This is an optimization exercise on Yosys and OpenROAD, whose aim is a short achievable clock period and few clock cycles, not a production implementation.
Only simulation tests tie the RTL to the original design; equivalence was not proved.
Power and IR drop assume default switching activity.

==> images/wires.png <==
Scale bar: 200 um.
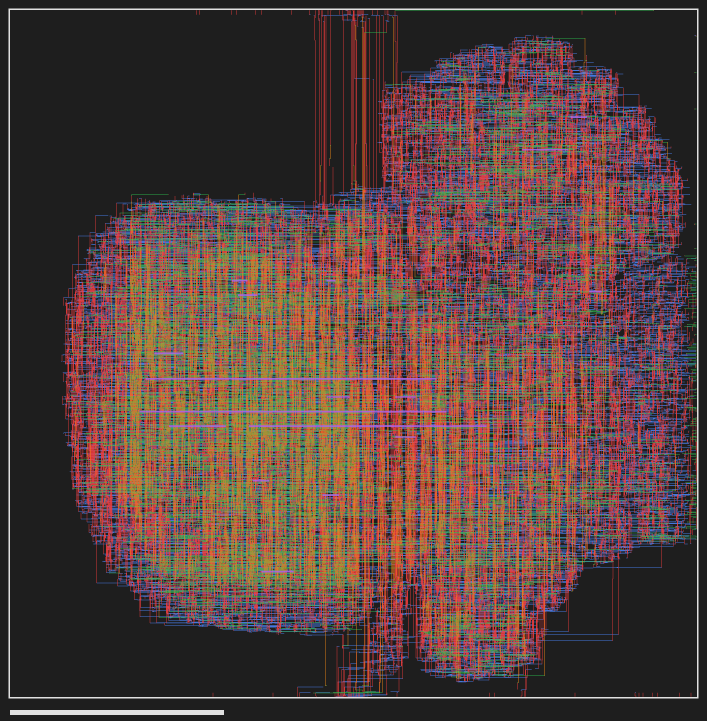
==> images/routing.png <==
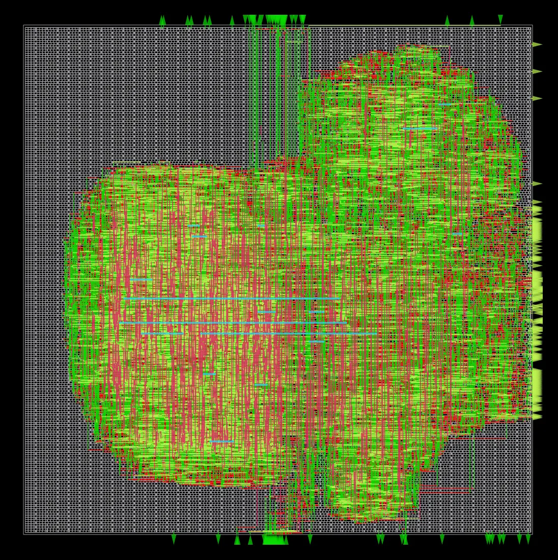
==> images/clk_routes.png <==
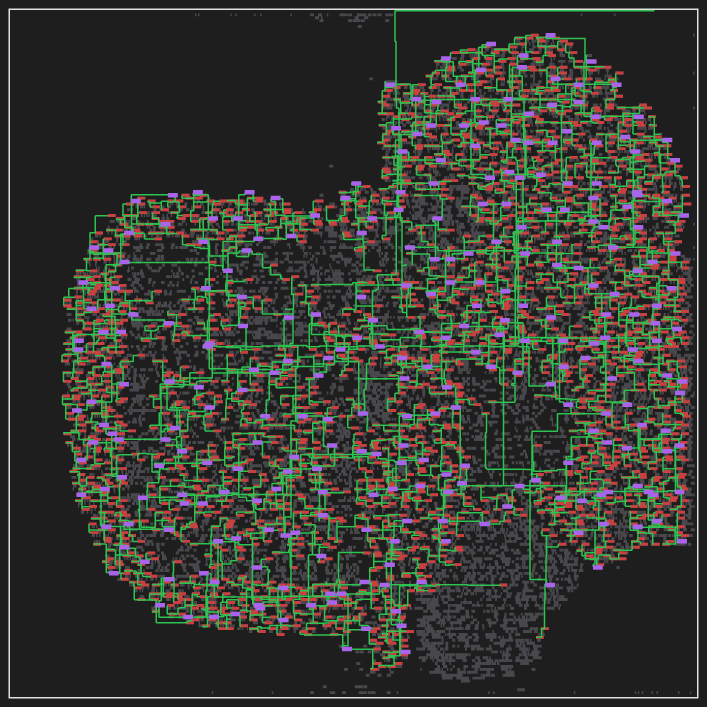
==> images/layer_met2.png <==
Cells faint in the background.
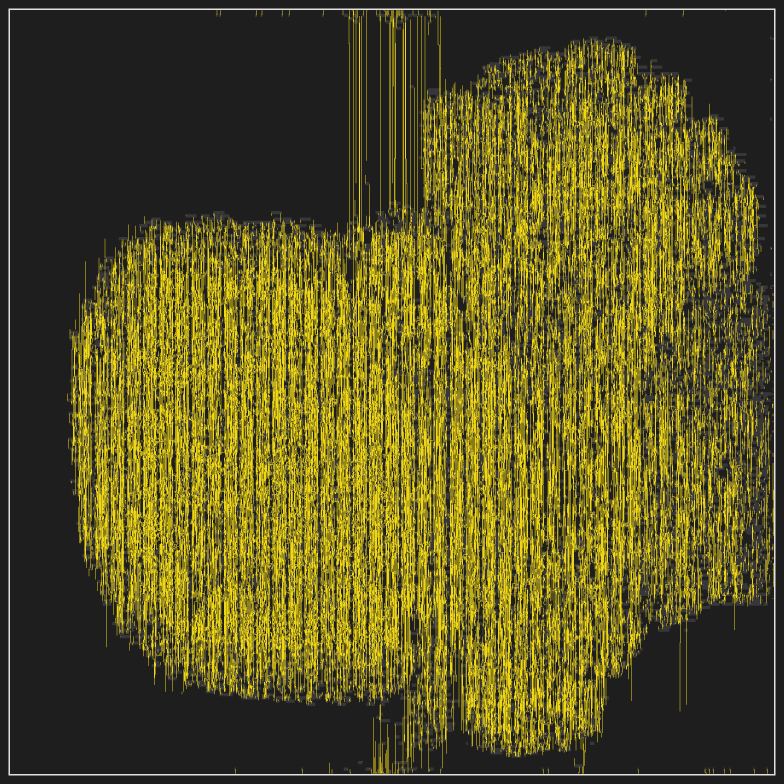
<file path="design/flow/run.sh">
#!/bin/bash
# synth_recipe.tcl (not shown) runs the flow's synth.tcl, then flattens the netlist and writes it again
# the make line also repeats each setting of config.mk as NAME=value (left out here)
make -C /OpenROAD-flow-scripts/flow DESIGN_CONFIG=/design/flow/config.mk WORK_HOME=/design/flow/orfs CLKGATE_MAP_FILE= SYNTH_SCRIPT=/design/flow/synth_recipe.tcl finish
</file>
<file path="design/flow/config.mk">
export PLATFORM = sky130hd
export DESIGN_NAME = SocTop
export DESIGN_NICKNAME = SocTop
export VERILOG_FILES = /design/flow/design.v
export SDC_FILE = /design/flow/constraint.sdc
export NUM_CORES = 8
export LEC_CHECK = 0
export CAP_MARGIN = 20
export CORE_MARGIN = 2
export CORE_UTILIZATION = 30
export SLEW_MARGIN = 20
</file>
<file path="design/flow/constraint.sdc">
create_clock -name core_clock -period 7.0 [get_ports {clock}]
set_input_delay 1.4000 -clock core_clock [delete_from_list [all_inputs] [get_ports {clock}]]
set_output_delay 1.4000 -clock core_clock [all_outputs]
set_load 0.01 [all_outputs]
</file>
<file path="design/flow/design.v">
module CorePreIf(
  input         clock,
  input         reset,
  output        io_Instr_inst_sram_en,
  output [31:0] io_Instr_inst_sram_addr,
  input         io_If_IfReady,
  output [31:0] io_If_Pc,
  input         io_Exe_PcJump,
  input  [31:0] io_Exe_NextPc
);
  reg [31:0] Pc;  
  wire [31:0] _Pc_T_1 = Pc + 32'h4;  
  assign io_Instr_inst_sram_en = io_If_IfReady;  
  assign io_Instr_inst_sram_addr = Pc;  
  assign io_If_Pc = Pc;  
  always @(posedge clock) begin
    if (reset) begin  
      Pc <= 32'h0;  
    end else if (io_Exe_PcJump) begin  
      Pc <= io_Exe_NextPc;  
    end else if (io_If_IfReady) begin  
      Pc <= _Pc_T_1;  
    end
  end
endmodule
module CoreIf(
  input         clock,
  input         reset,
  input  [31:0] io_Instr_inst_sram_rdata,
  input         io_Id_IdReady,
  output [31:0] io_Id_IfInstr,
  output [31:0] io_Id_Pc,
  output        io_Id_IfValid,
  output        io_PreIf_IfReady,
  input  [31:0] io_PreIf_Pc,
  input         io_Exe_PcJump,
  output [31:0] io_DebugInstr,
  output [31:0] io_DebugPc,
  output        io_DebugIfValid,
  output        io_DebugIfEn
);
  reg [31:0] Instr;  
  reg [31:0] Pc;  
  reg  IfValid;  
  wire  IfEn = io_Id_IdReady | ~IfValid;  
  wire  _GEN_2 = IfEn | IfValid;  
  assign io_Id_IfInstr = Instr;  
  assign io_Id_Pc = Pc;  
  assign io_Id_IfValid = IfValid;  
  assign io_PreIf_IfReady = io_Id_IdReady | ~IfValid;  
  assign io_DebugInstr = Instr;  
  assign io_DebugPc = Pc;  
  assign io_DebugIfValid = IfValid;  
  assign io_DebugIfEn = io_Id_IdReady | ~IfValid;  
  always @(posedge clock) begin
    if (reset) begin  
      Instr <= 32'h0;  
    end else if (io_Exe_PcJump) begin  
      Instr <= 32'h0;  
    end else if (IfEn) begin  
      Instr <= io_Instr_inst_sram_rdata;  
    end
    if (reset) begin  
      Pc <= 32'h0;  
    end else if (io_Exe_PcJump) begin  
      Pc <= 32'h0;  
    end else if (IfEn) begin  
      Pc <= io_PreIf_Pc;  
    end
    if (reset) begin  
      IfValid <= 1'h0;  
    end else if (io_Exe_PcJump) begin  
      IfValid <= 1'h0;  
    end else begin
      IfValid <= _GEN_2;
    end
  end
endmodule
module CoreId(
  input         clock,
  input         reset,
  output        io_If_IdReady,
  input  [31:0] io_If_IfInstr,
  input  [31:0] io_If_Pc,
  input         io_If_IfValid,
  output [9:0]  io_Exe_AluOp,
  output [31:0] io_Exe_Data1,
  output [31:0] io_Exe_Data2,
  output        io_Exe_MmuEn,
  output        io_Exe_MmuWen,
  output [4:0]  io_Exe_MmuOp,
  output [31:0] io_Exe_MmuRData2,
  output        io_Exe_PcuEn,
  output [7:0]  io_Exe_PcuOp,
  output [31:0] io_Exe_PcuData1,
  output [31:0] io_Exe_PcuData2,
  output [4:0]  io_Exe_Rd,
  input         io_Exe_ExeReady,
  input         io_Exe_PcJump,
  output        io_Exe_CsrEn,
  output [2:0]  io_Exe_CsrOp,
  output [11:0] io_Exe_CsrWAddr,
  output [31:0] io_Exe_CsrData,
  output [31:0] io_Exe_CsrImm,
  output        io_Exe_IdValid,
  output [4:0]  io_RegFile_Rs1,
  output [4:0]  io_RegFile_Rs2,
  output [4:0]  io_RegFile_Rd,
  input  [31:0] io_RegFile_RData1,
  input  [31:0] io_RegFile_RData2,
  input         io_RegFile_RValid,
  output [11:0] io_CsrReg_CsrAddr,
  input  [31:0] io_CsrReg_CsrData,
  output [9:0]  io_Debug_alu_op,
  output [31:0] io_Debug_data1,
  output [31:0] io_Debug_data2,
  output        io_Debug_mmu_en,
  output        io_Debug_mmu_wen,
  output [4:0]  io_Debug_mmu_op,
  output [31:0] io_Debug_mmu_RData2,
  output        io_Debug_pcu_en,
  output [7:0]  io_Debug_pcu_op,
  output [31:0] io_Debug_pcu_data1,
  output [31:0] io_Debug_pcu_data2,
  output [4:0]  io_Debug_rd_r,
  output        io_Debug_csr_en,
  output [2:0]  io_Debug_csr_op,
  output [11:0] io_Debug_csr_waddr,
  output [31:0] io_Debug_csr_data,
  output [31:0] io_Debug_csr_imm,
  output        io_Debug_IdValid
);
  reg [9:0] alu_op;  
  reg [31:0] data1;  
  reg [31:0] data2;  
  reg  mmu_en;  
  reg  mmu_wen;  
  reg [4:0] mmu_op;  
  reg [31:0] mmu_RData2;  
  reg  pcu_en;  
  reg [7:0] pcu_op;  
  reg [31:0] pcu_data1;  
  reg [31:0] pcu_data2;  
  reg [4:0] rd_r;  
  reg  csr_en;  
  reg [2:0] csr_op;  
  reg [11:0] csr_waddr;  
  reg [31:0] csr_data;  
  reg [31:0] csr_imm;  
  reg  IdValid;  
  wire  IdEn = (io_Exe_ExeReady | ~IdValid) & io_RegFile_RValid & io_If_IfValid;  
  wire [6:0] opcode = io_If_IfInstr[6:0];  
  wire [4:0] rd = io_If_IfInstr[11:7];  
  wire [2:0] fuct3 = io_If_IfInstr[14:12];  
  wire [4:0] rs1 = io_If_IfInstr[19:15];  
  wire [4:0] rs2 = io_If_IfInstr[24:20];  
  wire [6:0] fuct7 = io_If_IfInstr[31:25];  
  wire  R_op = opcode == 7'h33;  
  wire  I_op = opcode == 7'h13;  
  wire  S_op = opcode == 7'h23;  
  wire  L_op = opcode == 7'h3;  
  wire  B_op = opcode == 7'h63;  
  wire  J_type = opcode == 7'h6f;  
  wire  lui = opcode == 7'h37;  
  wire  auipc = opcode == 7'h17;  
  wire  jalr = opcode == 7'h67;  
  wire  I_type = I_op | L_op | jalr;  
  wire  U_type = lui | auipc;  
  wire  csr_opcode = opcode == 7'h73;  
  wire [19:0] _imm_T_2 = io_If_IfInstr[31] ? 20'hfffff : 20'h0;  
  wire [31:0] _imm_T_4 = {_imm_T_2,io_If_IfInstr[31:20]};  
  wire [31:0] _imm_T_11 = {_imm_T_2,fuct7,rd};  
  wire [18:0] _imm_T_14 = io_If_IfInstr[31] ? 19'h7ffff : 19'h0;  
  wire [31:0] _imm_T_23 = {_imm_T_14,io_If_IfInstr[31],io_If_IfInstr[7],io_If_IfInstr[30:25],io_If_IfInstr[11:8],1'h0};  
  wire [31:0] _imm_T_25 = {io_If_IfInstr[31:12],12'h0};  
  wire [10:0] _imm_T_28 = io_If_IfInstr[31] ? 11'h7ff : 11'h0;  
  wire [31:0] _imm_T_37 = {_imm_T_28,io_If_IfInstr[31],io_If_IfInstr[19:12],io_If_IfInstr[20],io_If_IfInstr[30:21],1'h0}
    ;  
  wire [31:0] _imm_T_38 = J_type ? _imm_T_37 : 32'h0;  
  wire [31:0] _imm_T_39 = U_type ? _imm_T_25 : _imm_T_38;  
  wire [31:0] _imm_T_40 = B_op ? _imm_T_23 : _imm_T_39;  
  wire [31:0] _imm_T_41 = S_op ? _imm_T_11 : _imm_T_40;  
  wire [31:0] imm = I_type ? _imm_T_4 : _imm_T_41;  
  wire  _add_T = fuct3 == 3'h0;  
  wire  _add_T_1 = R_op & fuct3 == 3'h0;  
  wire  _add_T_2 = fuct7 == 7'h0;  
  wire  add = R_op & fuct3 == 3'h0 & fuct7 == 7'h0 | I_op & fuct3 == 3'h0 | L_op | S_op | B_op | J_type | jalr | lui |
    auipc;  
  wire  _sub_T_2 = fuct7 == 7'h20;  
  wire  sub = _add_T_1 & fuct7 == 7'h20;  
  wire  _slt_T = fuct3 == 3'h2;  
  wire  slt = R_op & fuct3 == 3'h2 & _add_T_2 | I_op & fuct3 == 3'h2;  
  wire  _sltu_T = fuct3 == 3'h3;  
  wire  sltu = R_op & fuct3 == 3'h3 & _add_T_2 | I_op & fuct3 == 3'h3;  
  wire  _and_T = fuct3 == 3'h7;  
  wire  and_ = R_op & fuct3 == 3'h7 & _add_T_2 | I_op & fuct3 == 3'h7;  
  wire  _or_T = fuct3 == 3'h6;  
  wire  or_ = R_op & fuct3 == 3'h6 & _add_T_2 | I_op & fuct3 == 3'h6;  
  wire  _xor_T = fuct3 == 3'h4;  
  wire  xor_ = R_op & fuct3 == 3'h4 & _add_T_2 | I_op & fuct3 == 3'h4;  
  wire  _sll_T = fuct3 == 3'h1;  
  wire  sll = R_op & fuct3 == 3'h1 & _add_T_2 | I_op & fuct3 == 3'h1 & _add_T_2;  
  wire  _srl_T = fuct3 == 3'h5;  
  wire  _srl_T_1 = R_op & fuct3 == 3'h5;  
  wire  _srl_T_5 = I_op & fuct3 == 3'h5;  
  wire  srl = R_op & fuct3 == 3'h5 & _add_T_2 | I_op & fuct3 == 3'h5 & _add_T_2;  
  wire  sra = _srl_T_1 & _sub_T_2 | _srl_T_5 & _sub_T_2;  
  wire  _ByteS_T = L_op | S_op;  
  wire  ByteS = (L_op | S_op) & _add_T;  
  wire  HalfS = _ByteS_T & _sll_T;  
  wire  WordS = _ByteS_T & _slt_T;  
  wire  ByteU = _ByteS_T & _xor_T;  
  wire  HalfU = _ByteS_T & _srl_T;  
  wire  beq = B_op & _add_T;  
  wire  bne = B_op & _sll_T;  
  wire  blt = B_op & _xor_T;  
  wire  bge = B_op & _srl_T;  
  wire  bltu = B_op & _or_T;  
  wire  bgeu = B_op & _and_T;  
  wire  csrrw = csr_opcode & _sll_T;  
  wire  csrrs = csr_opcode & _slt_T;  
  wire  csrrc = csr_opcode & _sltu_T;  
  wire  csrrwi = csr_opcode & _srl_T;  
  wire  csrrsi = csr_opcode & _or_T;  
  wire  csrrci = csr_opcode & _and_T;  
  wire  csri = csr_opcode & fuct3[2];  
  wire  csrr = csr_opcode & ~fuct3[2];  
  wire [31:0] zimm = {27'h0,rs1};  
  wire  _io_RegFile_Rs1_T = R_op | I_type;  
  wire [9:0] _alu_op_T_8 = {sra,srl,sll,xor_,or_,and_,sltu,slt,sub,add};  
  wire [31:0] _data1_T_2 = lui ? 32'h0 : io_RegFile_RData1;  
  wire [4:0] _mmu_op_T_3 = {HalfU,ByteU,WordS,HalfS,ByteS};  
  wire [7:0] _pcu_op_T_6 = {jalr,J_type,bgeu,bltu,bge,blt,bne,beq};  
  wire  _csr_op_T = csrrc | csrrci;  
  wire  _csr_op_T_1 = csrrs | csrrsi;  
  wire  _csr_op_T_3 = csrrw | csrrwi;  
  wire [2:0] _csr_op_T_4 = {_csr_op_T,_csr_op_T_1,_csr_op_T_3};  
  wire  _GEN_0 = io_Exe_ExeReady & ~IdEn ? 1'h0 : IdValid;  
  wire  _GEN_34 = IdEn | _GEN_0;  
  assign io_If_IdReady = (io_Exe_ExeReady | ~IdValid) & io_RegFile_RValid & io_If_IfValid;  
  assign io_Exe_AluOp = alu_op;  
  assign io_Exe_Data1 = data1;  
  assign io_Exe_Data2 = data2;  
  assign io_Exe_MmuEn = mmu_en;  
  assign io_Exe_MmuWen = mmu_wen;  
  assign io_Exe_MmuOp = mmu_op;  
  assign io_Exe_MmuRData2 = mmu_RData2;  
  assign io_Exe_PcuEn = pcu_en;  
  assign io_Exe_PcuOp = pcu_op;  
  assign io_Exe_PcuData1 = pcu_data1;  
  assign io_Exe_PcuData2 = pcu_data2;  
  assign io_Exe_Rd = rd_r;  
  assign io_Exe_CsrEn = csr_en;  
  assign io_Exe_CsrOp = csr_op;  
  assign io_Exe_CsrWAddr = csr_waddr;  
  assign io_Exe_CsrData = csr_data;  
  assign io_Exe_CsrImm = csr_imm;  
  assign io_Exe_IdValid = IdValid;  
  assign io_RegFile_Rs1 = R_op | I_type | S_op | B_op | csrr ? rs1 : 5'h0;  
  assign io_RegFile_Rs2 = R_op | S_op | B_op ? rs2 : 5'h0;  
  assign io_RegFile_Rd = _io_RegFile_Rs1_T | U_type | J_type | csr_opcode ? rd : 5'h0;  
  assign io_CsrReg_CsrAddr = csr_opcode ? io_If_IfInstr[31:20] : 12'h0;  
  assign io_Debug_alu_op = alu_op;  
  assign io_Debug_data1 = data1;  
  assign io_Debug_data2 = data2;  
  assign io_Debug_mmu_en = mmu_en;  
  assign io_Debug_mmu_wen = mmu_wen;  
  assign io_Debug_mmu_op = mmu_op;  
  assign io_Debug_mmu_RData2 = mmu_RData2;  
  assign io_Debug_pcu_en = pcu_en;  
  assign io_Debug_pcu_op = pcu_op;  
  assign io_Debug_pcu_data1 = pcu_data1;  
  assign io_Debug_pcu_data2 = pcu_data2;  
  assign io_Debug_rd_r = rd_r;  
  assign io_Debug_csr_en = csr_en;  
  assign io_Debug_csr_op = csr_op;  
  assign io_Debug_csr_waddr = csr_waddr;  
  assign io_Debug_csr_data = csr_data;  
  assign io_Debug_csr_imm = csr_imm;  
  assign io_Debug_IdValid = IdValid;  
  always @(posedge clock) begin
    if (reset) begin  
      alu_op <= 10'h0;  
    end else if (io_Exe_PcJump) begin  
      alu_op <= 10'h0;  
    end else if (IdEn) begin  
      alu_op <= _alu_op_T_8;  
    end
    if (reset) begin  
      data1 <= 32'h0;  
    end else if (io_Exe_PcJump) begin  
      data1 <= 32'h0;  
    end else if (IdEn) begin  
      if (auipc | B_op | J_type) begin  
        data1 <= io_If_Pc;
      end else begin
        data1 <= _data1_T_2;
      end
    end
    if (reset) begin  
      data2 <= 32'h0;  
    end else if (io_Exe_PcJump) begin  
      data2 <= 32'h0;  
    end else if (IdEn) begin  
      if (R_op) begin  
        data2 <= io_RegFile_RData2;
      end else begin
        data2 <= imm;
      end
    end
    if (reset) begin  
      mmu_en <= 1'h0;  
    end else if (io_Exe_PcJump) begin  
      mmu_en <= 1'h0;  
    end else if (IdEn) begin  
      mmu_en <= _ByteS_T;  
    end
    if (reset) begin  
      mmu_wen <= 1'h0;  
    end else if (io_Exe_PcJump) begin  
      mmu_wen <= 1'h0;  
    end else if (IdEn) begin  
      mmu_wen <= S_op;  
    end
    if (reset) begin  
      mmu_op <= 5'h0;  
    end else if (!(io_Exe_PcJump)) begin  
      if (IdEn) begin  
        mmu_op <= _mmu_op_T_3;  
      end
    end
    if (reset) begin  
      mmu_RData2 <= 32'h0;  
    end else if (io_Exe_PcJump) begin  
      mmu_RData2 <= 32'h0;  
    end else if (IdEn) begin  
      if (S_op) begin  
        mmu_RData2 <= io_RegFile_RData2;
      end else begin
        mmu_RData2 <= 32'h0;
      end
    end
    if (reset) begin  
      pcu_en <= 1'h0;  
    end else if (io_Exe_PcJump) begin  
      pcu_en <= 1'h0;  
    end else if (IdEn) begin  
      pcu_en <= B_op | J_type | jalr;  
    end
    if (reset) begin  
      pcu_op <= 8'h0;  
    end else if (io_Exe_PcJump) begin  
      pcu_op <= 8'h0;  
    end else if (IdEn) begin  
      pcu_op <= _pcu_op_T_6;  
    end
    if (reset) begin  
      pcu_data1 <= 32'h0;  
    end else if (io_Exe_PcJump) begin  
      pcu_data1 <= 32'h0;  
    end else if (IdEn) begin  
      if (B_op) begin  
        pcu_data1 <= io_RegFile_RData1;
      end else begin
        pcu_data1 <= io_If_Pc;
      end
    end
    if (reset) begin  
      pcu_data2 <= 32'h0;  
    end else if (io_Exe_PcJump) begin  
      pcu_data2 <= 32'h0;  
    end else if (IdEn) begin  
      if (B_op) begin  
        pcu_data2 <= io_RegFile_RData2;
      end else begin
        pcu_data2 <= 32'h4;
      end
    end
    if (reset) begin  
      rd_r <= 5'h0;  
    end else if (io_Exe_PcJump) begin  
      rd_r <= 5'h0;  
    end else if (IdEn) begin  
      rd_r <= io_RegFile_Rd;  
    end
    if (reset) begin  
      csr_en <= 1'h0;  
    end else if (io_Exe_PcJump) begin  
      csr_en <= 1'h0;  
    end else if (IdEn) begin  
      csr_en <= csr_opcode;  
    end
    if (reset) begin  
      csr_op <= 3'h0;  
    end else if (io_Exe_PcJump) begin  
      csr_op <= 3'h0;  
    end else if (IdEn) begin  
      csr_op <= _csr_op_T_4;  
    end
    if (reset) begin  
      csr_waddr <= 12'h0;  
    end else if (io_Exe_PcJump) begin  
      csr_waddr <= 12'h0;  
    end else if (IdEn) begin  
      csr_waddr <= io_CsrReg_CsrAddr;  
    end
    if (reset) begin  
      csr_data <= 32'h0;  
    end else if (io_Exe_PcJump) begin  
      csr_data <= 32'h0;  
    end else if (IdEn) begin  
      if (io_CsrReg_CsrAddr == csr_waddr) begin  
        csr_data <= csr_imm;
      end else begin
        csr_data <= io_CsrReg_CsrData;
      end
    end
    if (reset) begin  
      csr_imm <= 32'h0;  
    end else if (io_Exe_PcJump) begin  
      csr_imm <= 32'h0;  
    end else if (IdEn) begin  
      if (csri) begin  
        csr_imm <= zimm;
      end else begin
        csr_imm <= io_RegFile_RData1;
      end
    end
    if (reset) begin  
      IdValid <= 1'h0;  
    end else if (io_Exe_PcJump) begin  
      IdValid <= 1'h0;  
    end else begin
      IdValid <= _GEN_34;
    end
  end
endmodule
module ALU(
  input  [9:0]  io_op,
  input  [31:0] io_data1,
  input  [31:0] io_data2,
  output [31:0] io_result
);
  wire  op_add = io_op[0];  
  wire  op_sub = io_op[1];  
  wire  op_slt = io_op[2];  
  wire  op_sltu = io_op[3];  
  wire  op_and = io_op[4];  
  wire  op_or = io_op[5];  
  wire  op_xor = io_op[6];  
  wire  op_sll = io_op[7];  
  wire  op_srl = io_op[8];  
  wire  op_sra = io_op[9];  
  wire  _adder_b_T_1 = op_sub | op_slt | op_sltu;  
  wire [31:0] _adder_b_T_2 = ~io_data2;  
  wire [31:0] adder_b = op_sub | op_slt | op_sltu ? _adder_b_T_2 : io_data2;  
  wire [31:0] adder_cin = _adder_b_T_1 ? 32'h1 : 32'h0;  
  wire [32:0] _adder_cout_result_T = {1'h0,io_data1};  
  wire [32:0] _adder_cout_result_T_1 = {1'h0,adder_b};  
  wire [32:0] _adder_cout_result_T_3 = _adder_cout_result_T + _adder_cout_result_T_1;  
  wire [32:0] _adder_cout_result_T_4 = {1'h0,adder_cin};  
  wire [32:0] adder_cout_result = _adder_cout_result_T_3 + _adder_cout_result_T_4;  
  wire  adder_cout = adder_cout_result[32];  
  wire [31:0] add_sub_result = adder_cout_result[31:0];  
  wire  _slt_result_T_3 = io_data1[31] & ~io_data2[31];  
  wire  _slt_result_T_7 = ~adder_cout;  
  wire  _slt_result_T_9 = _slt_result_T_3 | io_data1[31] == io_data2[31] & ~adder_cout;  
  wire [31:0] slt_result = {31'h0,_slt_result_T_9};  
  wire [31:0] sltu_result = {31'h0,_slt_result_T_7};  
  wire [31:0] and_result = io_data1 & io_data2;  
  wire [31:0] or_result = io_data1 | io_data2;  
  wire [31:0] xor_result = io_data1 ^ io_data2;  
  wire [62:0] _GEN_10 = {{31'd0}, io_data1};  
  wire [62:0] sll_result = _GEN_10 << io_data2[4:0];  
  wire  _data1_64_T_1 = op_sra & io_data1[31];  
  wire [31:0] _data1_64_T_3 = _data1_64_T_1 ? 32'hffffffff : 32'h0;  
  wire [63:0] data1_64 = {_data1_64_T_3,io_data1};  
  wire [63:0] sr64_result = data1_64 >> io_data2[4:0];  
  wire [31:0] sr_result = sr64_result[31:0];  
  wire [31:0] _GEN_0 = op_sra ? sr_result : 32'h0;  
  wire [31:0] _GEN_1 = op_srl ? sr_result : _GEN_0;  
  wire [62:0] _GEN_2 = op_sll ? sll_result : {{31'd0}, _GEN_1};  
  wire [62:0] _GEN_3 = op_xor ? {{31'd0}, xor_result} : _GEN_2;  
  wire [62:0] _GEN_4 = op_or ? {{31'd0}, or_result} : _GEN_3;  
  wire [62:0] _GEN_5 = op_and ? {{31'd0}, and_result} : _GEN_4;  
  wire [62:0] _GEN_6 = op_sltu ? {{31'd0}, sltu_result} : _GEN_5;  
  wire [62:0] _GEN_7 = op_slt ? {{31'd0}, slt_result} : _GEN_6;  
  wire [62:0] _GEN_8 = op_sub ? {{31'd0}, add_sub_result} : _GEN_7;  
  wire [62:0] _GEN_9 = op_add ? {{31'd0}, add_sub_result} : _GEN_8;  
  assign io_result = _GEN_9[31:0];  
endmodule
module Mmu(
  input         io_MmuEn,
  input         io_MmuWen,
  input  [4:0]  io_MmuOp,
  input  [31:0] io_MmuRData2,
  output        io_data_sram_en,
  output        io_data_sram_wen,
  output [31:0] io_data_sram_wdata,
  output [1:0]  io_data_size,
  output        io_DataMemValid,
  output [4:0]  io_LoadOp
);
  wire  ByteS = io_MmuOp[0];  
  wire  HalfS = io_MmuOp[1];  
  wire  WordS = io_MmuOp[2];  
  wire  ByteU = io_MmuOp[3];  
  wire  HalfU = io_MmuOp[4];  
  wire [1:0] _GEN_0 = WordS ? 2'h3 : 2'h0;  
  wire [1:0] _GEN_1 = HalfS | HalfU ? 2'h1 : _GEN_0;  
  assign io_data_sram_en = io_MmuEn;  
  assign io_data_sram_wen = io_MmuWen;  
  assign io_data_sram_wdata = io_MmuRData2;  
  assign io_data_size = ByteS | ByteU ? 2'h0 : _GEN_1;  
  assign io_DataMemValid = io_MmuEn & ~io_MmuWen;  
  assign io_LoadOp = io_MmuOp;  
endmodule
module Pcu(
  input  [7:0]  io_PcuOp,
  input  [31:0] io_PcuData1,
  input  [31:0] io_PcuData2,
  output        io_PcJump,
  output [31:0] io_PcuResult
);
  wire  beq = io_PcuOp[0];  
  wire  bne = io_PcuOp[1];  
  wire  blt = io_PcuOp[2];  
  wire  bge = io_PcuOp[3];  
  wire  bltu = io_PcuOp[4];  
  wire  bgeu = io_PcuOp[5];  
  wire  jal = io_PcuOp[6];  
  wire  jalr = io_PcuOp[7];  
  wire  equil = io_PcuData1 == io_PcuData2;  
  wire  _adder_b_T_2 = ~jal & ~jalr;  
  wire [31:0] _adder_b_T_3 = ~io_PcuData2;  
  wire [31:0] adder_b = ~jal & ~jalr ? _adder_b_T_3 : io_PcuData2;  
  wire [31:0] adder_cin = _adder_b_T_2 ? 32'h1 : 32'h0;  
  wire [32:0] _adder_cout_result_T = {1'h0,io_PcuData1};  
  wire [32:0] _adder_cout_result_T_1 = {1'h0,adder_b};  
  wire [32:0] _adder_cout_result_T_3 = _adder_cout_result_T + _adder_cout_result_T_1;  
  wire [32:0] _adder_cout_result_T_4 = {1'h0,adder_cin};  
  wire [32:0] adder_cout_result = _adder_cout_result_T_3 + _adder_cout_result_T_4;  
  wire  adder_cout = adder_cout_result[32];  
  wire [31:0] add_sub_result = adder_cout_result[31:0];  
  wire  _slt_result_T_7 = ~adder_cout;  
  wire  slt_result = io_PcuData1[31] & ~io_PcuData2[31] | io_PcuData1[31] == io_PcuData2[31] & ~adder_cout;  
  wire  _GEN_1 = jal | jalr;  
  wire  _GEN_2 = bgeu ? ~_slt_result_T_7 : _GEN_1;  
  wire  _GEN_3 = bltu ? _slt_result_T_7 : _GEN_2;  
  wire  _GEN_4 = bge ? ~slt_result : _GEN_3;  
  wire  _GEN_5 = blt ? slt_result : _GEN_4;  
  wire  _GEN_6 = bne ? ~equil : _GEN_5;  
  assign io_PcJump = beq ? equil : _GEN_6;  
  assign io_PcuResult = _GEN_1 ? add_sub_result : 32'h0;  
endmodule
module Csru(
  input  [5:0]  io_CsrOp,
  input  [31:0] io_CsrData,
  input  [31:0] io_CsrImm,
  output [31:0] io_CsrWData,
  output [31:0] io_CsrWbData
);
  wire  csrrw = io_CsrOp[0];  
  wire  csrrs = io_CsrOp[1];  
  wire  csrrc = io_CsrOp[2];  
  wire [31:0] CsrRDataS = io_CsrData | io_CsrImm;  
  wire [31:0] _CsrRDataC_T = ~io_CsrImm;  
  wire [31:0] CsrRDataC = io_CsrData & _CsrRDataC_T;  
  wire [31:0] _GEN_0 = csrrc ? CsrRDataC : 32'h0;  
  wire [31:0] _GEN_1 = csrrc ? io_CsrData : 32'h0;  
  wire [31:0] _GEN_2 = csrrs ? CsrRDataS : _GEN_0;  
  wire [31:0] _GEN_3 = csrrs ? io_CsrData : _GEN_1;  
  assign io_CsrWData = csrrw ? io_CsrImm : _GEN_2;  
  assign io_CsrWbData = csrrw ? io_CsrData : _GEN_3;  
endmodule
module CoreExe(
  input         clock,
  input         reset,
  input         io_Mem_MemReady,
  output [31:0] io_Mem_Result,
  output [4:0]  io_Mem_Rd,
  output        io_Mem_WrValid,
  output        io_Mem_DataMemValid,
  output [4:0]  io_Mem_LoadOp,
  output        io_Mem_ExeValid,
  input  [9:0]  io_Id_AluOp,
  input  [31:0] io_Id_Data1,
  input  [31:0] io_Id_Data2,
  input         io_Id_MmuEn,
  input         io_Id_MmuWen,
  input  [4:0]  io_Id_MmuOp,
  input  [31:0] io_Id_MmuRData2,
  input         io_Id_PcuEn,
  input  [7:0]  io_Id_PcuOp,
  input  [31:0] io_Id_PcuData1,
  input  [31:0] io_Id_PcuData2,
  input  [4:0]  io_Id_Rd,
  output        io_Id_ExeReady,
  output        io_Id_PcJump,
  input         io_Id_CsrEn,
  input  [2:0]  io_Id_CsrOp,
  input  [11:0] io_Id_CsrWAddr,
  input  [31:0] io_Id_CsrData,
  input  [31:0] io_Id_CsrImm,
  input         io_Id_IdValid,
  output        io_Data_data_sram_en,
  output        io_Data_data_sram_wen,
  output [31:0] io_Data_data_sram_addr,
  output [31:0] io_Data_data_sram_wdata,
  output [1:0]  io_Data_data_size,
  output        io_If_PcJump,
  output        io_PreIf_PcJump,
  output [31:0] io_PreIf_NextPc,
  output [11:0] io_CsrReg_CsrAddr,
  output [31:0] io_CsrReg_CsrData,
  output [31:0] io_DebugResult,
  output [4:0]  io_DebugRd_r,
  output        io_DebugDataEn,
  output        io_DebugDataWen,
  output [31:0] io_DebugDataWdata,
  output [1:0]  io_DebugDataSize,
  output        io_DebugDataMemValid,
  output [4:0]  io_DebugLoadOp,
  output        io_DebugPcJump,
  output [31:0] io_DebugNextPc,
  output [11:0] io_DebugCsrWAddr,
  output [31:0] io_DebugCsrWData,
  output        io_DebugExeValid
);
  wire [9:0] ALU_io_op;  
  wire [31:0] ALU_io_data1;  
  wire [31:0] ALU_io_data2;  
  wire [31:0] ALU_io_result;  
  wire  Mmu_io_MmuEn;  
  wire  Mmu_io_MmuWen;  
  wire [4:0] Mmu_io_MmuOp;  
  wire [31:0] Mmu_io_MmuRData2;  
  wire  Mmu_io_data_sram_en;  
  wire  Mmu_io_data_sram_wen;  
  wire [31:0] Mmu_io_data_sram_wdata;  
  wire [1:0] Mmu_io_data_size;  
  wire  Mmu_io_DataMemValid;  
  wire [4:0] Mmu_io_LoadOp;  
  wire [7:0] Pcu_io_PcuOp;  
  wire [31:0] Pcu_io_PcuData1;  
  wire [31:0] Pcu_io_PcuData2;  
  wire  Pcu_io_PcJump;  
  wire [31:0] Pcu_io_PcuResult;  
  wire [5:0] Csru_io_CsrOp;  
  wire [31:0] Csru_io_CsrData;  
  wire [31:0] Csru_io_CsrImm;  
  wire [31:0] Csru_io_CsrWData;  
  wire [31:0] Csru_io_CsrWbData;  
  reg [31:0] Result;  
  reg [4:0] Rd_r;  
  reg  DataEn;  
  reg  DataWen;  
  reg [31:0] DataWdata;  
  reg [1:0] DataSize;  
  reg  DataMemValid;  
  reg [4:0] LoadOp;  
  reg  PcJump;  
  reg [31:0] NextPc;  
  reg [11:0] CsrWAddr;  
  reg [31:0] CsrWData;  
  reg  ExeValid;  
  wire  ExeEn = (io_Mem_MemReady | ~ExeValid) & io_Id_IdValid;  
  wire [31:0] _Result_T = io_Id_PcuEn ? Pcu_io_PcuResult : ALU_io_result;  
  wire  _GEN_0 = io_Mem_MemReady & ~ExeEn ? 1'h0 : ExeValid;  
  wire  _GEN_25 = ExeEn | _GEN_0;  
  ALU ALU (  
    .io_op(ALU_io_op),
    .io_data1(ALU_io_data1),
    .io_data2(ALU_io_data2),
    .io_result(ALU_io_result)
  );
  Mmu Mmu (  
    .io_MmuEn(Mmu_io_MmuEn),
    .io_MmuWen(Mmu_io_MmuWen),
    .io_MmuOp(Mmu_io_MmuOp),
    .io_MmuRData2(Mmu_io_MmuRData2),
    .io_data_sram_en(Mmu_io_data_sram_en),
    .io_data_sram_wen(Mmu_io_data_sram_wen),
    .io_data_sram_wdata(Mmu_io_data_sram_wdata),
    .io_data_size(Mmu_io_data_size),
    .io_DataMemValid(Mmu_io_DataMemValid),
    .io_LoadOp(Mmu_io_LoadOp)
  );
  Pcu Pcu (  
    .io_PcuOp(Pcu_io_PcuOp),
    .io_PcuData1(Pcu_io_PcuData1),
    .io_PcuData2(Pcu_io_PcuData2),
    .io_PcJump(Pcu_io_PcJump),
    .io_PcuResult(Pcu_io_PcuResult)
  );
  Csru Csru (  
    .io_CsrOp(Csru_io_CsrOp),
    .io_CsrData(Csru_io_CsrData),
    .io_CsrImm(Csru_io_CsrImm),
    .io_CsrWData(Csru_io_CsrWData),
    .io_CsrWbData(Csru_io_CsrWbData)
  );
  assign io_Mem_Result = Result;  
  assign io_Mem_Rd = Rd_r;  
  assign io_Mem_WrValid = DataEn & DataWen;  
  assign io_Mem_DataMemValid = DataMemValid;  
  assign io_Mem_LoadOp = LoadOp;  
  assign io_Mem_ExeValid = ExeValid;  
  assign io_Id_ExeReady = (io_Mem_MemReady | ~ExeValid) & io_Id_IdValid;  
  assign io_Id_PcJump = PcJump;  
  assign io_Data_data_sram_en = DataEn & ~io_Mem_MemReady;  
  assign io_Data_data_sram_wen = DataWen;  
  assign io_Data_data_sram_addr = Result;  
  assign io_Data_data_sram_wdata = DataWdata;  
  assign io_Data_data_size = DataSize;  
  assign io_If_PcJump = PcJump;  
  assign io_PreIf_PcJump = PcJump;  
  assign io_PreIf_NextPc = NextPc;  
  assign io_CsrReg_CsrAddr = CsrWAddr;  
  assign io_CsrReg_CsrData = CsrWData;  
  assign io_DebugResult = Result;  
  assign io_DebugRd_r = Rd_r;  
  assign io_DebugDataEn = DataEn;  
  assign io_DebugDataWen = DataWen;  
  assign io_DebugDataWdata = DataWdata;  
  assign io_DebugDataSize = DataSize;  
  assign io_DebugDataMemValid = DataMemValid;  
  assign io_DebugLoadOp = LoadOp;  
  assign io_DebugPcJump = PcJump;  
  assign io_DebugNextPc = NextPc;  
  assign io_DebugCsrWAddr = CsrWAddr;  
  assign io_DebugCsrWData = CsrWData;  
  assign io_DebugExeValid = ExeValid;  
  assign ALU_io_op = io_Id_AluOp;  
  assign ALU_io_data1 = io_Id_Data1;  
  assign ALU_io_data2 = io_Id_Data2;  
  assign Mmu_io_MmuEn = io_Id_MmuEn;  
  assign Mmu_io_MmuWen = io_Id_MmuWen;  
  assign Mmu_io_MmuOp = io_Id_MmuOp;  
  assign Mmu_io_MmuRData2 = io_Id_MmuRData2;  
  assign Pcu_io_PcuOp = io_Id_PcuOp;  
  assign Pcu_io_PcuData1 = io_Id_PcuData1;  
  assign Pcu_io_PcuData2 = io_Id_PcuData2;  
  assign Csru_io_CsrOp = {{3'd0}, io_Id_CsrOp};  
  assign Csru_io_CsrData = io_Id_CsrData;  
  assign Csru_io_CsrImm = io_Id_CsrImm;  
  always @(posedge clock) begin
    if (reset) begin  
      Result <= 32'h0;  
    end else if (PcJump) begin  
      Result <= 32'h0;  
    end else if (ExeEn) begin  
      if (io_Id_CsrEn) begin  
        Result <= Csru_io_CsrWbData;
      end else begin
        Result <= _Result_T;
      end
    end
    if (reset) begin  
      Rd_r <= 5'h0;  
    end else if (PcJump) begin  
      Rd_r <= 5'h0;  
    end else if (ExeEn) begin  
      Rd_r <= io_Id_Rd;  
    end
    if (reset) begin  
      DataEn <= 1'h0;  
    end else if (PcJump) begin  
      DataEn <= 1'h0;  
    end else if (ExeEn) begin  
      DataEn <= Mmu_io_data_sram_en;  
    end else if (io_Mem_MemReady & ~ExeEn) begin  
      DataEn <= 1'h0;  
    end
    if (reset) begin  
      DataWen <= 1'h0;  
    end else if (PcJump) begin  
      DataWen <= 1'h0;  
    end else if (ExeEn) begin  
      DataWen <= Mmu_io_data_sram_wen;  
    end
    if (reset) begin  
      DataWdata <= 32'h0;  
    end else if (PcJump) begin  
      DataWdata <= 32'h0;  
    end else if (ExeEn) begin  
      DataWdata <= Mmu_io_data_sram_wdata;  
    end
    if (reset) begin  
      DataSize <= 2'h0;  
    end else if (PcJump) begin  
      DataSize <= 2'h0;  
    end else if (ExeEn) begin  
      DataSize <= Mmu_io_data_size;  
    end
    if (reset) begin  
      DataMemValid <= 1'h0;  
    end else if (PcJump) begin  
      DataMemValid <= 1'h0;  
    end else if (ExeEn) begin  
      DataMemValid <= Mmu_io_DataMemValid;  
    end
    if (reset) begin  
      LoadOp <= 5'h0;  
    end else if (PcJump) begin  
      LoadOp <= 5'h0;  
    end else if (ExeEn) begin  
      LoadOp <= Mmu_io_LoadOp;  
    end
    if (reset) begin  
      PcJump <= 1'h0;  
    end else if (PcJump) begin  
      PcJump <= 1'h0;  
    end else if (ExeEn) begin  
      PcJump <= Pcu_io_PcJump;  
    end
    if (reset) begin  
      NextPc <= 32'h0;  
    end else if (PcJump) begin  
      NextPc <= 32'h0;  
    end else if (ExeEn) begin  
      NextPc <= ALU_io_result;  
    end
    if (reset) begin  
      CsrWAddr <= 12'h0;  
    end else if (PcJump) begin  
      CsrWAddr <= 12'h0;  
    end else if (ExeEn) begin  
      CsrWAddr <= io_Id_CsrWAddr;  
    end
    if (reset) begin  
      CsrWData <= 32'h0;  
    end else if (PcJump) begin  
      CsrWData <= 32'h0;  
    end else if (ExeEn) begin  
      CsrWData <= Csru_io_CsrWData;  
    end
    if (reset) begin  
      ExeValid <= 1'h0;  
    end else if (PcJump) begin  
      ExeValid <= 1'h0;  
    end else begin
      ExeValid <= _GEN_25;
    end
  end
endmodule
module CoreMem(
  input         clock,
  input         reset,
  output        io_Exe_MemReady,
  input  [31:0] io_Exe_Result,
  input  [4:0]  io_Exe_Rd,
  input         io_Exe_WrValid,
  input         io_Exe_DataMemValid,
  input  [4:0]  io_Exe_LoadOp,
  input         io_Exe_ExeValid,
  output [31:0] io_Wb_WData,
  output [4:0]  io_Wb_Rd,
  input  [31:0] io_Data_data_sram_rdata,
  input         io_Data_data_ok,
  input         io_Data_data_addr_ok,
  output [31:0] io_DebugWData,
  output [4:0]  io_DebugRd_r
);
  reg [31:0] WData;  
  reg [4:0] Rd_r;  
  wire  MemEn = io_Exe_ExeValid & ((io_Data_data_ok | ~io_Exe_DataMemValid) & (io_Data_data_addr_ok | ~io_Exe_WrValid));  
  wire  ByteS = io_Exe_LoadOp[0];  
  wire  HalfS = io_Exe_LoadOp[1];  
  wire  WordS = io_Exe_LoadOp[2];  
  wire  ByteU = io_Exe_LoadOp[3];  
  wire  HalfU = io_Exe_LoadOp[4];  
  wire [23:0] _WbData_T_2 = io_Data_data_sram_rdata[7] ? 24'hffffff : 24'h0;  
  wire [31:0] _WbData_T_4 = {_WbData_T_2,io_Data_data_sram_rdata[7:0]};  
  wire [15:0] _WbData_T_7 = io_Data_data_sram_rdata[15] ? 16'hffff : 16'h0;  
  wire [31:0] _WbData_T_9 = {_WbData_T_7,io_Data_data_sram_rdata[15:0]};  
  wire [31:0] _WbData_T_13 = {24'h0,io_Data_data_sram_rdata[7:0]};  
  wire [31:0] _WbData_T_16 = {16'h0,io_Data_data_sram_rdata[15:0]};  
  wire [31:0] _GEN_0 = HalfU ? _WbData_T_16 : 32'h0;  
  wire [31:0] _GEN_1 = ByteU ? _WbData_T_13 : _GEN_0;  
  wire [31:0] _GEN_2 = WordS ? io_Data_data_sram_rdata : _GEN_1;  
  wire [31:0] _GEN_3 = HalfS ? _WbData_T_9 : _GEN_2;  
  assign io_Exe_MemReady = io_Exe_ExeValid & ((io_Data_data_ok | ~io_Exe_DataMemValid) & (io_Data_data_addr_ok | ~
    io_Exe_WrValid));  
  assign io_Wb_WData = WData;  
  assign io_Wb_Rd = Rd_r;  
  assign io_DebugWData = WData;  
  assign io_DebugRd_r = Rd_r;  
  always @(posedge clock) begin
    if (reset) begin  
      WData <= 32'h0;  
    end else if (MemEn) begin  
      if (io_Exe_DataMemValid) begin  
        if (ByteS) begin  
          WData <= _WbData_T_4;  
        end else begin
          WData <= _GEN_3;
        end
      end else begin
        WData <= io_Exe_Result;  
      end
    end
    if (reset) begin  
      Rd_r <= 5'h0;  
    end else if (MemEn) begin  
      Rd_r <= io_Exe_Rd;  
    end
  end
endmodule
module CoreWb(
  input  [31:0] io_Mem_WData,
  input  [4:0]  io_Mem_Rd,
  output [4:0]  io_RegFile_Rd,
  output [31:0] io_RegFile_WData
);
  assign io_RegFile_Rd = io_Mem_Rd;  
  assign io_RegFile_WData = io_Mem_WData;  
endmodule
module RegFile(
  input         clock,
  input         reset,
  input  [4:0]  io_Id_Rs1,
  input  [4:0]  io_Id_Rs2,
  input  [4:0]  io_Id_Rd,
  output [31:0] io_Id_RData1,
  output [31:0] io_Id_RData2,
  output        io_Id_RValid,
  input  [4:0]  io_Wb_Rd,
  input  [31:0] io_Wb_WData,
  input         io_IssueEn,
  input         io_FlushEn,
  input  [4:0]  io_FlushRd,
  input         io_MemEn
);
  reg  [31:0] RegStack [0:31];
  reg  [31:0] RegDirty;
  reg         WbValid;
  wire        RValid1 = io_Id_Rs1 == 5'h0 | ~RegDirty[io_Id_Rs1];
  wire        RValid2 = io_Id_Rs2 == 5'h0 | ~RegDirty[io_Id_Rs2];
  wire        RValidD = io_Id_Rd == 5'h0 | ~RegDirty[io_Id_Rd];
  assign io_Id_RValid = RValid1 & RValid2 & RValidD;
  assign io_Id_RData1 = RegDirty[io_Id_Rs1] ? 32'h0 : RegStack[io_Id_Rs1];
  assign io_Id_RData2 = RegDirty[io_Id_Rs2] ? 32'h0 : RegStack[io_Id_Rs2];
  genvar i;
  generate
    for (i = 0; i < 32; i = i + 1) begin : g_reg
      always @(posedge clock) begin
        if (reset) begin
          RegStack[i] <= 32'h0;
          RegDirty[i] <= 1'h0;
        end else begin
          if (io_Wb_Rd == i) begin
            RegStack[i] <= i == 0 ? 32'h0 : io_Wb_WData;
          end
          if ((WbValid & io_Wb_Rd == i) | (io_FlushEn & io_FlushRd == i)) begin
            RegDirty[i] <= 1'h0;
          end else if (io_IssueEn & io_Id_Rd == i & i != 0) begin
            RegDirty[i] <= 1'h1;
          end
        end
      end
    end
  endgenerate
  always @(posedge clock) begin
    if (reset) begin
      WbValid <= 1'h0;
    end else begin
      WbValid <= io_MemEn;
    end
  end
endmodule
module CsrReg(
  input         clock,
  input         reset,
  input  [11:0] io_Id_CsrAddr,
  output [31:0] io_Id_CsrData,
  input  [11:0] io_Exe_CsrAddr,
  input  [31:0] io_Exe_CsrData
);
  reg [31:0] fflags;  
  reg [31:0] frm;  
  reg [31:0] fcsr;  
  reg [31:0] mstatus;  
  reg [31:0] misa;  
  reg [31:0] mie;  
  reg [31:0] mtvec;  
  reg [31:0] mscratch;  
  reg [31:0] mepc;  
  reg [31:0] mcause;  
  reg [31:0] mtval;  
  reg [31:0] mip;  
  reg [31:0] mcycle;  
  reg [31:0] mcycleh;  
  reg [31:0] minstret;  
  reg [31:0] minstreth;  
  reg [31:0] mvendorid;  
  reg [31:0] marchid;  
  reg [31:0] mimpid;  
  reg [31:0] mhartid;  
  wire [31:0] _GEN_0 = 12'hf14 == io_Exe_CsrAddr ? io_Exe_CsrData : mhartid;  
  wire [31:0] _GEN_1 = 12'hf13 == io_Exe_CsrAddr ? io_Exe_CsrData : mimpid;  
  wire [31:0] _GEN_2 = 12'hf13 == io_Exe_CsrAddr ? mhartid : _GEN_0;  
  wire [31:0] _GEN_3 = 12'hf12 == io_Exe_CsrAddr ? io_Exe_CsrData : marchid;  
  wire [31:0] _GEN_4 = 12'hf12 == io_Exe_CsrAddr ? mimpid : _GEN_1;  
  wire [31:0] _GEN_5 = 12'hf12 == io_Exe_CsrAddr ? mhartid : _GEN_2;  
  wire [31:0] _GEN_6 = 12'hf11 == io_Exe_CsrAddr ? io_Exe_CsrData : mvendorid;  
  wire [31:0] _GEN_7 = 12'hf11 == io_Exe_CsrAddr ? marchid : _GEN_3;  
  wire [31:0] _GEN_8 = 12'hf11 == io_Exe_CsrAddr ? mimpid : _GEN_4;  
  wire [31:0] _GEN_9 = 12'hf11 == io_Exe_CsrAddr ? mhartid : _GEN_5;  
  wire [31:0] _GEN_10 = 12'hb82 == io_Exe_CsrAddr ? io_Exe_CsrData : minstreth;  
  wire [31:0] _GEN_11 = 12'hb82 == io_Exe_CsrAddr ? mvendorid : _GEN_6;  
  wire [31:0] _GEN_12 = 12'hb82 == io_Exe_CsrAddr ? marchid : _GEN_7;  
  wire [31:0] _GEN_13 = 12'hb82 == io_Exe_CsrAddr ? mimpid : _GEN_8;  
  wire [31:0] _GEN_14 = 12'hb82 == io_Exe_CsrAddr ? mhartid : _GEN_9;  
  wire [31:0] _GEN_15 = 12'hb02 == io_Exe_CsrAddr ? io_Exe_CsrData : minstret;  
  wire [31:0] _GEN_16 = 12'hb02 == io_Exe_CsrAddr ? minstreth : _GEN_10;  
  wire [31:0] _GEN_17 = 12'hb02 == io_Exe_CsrAddr ? mvendorid : _GEN_11;  
  wire [31:0] _GEN_18 = 12'hb02 == io_Exe_CsrAddr ? marchid : _GEN_12;  
  wire [31:0] _GEN_19 = 12'hb02 == io_Exe_CsrAddr ? mimpid : _GEN_13;  
  wire [31:0] _GEN_20 = 12'hb02 == io_Exe_CsrAddr ? mhartid : _GEN_14;  
  wire [31:0] _GEN_21 = 12'hb80 == io_Exe_CsrAddr ? io_Exe_CsrData : mcycleh;  
  wire [31:0] _GEN_22 = 12'hb80 == io_Exe_CsrAddr ? minstret : _GEN_15;  
  wire [31:0] _GEN_23 = 12'hb80 == io_Exe_CsrAddr ? minstreth : _GEN_16;  
  wire [31:0] _GEN_24 = 12'hb80 == io_Exe_CsrAddr ? mvendorid : _GEN_17;  
  wire [31:0] _GEN_25 = 12'hb80 == io_Exe_CsrAddr ? marchid : _GEN_18;  
  wire [31:0] _GEN_26 = 12'hb80 == io_Exe_CsrAddr ? mimpid : _GEN_19;  
  wire [31:0] _GEN_27 = 12'hb80 == io_Exe_CsrAddr ? mhartid : _GEN_20;  
  wire [31:0] _GEN_28 = 12'hb00 == io_Exe_CsrAddr ? io_Exe_CsrData : mcycle;  
  wire [31:0] _GEN_29 = 12'hb00 == io_Exe_CsrAddr ? mcycleh : _GEN_21;  
  wire [31:0] _GEN_30 = 12'hb00 == io_Exe_CsrAddr ? minstret : _GEN_22;  
  wire [31:0] _GEN_31 = 12'hb00 == io_Exe_CsrAddr ? minstreth : _GEN_23;  
  wire [31:0] _GEN_32 = 12'hb00 == io_Exe_CsrAddr ? mvendorid : _GEN_24;  
  wire [31:0] _GEN_33 = 12'hb00 == io_Exe_CsrAddr ? marchid : _GEN_25;  
  wire [31:0] _GEN_34 = 12'hb00 == io_Exe_CsrAddr ? mimpid : _GEN_26;  
  wire [31:0] _GEN_35 = 12'hb00 == io_Exe_CsrAddr ? mhartid : _GEN_27;  
  wire [31:0] _GEN_36 = 12'h344 == io_Exe_CsrAddr ? io_Exe_CsrData : mip;  
  wire [31:0] _GEN_37 = 12'h344 == io_Exe_CsrAddr ? mcycle : _GEN_28;  
  wire [31:0] _GEN_38 = 12'h344 == io_Exe_CsrAddr ? mcycleh : _GEN_29;  
  wire [31:0] _GEN_39 = 12'h344 == io_Exe_CsrAddr ? minstret : _GEN_30;  
  wire [31:0] _GEN_40 = 12'h344 == io_Exe_CsrAddr ? minstreth : _GEN_31;  
  wire [31:0] _GEN_41 = 12'h344 == io_Exe_CsrAddr ? mvendorid : _GEN_32;  
  wire [31:0] _GEN_42 = 12'h344 == io_Exe_CsrAddr ? marchid : _GEN_33;  
  wire [31:0] _GEN_43 = 12'h344 == io_Exe_CsrAddr ? mimpid : _GEN_34;  
  wire [31:0] _GEN_44 = 12'h344 == io_Exe_CsrAddr ? mhartid : _GEN_35;  
  wire [31:0] _GEN_45 = 12'h343 == io_Exe_CsrAddr ? io_Exe_CsrData : mtval;  
  wire [31:0] _GEN_46 = 12'h343 == io_Exe_CsrAddr ? mip : _GEN_36;  
  wire [31:0] _GEN_47 = 12'h343 == io_Exe_CsrAddr ? mcycle : _GEN_37;  
  wire [31:0] _GEN_48 = 12'h343 == io_Exe_CsrAddr ? mcycleh : _GEN_38;  
  wire [31:0] _GEN_49 = 12'h343 == io_Exe_CsrAddr ? minstret : _GEN_39;  
  wire [31:0] _GEN_50 = 12'h343 == io_Exe_CsrAddr ? minstreth : _GEN_40;  
  wire [31:0] _GEN_51 = 12'h343 == io_Exe_CsrAddr ? mvendorid : _GEN_41;  
  wire [31:0] _GEN_52 = 12'h343 == io_Exe_CsrAddr ? marchid : _GEN_42;  
  wire [31:0] _GEN_53 = 12'h343 == io_Exe_CsrAddr ? mimpid : _GEN_43;  
  wire [31:0] _GEN_54 = 12'h343 == io_Exe_CsrAddr ? mhartid : _GEN_44;  
  wire [31:0] _GEN_55 = 12'h342 == io_Exe_CsrAddr ? io_Exe_CsrData : mcause;  
  wire [31:0] _GEN_56 = 12'h342 == io_Exe_CsrAddr ? mtval : _GEN_45;  
  wire [31:0] _GEN_57 = 12'h342 == io_Exe_CsrAddr ? mip : _GEN_46;  
  wire [31:0] _GEN_58 = 12'h342 == io_Exe_CsrAddr ? mcycle : _GEN_47;  
  wire [31:0] _GEN_59 = 12'h342 == io_Exe_CsrAddr ? mcycleh : _GEN_48;  
  wire [31:0] _GEN_60 = 12'h342 == io_Exe_CsrAddr ? minstret : _GEN_49;  
  wire [31:0] _GEN_61 = 12'h342 == io_Exe_CsrAddr ? minstreth : _GEN_50;  
  wire [31:0] _GEN_62 = 12'h342 == io_Exe_CsrAddr ? mvendorid : _GEN_51;  
  wire [31:0] _GEN_63 = 12'h342 == io_Exe_CsrAddr ? marchid : _GEN_52;  
  wire [31:0] _GEN_64 = 12'h342 == io_Exe_CsrAddr ? mimpid : _GEN_53;  
  wire [31:0] _GEN_65 = 12'h342 == io_Exe_CsrAddr ? mhartid : _GEN_54;  
  wire [31:0] _GEN_66 = 12'h341 == io_Exe_CsrAddr ? io_Exe_CsrData : mepc;  
  wire [31:0] _GEN_67 = 12'h341 == io_Exe_CsrAddr ? mcause : _GEN_55;  
  wire [31:0] _GEN_68 = 12'h341 == io_Exe_CsrAddr ? mtval : _GEN_56;  
  wire [31:0] _GEN_69 = 12'h341 == io_Exe_CsrAddr ? mip : _GEN_57;  
  wire [31:0] _GEN_70 = 12'h341 == io_Exe_CsrAddr ? mcycle : _GEN_58;  
  wire [31:0] _GEN_71 = 12'h341 == io_Exe_CsrAddr ? mcycleh : _GEN_59;  
  wire [31:0] _GEN_72 = 12'h341 == io_Exe_CsrAddr ? minstret : _GEN_60;  
  wire [31:0] _GEN_73 = 12'h341 == io_Exe_CsrAddr ? minstreth : _GEN_61;  
  wire [31:0] _GEN_74 = 12'h341 == io_Exe_CsrAddr ? mvendorid : _GEN_62;  
  wire [31:0] _GEN_75 = 12'h341 == io_Exe_CsrAddr ? marchid : _GEN_63;  
  wire [31:0] _GEN_76 = 12'h341 == io_Exe_CsrAddr ? mimpid : _GEN_64;  
  wire [31:0] _GEN_77 = 12'h341 == io_Exe_CsrAddr ? mhartid : _GEN_65;  
  wire [31:0] _GEN_78 = 12'h340 == io_Exe_CsrAddr ? io_Exe_CsrData : mscratch;  
  wire [31:0] _GEN_79 = 12'h340 == io_Exe_CsrAddr ? mepc : _GEN_66;  
  wire [31:0] _GEN_80 = 12'h340 == io_Exe_CsrAddr ? mcause : _GEN_67;  
  wire [31:0] _GEN_81 = 12'h340 == io_Exe_CsrAddr ? mtval : _GEN_68;  
  wire [31:0] _GEN_82 = 12'h340 == io_Exe_CsrAddr ? mip : _GEN_69;  
  wire [31:0] _GEN_83 = 12'h340 == io_Exe_CsrAddr ? mcycle : _GEN_70;  
  wire [31:0] _GEN_84 = 12'h340 == io_Exe_CsrAddr ? mcycleh : _GEN_71;  
  wire [31:0] _GEN_85 = 12'h340 == io_Exe_CsrAddr ? minstret : _GEN_72;  
  wire [31:0] _GEN_86 = 12'h340 == io_Exe_CsrAddr ? minstreth : _GEN_73;  
  wire [31:0] _GEN_87 = 12'h340 == io_Exe_CsrAddr ? mvendorid : _GEN_74;  
  wire [31:0] _GEN_88 = 12'h340 == io_Exe_CsrAddr ? marchid : _GEN_75;  
  wire [31:0] _GEN_89 = 12'h340 == io_Exe_CsrAddr ? mimpid : _GEN_76;  
  wire [31:0] _GEN_90 = 12'h340 == io_Exe_CsrAddr ? mhartid : _GEN_77;  
  wire [31:0] _GEN_91 = 12'h305 == io_Exe_CsrAddr ? io_Exe_CsrData : mtvec;  
  wire [31:0] _GEN_92 = 12'h305 == io_Exe_CsrAddr ? mscratch : _GEN_78;  
  wire [31:0] _GEN_93 = 12'h305 == io_Exe_CsrAddr ? mepc : _GEN_79;  
  wire [31:0] _GEN_94 = 12'h305 == io_Exe_CsrAddr ? mcause : _GEN_80;  
  wire [31:0] _GEN_95 = 12'h305 == io_Exe_CsrAddr ? mtval : _GEN_81;  
  wire [31:0] _GEN_96 = 12'h305 == io_Exe_CsrAddr ? mip : _GEN_82;  
  wire [31:0] _GEN_97 = 12'h305 == io_Exe_CsrAddr ? mcycle : _GEN_83;  
  wire [31:0] _GEN_98 = 12'h305 == io_Exe_CsrAddr ? mcycleh : _GEN_84;  
  wire [31:0] _GEN_99 = 12'h305 == io_Exe_CsrAddr ? minstret : _GEN_85;  
  wire [31:0] _GEN_100 = 12'h305 == io_Exe_CsrAddr ? minstreth : _GEN_86;  
  wire [31:0] _GEN_101 = 12'h305 == io_Exe_CsrAddr ? mvendorid : _GEN_87;  
  wire [31:0] _GEN_102 = 12'h305 == io_Exe_CsrAddr ? marchid : _GEN_88;  
  wire [31:0] _GEN_103 = 12'h305 == io_Exe_CsrAddr ? mimpid : _GEN_89;  
  wire [31:0] _GEN_104 = 12'h305 == io_Exe_CsrAddr ? mhartid : _GEN_90;  
  wire [31:0] _GEN_105 = 12'h304 == io_Exe_CsrAddr ? io_Exe_CsrData : mie;  
  wire [31:0] _GEN_106 = 12'h304 == io_Exe_CsrAddr ? mtvec : _GEN_91;  
  wire [31:0] _GEN_107 = 12'h304 == io_Exe_CsrAddr ? mscratch : _GEN_92;  
  wire [31:0] _GEN_108 = 12'h304 == io_Exe_CsrAddr ? mepc : _GEN_93;  
  wire [31:0] _GEN_109 = 12'h304 == io_Exe_CsrAddr ? mcause : _GEN_94;  
  wire [31:0] _GEN_110 = 12'h304 == io_Exe_CsrAddr ? mtval : _GEN_95;  
  wire [31:0] _GEN_111 = 12'h304 == io_Exe_CsrAddr ? mip : _GEN_96;  
  wire [31:0] _GEN_112 = 12'h304 == io_Exe_CsrAddr ? mcycle : _GEN_97;  
  wire [31:0] _GEN_113 = 12'h304 == io_Exe_CsrAddr ? mcycleh : _GEN_98;  
  wire [31:0] _GEN_114 = 12'h304 == io_Exe_CsrAddr ? minstret : _GEN_99;  
  wire [31:0] _GEN_115 = 12'h304 == io_Exe_CsrAddr ? minstreth : _GEN_100;  
  wire [31:0] _GEN_116 = 12'h304 == io_Exe_CsrAddr ? mvendorid : _GEN_101;  
  wire [31:0] _GEN_117 = 12'h304 == io_Exe_CsrAddr ? marchid : _GEN_102;  
  wire [31:0] _GEN_118 = 12'h304 == io_Exe_CsrAddr ? mimpid : _GEN_103;  
  wire [31:0] _GEN_119 = 12'h304 == io_Exe_CsrAddr ? mhartid : _GEN_104;  
  wire [31:0] _GEN_120 = 12'h301 == io_Exe_CsrAddr ? io_Exe_CsrData : misa;  
  wire [31:0] _GEN_121 = 12'h301 == io_Exe_CsrAddr ? mie : _GEN_105;  
  wire [31:0] _GEN_122 = 12'h301 == io_Exe_CsrAddr ? mtvec : _GEN_106;  
  wire [31:0] _GEN_123 = 12'h301 == io_Exe_CsrAddr ? mscratch : _GEN_107;  
  wire [31:0] _GEN_124 = 12'h301 == io_Exe_CsrAddr ? mepc : _GEN_108;  
  wire [31:0] _GEN_125 = 12'h301 == io_Exe_CsrAddr ? mcause : _GEN_109;  
  wire [31:0] _GEN_126 = 12'h301 == io_Exe_CsrAddr ? mtval : _GEN_110;  
  wire [31:0] _GEN_127 = 12'h301 == io_Exe_CsrAddr ? mip : _GEN_111;  
  wire [31:0] _GEN_128 = 12'h301 == io_Exe_CsrAddr ? mcycle : _GEN_112;  
  wire [31:0] _GEN_129 = 12'h301 == io_Exe_CsrAddr ? mcycleh : _GEN_113;  
  wire [31:0] _GEN_130 = 12'h301 == io_Exe_CsrAddr ? minstret : _GEN_114;  
  wire [31:0] _GEN_131 = 12'h301 == io_Exe_CsrAddr ? minstreth : _GEN_115;  
  wire [31:0] _GEN_132 = 12'h301 == io_Exe_CsrAddr ? mvendorid : _GEN_116;  
  wire [31:0] _GEN_133 = 12'h301 == io_Exe_CsrAddr ? marchid : _GEN_117;  
  wire [31:0] _GEN_134 = 12'h301 == io_Exe_CsrAddr ? mimpid : _GEN_118;  
  wire [31:0] _GEN_135 = 12'h301 == io_Exe_CsrAddr ? mhartid : _GEN_119;  
  wire [31:0] _GEN_136 = 12'h300 == io_Exe_CsrAddr ? io_Exe_CsrData : mstatus;  
  wire [31:0] _GEN_137 = 12'h300 == io_Exe_CsrAddr ? misa : _GEN_120;  
  wire [31:0] _GEN_138 = 12'h300 == io_Exe_CsrAddr ? mie : _GEN_121;  
  wire [31:0] _GEN_139 = 12'h300 == io_Exe_CsrAddr ? mtvec : _GEN_122;  
  wire [31:0] _GEN_140 = 12'h300 == io_Exe_CsrAddr ? mscratch : _GEN_123;  
  wire [31:0] _GEN_141 = 12'h300 == io_Exe_CsrAddr ? mepc : _GEN_124;  
  wire [31:0] _GEN_142 = 12'h300 == io_Exe_CsrAddr ? mcause : _GEN_125;  
  wire [31:0] _GEN_143 = 12'h300 == io_Exe_CsrAddr ? mtval : _GEN_126;  
  wire [31:0] _GEN_144 = 12'h300 == io_Exe_CsrAddr ? mip : _GEN_127;  
  wire [31:0] _GEN_145 = 12'h300 == io_Exe_CsrAddr ? mcycle : _GEN_128;  
  wire [31:0] _GEN_146 = 12'h300 == io_Exe_CsrAddr ? mcycleh : _GEN_129;  
  wire [31:0] _GEN_147 = 12'h300 == io_Exe_CsrAddr ? minstret : _GEN_130;  
  wire [31:0] _GEN_148 = 12'h300 == io_Exe_CsrAddr ? minstreth : _GEN_131;  
  wire [31:0] _GEN_149 = 12'h300 == io_Exe_CsrAddr ? mvendorid : _GEN_132;  
  wire [31:0] _GEN_150 = 12'h300 == io_Exe_CsrAddr ? marchid : _GEN_133;  
  wire [31:0] _GEN_151 = 12'h300 == io_Exe_CsrAddr ? mimpid : _GEN_134;  
  wire [31:0] _GEN_152 = 12'h300 == io_Exe_CsrAddr ? mhartid : _GEN_135;  
  wire [31:0] _GEN_210 = 12'hf14 == io_Id_CsrAddr ? mhartid : 32'h0;  
  wire [31:0] _GEN_211 = 12'hf13 == io_Id_CsrAddr ? mimpid : _GEN_210;  
  wire [31:0] _GEN_212 = 12'hf12 == io_Id_CsrAddr ? marchid : _GEN_211;  
  wire [31:0] _GEN_213 = 12'hf11 == io_Id_CsrAddr ? mvendorid : _GEN_212;  
  wire [31:0] _GEN_214 = 12'hb82 == io_Id_CsrAddr ? minstreth : _GEN_213;  
  wire [31:0] _GEN_215 = 12'hb02 == io_Id_CsrAddr ? minstret : _GEN_214;  
  wire [31:0] _GEN_216 = 12'hb80 == io_Id_CsrAddr ? mcycleh : _GEN_215;  
  wire [31:0] _GEN_217 = 12'hb00 == io_Id_CsrAddr ? mcycle : _GEN_216;  
  wire [31:0] _GEN_218 = 12'h344 == io_Id_CsrAddr ? mip : _GEN_217;  
  wire [31:0] _GEN_219 = 12'h343 == io_Id_CsrAddr ? mtval : _GEN_218;  
  wire [31:0] _GEN_220 = 12'h342 == io_Id_CsrAddr ? mcause : _GEN_219;  
  wire [31:0] _GEN_221 = 12'h341 == io_Id_CsrAddr ? mepc : _GEN_220;  
  wire [31:0] _GEN_222 = 12'h340 == io_Id_CsrAddr ? mscratch : _GEN_221;  
  wire [31:0] _GEN_223 = 12'h305 == io_Id_CsrAddr ? mtvec : _GEN_222;  
  wire [31:0] _GEN_224 = 12'h304 == io_Id_CsrAddr ? mie : _GEN_223;  
  wire [31:0] _GEN_225 = 12'h301 == io_Id_CsrAddr ? misa : _GEN_224;  
  wire [31:0] _GEN_226 = 12'h300 == io_Id_CsrAddr ? mstatus : _GEN_225;  
  wire [31:0] _GEN_227 = 12'h3 == io_Id_CsrAddr ? fcsr : _GEN_226;  
  wire [31:0] _GEN_228 = 12'h2 == io_Id_CsrAddr ? frm : _GEN_227;  
  wire [31:0] _GEN_229 = 12'h1 == io_Id_CsrAddr ? fflags : _GEN_228;  
  assign io_Id_CsrData = io_Id_CsrAddr == io_Exe_CsrAddr ? io_Exe_CsrData : _GEN_229;  
  always @(posedge clock) begin
    if (reset) begin  
      fflags <= 32'h0;  
    end else if (12'h1 == io_Exe_CsrAddr) begin  
      fflags <= io_Exe_CsrData;  
    end
    if (reset) begin  
      frm <= 32'h0;  
    end else if (!(12'h1 == io_Exe_CsrAddr)) begin  
      if (12'h2 == io_Exe_CsrAddr) begin  
        frm <= io_Exe_CsrData;  
      end
    end
    if (reset) begin  
      fcsr <= 32'h0;  
    end else if (!(12'h1 == io_Exe_CsrAddr)) begin  
      if (!(12'h2 == io_Exe_CsrAddr)) begin  
        if (12'h3 == io_Exe_CsrAddr) begin  
          fcsr <= io_Exe_CsrData;  
        end
      end
    end
    if (reset) begin  
      mstatus <= 32'h0;  
    end else if (!(12'h1 == io_Exe_CsrAddr)) begin  
      if (!(12'h2 == io_Exe_CsrAddr)) begin  
        if (!(12'h3 == io_Exe_CsrAddr)) begin  
          mstatus <= _GEN_136;
        end
      end
    end
    if (reset) begin  
      misa <= 32'h0;  
    end else if (!(12'h1 == io_Exe_CsrAddr)) begin  
      if (!(12'h2 == io_Exe_CsrAddr)) begin  
        if (!(12'h3 == io_Exe_CsrAddr)) begin  
          misa <= _GEN_137;
        end
      end
    end
    if (reset) begin  
      mie <= 32'h0;  
    end else if (!(12'h1 == io_Exe_CsrAddr)) begin  
      if (!(12'h2 == io_Exe_CsrAddr)) begin  
        if (!(12'h3 == io_Exe_CsrAddr)) begin  
          mie <= _GEN_138;
        end
      end
    end
    if (reset) begin  
      mtvec <= 32'h0;  
    end else if (!(12'h1 == io_Exe_CsrAddr)) begin  
      if (!(12'h2 == io_Exe_CsrAddr)) begin  
        if (!(12'h3 == io_Exe_CsrAddr)) begin  
          mtvec <= _GEN_139;
        end
      end
    end
    if (reset) begin  
      mscratch <= 32'h0;  
    end else if (!(12'h1 == io_Exe_CsrAddr)) begin  
      if (!(12'h2 == io_Exe_CsrAddr)) begin  
        if (!(12'h3 == io_Exe_CsrAddr)) begin  
          mscratch <= _GEN_140;
        end
      end
    end
    if (reset) begin  
      mepc <= 32'h0;  
    end else if (!(12'h1 == io_Exe_CsrAddr)) begin  
      if (!(12'h2 == io_Exe_CsrAddr)) begin  
        if (!(12'h3 == io_Exe_CsrAddr)) begin  
          mepc <= _GEN_141;
        end
      end
    end
    if (reset) begin  
      mcause <= 32'h0;  
    end else if (!(12'h1 == io_Exe_CsrAddr)) begin  
      if (!(12'h2 == io_Exe_CsrAddr)) begin  
        if (!(12'h3 == io_Exe_CsrAddr)) begin  
          mcause <= _GEN_142;
        end
      end
    end
    if (reset) begin  
      mtval <= 32'h0;  
    end else if (!(12'h1 == io_Exe_CsrAddr)) begin  
      if (!(12'h2 == io_Exe_CsrAddr)) begin  
        if (!(12'h3 == io_Exe_CsrAddr)) begin  
          mtval <= _GEN_143;
        end
      end
    end
    if (reset) begin  
      mip <= 32'h0;  
    end else if (!(12'h1 == io_Exe_CsrAddr)) begin  
      if (!(12'h2 == io_Exe_CsrAddr)) begin  
        if (!(12'h3 == io_Exe_CsrAddr)) begin  
          mip <= _GEN_144;
        end
      end
    end
    if (reset) begin  
      mcycle <= 32'h0;  
    end else if (!(12'h1 == io_Exe_CsrAddr)) begin  
      if (!(12'h2 == io_Exe_CsrAddr)) begin  
        if (!(12'h3 == io_Exe_CsrAddr)) begin  
          mcycle <= _GEN_145;
        end
      end
    end
    if (reset) begin  
      mcycleh <= 32'h0;  
    end else if (!(12'h1 == io_Exe_CsrAddr)) begin  
      if (!(12'h2 == io_Exe_CsrAddr)) begin  
        if (!(12'h3 == io_Exe_CsrAddr)) begin  
          mcycleh <= _GEN_146;
        end
      end
    end
    if (reset) begin  
      minstret <= 32'h0;  
    end else if (!(12'h1 == io_Exe_CsrAddr)) begin  
      if (!(12'h2 == io_Exe_CsrAddr)) begin  
        if (!(12'h3 == io_Exe_CsrAddr)) begin  
          minstret <= _GEN_147;
        end
      end
    end
    if (reset) begin  
      minstreth <= 32'h0;  
    end else if (!(12'h1 == io_Exe_CsrAddr)) begin  
      if (!(12'h2 == io_Exe_CsrAddr)) begin  
        if (!(12'h3 == io_Exe_CsrAddr)) begin  
          minstreth <= _GEN_148;
        end
      end
    end
    if (reset) begin  
      mvendorid <= 32'h0;  
    end else if (!(12'h1 == io_Exe_CsrAddr)) begin  
      if (!(12'h2 == io_Exe_CsrAddr)) begin  
        if (!(12'h3 == io_Exe_CsrAddr)) begin  
          mvendorid <= _GEN_149;
        end
      end
    end
    if (reset) begin  
      marchid <= 32'h0;  
    end else if (!(12'h1 == io_Exe_CsrAddr)) begin  
      if (!(12'h2 == io_Exe_CsrAddr)) begin  
        if (!(12'h3 == io_Exe_CsrAddr)) begin  
          marchid <= _GEN_150;
        end
      end
    end
    if (reset) begin  
      mimpid <= 32'h0;  
    end else if (!(12'h1 == io_Exe_CsrAddr)) begin  
      if (!(12'h2 == io_Exe_CsrAddr)) begin  
        if (!(12'h3 == io_Exe_CsrAddr)) begin  
          mimpid <= _GEN_151;
        end
      end
    end
    if (reset) begin  
      mhartid <= 32'h0;  
    end else if (!(12'h1 == io_Exe_CsrAddr)) begin  
      if (!(12'h2 == io_Exe_CsrAddr)) begin  
        if (!(12'h3 == io_Exe_CsrAddr)) begin  
          mhartid <= _GEN_152;
        end
      end
    end
  end
endmodule
module CoreTop(
  input         clock,
  input         reset,
  output        io_Axi_ExeData_data_sram_en,
  output        io_Axi_ExeData_data_sram_wen,
  output [31:0] io_Axi_ExeData_data_sram_addr,
  output [31:0] io_Axi_ExeData_data_sram_wdata,
  output [1:0]  io_Axi_ExeData_data_size,
  input  [31:0] io_Axi_DataMem_data_sram_rdata,
  input         io_Axi_DataMem_data_ok,
  input         io_Axi_DataMem_data_addr_ok,
  output        io_Instr_PreIfInstr_inst_sram_en,
  output [31:0] io_Instr_PreIfInstr_inst_sram_addr,
  input  [31:0] io_Instr_InstrIf_inst_sram_rdata,
  output [31:0] io_Debug_DebugInstr,
  output [31:0] io_Debug_DebugPc,
  output        io_Debug_DebugIfValid,
  output        io_Debug_DebugIfEn,
  output [9:0]  io_Debug_Debug_alu_op,
  output [31:0] io_Debug_Debug_data1,
  output [31:0] io_Debug_Debug_data2,
  output        io_Debug_Debug_mmu_en,
  output        io_Debug_Debug_mmu_wen,
  output [4:0]  io_Debug_Debug_mmu_op,
  output [31:0] io_Debug_Debug_mmu_RData2,
  output        io_Debug_Debug_pcu_en,
  output [7:0]  io_Debug_Debug_pcu_op,
  output [31:0] io_Debug_Debug_pcu_data1,
  output [31:0] io_Debug_Debug_pcu_data2,
  output [4:0]  io_Debug_Debug_rd_r,
  output        io_Debug_Debug_csr_en,
  output [2:0]  io_Debug_Debug_csr_op,
  output [11:0] io_Debug_Debug_csr_waddr,
  output [31:0] io_Debug_Debug_csr_data,
  output [31:0] io_Debug_Debug_csr_imm,
  output        io_Debug_Debug_IdValid,
  output [31:0] io_Debug_DebugResult,
  output [4:0]  io_Debug_DebugRd_r,
  output        io_Debug_DebugDataEn,
  output        io_Debug_DebugDataWen,
  output [31:0] io_Debug_DebugDataWdata,
  output [1:0]  io_Debug_DebugDataSize,
  output        io_Debug_DebugDataMemValid,
  output [4:0]  io_Debug_DebugLoadOp,
  output        io_Debug_DebugPcJump,
  output [31:0] io_Debug_DebugNextPc,
  output [11:0] io_Debug_DebugCsrWAddr,
  output [31:0] io_Debug_DebugCsrWData,
  output        io_Debug_DebugExeValid,
  output [31:0] io_Debug_DebugWData,
  output [4:0]  io_Debug_DebugMemRd_r
);
  wire  CorePreIf_clock;  
  wire  CorePreIf_reset;  
  wire  CorePreIf_io_Instr_inst_sram_en;  
  wire [31:0] CorePreIf_io_Instr_inst_sram_addr;  
  wire  CorePreIf_io_If_IfReady;  
  wire [31:0] CorePreIf_io_If_Pc;  
  wire  CorePreIf_io_Exe_PcJump;  
  wire [31:0] CorePreIf_io_Exe_NextPc;  
  wire  CoreIf_clock;  
  wire  CoreIf_reset;  
  wire [31:0] CoreIf_io_Instr_inst_sram_rdata;  
  wire  CoreIf_io_Id_IdReady;  
  wire [31:0] CoreIf_io_Id_IfInstr;  
  wire [31:0] CoreIf_io_Id_Pc;  
  wire  CoreIf_io_Id_IfValid;  
  wire  CoreIf_io_PreIf_IfReady;  
  wire [31:0] CoreIf_io_PreIf_Pc;  
  wire  CoreIf_io_Exe_PcJump;  
  wire [31:0] CoreIf_io_DebugInstr;  
  wire [31:0] CoreIf_io_DebugPc;  
  wire  CoreIf_io_DebugIfValid;  
  wire  CoreIf_io_DebugIfEn;  
  wire  CoreId_clock;  
  wire  CoreId_reset;  
  wire  CoreId_io_If_IdReady;  
  wire [31:0] CoreId_io_If_IfInstr;  
  wire [31:0] CoreId_io_If_Pc;  
  wire  CoreId_io_If_IfValid;  
  wire [9:0] CoreId_io_Exe_AluOp;  
  wire [31:0] CoreId_io_Exe_Data1;  
  wire [31:0] CoreId_io_Exe_Data2;  
  wire  CoreId_io_Exe_MmuEn;  
  wire  CoreId_io_Exe_MmuWen;  
  wire [4:0] CoreId_io_Exe_MmuOp;  
  wire [31:0] CoreId_io_Exe_MmuRData2;  
  wire  CoreId_io_Exe_PcuEn;  
  wire [7:0] CoreId_io_Exe_PcuOp;  
  wire [31:0] CoreId_io_Exe_PcuData1;  
  wire [31:0] CoreId_io_Exe_PcuData2;  
  wire [4:0] CoreId_io_Exe_Rd;  
  wire  CoreId_io_Exe_ExeReady;  
  wire  CoreId_io_Exe_PcJump;  
  wire  CoreId_io_Exe_CsrEn;  
  wire [2:0] CoreId_io_Exe_CsrOp;  
  wire [11:0] CoreId_io_Exe_CsrWAddr;  
  wire [31:0] CoreId_io_Exe_CsrData;  
  wire [31:0] CoreId_io_Exe_CsrImm;  
  wire  CoreId_io_Exe_IdValid;  
  wire [4:0] CoreId_io_RegFile_Rs1;  
  wire [4:0] CoreId_io_RegFile_Rs2;  
  wire [4:0] CoreId_io_RegFile_Rd;  
  wire [31:0] CoreId_io_RegFile_RData1;  
  wire [31:0] CoreId_io_RegFile_RData2;  
  wire  CoreId_io_RegFile_RValid;  
  wire [11:0] CoreId_io_CsrReg_CsrAddr;  
  wire [31:0] CoreId_io_CsrReg_CsrData;  
  wire [9:0] CoreId_io_Debug_alu_op;  
  wire [31:0] CoreId_io_Debug_data1;  
  wire [31:0] CoreId_io_Debug_data2;  
  wire  CoreId_io_Debug_mmu_en;  
  wire  CoreId_io_Debug_mmu_wen;  
  wire [4:0] CoreId_io_Debug_mmu_op;  
  wire [31:0] CoreId_io_Debug_mmu_RData2;  
  wire  CoreId_io_Debug_pcu_en;  
  wire [7:0] CoreId_io_Debug_pcu_op;  
  wire [31:0] CoreId_io_Debug_pcu_data1;  
  wire [31:0] CoreId_io_Debug_pcu_data2;  
  wire [4:0] CoreId_io_Debug_rd_r;  
  wire  CoreId_io_Debug_csr_en;  
  wire [2:0] CoreId_io_Debug_csr_op;  
  wire [11:0] CoreId_io_Debug_csr_waddr;  
  wire [31:0] CoreId_io_Debug_csr_data;  
  wire [31:0] CoreId_io_Debug_csr_imm;  
  wire  CoreId_io_Debug_IdValid;  
  wire  CoreExe_clock;  
  wire  CoreExe_reset;  
  wire  CoreExe_io_Mem_MemReady;  
  wire [31:0] CoreExe_io_Mem_Result;  
  wire [4:0] CoreExe_io_Mem_Rd;  
  wire  CoreExe_io_Mem_WrValid;  
  wire  CoreExe_io_Mem_DataMemValid;  
  wire [4:0] CoreExe_io_Mem_LoadOp;  
  wire  CoreExe_io_Mem_ExeValid;  
  wire [9:0] CoreExe_io_Id_AluOp;  
  wire [31:0] CoreExe_io_Id_Data1;  
  wire [31:0] CoreExe_io_Id_Data2;  
  wire  CoreExe_io_Id_MmuEn;  
  wire  CoreExe_io_Id_MmuWen;  
  wire [4:0] CoreExe_io_Id_MmuOp;  
  wire [31:0] CoreExe_io_Id_MmuRData2;  
  wire  CoreExe_io_Id_PcuEn;  
  wire [7:0] CoreExe_io_Id_PcuOp;  
  wire [31:0] CoreExe_io_Id_PcuData1;  
  wire [31:0] CoreExe_io_Id_PcuData2;  
  wire [4:0] CoreExe_io_Id_Rd;  
  wire  CoreExe_io_Id_ExeReady;  
  wire  CoreExe_io_Id_PcJump;  
  wire  CoreExe_io_Id_CsrEn;  
  wire [2:0] CoreExe_io_Id_CsrOp;  
  wire [11:0] CoreExe_io_Id_CsrWAddr;  
  wire [31:0] CoreExe_io_Id_CsrData;  
  wire [31:0] CoreExe_io_Id_CsrImm;  
  wire  CoreExe_io_Id_IdValid;  
  wire  CoreExe_io_Data_data_sram_en;  
  wire  CoreExe_io_Data_data_sram_wen;  
  wire [31:0] CoreExe_io_Data_data_sram_addr;  
  wire [31:0] CoreExe_io_Data_data_sram_wdata;  
  wire [1:0] CoreExe_io_Data_data_size;  
  wire  CoreExe_io_If_PcJump;  
  wire  CoreExe_io_PreIf_PcJump;  
  wire [31:0] CoreExe_io_PreIf_NextPc;  
  wire [11:0] CoreExe_io_CsrReg_CsrAddr;  
  wire [31:0] CoreExe_io_CsrReg_CsrData;  
  wire [31:0] CoreExe_io_DebugResult;  
  wire [4:0] CoreExe_io_DebugRd_r;  
  wire  CoreExe_io_DebugDataEn;  
  wire  CoreExe_io_DebugDataWen;  
  wire [31:0] CoreExe_io_DebugDataWdata;  
  wire [1:0] CoreExe_io_DebugDataSize;  
  wire  CoreExe_io_DebugDataMemValid;  
  wire [4:0] CoreExe_io_DebugLoadOp;  
  wire  CoreExe_io_DebugPcJump;  
  wire [31:0] CoreExe_io_DebugNextPc;  
  wire [11:0] CoreExe_io_DebugCsrWAddr;  
  wire [31:0] CoreExe_io_DebugCsrWData;  
  wire  CoreExe_io_DebugExeValid;  
  wire  CoreMem_clock;  
  wire  CoreMem_reset;  
  wire  CoreMem_io_Exe_MemReady;  
  wire [31:0] CoreMem_io_Exe_Result;  
  wire [4:0] CoreMem_io_Exe_Rd;  
  wire  CoreMem_io_Exe_WrValid;  
  wire  CoreMem_io_Exe_DataMemValid;  
  wire [4:0] CoreMem_io_Exe_LoadOp;  
  wire  CoreMem_io_Exe_ExeValid;  
  wire [31:0] CoreMem_io_Wb_WData;  
  wire [4:0] CoreMem_io_Wb_Rd;  
  wire [31:0] CoreMem_io_Data_data_sram_rdata;  
  wire  CoreMem_io_Data_data_ok;  
  wire  CoreMem_io_Data_data_addr_ok;  
  wire [31:0] CoreMem_io_DebugWData;  
  wire [4:0] CoreMem_io_DebugRd_r;  
  wire [31:0] CoreWb_io_Mem_WData;  
  wire [4:0] CoreWb_io_Mem_Rd;  
  wire [4:0] CoreWb_io_RegFile_Rd;  
  wire [31:0] CoreWb_io_RegFile_WData;  
  wire  RegFile_clock;  
  wire  RegFile_reset;  
  wire [4:0] RegFile_io_Id_Rs1;  
  wire [4:0] RegFile_io_Id_Rs2;  
  wire [4:0] RegFile_io_Id_Rd;  
  wire [31:0] RegFile_io_Id_RData1;  
  wire [31:0] RegFile_io_Id_RData2;  
  wire  RegFile_io_Id_RValid;  
  wire [4:0] RegFile_io_Wb_Rd;  
  wire [31:0] RegFile_io_Wb_WData;  
  wire  CsrReg_clock;  
  wire  CsrReg_reset;  
  wire [11:0] CsrReg_io_Id_CsrAddr;  
  wire [31:0] CsrReg_io_Id_CsrData;  
  wire [11:0] CsrReg_io_Exe_CsrAddr;  
  wire [31:0] CsrReg_io_Exe_CsrData;  
  CorePreIf CorePreIf (  
    .clock(CorePreIf_clock),
    .reset(CorePreIf_reset),
    .io_Instr_inst_sram_en(CorePreIf_io_Instr_inst_sram_en),
    .io_Instr_inst_sram_addr(CorePreIf_io_Instr_inst_sram_addr),
    .io_If_IfReady(CorePreIf_io_If_IfReady),
    .io_If_Pc(CorePreIf_io_If_Pc),
    .io_Exe_PcJump(CorePreIf_io_Exe_PcJump),
    .io_Exe_NextPc(CorePreIf_io_Exe_NextPc)
  );
  CoreIf CoreIf (  
    .clock(CoreIf_clock),
    .reset(CoreIf_reset),
    .io_Instr_inst_sram_rdata(CoreIf_io_Instr_inst_sram_rdata),
    .io_Id_IdReady(CoreIf_io_Id_IdReady),
    .io_Id_IfInstr(CoreIf_io_Id_IfInstr),
    .io_Id_Pc(CoreIf_io_Id_Pc),
    .io_Id_IfValid(CoreIf_io_Id_IfValid),
    .io_PreIf_IfReady(CoreIf_io_PreIf_IfReady),
    .io_PreIf_Pc(CoreIf_io_PreIf_Pc),
    .io_Exe_PcJump(CoreIf_io_Exe_PcJump),
    .io_DebugInstr(CoreIf_io_DebugInstr),
    .io_DebugPc(CoreIf_io_DebugPc),
    .io_DebugIfValid(CoreIf_io_DebugIfValid),
    .io_DebugIfEn(CoreIf_io_DebugIfEn)
  );
  CoreId CoreId (  
    .clock(CoreId_clock),
    .reset(CoreId_reset),
    .io_If_IdReady(CoreId_io_If_IdReady),
    .io_If_IfInstr(CoreId_io_If_IfInstr),
    .io_If_Pc(CoreId_io_If_Pc),
    .io_If_IfValid(CoreId_io_If_IfValid),
    .io_Exe_AluOp(CoreId_io_Exe_AluOp),
    .io_Exe_Data1(CoreId_io_Exe_Data1),
    .io_Exe_Data2(CoreId_io_Exe_Data2),
    .io_Exe_MmuEn(CoreId_io_Exe_MmuEn),
    .io_Exe_MmuWen(CoreId_io_Exe_MmuWen),
    .io_Exe_MmuOp(CoreId_io_Exe_MmuOp),
    .io_Exe_MmuRData2(CoreId_io_Exe_MmuRData2),
    .io_Exe_PcuEn(CoreId_io_Exe_PcuEn),
    .io_Exe_PcuOp(CoreId_io_Exe_PcuOp),
    .io_Exe_PcuData1(CoreId_io_Exe_PcuData1),
    .io_Exe_PcuData2(CoreId_io_Exe_PcuData2),
    .io_Exe_Rd(CoreId_io_Exe_Rd),
    .io_Exe_ExeReady(CoreId_io_Exe_ExeReady),
    .io_Exe_PcJump(CoreId_io_Exe_PcJump),
    .io_Exe_CsrEn(CoreId_io_Exe_CsrEn),
    .io_Exe_CsrOp(CoreId_io_Exe_CsrOp),
    .io_Exe_CsrWAddr(CoreId_io_Exe_CsrWAddr),
    .io_Exe_CsrData(CoreId_io_Exe_CsrData),
    .io_Exe_CsrImm(CoreId_io_Exe_CsrImm),
    .io_Exe_IdValid(CoreId_io_Exe_IdValid),
    .io_RegFile_Rs1(CoreId_io_RegFile_Rs1),
    .io_RegFile_Rs2(CoreId_io_RegFile_Rs2),
    .io_RegFile_Rd(CoreId_io_RegFile_Rd),
    .io_RegFile_RData1(CoreId_io_RegFile_RData1),
    .io_RegFile_RData2(CoreId_io_RegFile_RData2),
    .io_RegFile_RValid(CoreId_io_RegFile_RValid),
    .io_CsrReg_CsrAddr(CoreId_io_CsrReg_CsrAddr),
    .io_CsrReg_CsrData(CoreId_io_CsrReg_CsrData),
    .io_Debug_alu_op(CoreId_io_Debug_alu_op),
    .io_Debug_data1(CoreId_io_Debug_data1),
    .io_Debug_data2(CoreId_io_Debug_data2),
    .io_Debug_mmu_en(CoreId_io_Debug_mmu_en),
    .io_Debug_mmu_wen(CoreId_io_Debug_mmu_wen),
    .io_Debug_mmu_op(CoreId_io_Debug_mmu_op),
    .io_Debug_mmu_RData2(CoreId_io_Debug_mmu_RData2),
    .io_Debug_pcu_en(CoreId_io_Debug_pcu_en),
    .io_Debug_pcu_op(CoreId_io_Debug_pcu_op),
    .io_Debug_pcu_data1(CoreId_io_Debug_pcu_data1),
    .io_Debug_pcu_data2(CoreId_io_Debug_pcu_data2),
    .io_Debug_rd_r(CoreId_io_Debug_rd_r),
    .io_Debug_csr_en(CoreId_io_Debug_csr_en),
    .io_Debug_csr_op(CoreId_io_Debug_csr_op),
    .io_Debug_csr_waddr(CoreId_io_Debug_csr_waddr),
    .io_Debug_csr_data(CoreId_io_Debug_csr_data),
    .io_Debug_csr_imm(CoreId_io_Debug_csr_imm),
    .io_Debug_IdValid(CoreId_io_Debug_IdValid)
  );
  CoreExe CoreExe (  
    .clock(CoreExe_clock),
    .reset(CoreExe_reset),
    .io_Mem_MemReady(CoreExe_io_Mem_MemReady),
    .io_Mem_Result(CoreExe_io_Mem_Result),
    .io_Mem_Rd(CoreExe_io_Mem_Rd),
    .io_Mem_WrValid(CoreExe_io_Mem_WrValid),
    .io_Mem_DataMemValid(CoreExe_io_Mem_DataMemValid),
    .io_Mem_LoadOp(CoreExe_io_Mem_LoadOp),
    .io_Mem_ExeValid(CoreExe_io_Mem_ExeValid),
    .io_Id_AluOp(CoreExe_io_Id_AluOp),
    .io_Id_Data1(CoreExe_io_Id_Data1),
    .io_Id_Data2(CoreExe_io_Id_Data2),
    .io_Id_MmuEn(CoreExe_io_Id_MmuEn),
    .io_Id_MmuWen(CoreExe_io_Id_MmuWen),
    .io_Id_MmuOp(CoreExe_io_Id_MmuOp),
    .io_Id_MmuRData2(CoreExe_io_Id_MmuRData2),
    .io_Id_PcuEn(CoreExe_io_Id_PcuEn),
    .io_Id_PcuOp(CoreExe_io_Id_PcuOp),
    .io_Id_PcuData1(CoreExe_io_Id_PcuData1),
    .io_Id_PcuData2(CoreExe_io_Id_PcuData2),
    .io_Id_Rd(CoreExe_io_Id_Rd),
    .io_Id_ExeReady(CoreExe_io_Id_ExeReady),
    .io_Id_PcJump(CoreExe_io_Id_PcJump),
    .io_Id_CsrEn(CoreExe_io_Id_CsrEn),
    .io_Id_CsrOp(CoreExe_io_Id_CsrOp),
    .io_Id_CsrWAddr(CoreExe_io_Id_CsrWAddr),
    .io_Id_CsrData(CoreExe_io_Id_CsrData),
    .io_Id_CsrImm(CoreExe_io_Id_CsrImm),
    .io_Id_IdValid(CoreExe_io_Id_IdValid),
    .io_Data_data_sram_en(CoreExe_io_Data_data_sram_en),
    .io_Data_data_sram_wen(CoreExe_io_Data_data_sram_wen),
    .io_Data_data_sram_addr(CoreExe_io_Data_data_sram_addr),
    .io_Data_data_sram_wdata(CoreExe_io_Data_data_sram_wdata),
    .io_Data_data_size(CoreExe_io_Data_data_size),
    .io_If_PcJump(CoreExe_io_If_PcJump),
    .io_PreIf_PcJump(CoreExe_io_PreIf_PcJump),
    .io_PreIf_NextPc(CoreExe_io_PreIf_NextPc),
    .io_CsrReg_CsrAddr(CoreExe_io_CsrReg_CsrAddr),
    .io_CsrReg_CsrData(CoreExe_io_CsrReg_CsrData),
    .io_DebugResult(CoreExe_io_DebugResult),
    .io_DebugRd_r(CoreExe_io_DebugRd_r),
    .io_DebugDataEn(CoreExe_io_DebugDataEn),
    .io_DebugDataWen(CoreExe_io_DebugDataWen),
    .io_DebugDataWdata(CoreExe_io_DebugDataWdata),
    .io_DebugDataSize(CoreExe_io_DebugDataSize),
    .io_DebugDataMemValid(CoreExe_io_DebugDataMemValid),
    .io_DebugLoadOp(CoreExe_io_DebugLoadOp),
    .io_DebugPcJump(CoreExe_io_DebugPcJump),
    .io_DebugNextPc(CoreExe_io_DebugNextPc),
    .io_DebugCsrWAddr(CoreExe_io_DebugCsrWAddr),
    .io_DebugCsrWData(CoreExe_io_DebugCsrWData),
    .io_DebugExeValid(CoreExe_io_DebugExeValid)
  );
  CoreMem CoreMem (  
    .clock(CoreMem_clock),
    .reset(CoreMem_reset),
    .io_Exe_MemReady(CoreMem_io_Exe_MemReady),
    .io_Exe_Result(CoreMem_io_Exe_Result),
    .io_Exe_Rd(CoreMem_io_Exe_Rd),
    .io_Exe_WrValid(CoreMem_io_Exe_WrValid),
    .io_Exe_DataMemValid(CoreMem_io_Exe_DataMemValid),
    .io_Exe_LoadOp(CoreMem_io_Exe_LoadOp),
    .io_Exe_ExeValid(CoreMem_io_Exe_ExeValid),
    .io_Wb_WData(CoreMem_io_Wb_WData),
    .io_Wb_Rd(CoreMem_io_Wb_Rd),
    .io_Data_data_sram_rdata(CoreMem_io_Data_data_sram_rdata),
    .io_Data_data_ok(CoreMem_io_Data_data_ok),
    .io_Data_data_addr_ok(CoreMem_io_Data_data_addr_ok),
    .io_DebugWData(CoreMem_io_DebugWData),
    .io_DebugRd_r(CoreMem_io_DebugRd_r)
  );
  CoreWb CoreWb (  
    .io_Mem_WData(CoreWb_io_Mem_WData),
    .io_Mem_Rd(CoreWb_io_Mem_Rd),
    .io_RegFile_Rd(CoreWb_io_RegFile_Rd),
    .io_RegFile_WData(CoreWb_io_RegFile_WData)
  );
  RegFile RegFile (  
    .clock(RegFile_clock),
    .reset(RegFile_reset),
    .io_Id_Rs1(RegFile_io_Id_Rs1),
    .io_Id_Rs2(RegFile_io_Id_Rs2),
    .io_Id_Rd(RegFile_io_Id_Rd),
    .io_Id_RData1(RegFile_io_Id_RData1),
    .io_Id_RData2(RegFile_io_Id_RData2),
    .io_Id_RValid(RegFile_io_Id_RValid),
    .io_Wb_Rd(RegFile_io_Wb_Rd),
    .io_Wb_WData(RegFile_io_Wb_WData),
    .io_IssueEn(CoreId_io_If_IdReady & ~CoreExe_io_Id_PcJump),
    .io_FlushEn(CoreExe_io_Id_PcJump & CoreId_io_Debug_IdValid),
    .io_FlushRd(CoreId_io_Debug_rd_r),
    .io_MemEn(CoreMem_io_Exe_MemReady)
  );
  CsrReg CsrReg (  
    .clock(CsrReg_clock),
    .reset(CsrReg_reset),
    .io_Id_CsrAddr(CsrReg_io_Id_CsrAddr),
    .io_Id_CsrData(CsrReg_io_Id_CsrData),
    .io_Exe_CsrAddr(CsrReg_io_Exe_CsrAddr),
    .io_Exe_CsrData(CsrReg_io_Exe_CsrData)
  );
  assign io_Axi_ExeData_data_sram_en = CoreExe_io_Data_data_sram_en;  
  assign io_Axi_ExeData_data_sram_wen = CoreExe_io_Data_data_sram_wen;  
  assign io_Axi_ExeData_data_sram_addr = CoreExe_io_Data_data_sram_addr;  
  assign io_Axi_ExeData_data_sram_wdata = CoreExe_io_Data_data_sram_wdata;  
  assign io_Axi_ExeData_data_size = CoreExe_io_Data_data_size;  
  assign io_Instr_PreIfInstr_inst_sram_en = CorePreIf_io_Instr_inst_sram_en;  
  assign io_Instr_PreIfInstr_inst_sram_addr = CorePreIf_io_Instr_inst_sram_addr;  
  assign io_Debug_DebugInstr = CoreIf_io_DebugInstr;  
  assign io_Debug_DebugPc = CoreIf_io_DebugPc;  
  assign io_Debug_DebugIfValid = CoreIf_io_DebugIfValid;  
  assign io_Debug_DebugIfEn = CoreIf_io_DebugIfEn;  
  assign io_Debug_Debug_alu_op = CoreId_io_Debug_alu_op;  
  assign io_Debug_Debug_data1 = CoreId_io_Debug_data1;  
  assign io_Debug_Debug_data2 = CoreId_io_Debug_data2;  
  assign io_Debug_Debug_mmu_en = CoreId_io_Debug_mmu_en;  
  assign io_Debug_Debug_mmu_wen = CoreId_io_Debug_mmu_wen;  
  assign io_Debug_Debug_mmu_op = CoreId_io_Debug_mmu_op;  
  assign io_Debug_Debug_mmu_RData2 = CoreId_io_Debug_mmu_RData2;  
  assign io_Debug_Debug_pcu_en = CoreId_io_Debug_pcu_en;  
  assign io_Debug_Debug_pcu_op = CoreId_io_Debug_pcu_op;  
  assign io_Debug_Debug_pcu_data1 = CoreId_io_Debug_pcu_data1;  
  assign io_Debug_Debug_pcu_data2 = CoreId_io_Debug_pcu_data2;  
  assign io_Debug_Debug_rd_r = CoreId_io_Debug_rd_r;  
  assign io_Debug_Debug_csr_en = CoreId_io_Debug_csr_en;  
  assign io_Debug_Debug_csr_op = CoreId_io_Debug_csr_op;  
  assign io_Debug_Debug_csr_waddr = CoreId_io_Debug_csr_waddr;  
  assign io_Debug_Debug_csr_data = CoreId_io_Debug_csr_data;  
  assign io_Debug_Debug_csr_imm = CoreId_io_Debug_csr_imm;  
  assign io_Debug_Debug_IdValid = CoreId_io_Debug_IdValid;  
  assign io_Debug_DebugResult = CoreExe_io_DebugResult;  
  assign io_Debug_DebugRd_r = CoreExe_io_DebugRd_r;  
  assign io_Debug_DebugDataEn = CoreExe_io_DebugDataEn;  
  assign io_Debug_DebugDataWen = CoreExe_io_DebugDataWen;  
  assign io_Debug_DebugDataWdata = CoreExe_io_DebugDataWdata;  
  assign io_Debug_DebugDataSize = CoreExe_io_DebugDataSize;  
  assign io_Debug_DebugDataMemValid = CoreExe_io_DebugDataMemValid;  
  assign io_Debug_DebugLoadOp = CoreExe_io_DebugLoadOp;  
  assign io_Debug_DebugPcJump = CoreExe_io_DebugPcJump;  
  assign io_Debug_DebugNextPc = CoreExe_io_DebugNextPc;  
  assign io_Debug_DebugCsrWAddr = CoreExe_io_DebugCsrWAddr;  
  assign io_Debug_DebugCsrWData = CoreExe_io_DebugCsrWData;  
  assign io_Debug_DebugExeValid = CoreExe_io_DebugExeValid;  
  assign io_Debug_DebugWData = CoreMem_io_DebugWData;  
  assign io_Debug_DebugMemRd_r = CoreMem_io_DebugRd_r;  
  assign CorePreIf_clock = clock;
  assign CorePreIf_reset = reset;
  assign CorePreIf_io_If_IfReady = CoreIf_io_PreIf_IfReady;  
  assign CorePreIf_io_Exe_PcJump = CoreExe_io_PreIf_PcJump;  
  assign CorePreIf_io_Exe_NextPc = CoreExe_io_PreIf_NextPc;  
  assign CoreIf_clock = clock;
  assign CoreIf_reset = reset;
  assign CoreIf_io_Instr_inst_sram_rdata = io_Instr_InstrIf_inst_sram_rdata;  
  assign CoreIf_io_Id_IdReady = CoreId_io_If_IdReady;  
  assign CoreIf_io_PreIf_Pc = CorePreIf_io_If_Pc;  
  assign CoreIf_io_Exe_PcJump = CoreExe_io_If_PcJump;  
  assign CoreId_clock = clock;
  assign CoreId_reset = reset;
  assign CoreId_io_If_IfInstr = CoreIf_io_Id_IfInstr;  
  assign CoreId_io_If_Pc = CoreIf_io_Id_Pc;  
  assign CoreId_io_If_IfValid = CoreIf_io_Id_IfValid;  
  assign CoreId_io_Exe_ExeReady = CoreExe_io_Id_ExeReady;  
  assign CoreId_io_Exe_PcJump = CoreExe_io_Id_PcJump;  
  assign CoreId_io_RegFile_RData1 = RegFile_io_Id_RData1;  
  assign CoreId_io_RegFile_RData2 = RegFile_io_Id_RData2;  
  assign CoreId_io_RegFile_RValid = RegFile_io_Id_RValid;  
  assign CoreId_io_CsrReg_CsrData = CsrReg_io_Id_CsrData;  
  assign CoreExe_clock = clock;
  assign CoreExe_reset = reset;
  assign CoreExe_io_Mem_MemReady = CoreMem_io_Exe_MemReady;  
  assign CoreExe_io_Id_AluOp = CoreId_io_Exe_AluOp;  
  assign CoreExe_io_Id_Data1 = CoreId_io_Exe_Data1;  
  assign CoreExe_io_Id_Data2 = CoreId_io_Exe_Data2;  
  assign CoreExe_io_Id_MmuEn = CoreId_io_Exe_MmuEn;  
  assign CoreExe_io_Id_MmuWen = CoreId_io_Exe_MmuWen;  
  assign CoreExe_io_Id_MmuOp = CoreId_io_Exe_MmuOp;  
  assign CoreExe_io_Id_MmuRData2 = CoreId_io_Exe_MmuRData2;  
  assign CoreExe_io_Id_PcuEn = CoreId_io_Exe_PcuEn;  
  assign CoreExe_io_Id_PcuOp = CoreId_io_Exe_PcuOp;  
  assign CoreExe_io_Id_PcuData1 = CoreId_io_Exe_PcuData1;  
  assign CoreExe_io_Id_PcuData2 = CoreId_io_Exe_PcuData2;  
  assign CoreExe_io_Id_Rd = CoreId_io_Exe_Rd;  
  assign CoreExe_io_Id_CsrEn = CoreId_io_Exe_CsrEn;  
  assign CoreExe_io_Id_CsrOp = CoreId_io_Exe_CsrOp;  
  assign CoreExe_io_Id_CsrWAddr = CoreId_io_Exe_CsrWAddr;  
  assign CoreExe_io_Id_CsrData = CoreId_io_Exe_CsrData;  
  assign CoreExe_io_Id_CsrImm = CoreId_io_Exe_CsrImm;  
  assign CoreExe_io_Id_IdValid = CoreId_io_Exe_IdValid;  
  assign CoreMem_clock = clock;
  assign CoreMem_reset = reset;
  assign CoreMem_io_Exe_Result = CoreExe_io_Mem_Result;  
  assign CoreMem_io_Exe_Rd = CoreExe_io_Mem_Rd;  
  assign CoreMem_io_Exe_WrValid = CoreExe_io_Mem_WrValid;  
  assign CoreMem_io_Exe_DataMemValid = CoreExe_io_Mem_DataMemValid;  
  assign CoreMem_io_Exe_LoadOp = CoreExe_io_Mem_LoadOp;  
  assign CoreMem_io_Exe_ExeValid = CoreExe_io_Mem_ExeValid;  
  assign CoreMem_io_Data_data_sram_rdata = io_Axi_DataMem_data_sram_rdata;  
  assign CoreMem_io_Data_data_ok = io_Axi_DataMem_data_ok;  
  assign CoreMem_io_Data_data_addr_ok = io_Axi_DataMem_data_addr_ok;  
  assign CoreWb_io_Mem_WData = CoreMem_io_Wb_WData;  
  assign CoreWb_io_Mem_Rd = CoreMem_io_Wb_Rd;  
  assign RegFile_clock = clock;
  assign RegFile_reset = reset;
  assign RegFile_io_Id_Rs1 = CoreId_io_RegFile_Rs1;  
  assign RegFile_io_Id_Rs2 = CoreId_io_RegFile_Rs2;  
  assign RegFile_io_Id_Rd = CoreId_io_RegFile_Rd;  
  assign RegFile_io_Wb_Rd = CoreWb_io_RegFile_Rd;  
  assign RegFile_io_Wb_WData = CoreWb_io_RegFile_WData;  
  assign CsrReg_clock = clock;
  assign CsrReg_reset = reset;
  assign CsrReg_io_Id_CsrAddr = CoreId_io_CsrReg_CsrAddr;  
  assign CsrReg_io_Exe_CsrAddr = CoreExe_io_CsrReg_CsrAddr;  
  assign CsrReg_io_Exe_CsrData = CoreExe_io_CsrReg_CsrData;  
endmodule
module AxiMasterAxi(
  input         clock,
  input         reset,
  input         io_Cpu_ExeData_data_sram_en,
  input         io_Cpu_ExeData_data_sram_wen,
  input  [31:0] io_Cpu_ExeData_data_sram_addr,
  input  [31:0] io_Cpu_ExeData_data_sram_wdata,
  input  [1:0]  io_Cpu_ExeData_data_size,
  output [31:0] io_Cpu_DataMem_data_sram_rdata,
  output        io_Cpu_DataMem_data_ok,
  output        io_Cpu_DataMem_data_addr_ok,
  output [31:0] io_AR_ArAddr,
  output        io_AR_ArValid,
  input         io_AR_ArReady,
  input  [31:0] io_R_RData,
  input         io_R_RLast,
  input         io_R_RValid,
  output [31:0] io_AW_AwAddr,
  output [1:0]  io_AW_AwSize,
  output        io_AW_AwValid,
  input         io_AW_AwReady,
  output [31:0] io_W_WData,
  output        io_W_WLast,
  output        io_W_WValid,
  input         io_B_Bvalid,
  output        io_DeBugAddrOk,
  output        io_DeBugDataOk,
  output [31:0] io_DeBugRData,
  output [2:0]  io_DebugRegState,
  output [31:0] io_DebugArAddr,
  output [1:0]  io_DebugArsize,
  output        io_DebugArValid,
  output [31:0] io_DebugAwAddr,
  output [1:0]  io_DebugAwsize,
  output        io_DebugAwValid,
  output [31:0] io_DebugWData,
  output        io_DebugWLast,
  output        io_DebugWValid
);
  reg [2:0] RegState;  
  reg [31:0] ArAddr;  
  reg [1:0] Arsize;  
  reg  ArValid;  
  reg [31:0] AwAddr;  
  reg [1:0] Awsize;  
  reg  AwValid;  
  reg [31:0] WData;  
  reg  WLast;  
  reg  WValid;  
  reg  AddrOk;  
  reg  DataOk;  
  reg [31:0] RData;  
  wire  _T_1 = io_Cpu_ExeData_data_sram_en & io_Cpu_ExeData_data_sram_wen;  
  wire  _T_3 = io_Cpu_ExeData_data_sram_en & ~io_Cpu_ExeData_data_sram_wen;  
  wire [2:0] _GEN_15 = io_B_Bvalid ? 3'h3 : 3'h2;  
  wire [31:0] _GEN_16 = io_B_Bvalid ? 32'h0 : AwAddr;  
  wire [1:0] _GEN_17 = io_B_Bvalid ? 2'h0 : Awsize;  
  wire  _GEN_18 = io_B_Bvalid ? 1'h0 : AwValid;  
  wire [2:0] _GEN_19 = io_AR_ArReady ? 3'h5 : 3'h4;  
  wire [31:0] _GEN_20 = io_AR_ArReady ? 32'h0 : ArAddr;  
  wire [1:0] _GEN_21 = io_AR_ArReady ? 2'h0 : Arsize;  
  wire  _GEN_22 = io_AR_ArReady ? 1'h0 : ArValid;  
  wire [2:0] _GEN_23 = io_R_RLast ? 3'h0 : RegState;  
  wire [31:0] _GEN_25 = io_R_RValid ? io_R_RData : 32'h0;  
  wire [2:0] _GEN_26 = 3'h5 == RegState ? _GEN_23 : RegState;  
  wire  _GEN_27 = 3'h5 == RegState ? io_R_RValid : DataOk;  
  wire [31:0] _GEN_28 = 3'h5 == RegState ? _GEN_25 : RData;  
  wire [2:0] _GEN_29 = 3'h4 == RegState ? _GEN_19 : _GEN_26;  
  wire [31:0] _GEN_30 = 3'h4 == RegState ? _GEN_20 : ArAddr;  
  wire [1:0] _GEN_31 = 3'h4 == RegState ? _GEN_21 : Arsize;  
  wire  _GEN_32 = 3'h4 == RegState ? _GEN_22 : ArValid;  
  wire  _GEN_33 = 3'h4 == RegState ? DataOk : _GEN_27;  
  wire [31:0] _GEN_34 = 3'h4 == RegState ? RData : _GEN_28;  
  wire  _GEN_35 = 3'h3 == RegState | AddrOk;  
  wire [31:0] _GEN_36 = 3'h3 == RegState ? io_Cpu_ExeData_data_sram_wdata : WData;  
  wire  _GEN_37 = 3'h3 == RegState | WLast;  
  wire  _GEN_38 = 3'h3 == RegState | WValid;  
  wire [2:0] _GEN_39 = 3'h3 == RegState ? 3'h0 : _GEN_29;  
  wire [31:0] _GEN_40 = 3'h3 == RegState ? ArAddr : _GEN_30;  
  wire [1:0] _GEN_41 = 3'h3 == RegState ? Arsize : _GEN_31;  
  wire  _GEN_42 = 3'h3 == RegState ? ArValid : _GEN_32;  
  wire  _GEN_43 = 3'h3 == RegState ? DataOk : _GEN_33;  
  wire [31:0] _GEN_44 = 3'h3 == RegState ? RData : _GEN_34;  
  assign io_Cpu_DataMem_data_sram_rdata = RData;  
  assign io_Cpu_DataMem_data_ok = DataOk;  
  assign io_Cpu_DataMem_data_addr_ok = AddrOk;  
  assign io_AR_ArAddr = ArAddr;  
  assign io_AR_ArValid = ArValid;  
  assign io_AW_AwAddr = AwAddr;  
  assign io_AW_AwSize = Awsize;  
  assign io_AW_AwValid = AwValid;  
  assign io_W_WData = WData;  
  assign io_W_WLast = WLast;  
  assign io_W_WValid = WValid;  
  assign io_DeBugAddrOk = AddrOk;  
  assign io_DeBugDataOk = DataOk;  
  assign io_DeBugRData = RData;  
  assign io_DebugRegState = RegState;  
  assign io_DebugArAddr = ArAddr;  
  assign io_DebugArsize = Arsize;  
  assign io_DebugArValid = ArValid;  
  assign io_DebugAwAddr = AwAddr;  
  assign io_DebugAwsize = Awsize;  
  assign io_DebugAwValid = AwValid;  
  assign io_DebugWData = WData;  
  assign io_DebugWLast = WLast;  
  assign io_DebugWValid = WValid;  
  always @(posedge clock) begin
    if (reset) begin  
      RegState <= 3'h0;  
    end else if (3'h0 == RegState) begin  
      if (io_Cpu_ExeData_data_sram_en & io_Cpu_ExeData_data_sram_wen) begin  
        RegState <= 3'h1;  
      end else if (io_Cpu_ExeData_data_sram_en & ~io_Cpu_ExeData_data_sram_wen) begin  
        RegState <= 3'h4;  
      end else begin
        RegState <= 3'h0;  
      end
    end else if (3'h1 == RegState) begin  
      if (io_AW_AwReady) begin  
        RegState <= 3'h2;  
      end else begin
        RegState <= 3'h1;  
      end
    end else if (3'h2 == RegState) begin  
      RegState <= _GEN_15;
    end else begin
      RegState <= _GEN_39;
    end
    if (reset) begin  
      ArAddr <= 32'h0;  
    end else if (3'h0 == RegState) begin  
      if (io_Cpu_ExeData_data_sram_en & io_Cpu_ExeData_data_sram_wen) begin  
        ArAddr <= 32'h0;  
      end else if (io_Cpu_ExeData_data_sram_en & ~io_Cpu_ExeData_data_sram_wen) begin  
        ArAddr <= io_Cpu_ExeData_data_sram_addr;  
      end else begin
        ArAddr <= 32'h0;  
      end
    end else if (!(3'h1 == RegState)) begin  
      if (!(3'h2 == RegState)) begin  
        ArAddr <= _GEN_40;
      end
    end
    if (reset) begin  
      Arsize <= 2'h0;  
    end else if (3'h0 == RegState) begin  
      if (io_Cpu_ExeData_data_sram_en & io_Cpu_ExeData_data_sram_wen) begin  
        Arsize <= 2'h0;  
      end else if (io_Cpu_ExeData_data_sram_en & ~io_Cpu_ExeData_data_sram_wen) begin  
        Arsize <= io_Cpu_ExeData_data_size;  
      end else begin
        Arsize <= 2'h0;  
      end
    end else if (!(3'h1 == RegState)) begin  
      if (!(3'h2 == RegState)) begin  
        Arsize <= _GEN_41;
      end
    end
    if (reset) begin  
      ArValid <= 1'h0;  
    end else if (3'h0 == RegState) begin  
      if (io_Cpu_ExeData_data_sram_en & io_Cpu_ExeData_data_sram_wen) begin  
        ArValid <= 1'h0;  
      end else begin
        ArValid <= _T_3;
      end
    end else if (!(3'h1 == RegState)) begin  
      if (!(3'h2 == RegState)) begin  
        ArValid <= _GEN_42;
      end
    end
    if (reset) begin  
      AwAddr <= 32'h0;  
    end else if (3'h0 == RegState) begin  
      if (io_Cpu_ExeData_data_sram_en & io_Cpu_ExeData_data_sram_wen) begin  
        AwAddr <= io_Cpu_ExeData_data_sram_addr;  
      end else begin
        AwAddr <= 32'h0;
      end
    end else if (!(3'h1 == RegState)) begin  
      if (3'h2 == RegState) begin  
        AwAddr <= _GEN_16;
      end
    end
    if (reset) begin  
      Awsize <= 2'h0;  
    end else if (3'h0 == RegState) begin  
      if (io_Cpu_ExeData_data_sram_en & io_Cpu_ExeData_data_sram_wen) begin  
        Awsize <= io_Cpu_ExeData_data_size;  
      end else begin
        Awsize <= 2'h0;
      end
    end else if (!(3'h1 == RegState)) begin  
      if (3'h2 == RegState) begin  
        Awsize <= _GEN_17;
      end
    end
    if (reset) begin  
      AwValid <= 1'h0;  
    end else if (3'h0 == RegState) begin  
      AwValid <= _T_1;
    end else if (!(3'h1 == RegState)) begin  
      if (3'h2 == RegState) begin  
        AwValid <= _GEN_18;
      end
    end
    if (reset) begin  
      WData <= 32'h0;  
    end else if (3'h0 == RegState) begin  
      WData <= 32'h0;  
    end else if (!(3'h1 == RegState)) begin  
      if (!(3'h2 == RegState)) begin  
        WData <= _GEN_36;
      end
    end
    if (reset) begin  
      WLast <= 1'h0;  
    end else if (3'h0 == RegState) begin  
      WLast <= 1'h0;  
    end else if (!(3'h1 == RegState)) begin  
      if (!(3'h2 == RegState)) begin  
        WLast <= _GEN_37;
      end
    end
    if (reset) begin  
      WValid <= 1'h0;  
    end else if (3'h0 == RegState) begin  
      WValid <= 1'h0;  
    end else if (!(3'h1 == RegState)) begin  
      if (!(3'h2 == RegState)) begin  
        WValid <= _GEN_38;
      end
    end
    if (reset) begin  
      AddrOk <= 1'h0;  
    end else if (3'h0 == RegState) begin  
      AddrOk <= 1'h0;  
    end else if (!(3'h1 == RegState)) begin  
      if (!(3'h2 == RegState)) begin  
        AddrOk <= _GEN_35;
      end
    end
    if (reset) begin  
      DataOk <= 1'h0;  
    end else if (3'h0 == RegState) begin  
      DataOk <= 1'h0;  
    end else if (!(3'h1 == RegState)) begin  
      if (!(3'h2 == RegState)) begin  
        DataOk <= _GEN_43;
      end
    end
    if (reset) begin  
      RData <= 32'h0;  
    end else if (!(3'h0 == RegState)) begin  
      if (!(3'h1 == RegState)) begin  
        if (!(3'h2 == RegState)) begin  
          RData <= _GEN_44;
        end
      end
    end
  end
endmodule
module AxiMux(
  input         clock,
  input         reset,
  input  [31:0] io_AxiMaster1_AR_ArAddr,
  input         io_AxiMaster1_AR_ArValid,
  output        io_AxiMaster1_AR_ArReady,
  output [31:0] io_AxiMaster1_R_RData,
  output        io_AxiMaster1_R_RLast,
  output        io_AxiMaster1_R_RValid,
  input  [31:0] io_AxiMaster1_AW_AwAddr,
  input  [1:0]  io_AxiMaster1_AW_AwSize,
  input         io_AxiMaster1_AW_AwValid,
  output        io_AxiMaster1_AW_AwReady,
  input  [31:0] io_AxiMaster1_W_WData,
  input         io_AxiMaster1_W_WLast,
  input         io_AxiMaster1_W_WValid,
  output        io_AxiMaster1_B_Bvalid,
  output [31:0] io_AxiSlave1_AR_ArAddr,
  output        io_AxiSlave1_AR_ArValid,
  input         io_AxiSlave1_AR_ArReady,
  input  [31:0] io_AxiSlave1_R_RData,
  input         io_AxiSlave1_R_RLast,
  input         io_AxiSlave1_R_RValid,
  output [31:0] io_AxiSlave1_AW_AwAddr,
  output [1:0]  io_AxiSlave1_AW_AwSize,
  output        io_AxiSlave1_AW_AwValid,
  input         io_AxiSlave1_AW_AwReady,
  output [31:0] io_AxiSlave1_W_WData,
  output        io_AxiSlave1_W_WLast,
  output        io_AxiSlave1_W_WValid,
  input         io_AxiSlave1_B_Bvalid,
  output        io_AxiSlave1_B_Bready,
  output [31:0] io_AxiSlave2_AR_ArAddr,
  output        io_AxiSlave2_AR_ArValid,
  input         io_AxiSlave2_AR_ArReady,
  input  [31:0] io_AxiSlave2_R_RData,
  input         io_AxiSlave2_R_RLast,
  input         io_AxiSlave2_R_RValid,
  output [31:0] io_AxiSlave2_AW_AwAddr,
  output        io_AxiSlave2_AW_AwValid,
  input         io_AxiSlave2_AW_AwReady,
  output [31:0] io_AxiSlave2_W_WData,
  output        io_AxiSlave2_W_WLast,
  output        io_AxiSlave2_W_WValid,
  input         io_AxiSlave2_B_Bvalid,
  output        io_AxiSlave2_B_Bready,
  output [1:0]  io_DebugWriteState,
  output [1:0]  io_DebugReadState
);
  reg [1:0] WriteState;  
  reg [1:0] ReadState;  
  wire [1:0] _GEN_2 = io_AxiMaster1_W_WLast ? 2'h0 : WriteState;  
  wire [1:0] _GEN_9 = io_AxiSlave2_R_RLast ? 2'h0 : ReadState;  
  wire  _T_19 = WriteState == 2'h2;  
  wire [31:0] _GEN_14 = WriteState == 2'h2 ? io_AxiMaster1_AW_AwAddr : 32'h0;  
  wire  _GEN_21 = WriteState == 2'h2 & io_AxiMaster1_AW_AwValid;  
  wire  _GEN_22 = WriteState == 2'h2 & io_AxiSlave2_AW_AwReady;  
  wire [31:0] _GEN_24 = WriteState == 2'h2 ? io_AxiMaster1_W_WData : 32'h0;  
  wire  _GEN_26 = WriteState == 2'h2 & io_AxiMaster1_W_WLast;  
  wire  _GEN_27 = WriteState == 2'h2 & io_AxiMaster1_W_WValid;  
  wire  _GEN_31 = WriteState == 2'h2 & io_AxiSlave2_B_Bvalid;  
  wire [31:0] _GEN_69 = ReadState == 2'h2 ? io_AxiMaster1_AR_ArAddr : 32'h0;  
  wire  _GEN_76 = ReadState == 2'h2 & io_AxiMaster1_AR_ArValid;  
  wire  _GEN_77 = ReadState == 2'h2 & io_AxiSlave2_AR_ArReady;  
  wire [31:0] _GEN_79 = ReadState == 2'h2 ? io_AxiSlave2_R_RData : 32'h0;  
  wire  _GEN_81 = ReadState == 2'h2 & io_AxiSlave2_R_RLast;  
  wire  _GEN_82 = ReadState == 2'h2 & io_AxiSlave2_R_RValid;  
  assign io_AxiMaster1_AR_ArReady = ReadState == 2'h1 ? io_AxiSlave1_AR_ArReady : _GEN_77;  
  assign io_AxiMaster1_R_RData = ReadState == 2'h1 ? io_AxiSlave1_R_RData : _GEN_79;  
  assign io_AxiMaster1_R_RLast = ReadState == 2'h1 ? io_AxiSlave1_R_RLast : _GEN_81;  
  assign io_AxiMaster1_R_RValid = ReadState == 2'h1 ? io_AxiSlave1_R_RValid : _GEN_82;  
  assign io_AxiMaster1_AW_AwReady = WriteState == 2'h1 ? io_AxiSlave1_AW_AwReady : _GEN_22;  
  assign io_AxiMaster1_B_Bvalid = WriteState == 2'h1 ? io_AxiSlave1_B_Bvalid : _GEN_31;  
  assign io_AxiSlave1_AR_ArAddr = ReadState == 2'h1 ? io_AxiMaster1_AR_ArAddr : 32'h0;  
  assign io_AxiSlave1_AR_ArValid = ReadState == 2'h1 & io_AxiMaster1_AR_ArValid;  
  assign io_AxiSlave1_AW_AwAddr = WriteState == 2'h1 ? io_AxiMaster1_AW_AwAddr : 32'h0;  
  assign io_AxiSlave1_AW_AwSize = WriteState == 2'h1 ? io_AxiMaster1_AW_AwSize : 2'h0;  
  assign io_AxiSlave1_AW_AwValid = WriteState == 2'h1 & io_AxiMaster1_AW_AwValid;  
  assign io_AxiSlave1_W_WData = WriteState == 2'h1 ? io_AxiMaster1_W_WData : 32'h0;  
  assign io_AxiSlave1_W_WLast = WriteState == 2'h1 & io_AxiMaster1_W_WLast;  
  assign io_AxiSlave1_W_WValid = WriteState == 2'h1 & io_AxiMaster1_W_WValid;  
  assign io_AxiSlave1_B_Bready = WriteState == 2'h1;  
  assign io_AxiSlave2_AR_ArAddr = ReadState == 2'h1 ? 32'h0 : _GEN_69;  
  assign io_AxiSlave2_AR_ArValid = ReadState == 2'h1 ? 1'h0 : _GEN_76;  
  assign io_AxiSlave2_AW_AwAddr = WriteState == 2'h1 ? 32'h0 : _GEN_14;  
  assign io_AxiSlave2_AW_AwValid = WriteState == 2'h1 ? 1'h0 : _GEN_21;  
  assign io_AxiSlave2_W_WData = WriteState == 2'h1 ? 32'h0 : _GEN_24;  
  assign io_AxiSlave2_W_WLast = WriteState == 2'h1 ? 1'h0 : _GEN_26;  
  assign io_AxiSlave2_W_WValid = WriteState == 2'h1 ? 1'h0 : _GEN_27;  
  assign io_AxiSlave2_B_Bready = WriteState == 2'h1 ? 1'h0 : _T_19;  
  assign io_DebugWriteState = WriteState;  
  assign io_DebugReadState = ReadState;  
  always @(posedge clock) begin
    if (reset) begin  
      WriteState <= 2'h0;  
    end else if (2'h0 == WriteState) begin  
      if (io_AxiMaster1_AW_AwValid & io_AxiMaster1_AW_AwAddr[31:28] == 4'h1) begin  
        WriteState <= 2'h1;  
      end else if (io_AxiMaster1_AW_AwValid & io_AxiMaster1_AW_AwAddr[31:28] == 4'h2) begin  
        WriteState <= 2'h2;  
      end else begin
        WriteState <= 2'h0;  
      end
    end else if (2'h1 == WriteState) begin  
      WriteState <= _GEN_2;
    end else if (2'h2 == WriteState) begin  
      WriteState <= _GEN_2;
    end
    if (reset) begin  
      ReadState <= 2'h0;  
    end else if (2'h0 == ReadState) begin  
      if (io_AxiMaster1_AR_ArValid & io_AxiMaster1_AR_ArAddr[31:28] == 4'h1) begin  
        ReadState <= 2'h1;  
      end else if (io_AxiMaster1_AR_ArValid & io_AxiMaster1_AR_ArAddr[31:28] == 4'h2) begin  
        ReadState <= 2'h2;  
      end else begin
        ReadState <= 2'h0;  
      end
    end else if (2'h1 == ReadState) begin  
      if (io_AxiSlave1_R_RLast) begin  
        ReadState <= 2'h0;  
      end
    end else if (2'h2 == ReadState) begin  
      ReadState <= _GEN_9;
    end
  end
endmodule
module AxiApb(
  input         clock,
  input         reset,
  output [31:0] io_Apb_PAddr,
  output        io_Apb_PWrite,
  output        io_Apb_PSel,
  output        io_Apb_PEnable,
  output [31:0] io_Apb_PWData,
  input  [31:0] io_Apb_PRData,
  input         io_Apb_PReady,
  input  [31:0] io_AR_ArAddr,
  input         io_AR_ArValid,
  output        io_AR_ArReady,
  output [31:0] io_R_RData,
  output        io_R_RLast,
  output        io_R_RValid,
  input  [31:0] io_AW_AwAddr,
  input         io_AW_AwValid,
  output        io_AW_AwReady,
  input  [31:0] io_W_WData,
  input         io_W_WLast,
  input         io_W_WValid,
  output        io_B_Bvalid,
  input         io_B_Bready,
  output [2:0]  io_DebugAxiState,
  output [2:0]  io_DebugApbState,
  output [31:0] io_DebugPAddr,
  output        io_DebugPWrite,
  output        io_DebugPSel,
  output        io_DebugPEnable,
  output [31:0] io_DebugPWData
);
  reg [2:0] AxiState;  
  reg [2:0] ApbState;  
  reg  RValid;  
  reg  RLast;  
  reg  Bvalid;  
  reg [31:0] AxiRData;  
  reg [31:0] PAddr;  
  reg [31:0] PWData;  
  wire  _T_6 = AxiState == 3'h4;  
  wire [2:0] _GEN_2 = AxiState == 3'h4 | RLast ? 3'h0 : 3'h1;  
  wire [2:0] _GEN_3 = io_Apb_PReady ? _GEN_2 : 3'h2;  
  wire [31:0] _GEN_6 = 3'h0 == ApbState ? 32'h0 : PWData;  
  wire [2:0] _GEN_14 = io_W_WValid ? 3'h3 : 3'h2;  
  wire [2:0] _GEN_15 = io_W_WLast ? 3'h4 : _GEN_14;  
  wire [31:0] _GEN_16 = io_W_WValid ? io_W_WData : 32'h0;  
  wire [2:0] _GEN_17 = io_Apb_PReady ? 3'h2 : 3'h3;  
  wire [31:0] _GEN_18 = io_Apb_PReady ? 32'h0 : PWData;  
  wire [2:0] _GEN_19 = io_Apb_PReady ? 3'h0 : 3'h4;  
  wire [31:0] _GEN_21 = io_Apb_PReady ? io_Apb_PRData : 32'h0;  
  wire [2:0] _GEN_22 = RLast ? 3'h0 : 3'h5;  
  wire  _GEN_23 = 3'h5 == AxiState ? io_Apb_PReady : RLast;  
  wire  _GEN_24 = 3'h5 == AxiState ? io_Apb_PReady : RValid;  
  wire [31:0] _GEN_25 = 3'h5 == AxiState ? _GEN_21 : AxiRData;  
  wire [2:0] _GEN_26 = 3'h5 == AxiState ? _GEN_22 : AxiState;  
  wire  _GEN_27 = 3'h4 == AxiState ? 1'h0 : Bvalid;  
  wire [2:0] _GEN_28 = 3'h4 == AxiState ? _GEN_19 : _GEN_26;  
  wire [31:0] _GEN_29 = 3'h4 == AxiState ? _GEN_18 : _GEN_6;  
  wire  _GEN_30 = 3'h4 == AxiState ? RLast : _GEN_23;  
  wire  _GEN_31 = 3'h4 == AxiState ? RValid : _GEN_24;  
  wire [31:0] _GEN_32 = 3'h4 == AxiState ? AxiRData : _GEN_25;  
  wire  _GEN_33 = 3'h3 == AxiState ? 1'h0 : _GEN_27;  
  wire [2:0] _GEN_34 = 3'h3 == AxiState ? _GEN_17 : _GEN_28;  
  wire [31:0] _GEN_35 = 3'h3 == AxiState ? _GEN_18 : _GEN_29;  
  wire  _GEN_36 = 3'h3 == AxiState ? RLast : _GEN_30;  
  wire  _GEN_37 = 3'h3 == AxiState ? RValid : _GEN_31;  
  wire [31:0] _GEN_38 = 3'h3 == AxiState ? AxiRData : _GEN_32;  
  wire  _T_15 = ApbState == 3'h2;  
  assign io_Apb_PAddr = PAddr;  
  assign io_Apb_PWrite = AxiState == 3'h2 | _T_6;  
  assign io_Apb_PSel = ApbState == 3'h1 | _T_15;  
  assign io_Apb_PEnable = ApbState == 3'h1 ? 1'h0 : _T_15;  
  assign io_Apb_PWData = PWData;  
  assign io_AR_ArReady = AxiState == 3'h0;  
  assign io_R_RData = AxiRData;  
  assign io_R_RLast = RLast;  
  assign io_R_RValid = RValid;  
  assign io_AW_AwReady = AxiState == 3'h0;  
  assign io_B_Bvalid = Bvalid;  
  assign io_DebugAxiState = AxiState;  
  assign io_DebugApbState = ApbState;  
  assign io_DebugPAddr = PAddr;  
  assign io_DebugPWrite = AxiState == 3'h2 | _T_6;  
  assign io_DebugPSel = ApbState == 3'h1 | _T_15;  
  assign io_DebugPEnable = ApbState == 3'h1 ? 1'h0 : _T_15;  
  assign io_DebugPWData = PWData;  
  always @(posedge clock) begin
    if (reset) begin  
      AxiState <= 3'h0;  
    end else if (3'h0 == AxiState) begin  
      if (io_AW_AwValid) begin  
        AxiState <= 3'h1;  
      end else if (io_AR_ArValid) begin  
        AxiState <= 3'h5;  
      end else begin
        AxiState <= 3'h0;  
      end
    end else if (3'h1 == AxiState) begin  
      if (io_B_Bready) begin  
        AxiState <= 3'h2;  
      end else begin
        AxiState <= 3'h1;  
      end
    end else if (3'h2 == AxiState) begin  
      AxiState <= _GEN_15;
    end else begin
      AxiState <= _GEN_34;
    end
    if (reset) begin  
      ApbState <= 3'h0;  
    end else if (3'h0 == ApbState) begin  
      if (io_AW_AwValid | io_AR_ArValid) begin  
        ApbState <= 3'h1;  
      end else begin
        ApbState <= 3'h0;  
      end
    end else if (3'h1 == ApbState) begin  
      if (io_W_WValid | AxiState == 3'h5) begin  
        ApbState <= 3'h2;  
      end else begin
        ApbState <= 3'h1;  
      end
    end else if (3'h2 == ApbState) begin  
      ApbState <= _GEN_3;
    end
    if (reset) begin  
      RValid <= 1'h0;  
    end else if (3'h0 == AxiState) begin  
      RValid <= 1'h0;  
    end else if (!(3'h1 == AxiState)) begin  
      if (!(3'h2 == AxiState)) begin  
        RValid <= _GEN_37;
      end
    end
    if (reset) begin  
      RLast <= 1'h0;  
    end else if (3'h0 == AxiState) begin  
      RLast <= 1'h0;  
    end else if (!(3'h1 == AxiState)) begin  
      if (!(3'h2 == AxiState)) begin  
        RLast <= _GEN_36;
      end
    end
    if (reset) begin  
      Bvalid <= 1'h0;  
    end else if (3'h0 == AxiState) begin  
      Bvalid <= 1'h0;  
    end else if (3'h1 == AxiState) begin  
      Bvalid <= io_B_Bready;
    end else if (3'h2 == AxiState) begin  
      Bvalid <= 1'h0;  
    end else begin
      Bvalid <= _GEN_33;
    end
    if (reset) begin  
      AxiRData <= 32'h0;  
    end else if (3'h0 == AxiState) begin  
      AxiRData <= 32'h0;  
    end else if (!(3'h1 == AxiState)) begin  
      if (!(3'h2 == AxiState)) begin  
        AxiRData <= _GEN_38;
      end
    end
    if (reset) begin  
      PAddr <= 32'h0;  
    end else if (3'h0 == AxiState) begin  
      if (io_AW_AwValid) begin  
        PAddr <= io_AW_AwAddr;  
      end else if (io_AR_ArValid) begin  
        PAddr <= io_AR_ArAddr;  
      end else begin
        PAddr <= 32'h0;  
      end
    end
    if (reset) begin  
      PWData <= 32'h0;  
    end else if (3'h0 == AxiState) begin  
      PWData <= _GEN_6;
    end else if (3'h1 == AxiState) begin  
      PWData <= _GEN_6;
    end else if (3'h2 == AxiState) begin  
      PWData <= _GEN_16;
    end else begin
      PWData <= _GEN_35;
    end
  end
endmodule
module LedSlave(
  input         clock,
  input         reset,
  input  [31:0] io_Apb_PAddr,
  input         io_Apb_PWrite,
  input         io_Apb_PSel,
  input         io_Apb_PEnable,
  input  [31:0] io_Apb_PWData,
  output [31:0] io_Apb_PRData,
  output        io_Apb_PReady,
  output [7:0]  io_Led_Led
);
  reg [7:0] Led;  
  wire  _T_1 = io_Apb_PAddr == 32'h20000000;  
  wire [31:0] _PRData_T = {24'h0,Led};  
  wire [31:0] _GEN_1 = io_Apb_PWrite ? 32'h0 : _PRData_T;  
  wire [31:0] _GEN_5 = io_Apb_PAddr == 32'h20000000 ? _GEN_1 : 32'h0;  
  assign io_Apb_PRData = io_Apb_PSel & io_Apb_PEnable ? _GEN_5 : 32'h0;  
  assign io_Apb_PReady = io_Apb_PSel & io_Apb_PEnable & _T_1;  
  assign io_Led_Led = Led;  
  always @(posedge clock) begin
    if (reset) begin  
      Led <= 8'h0;  
    end else if (io_Apb_PSel & io_Apb_PEnable) begin  
      if (io_Apb_PAddr == 32'h20000000) begin  
        if (io_Apb_PWrite) begin  
          Led <= io_Apb_PWData[7:0];  
        end
      end
    end
  end
endmodule
module DataMemSlave(
  input         clock,
  input         reset,
  output        io_MemData_data_sram_en,
  output [3:0]  io_MemData_data_sram_wen,
  output [31:0] io_MemData_data_sram_addr,
  output [31:0] io_MemData_data_sram_wdata,
  input  [31:0] io_MemData_data_sram_rdata,
  input  [31:0] io_AR_ArAddr,
  input         io_AR_ArValid,
  output        io_AR_ArReady,
  output [31:0] io_R_RData,
  output        io_R_RLast,
  output        io_R_RValid,
  input  [31:0] io_AW_AwAddr,
  input  [1:0]  io_AW_AwSize,
  input         io_AW_AwValid,
  output        io_AW_AwReady,
  input  [31:0] io_W_WData,
  input         io_W_WLast,
  input         io_W_WValid,
  output        io_B_Bvalid,
  input         io_B_Bready
);
  reg [1:0] RegState;  
  reg  DataEn;  
  reg [3:0] DataWen;  
  reg [31:0] DataAddr;  
  reg [31:0] MemWData;  
  reg  RValid;  
  reg  RLast;  
  reg  Bvalid;  
  reg [31:0] AxiRData;  
  wire [3:0] _DataWen_T_3 = io_AW_AwSize == 2'h3 ? 4'hf : 4'h0;  
  wire [3:0] _DataWen_T_4 = io_AW_AwSize == 2'h1 ? 4'h3 : _DataWen_T_3;  
  wire  _GEN_9 = io_B_Bready | Bvalid;  
  wire [1:0] _GEN_10 = io_W_WLast ? 2'h0 : RegState;  
  wire [31:0] _GEN_14 = io_W_WValid ? io_W_WData : MemWData;  
  wire  _GEN_15 = 2'h3 == RegState | RValid;  
  wire [31:0] _GEN_16 = 2'h3 == RegState ? io_MemData_data_sram_rdata : AxiRData;  
  wire [1:0] _GEN_17 = 2'h3 == RegState ? 2'h0 : RegState;  
  wire  _GEN_18 = 2'h3 == RegState | RLast;  
  assign io_MemData_data_sram_en = DataEn;  
  assign io_MemData_data_sram_wen = DataWen;  
  assign io_MemData_data_sram_addr = DataAddr;  
  assign io_MemData_data_sram_wdata = MemWData;  
  assign io_AR_ArReady = RegState == 2'h0;  
  assign io_R_RData = AxiRData;  
  assign io_R_RLast = RLast;  
  assign io_R_RValid = RValid;  
  assign io_AW_AwReady = RegState == 2'h0;  
  assign io_B_Bvalid = Bvalid;  
  always @(posedge clock) begin
    if (reset) begin  
      RegState <= 2'h0;  
    end else if (2'h0 == RegState) begin  
      if (io_AW_AwValid) begin  
        RegState <= 2'h1;  
      end else if (io_AR_ArValid) begin  
        RegState <= 2'h3;  
      end else begin
        RegState <= 2'h0;  
      end
    end else if (2'h1 == RegState) begin  
      if (io_B_Bready) begin  
        RegState <= 2'h2;  
      end
    end else if (2'h2 == RegState) begin  
      RegState <= _GEN_10;
    end else begin
      RegState <= _GEN_17;
    end
    if (reset) begin  
      DataEn <= 1'h0;  
    end else if (2'h0 == RegState) begin  
      if (io_AW_AwValid) begin  
        DataEn <= 1'h0;  
      end else begin
        DataEn <= io_AR_ArValid;
      end
    end else if (!(2'h1 == RegState)) begin  
      if (2'h2 == RegState) begin  
        DataEn <= io_W_WValid;
      end
    end
    if (reset) begin  
      DataWen <= 4'h0;  
    end else if (2'h0 == RegState) begin  
      if (io_AW_AwValid) begin  
        if (io_AW_AwSize == 2'h0) begin  
          DataWen <= 4'h1;
        end else begin
          DataWen <= _DataWen_T_4;
        end
      end else begin
        DataWen <= 4'h0;
      end
    end
    if (reset) begin  
      DataAddr <= 32'h0;  
    end else if (2'h0 == RegState) begin  
      if (io_AW_AwValid) begin  
        DataAddr <= io_AW_AwAddr;  
      end else if (io_AR_ArValid) begin  
        DataAddr <= io_AR_ArAddr;  
      end else begin
        DataAddr <= 32'h0;  
      end
    end
    if (reset) begin  
      MemWData <= 32'h0;  
    end else if (!(2'h0 == RegState)) begin  
      if (!(2'h1 == RegState)) begin  
        if (2'h2 == RegState) begin  
          MemWData <= _GEN_14;
        end
      end
    end
    if (reset) begin  
      RValid <= 1'h0;  
    end else if (2'h0 == RegState) begin  
      RValid <= 1'h0;  
    end else if (!(2'h1 == RegState)) begin  
      if (!(2'h2 == RegState)) begin  
        RValid <= _GEN_15;
      end
    end
    if (reset) begin  
      RLast <= 1'h0;  
    end else if (2'h0 == RegState) begin  
      RLast <= 1'h0;  
    end else if (!(2'h1 == RegState)) begin  
      if (!(2'h2 == RegState)) begin  
        RLast <= _GEN_18;
      end
    end
    if (reset) begin  
      Bvalid <= 1'h0;  
    end else if (!(2'h0 == RegState)) begin  
      if (2'h1 == RegState) begin  
        Bvalid <= _GEN_9;
      end else if (2'h2 == RegState) begin  
        Bvalid <= 1'h0;  
      end
    end
    if (reset) begin  
      AxiRData <= 32'h0;  
    end else if (!(2'h0 == RegState)) begin  
      if (!(2'h1 == RegState)) begin  
        if (!(2'h2 == RegState)) begin  
          AxiRData <= _GEN_16;
        end
      end
    end
  end
endmodule
module SocTop(
  input         clock,
  input         reset,
  output        io_Instr_PreIfInstr_inst_sram_en,
  output [3:0]  io_Instr_PreIfInstr_inst_sram_wen,
  output [31:0] io_Instr_PreIfInstr_inst_sram_addr,
  output [31:0] io_Instr_PreIfInstr_inst_sram_wdata,
  input  [31:0] io_Instr_InstrIf_inst_sram_rdata,
  output        io_MemData_data_sram_en,
  output [3:0]  io_MemData_data_sram_wen,
  output [31:0] io_MemData_data_sram_addr,
  output [31:0] io_MemData_data_sram_wdata,
  input  [31:0] io_MemData_data_sram_rdata,
  output [7:0]  io_Led_Led
);
  wire  Cpu_clock;  
  wire  Cpu_reset;  
  wire  Cpu_io_Axi_ExeData_data_sram_en;  
  wire  Cpu_io_Axi_ExeData_data_sram_wen;  
  wire [31:0] Cpu_io_Axi_ExeData_data_sram_addr;  
  wire [31:0] Cpu_io_Axi_ExeData_data_sram_wdata;  
  wire [1:0] Cpu_io_Axi_ExeData_data_size;  
  wire [31:0] Cpu_io_Axi_DataMem_data_sram_rdata;  
  wire  Cpu_io_Axi_DataMem_data_ok;  
  wire  Cpu_io_Axi_DataMem_data_addr_ok;  
  wire  Cpu_io_Instr_PreIfInstr_inst_sram_en;  
  wire [31:0] Cpu_io_Instr_PreIfInstr_inst_sram_addr;  
  wire [31:0] Cpu_io_Instr_InstrIf_inst_sram_rdata;  
  wire [31:0] Cpu_io_Debug_DebugInstr;  
  wire [31:0] Cpu_io_Debug_DebugPc;  
  wire  Cpu_io_Debug_DebugIfValid;  
  wire  Cpu_io_Debug_DebugIfEn;  
  wire [9:0] Cpu_io_Debug_Debug_alu_op;  
  wire [31:0] Cpu_io_Debug_Debug_data1;  
  wire [31:0] Cpu_io_Debug_Debug_data2;  
  wire  Cpu_io_Debug_Debug_mmu_en;  
  wire  Cpu_io_Debug_Debug_mmu_wen;  
  wire [4:0] Cpu_io_Debug_Debug_mmu_op;  
  wire [31:0] Cpu_io_Debug_Debug_mmu_RData2;  
  wire  Cpu_io_Debug_Debug_pcu_en;  
  wire [7:0] Cpu_io_Debug_Debug_pcu_op;  
  wire [31:0] Cpu_io_Debug_Debug_pcu_data1;  
  wire [31:0] Cpu_io_Debug_Debug_pcu_data2;  
  wire [4:0] Cpu_io_Debug_Debug_rd_r;  
  wire  Cpu_io_Debug_Debug_csr_en;  
  wire [2:0] Cpu_io_Debug_Debug_csr_op;  
  wire [11:0] Cpu_io_Debug_Debug_csr_waddr;  
  wire [31:0] Cpu_io_Debug_Debug_csr_data;  
  wire [31:0] Cpu_io_Debug_Debug_csr_imm;  
  wire  Cpu_io_Debug_Debug_IdValid;  
  wire [31:0] Cpu_io_Debug_DebugResult;  
  wire [4:0] Cpu_io_Debug_DebugRd_r;  
  wire  Cpu_io_Debug_DebugDataEn;  
  wire  Cpu_io_Debug_DebugDataWen;  
  wire [31:0] Cpu_io_Debug_DebugDataWdata;  
  wire [1:0] Cpu_io_Debug_DebugDataSize;  
  wire  Cpu_io_Debug_DebugDataMemValid;  
  wire [4:0] Cpu_io_Debug_DebugLoadOp;  
  wire  Cpu_io_Debug_DebugPcJump;  
  wire [31:0] Cpu_io_Debug_DebugNextPc;  
  wire [11:0] Cpu_io_Debug_DebugCsrWAddr;  
  wire [31:0] Cpu_io_Debug_DebugCsrWData;  
  wire  Cpu_io_Debug_DebugExeValid;  
  wire [31:0] Cpu_io_Debug_DebugWData;  
  wire [4:0] Cpu_io_Debug_DebugMemRd_r;  
  wire  SramAxi_clock;  
  wire  SramAxi_reset;  
  wire  SramAxi_io_Cpu_ExeData_data_sram_en;  
  wire  SramAxi_io_Cpu_ExeData_data_sram_wen;  
  wire [31:0] SramAxi_io_Cpu_ExeData_data_sram_addr;  
  wire [31:0] SramAxi_io_Cpu_ExeData_data_sram_wdata;  
  wire [1:0] SramAxi_io_Cpu_ExeData_data_size;  
  wire [31:0] SramAxi_io_Cpu_DataMem_data_sram_rdata;  
  wire  SramAxi_io_Cpu_DataMem_data_ok;  
  wire  SramAxi_io_Cpu_DataMem_data_addr_ok;  
  wire [31:0] SramAxi_io_AR_ArAddr;  
  wire  SramAxi_io_AR_ArValid;  
  wire  SramAxi_io_AR_ArReady;  
  wire [31:0] SramAxi_io_R_RData;  
  wire  SramAxi_io_R_RLast;  
  wire  SramAxi_io_R_RValid;  
  wire [31:0] SramAxi_io_AW_AwAddr;  
  wire [1:0] SramAxi_io_AW_AwSize;  
  wire  SramAxi_io_AW_AwValid;  
  wire  SramAxi_io_AW_AwReady;  
  wire [31:0] SramAxi_io_W_WData;  
  wire  SramAxi_io_W_WLast;  
  wire  SramAxi_io_W_WValid;  
  wire  SramAxi_io_B_Bvalid;  
  wire  SramAxi_io_DeBugAddrOk;  
  wire  SramAxi_io_DeBugDataOk;  
  wire [31:0] SramAxi_io_DeBugRData;  
  wire [2:0] SramAxi_io_DebugRegState;  
  wire [31:0] SramAxi_io_DebugArAddr;  
  wire [1:0] SramAxi_io_DebugArsize;  
  wire  SramAxi_io_DebugArValid;  
  wire [31:0] SramAxi_io_DebugAwAddr;  
  wire [1:0] SramAxi_io_DebugAwsize;  
  wire  SramAxi_io_DebugAwValid;  
  wire [31:0] SramAxi_io_DebugWData;  
  wire  SramAxi_io_DebugWLast;  
  wire  SramAxi_io_DebugWValid;  
  wire  AxiMux_clock;  
  wire  AxiMux_reset;  
  wire [31:0] AxiMux_io_AxiMaster1_AR_ArAddr;  
  wire  AxiMux_io_AxiMaster1_AR_ArValid;  
  wire  AxiMux_io_AxiMaster1_AR_ArReady;  
  wire [31:0] AxiMux_io_AxiMaster1_R_RData;  
  wire  AxiMux_io_AxiMaster1_R_RLast;  
  wire  AxiMux_io_AxiMaster1_R_RValid;  
  wire [31:0] AxiMux_io_AxiMaster1_AW_AwAddr;  
  wire [1:0] AxiMux_io_AxiMaster1_AW_AwSize;  
  wire  AxiMux_io_AxiMaster1_AW_AwValid;  
  wire  AxiMux_io_AxiMaster1_AW_AwReady;  
  wire [31:0] AxiMux_io_AxiMaster1_W_WData;  
  wire  AxiMux_io_AxiMaster1_W_WLast;  
  wire  AxiMux_io_AxiMaster1_W_WValid;  
  wire  AxiMux_io_AxiMaster1_B_Bvalid;  
  wire [31:0] AxiMux_io_AxiSlave1_AR_ArAddr;  
  wire  AxiMux_io_AxiSlave1_AR_ArValid;  
  wire  AxiMux_io_AxiSlave1_AR_ArReady;  
  wire [31:0] AxiMux_io_AxiSlave1_R_RData;  
  wire  AxiMux_io_AxiSlave1_R_RLast;  
  wire  AxiMux_io_AxiSlave1_R_RValid;  
  wire [31:0] AxiMux_io_AxiSlave1_AW_AwAddr;  
  wire [1:0] AxiMux_io_AxiSlave1_AW_AwSize;  
  wire  AxiMux_io_AxiSlave1_AW_AwValid;  
  wire  AxiMux_io_AxiSlave1_AW_AwReady;  
  wire [31:0] AxiMux_io_AxiSlave1_W_WData;  
  wire  AxiMux_io_AxiSlave1_W_WLast;  
  wire  AxiMux_io_AxiSlave1_W_WValid;  
  wire  AxiMux_io_AxiSlave1_B_Bvalid;  
  wire  AxiMux_io_AxiSlave1_B_Bready;  
  wire [31:0] AxiMux_io_AxiSlave2_AR_ArAddr;  
  wire  AxiMux_io_AxiSlave2_AR_ArValid;  
  wire  AxiMux_io_AxiSlave2_AR_ArReady;  
  wire [31:0] AxiMux_io_AxiSlave2_R_RData;  
  wire  AxiMux_io_AxiSlave2_R_RLast;  
  wire  AxiMux_io_AxiSlave2_R_RValid;  
  wire [31:0] AxiMux_io_AxiSlave2_AW_AwAddr;  
  wire  AxiMux_io_AxiSlave2_AW_AwValid;  
  wire  AxiMux_io_AxiSlave2_AW_AwReady;  
  wire [31:0] AxiMux_io_AxiSlave2_W_WData;  
  wire  AxiMux_io_AxiSlave2_W_WLast;  
  wire  AxiMux_io_AxiSlave2_W_WValid;  
  wire  AxiMux_io_AxiSlave2_B_Bvalid;  
  wire  AxiMux_io_AxiSlave2_B_Bready;  
  wire [1:0] AxiMux_io_DebugWriteState;  
  wire [1:0] AxiMux_io_DebugReadState;  
  wire  AxiApb_clock;  
  wire  AxiApb_reset;  
  wire [31:0] AxiApb_io_Apb_PAddr;  
  wire  AxiApb_io_Apb_PWrite;  
  wire  AxiApb_io_Apb_PSel;  
  wire  AxiApb_io_Apb_PEnable;  
  wire [31:0] AxiApb_io_Apb_PWData;  
  wire [31:0] AxiApb_io_Apb_PRData;  
  wire  AxiApb_io_Apb_PReady;  
  wire [31:0] AxiApb_io_AR_ArAddr;  
  wire  AxiApb_io_AR_ArValid;  
  wire  AxiApb_io_AR_ArReady;  
  wire [31:0] AxiApb_io_R_RData;  
  wire  AxiApb_io_R_RLast;  
  wire  AxiApb_io_R_RValid;  
  wire [31:0] AxiApb_io_AW_AwAddr;  
  wire  AxiApb_io_AW_AwValid;  
  wire  AxiApb_io_AW_AwReady;  
  wire [31:0] AxiApb_io_W_WData;  
  wire  AxiApb_io_W_WLast;  
  wire  AxiApb_io_W_WValid;  
  wire  AxiApb_io_B_Bvalid;  
  wire  AxiApb_io_B_Bready;  
  wire [2:0] AxiApb_io_DebugAxiState;  
  wire [2:0] AxiApb_io_DebugApbState;  
  wire [31:0] AxiApb_io_DebugPAddr;  
  wire  AxiApb_io_DebugPWrite;  
  wire  AxiApb_io_DebugPSel;  
  wire  AxiApb_io_DebugPEnable;  
  wire [31:0] AxiApb_io_DebugPWData;  
  wire  LedSlave_clock;  
  wire  LedSlave_reset;  
  wire [31:0] LedSlave_io_Apb_PAddr;  
  wire  LedSlave_io_Apb_PWrite;  
  wire  LedSlave_io_Apb_PSel;  
  wire  LedSlave_io_Apb_PEnable;  
  wire [31:0] LedSlave_io_Apb_PWData;  
  wire [31:0] LedSlave_io_Apb_PRData;  
  wire  LedSlave_io_Apb_PReady;  
  wire [7:0] LedSlave_io_Led_Led;  
  wire  DataMemSlave_clock;  
  wire  DataMemSlave_reset;  
  wire  DataMemSlave_io_MemData_data_sram_en;  
  wire [3:0] DataMemSlave_io_MemData_data_sram_wen;  
  wire [31:0] DataMemSlave_io_MemData_data_sram_addr;  
  wire [31:0] DataMemSlave_io_MemData_data_sram_wdata;  
  wire [31:0] DataMemSlave_io_MemData_data_sram_rdata;  
  wire [31:0] DataMemSlave_io_AR_ArAddr;  
  wire  DataMemSlave_io_AR_ArValid;  
  wire  DataMemSlave_io_AR_ArReady;  
  wire [31:0] DataMemSlave_io_R_RData;  
  wire  DataMemSlave_io_R_RLast;  
  wire  DataMemSlave_io_R_RValid;  
  wire [31:0] DataMemSlave_io_AW_AwAddr;  
  wire [1:0] DataMemSlave_io_AW_AwSize;  
  wire  DataMemSlave_io_AW_AwValid;  
  wire  DataMemSlave_io_AW_AwReady;  
  wire [31:0] DataMemSlave_io_W_WData;  
  wire  DataMemSlave_io_W_WLast;  
  wire  DataMemSlave_io_W_WValid;  
  wire  DataMemSlave_io_B_Bvalid;  
  wire  DataMemSlave_io_B_Bready;  
  CoreTop Cpu (  
    .clock(Cpu_clock),
    .reset(Cpu_reset),
    .io_Axi_ExeData_data_sram_en(Cpu_io_Axi_ExeData_data_sram_en),
    .io_Axi_ExeData_data_sram_wen(Cpu_io_Axi_ExeData_data_sram_wen),
    .io_Axi_ExeData_data_sram_addr(Cpu_io_Axi_ExeData_data_sram_addr),
    .io_Axi_ExeData_data_sram_wdata(Cpu_io_Axi_ExeData_data_sram_wdata),
    .io_Axi_ExeData_data_size(Cpu_io_Axi_ExeData_data_size),
    .io_Axi_DataMem_data_sram_rdata(Cpu_io_Axi_DataMem_data_sram_rdata),
    .io_Axi_DataMem_data_ok(Cpu_io_Axi_DataMem_data_ok),
    .io_Axi_DataMem_data_addr_ok(Cpu_io_Axi_DataMem_data_addr_ok),
    .io_Instr_PreIfInstr_inst_sram_en(Cpu_io_Instr_PreIfInstr_inst_sram_en),
    .io_Instr_PreIfInstr_inst_sram_addr(Cpu_io_Instr_PreIfInstr_inst_sram_addr),
    .io_Instr_InstrIf_inst_sram_rdata(Cpu_io_Instr_InstrIf_inst_sram_rdata),
    .io_Debug_DebugInstr(Cpu_io_Debug_DebugInstr),
    .io_Debug_DebugPc(Cpu_io_Debug_DebugPc),
    .io_Debug_DebugIfValid(Cpu_io_Debug_DebugIfValid),
    .io_Debug_DebugIfEn(Cpu_io_Debug_DebugIfEn),
    .io_Debug_Debug_alu_op(Cpu_io_Debug_Debug_alu_op),
    .io_Debug_Debug_data1(Cpu_io_Debug_Debug_data1),
    .io_Debug_Debug_data2(Cpu_io_Debug_Debug_data2),
    .io_Debug_Debug_mmu_en(Cpu_io_Debug_Debug_mmu_en),
    .io_Debug_Debug_mmu_wen(Cpu_io_Debug_Debug_mmu_wen),
    .io_Debug_Debug_mmu_op(Cpu_io_Debug_Debug_mmu_op),
    .io_Debug_Debug_mmu_RData2(Cpu_io_Debug_Debug_mmu_RData2),
    .io_Debug_Debug_pcu_en(Cpu_io_Debug_Debug_pcu_en),
    .io_Debug_Debug_pcu_op(Cpu_io_Debug_Debug_pcu_op),
    .io_Debug_Debug_pcu_data1(Cpu_io_Debug_Debug_pcu_data1),
    .io_Debug_Debug_pcu_data2(Cpu_io_Debug_Debug_pcu_data2),
    .io_Debug_Debug_rd_r(Cpu_io_Debug_Debug_rd_r),
    .io_Debug_Debug_csr_en(Cpu_io_Debug_Debug_csr_en),
    .io_Debug_Debug_csr_op(Cpu_io_Debug_Debug_csr_op),
    .io_Debug_Debug_csr_waddr(Cpu_io_Debug_Debug_csr_waddr),
    .io_Debug_Debug_csr_data(Cpu_io_Debug_Debug_csr_data),
    .io_Debug_Debug_csr_imm(Cpu_io_Debug_Debug_csr_imm),
    .io_Debug_Debug_IdValid(Cpu_io_Debug_Debug_IdValid),
    .io_Debug_DebugResult(Cpu_io_Debug_DebugResult),
    .io_Debug_DebugRd_r(Cpu_io_Debug_DebugRd_r),
    .io_Debug_DebugDataEn(Cpu_io_Debug_DebugDataEn),
    .io_Debug_DebugDataWen(Cpu_io_Debug_DebugDataWen),
    .io_Debug_DebugDataWdata(Cpu_io_Debug_DebugDataWdata),
    .io_Debug_DebugDataSize(Cpu_io_Debug_DebugDataSize),
    .io_Debug_DebugDataMemValid(Cpu_io_Debug_DebugDataMemValid),
    .io_Debug_DebugLoadOp(Cpu_io_Debug_DebugLoadOp),
    .io_Debug_DebugPcJump(Cpu_io_Debug_DebugPcJump),
    .io_Debug_DebugNextPc(Cpu_io_Debug_DebugNextPc),
    .io_Debug_DebugCsrWAddr(Cpu_io_Debug_DebugCsrWAddr),
    .io_Debug_DebugCsrWData(Cpu_io_Debug_DebugCsrWData),
    .io_Debug_DebugExeValid(Cpu_io_Debug_DebugExeValid),
    .io_Debug_DebugWData(Cpu_io_Debug_DebugWData),
    .io_Debug_DebugMemRd_r(Cpu_io_Debug_DebugMemRd_r)
  );
  AxiMasterAxi SramAxi (  
    .clock(SramAxi_clock),
    .reset(SramAxi_reset),
    .io_Cpu_ExeData_data_sram_en(SramAxi_io_Cpu_ExeData_data_sram_en),
    .io_Cpu_ExeData_data_sram_wen(SramAxi_io_Cpu_ExeData_data_sram_wen),
    .io_Cpu_ExeData_data_sram_addr(SramAxi_io_Cpu_ExeData_data_sram_addr),
    .io_Cpu_ExeData_data_sram_wdata(SramAxi_io_Cpu_ExeData_data_sram_wdata),
    .io_Cpu_ExeData_data_size(SramAxi_io_Cpu_ExeData_data_size),
    .io_Cpu_DataMem_data_sram_rdata(SramAxi_io_Cpu_DataMem_data_sram_rdata),
    .io_Cpu_DataMem_data_ok(SramAxi_io_Cpu_DataMem_data_ok),
    .io_Cpu_DataMem_data_addr_ok(SramAxi_io_Cpu_DataMem_data_addr_ok),
    .io_AR_ArAddr(SramAxi_io_AR_ArAddr),
    .io_AR_ArValid(SramAxi_io_AR_ArValid),
    .io_AR_ArReady(SramAxi_io_AR_ArReady),
    .io_R_RData(SramAxi_io_R_RData),
    .io_R_RLast(SramAxi_io_R_RLast),
    .io_R_RValid(SramAxi_io_R_RValid),
    .io_AW_AwAddr(SramAxi_io_AW_AwAddr),
    .io_AW_AwSize(SramAxi_io_AW_AwSize),
    .io_AW_AwValid(SramAxi_io_AW_AwValid),
    .io_AW_AwReady(SramAxi_io_AW_AwReady),
    .io_W_WData(SramAxi_io_W_WData),
    .io_W_WLast(SramAxi_io_W_WLast),
    .io_W_WValid(SramAxi_io_W_WValid),
    .io_B_Bvalid(SramAxi_io_B_Bvalid),
    .io_DeBugAddrOk(SramAxi_io_DeBugAddrOk),
    .io_DeBugDataOk(SramAxi_io_DeBugDataOk),
    .io_DeBugRData(SramAxi_io_DeBugRData),
    .io_DebugRegState(SramAxi_io_DebugRegState),
    .io_DebugArAddr(SramAxi_io_DebugArAddr),
    .io_DebugArsize(SramAxi_io_DebugArsize),
    .io_DebugArValid(SramAxi_io_DebugArValid),
    .io_DebugAwAddr(SramAxi_io_DebugAwAddr),
    .io_DebugAwsize(SramAxi_io_DebugAwsize),
    .io_DebugAwValid(SramAxi_io_DebugAwValid),
    .io_DebugWData(SramAxi_io_DebugWData),
    .io_DebugWLast(SramAxi_io_DebugWLast),
    .io_DebugWValid(SramAxi_io_DebugWValid)
  );
  AxiMux AxiMux (  
    .clock(AxiMux_clock),
    .reset(AxiMux_reset),
    .io_AxiMaster1_AR_ArAddr(AxiMux_io_AxiMaster1_AR_ArAddr),
    .io_AxiMaster1_AR_ArValid(AxiMux_io_AxiMaster1_AR_ArValid),
    .io_AxiMaster1_AR_ArReady(AxiMux_io_AxiMaster1_AR_ArReady),
    .io_AxiMaster1_R_RData(AxiMux_io_AxiMaster1_R_RData),
    .io_AxiMaster1_R_RLast(AxiMux_io_AxiMaster1_R_RLast),
    .io_AxiMaster1_R_RValid(AxiMux_io_AxiMaster1_R_RValid),
    .io_AxiMaster1_AW_AwAddr(AxiMux_io_AxiMaster1_AW_AwAddr),
    .io_AxiMaster1_AW_AwSize(AxiMux_io_AxiMaster1_AW_AwSize),
    .io_AxiMaster1_AW_AwValid(AxiMux_io_AxiMaster1_AW_AwValid),
    .io_AxiMaster1_AW_AwReady(AxiMux_io_AxiMaster1_AW_AwReady),
    .io_AxiMaster1_W_WData(AxiMux_io_AxiMaster1_W_WData),
    .io_AxiMaster1_W_WLast(AxiMux_io_AxiMaster1_W_WLast),
    .io_AxiMaster1_W_WValid(AxiMux_io_AxiMaster1_W_WValid),
    .io_AxiMaster1_B_Bvalid(AxiMux_io_AxiMaster1_B_Bvalid),
    .io_AxiSlave1_AR_ArAddr(AxiMux_io_AxiSlave1_AR_ArAddr),
    .io_AxiSlave1_AR_ArValid(AxiMux_io_AxiSlave1_AR_ArValid),
    .io_AxiSlave1_AR_ArReady(AxiMux_io_AxiSlave1_AR_ArReady),
    .io_AxiSlave1_R_RData(AxiMux_io_AxiSlave1_R_RData),
    .io_AxiSlave1_R_RLast(AxiMux_io_AxiSlave1_R_RLast),
    .io_AxiSlave1_R_RValid(AxiMux_io_AxiSlave1_R_RValid),
    .io_AxiSlave1_AW_AwAddr(AxiMux_io_AxiSlave1_AW_AwAddr),
    .io_AxiSlave1_AW_AwSize(AxiMux_io_AxiSlave1_AW_AwSize),
    .io_AxiSlave1_AW_AwValid(AxiMux_io_AxiSlave1_AW_AwValid),
    .io_AxiSlave1_AW_AwReady(AxiMux_io_AxiSlave1_AW_AwReady),
    .io_AxiSlave1_W_WData(AxiMux_io_AxiSlave1_W_WData),
    .io_AxiSlave1_W_WLast(AxiMux_io_AxiSlave1_W_WLast),
    .io_AxiSlave1_W_WValid(AxiMux_io_AxiSlave1_W_WValid),
    .io_AxiSlave1_B_Bvalid(AxiMux_io_AxiSlave1_B_Bvalid),
    .io_AxiSlave1_B_Bready(AxiMux_io_AxiSlave1_B_Bready),
    .io_AxiSlave2_AR_ArAddr(AxiMux_io_AxiSlave2_AR_ArAddr),
    .io_AxiSlave2_AR_ArValid(AxiMux_io_AxiSlave2_AR_ArValid),
    .io_AxiSlave2_AR_ArReady(AxiMux_io_AxiSlave2_AR_ArReady),
    .io_AxiSlave2_R_RData(AxiMux_io_AxiSlave2_R_RData),
    .io_AxiSlave2_R_RLast(AxiMux_io_AxiSlave2_R_RLast),
    .io_AxiSlave2_R_RValid(AxiMux_io_AxiSlave2_R_RValid),
    .io_AxiSlave2_AW_AwAddr(AxiMux_io_AxiSlave2_AW_AwAddr),
    .io_AxiSlave2_AW_AwValid(AxiMux_io_AxiSlave2_AW_AwValid),
    .io_AxiSlave2_AW_AwReady(AxiMux_io_AxiSlave2_AW_AwReady),
    .io_AxiSlave2_W_WData(AxiMux_io_AxiSlave2_W_WData),
    .io_AxiSlave2_W_WLast(AxiMux_io_AxiSlave2_W_WLast),
    .io_AxiSlave2_W_WValid(AxiMux_io_AxiSlave2_W_WValid),
    .io_AxiSlave2_B_Bvalid(AxiMux_io_AxiSlave2_B_Bvalid),
    .io_AxiSlave2_B_Bready(AxiMux_io_AxiSlave2_B_Bready),
    .io_DebugWriteState(AxiMux_io_DebugWriteState),
    .io_DebugReadState(AxiMux_io_DebugReadState)
  );
  AxiApb AxiApb (  
    .clock(AxiApb_clock),
    .reset(AxiApb_reset),
    .io_Apb_PAddr(AxiApb_io_Apb_PAddr),
    .io_Apb_PWrite(AxiApb_io_Apb_PWrite),
    .io_Apb_PSel(AxiApb_io_Apb_PSel),
    .io_Apb_PEnable(AxiApb_io_Apb_PEnable),
    .io_Apb_PWData(AxiApb_io_Apb_PWData),
    .io_Apb_PRData(AxiApb_io_Apb_PRData),
    .io_Apb_PReady(AxiApb_io_Apb_PReady),
    .io_AR_ArAddr(AxiApb_io_AR_ArAddr),
    .io_AR_ArValid(AxiApb_io_AR_ArValid),
    .io_AR_ArReady(AxiApb_io_AR_ArReady),
    .io_R_RData(AxiApb_io_R_RData),
    .io_R_RLast(AxiApb_io_R_RLast),
    .io_R_RValid(AxiApb_io_R_RValid),
    .io_AW_AwAddr(AxiApb_io_AW_AwAddr),
    .io_AW_AwValid(AxiApb_io_AW_AwValid),
    .io_AW_AwReady(AxiApb_io_AW_AwReady),
    .io_W_WData(AxiApb_io_W_WData),
    .io_W_WLast(AxiApb_io_W_WLast),
    .io_W_WValid(AxiApb_io_W_WValid),
    .io_B_Bvalid(AxiApb_io_B_Bvalid),
    .io_B_Bready(AxiApb_io_B_Bready),
    .io_DebugAxiState(AxiApb_io_DebugAxiState),
    .io_DebugApbState(AxiApb_io_DebugApbState),
    .io_DebugPAddr(AxiApb_io_DebugPAddr),
    .io_DebugPWrite(AxiApb_io_DebugPWrite),
    .io_DebugPSel(AxiApb_io_DebugPSel),
    .io_DebugPEnable(AxiApb_io_DebugPEnable),
    .io_DebugPWData(AxiApb_io_DebugPWData)
  );
  LedSlave LedSlave (  
    .clock(LedSlave_clock),
    .reset(LedSlave_reset),
    .io_Apb_PAddr(LedSlave_io_Apb_PAddr),
    .io_Apb_PWrite(LedSlave_io_Apb_PWrite),
    .io_Apb_PSel(LedSlave_io_Apb_PSel),
    .io_Apb_PEnable(LedSlave_io_Apb_PEnable),
    .io_Apb_PWData(LedSlave_io_Apb_PWData),
    .io_Apb_PRData(LedSlave_io_Apb_PRData),
    .io_Apb_PReady(LedSlave_io_Apb_PReady),
    .io_Led_Led(LedSlave_io_Led_Led)
  );
  DataMemSlave DataMemSlave (  
    .clock(DataMemSlave_clock),
    .reset(DataMemSlave_reset),
    .io_MemData_data_sram_en(DataMemSlave_io_MemData_data_sram_en),
    .io_MemData_data_sram_wen(DataMemSlave_io_MemData_data_sram_wen),
    .io_MemData_data_sram_addr(DataMemSlave_io_MemData_data_sram_addr),
    .io_MemData_data_sram_wdata(DataMemSlave_io_MemData_data_sram_wdata),
    .io_MemData_data_sram_rdata(DataMemSlave_io_MemData_data_sram_rdata),
    .io_AR_ArAddr(DataMemSlave_io_AR_ArAddr),
    .io_AR_ArValid(DataMemSlave_io_AR_ArValid),
    .io_AR_ArReady(DataMemSlave_io_AR_ArReady),
    .io_R_RData(DataMemSlave_io_R_RData),
    .io_R_RLast(DataMemSlave_io_R_RLast),
    .io_R_RValid(DataMemSlave_io_R_RValid),
    .io_AW_AwAddr(DataMemSlave_io_AW_AwAddr),
    .io_AW_AwSize(DataMemSlave_io_AW_AwSize),
    .io_AW_AwValid(DataMemSlave_io_AW_AwValid),
    .io_AW_AwReady(DataMemSlave_io_AW_AwReady),
    .io_W_WData(DataMemSlave_io_W_WData),
    .io_W_WLast(DataMemSlave_io_W_WLast),
    .io_W_WValid(DataMemSlave_io_W_WValid),
    .io_B_Bvalid(DataMemSlave_io_B_Bvalid),
    .io_B_Bready(DataMemSlave_io_B_Bready)
  );
  assign io_Instr_PreIfInstr_inst_sram_en = Cpu_io_Instr_PreIfInstr_inst_sram_en;  
  assign io_Instr_PreIfInstr_inst_sram_wen = 4'h0;  
  assign io_Instr_PreIfInstr_inst_sram_addr = Cpu_io_Instr_PreIfInstr_inst_sram_addr;  
  assign io_Instr_PreIfInstr_inst_sram_wdata = 32'h0;  
  assign io_MemData_data_sram_en = DataMemSlave_io_MemData_data_sram_en;  
  assign io_MemData_data_sram_wen = DataMemSlave_io_MemData_data_sram_wen;  
  assign io_MemData_data_sram_addr = DataMemSlave_io_MemData_data_sram_addr;  
  assign io_MemData_data_sram_wdata = DataMemSlave_io_MemData_data_sram_wdata;  
  assign io_Led_Led = LedSlave_io_Led_Led;  
  assign Cpu_clock = clock;
  assign Cpu_reset = reset;
  assign Cpu_io_Axi_DataMem_data_sram_rdata = SramAxi_io_Cpu_DataMem_data_sram_rdata;  
  assign Cpu_io_Axi_DataMem_data_ok = SramAxi_io_Cpu_DataMem_data_ok;  
  assign Cpu_io_Axi_DataMem_data_addr_ok = SramAxi_io_Cpu_DataMem_data_addr_ok;  
  assign Cpu_io_Instr_InstrIf_inst_sram_rdata = io_Instr_InstrIf_inst_sram_rdata;  
  assign SramAxi_clock = clock;
  assign SramAxi_reset = reset;
  assign SramAxi_io_Cpu_ExeData_data_sram_en = Cpu_io_Axi_ExeData_data_sram_en;  
  assign SramAxi_io_Cpu_ExeData_data_sram_wen = Cpu_io_Axi_ExeData_data_sram_wen;  
  assign SramAxi_io_Cpu_ExeData_data_sram_addr = Cpu_io_Axi_ExeData_data_sram_addr;  
  assign SramAxi_io_Cpu_ExeData_data_sram_wdata = Cpu_io_Axi_ExeData_data_sram_wdata;  
  assign SramAxi_io_Cpu_ExeData_data_size = Cpu_io_Axi_ExeData_data_size;  
  assign SramAxi_io_AR_ArReady = AxiMux_io_AxiMaster1_AR_ArReady;  
  assign SramAxi_io_R_RData = AxiMux_io_AxiMaster1_R_RData;  
  assign SramAxi_io_R_RLast = AxiMux_io_AxiMaster1_R_RLast;  
  assign SramAxi_io_R_RValid = AxiMux_io_AxiMaster1_R_RValid;  
  assign SramAxi_io_AW_AwReady = AxiMux_io_AxiMaster1_AW_AwReady;  
  assign SramAxi_io_B_Bvalid = AxiMux_io_AxiMaster1_B_Bvalid;  
  assign AxiMux_clock = clock;
  assign AxiMux_reset = reset;
  assign AxiMux_io_AxiMaster1_AR_ArAddr = SramAxi_io_AR_ArAddr;  
  assign AxiMux_io_AxiMaster1_AR_ArValid = SramAxi_io_AR_ArValid;  
  assign AxiMux_io_AxiMaster1_AW_AwAddr = SramAxi_io_AW_AwAddr;  
  assign AxiMux_io_AxiMaster1_AW_AwSize = SramAxi_io_AW_AwSize;  
  assign AxiMux_io_AxiMaster1_AW_AwValid = SramAxi_io_AW_AwValid;  
  assign AxiMux_io_AxiMaster1_W_WData = SramAxi_io_W_WData;  
  assign AxiMux_io_AxiMaster1_W_WLast = SramAxi_io_W_WLast;  
  assign AxiMux_io_AxiMaster1_W_WValid = SramAxi_io_W_WValid;  
  assign AxiMux_io_AxiSlave1_AR_ArReady = DataMemSlave_io_AR_ArReady;  
  assign AxiMux_io_AxiSlave1_R_RData = DataMemSlave_io_R_RData;  
  assign AxiMux_io_AxiSlave1_R_RLast = DataMemSlave_io_R_RLast;  
  assign AxiMux_io_AxiSlave1_R_RValid = DataMemSlave_io_R_RValid;  
  assign AxiMux_io_AxiSlave1_AW_AwReady = DataMemSlave_io_AW_AwReady;  
  assign AxiMux_io_AxiSlave1_B_Bvalid = DataMemSlave_io_B_Bvalid;  
  assign AxiMux_io_AxiSlave2_AR_ArReady = AxiApb_io_AR_ArReady;  
  assign AxiMux_io_AxiSlave2_R_RData = AxiApb_io_R_RData;  
  assign AxiMux_io_AxiSlave2_R_RLast = AxiApb_io_R_RLast;  
  assign AxiMux_io_AxiSlave2_R_RValid = AxiApb_io_R_RValid;  
  assign AxiMux_io_AxiSlave2_AW_AwReady = AxiApb_io_AW_AwReady;  
  assign AxiMux_io_AxiSlave2_B_Bvalid = AxiApb_io_B_Bvalid;  
  assign AxiApb_clock = clock;
  assign AxiApb_reset = reset;
  assign AxiApb_io_Apb_PRData = LedSlave_io_Apb_PRData;  
  assign AxiApb_io_Apb_PReady = LedSlave_io_Apb_PReady;  
  assign AxiApb_io_AR_ArAddr = AxiMux_io_AxiSlave2_AR_ArAddr;  
  assign AxiApb_io_AR_ArValid = AxiMux_io_AxiSlave2_AR_ArValid;  
  assign AxiApb_io_AW_AwAddr = AxiMux_io_AxiSlave2_AW_AwAddr;  
  assign AxiApb_io_AW_AwValid = AxiMux_io_AxiSlave2_AW_AwValid;  
  assign AxiApb_io_W_WData = AxiMux_io_AxiSlave2_W_WData;  
  assign AxiApb_io_W_WLast = AxiMux_io_AxiSlave2_W_WLast;  
  assign AxiApb_io_W_WValid = AxiMux_io_AxiSlave2_W_WValid;  
  assign AxiApb_io_B_Bready = AxiMux_io_AxiSlave2_B_Bready;  
  assign LedSlave_clock = clock;
  assign LedSlave_reset = reset;
  assign LedSlave_io_Apb_PAddr = AxiApb_io_Apb_PAddr;  
  assign LedSlave_io_Apb_PWrite = AxiApb_io_Apb_PWrite;  
  assign LedSlave_io_Apb_PSel = AxiApb_io_Apb_PSel;  
  assign LedSlave_io_Apb_PEnable = AxiApb_io_Apb_PEnable;  
  assign LedSlave_io_Apb_PWData = AxiApb_io_Apb_PWData;  
  assign DataMemSlave_clock = clock;
  assign DataMemSlave_reset = reset;
  assign DataMemSlave_io_MemData_data_sram_rdata = io_MemData_data_sram_rdata;  
  assign DataMemSlave_io_AR_ArAddr = AxiMux_io_AxiSlave1_AR_ArAddr;  
  assign DataMemSlave_io_AR_ArValid = AxiMux_io_AxiSlave1_AR_ArValid;  
  assign DataMemSlave_io_AW_AwAddr = AxiMux_io_AxiSlave1_AW_AwAddr;  
  assign DataMemSlave_io_AW_AwSize = AxiMux_io_AxiSlave1_AW_AwSize;  
  assign DataMemSlave_io_AW_AwValid = AxiMux_io_AxiSlave1_AW_AwValid;  
  assign DataMemSlave_io_W_WData = AxiMux_io_AxiSlave1_W_WData;  
  assign DataMemSlave_io_W_WLast = AxiMux_io_AxiSlave1_W_WLast;  
  assign DataMemSlave_io_W_WValid = AxiMux_io_AxiSlave1_W_WValid;  
  assign DataMemSlave_io_B_Bready = AxiMux_io_AxiSlave1_B_Bready;  
endmodule
</file>
==> results.cfg <==
[setup_path]
cp.required_ns = 5.60
crit_path_end = io_Instr_PreIfInstr_inst_sram_en
critical_path.endpoint_type = primary output
r2r_slack_ns = 1.33
crit-reg2reg-launch = Cpu.CoreIf.Instr[6]$_SDFFE_PP0P_
critPathLaunchType = flop
worst-setup-path-type = flop to primary output
timing.critical_path.slowest_cell_delay_ns = 0.61
timing.critical_path.arrival_ns = 4.98
worstRegToRegCells = 11
crit_path_cell_trace = inv_1, nor3_1, o31a_1, nor4bb_1, a221o_1, o31a_2, clkinv_2, clkdlybuf4s50_1
worstPathMaxFanout = 17
worst_setup_path_startpoint = Cpu.CoreIf.Instr[4]$_SDFFE_PP0P_
r2r_end = Cpu.CoreId.data1[2]$_SDFFE_PP0P_
critical_path.slowest_cell = sky130_fd_sc_hd__o31a_1

[timing]
rsz0062_at_grt = false
final.setup.tns_ns = 0
period_share_pct = 91.2
max-slew-margin-rel_pct = 8.86
final_max_slew_viol_count = 0
setup_viol = 0
finClkSkew_ns = 0.0359
period_needed_ns = 6.38
timing_hold_violations_final = 0
fin_worst_hold_slack_ns = 0.445
worst_margin_slew_ns = 1.36

[die]
initial_utilization_pct = 30.1
i_o_pin_total = 212
floorplan.die_area_sq_um = 413000
core_sq_um = 406000
die_h_um = 642
placement_rows = 234
die_w_um = 642

[yosys]
netlist_top_cells_area = sky130_fd_sc_hd__dfxtp_1 (42%), sky130_fd_sc_hd__nand2_1 (13%), sky130_fd_sc_hd__a21oi_1 (10%)
yosys_register_bits = 2538
top_reg_cell_synth = sky130_fd_sc_hd__dfxtp_1
number_of_synthesized_flops_with_an_enable_pin = 0
synthCells = 15800
synthesis.area_sq_um = 122000
yosysTopAreaCellShare_pct = 41.6
mapped_avg_cell_area_sq_um = 7.72
synth_area_leader_cell = sky130_fd_sc_hd__dfxtp_1
synth_async_sr_flop_share_pct = 0
yosysUniqueCellTypes = 120

[final_layout]
final_common_cell = sky130_fd_sc_hd__nand2_1
max_reg_flops = 992
finalInstanceArea_sq_um = 139000
num-nets-final = 15400
layout-area-overhead-vs-synth_pct = 14.1
filler_cell_count = 42300
most-common-layout-cells = sky130_fd_sc_hd__nand2_1 (4027), sky130_fd_sc_hd__dfxtp_1 (2511), sky130_fd_sc_hd__a21oi_1 (2455)
max_flop_register = Cpu.RegFile.RegStack
drive_gt1_share_pct = 8.81

[outcome]
status = no timing/DRC/antenna violations

[place]
dp_hpwl_um = 438000
port-buffer-count = 175
placement.cell_area_sq_um = 129000
place.gp.congestion = 1.03

[global_route]
grt_overflow = 0
grt_first_pass_wirelength_um = 933000
first_global_vias = 115000
antenna_violations_before_repair = 44
grt_start_max_net_pins = 198

[routing]
detail_route.drc_violations = 0
route.antenna.remaining_nets = 0
detail_route.iter0.violations = 22100
drt_first_pass_iters = 13

[cts]
numCtsBuffers = 294
cts_tree = yes
count_of_cells_resized_by_post_cts_repair = 0
cts_hold_repair.buffers = 0
clock-sinks = 2538
cts.clk_slew.worst_paths_ns = 0.06
post-cts-setup-buffer-count = 0
cts_max_path_buffers = 4
clock-root-buffer = sky130_fd_sc_hd__clkbuf_16
ctsHtreeMaxLevel = 5

[power_and_ir_drop]
vdd_ir_drop_max_mv = 0.201
cellLeakagePower_nw = 44.5

[flow_run]
maxCapViolCount = 0

[hold_path]
hold_path_class = flop to flop
Testbench counts, summed over its fixed seeds: cycles 63,632.
## Picture notes: wires.png
- metal 2: red (wire length 272 mm)
- metal 3: green (wire length 95.0 mm)
- metal 5: purple (wire length 1070 um)
- metal 4: orange (wire length 58.5 mm)
- metal 1: blue (wire length 256 mm)
overall routing resource usage: 31.3%
vias: 131000
detail-routed net length per standard cell: 32.7 um
DRT Wirelength: 683000 um

## Picture notes: routing.png
Top Metal Used: met5
routed wire length on met2: 272000 um
DRT met1 WL: 256000 um
Met3 Wirelength: 95000 um

## Picture notes: clk_routes.png
- clock drivers: purple (count 294)
- flip-flops: red (count 2538)
- clock wires: green (length 35.8 mm)
- flops lie: spread over the die
- routed clock nets: 295
clock network power: 0.0163 W
clock share of power: 48.6%
clock network latency to the later pin of the worst-skew pair: 0.97 ns

## Picture notes: layer_met2.png
- nets with wire on the layer: 11357
- main direction: vertical
- share of all routed wire: 40%

[metrics by stage]
| step | instances | total power (W) | util, % | setup slack [ns] |
|---|---|---|---|---|
| floorplan | 15900 | 0.0165 | - | 3.03 |
| global placement | 20300 | 0.0175 | 31.8 | 1.69 |
| detailed placement | 20300 | 0.0175 | 31.8 | 1.67 |
| CTS | 20900 | 0.0335 | 34.3 | 0.683 |
| global route | 20900 | 0.0343 | 34.3 | 0.515 |
| finish | 20900 | 0.0336 | 34.3 | 0.616 |
[metal layers]
layer	GRT usage [%]	vias up
met2	43.9	10500
met1	39.6	62500
met3	11.3	2895
met4	21.6	34
met5	1.38	-
li1	-	54700
[power by group]
group,leakage (nW),switching [W],internal [W]
registers,20.5,0.000368,0.0146
clock network,4.91,0.00685,0.00947
logic,19.1,0.00162,0.000736
[worst min path at each step]
stage	start	end	slack, ns	cells after the start
6_report	Cpu.CsrReg.mstatus[24]$_SDFFE_PP0P_	Cpu.CsrReg.mstatus[24]$_SDFFE_PP0P_	0.45	2
5_1_grt	Cpu.CsrReg.mscratch[0]$_SDFFE_PP0P_	Cpu.CsrReg.mscratch[0]$_SDFFE_PP0P_	0.46	2
4_1_cts	Cpu.CsrReg.mcycle[24]$_SDFFE_PP0P_	Cpu.CsrReg.mcycle[24]$_SDFFE_PP0P_	0.45	2
3_5_place_dp	Cpu.CsrReg.mstatus[1]$_SDFFE_PP0P_	Cpu.CsrReg.mstatus[1]$_SDFFE_PP0P_	0.44	2
3_3_place_gp	Cpu.CsrReg.mstatus[1]$_SDFFE_PP0P_	Cpu.CsrReg.mstatus[1]$_SDFFE_PP0P_	0.43	2
2_1_floorplan	Cpu.CoreExe.NextPc[2]$_SDFFE_PP0P_	Cpu.CoreExe.NextPc[2]$_SDFFE_PP0P_	0.42	2
[critical path: cells and delay by family (launching register included)]
kind / cells / cell delay, ns
AO/OA/AOI/OAI: 3 / 1.13
buffers and inverters: 3 / 1.38
flip-flops: 1 / 0.58
AND/OR/NAND/NOR: 2 / 0.91
[layout make-up]
class                           count  area (sq um)  area share [%]
Inverter                          150           567           0.406
Tap cell                         5428          6790            4.87
Sequential cell                  2538         50800            36.5
Antenna cell                       33          82.6          0.0592
Multi-Input combinational cell  11600         66000            47.3
Clock inverter                    110          1460            1.05
Timing Repair Buffer              583          5200            3.73
Clock buffer                      414          8530            6.11
[cells in the mapped netlist (46+ instances only)]
cell type	instances
sky130_fd_sc_hd__a222oi_1	71
sky130_fd_sc_hd__xnor2_1	126
sky130_fd_sc_hd__o221ai_1	53
sky130_fd_sc_hd__dfxtp_1	2538
sky130_fd_sc_hd__a22oi_1	931
sky130_fd_sc_hd__clkbuf_1	1183
sky130_fd_sc_hd__o21ai_0	278
sky130_fd_sc_hd__nor4_1	47
sky130_fd_sc_hd__nand2b_1	79
sky130_fd_sc_hd__nand4_1	124
sky130_fd_sc_hd__buf_2	181
sky130_fd_sc_hd__a31oi_1	65
sky130_fd_sc_hd__a221o_1	46
sky130_fd_sc_hd__nor2b_1	48
sky130_fd_sc_hd__a21oi_1	2458
sky130_fd_sc_hd__a211oi_1	195
sky130_fd_sc_hd__nand3_1	208
sky130_fd_sc_hd__o22ai_1	69
sky130_fd_sc_hd__mux4_2	99
sky130_fd_sc_hd__nand2_1	4076
sky130_fd_sc_hd__a221oi_1	254
sky130_fd_sc_hd__inv_1	141
sky130_fd_sc_hd__mux2i_1	163
sky130_fd_sc_hd__ha_1	135
sky130_fd_sc_hd__xor2_1	51
sky130_fd_sc_hd__a22o_1	178
sky130_fd_sc_hd__buf_1	72
sky130_fd_sc_hd__nor3_1	148
sky130_fd_sc_hd__and3_1	47
sky130_fd_sc_hd__buf_4	76
sky130_fd_sc_hd__nor2_1	939
[kinds of logic (layout without fill, tap and decap cells)]
logic type / Yosys count / in the layout / synth area share, %
other: 1 / 69 / 0.00307
buffers and inverters: 1679 / 1257 / 5.68
xor gates and xnor gates: 177 / 177 / 1.27
adders and majority gates: 137 / 137 / 1.41
DFF: 2538 / 2538 / 41.6
AOI/OAI and AO/OA: 5049 / 5049 / 26.5
and+or+nand+nor: 5955 / 5955 / 20.2
muxes: 294 / 294 / 3.45

[separate check: timing with driven ports]
The flow's constraints put no driver on any port. The routed layout listed below was extracted and timed again, unchanged, in two steps.
Step 1, drivers: a clkbuf_16 drives clock and a buf_2 each remaining input, both assumed.
Step 2 adds t to the input delays and takes it off the output delays; t is the mean of the earliest and latest rising clock arrival at the registers after step 1. Input paths then give back, and output paths get back, about the clock's delay inside the block.
Slacks: ideal / step 1 / step 2; pairs: ideal / step 1.
t, ns: 1.045
setup slack, ns: 0.616 / 0.521 / 1.326
worst setup path after step 2: register to register
worst register clock-pin slew, ns: 0.08 / 0.08
After both steps setup and hold are still met in this run. For this run, drivers alone change the setup slack by -0.095 ns; drivers and shift together by +0.710 ns.
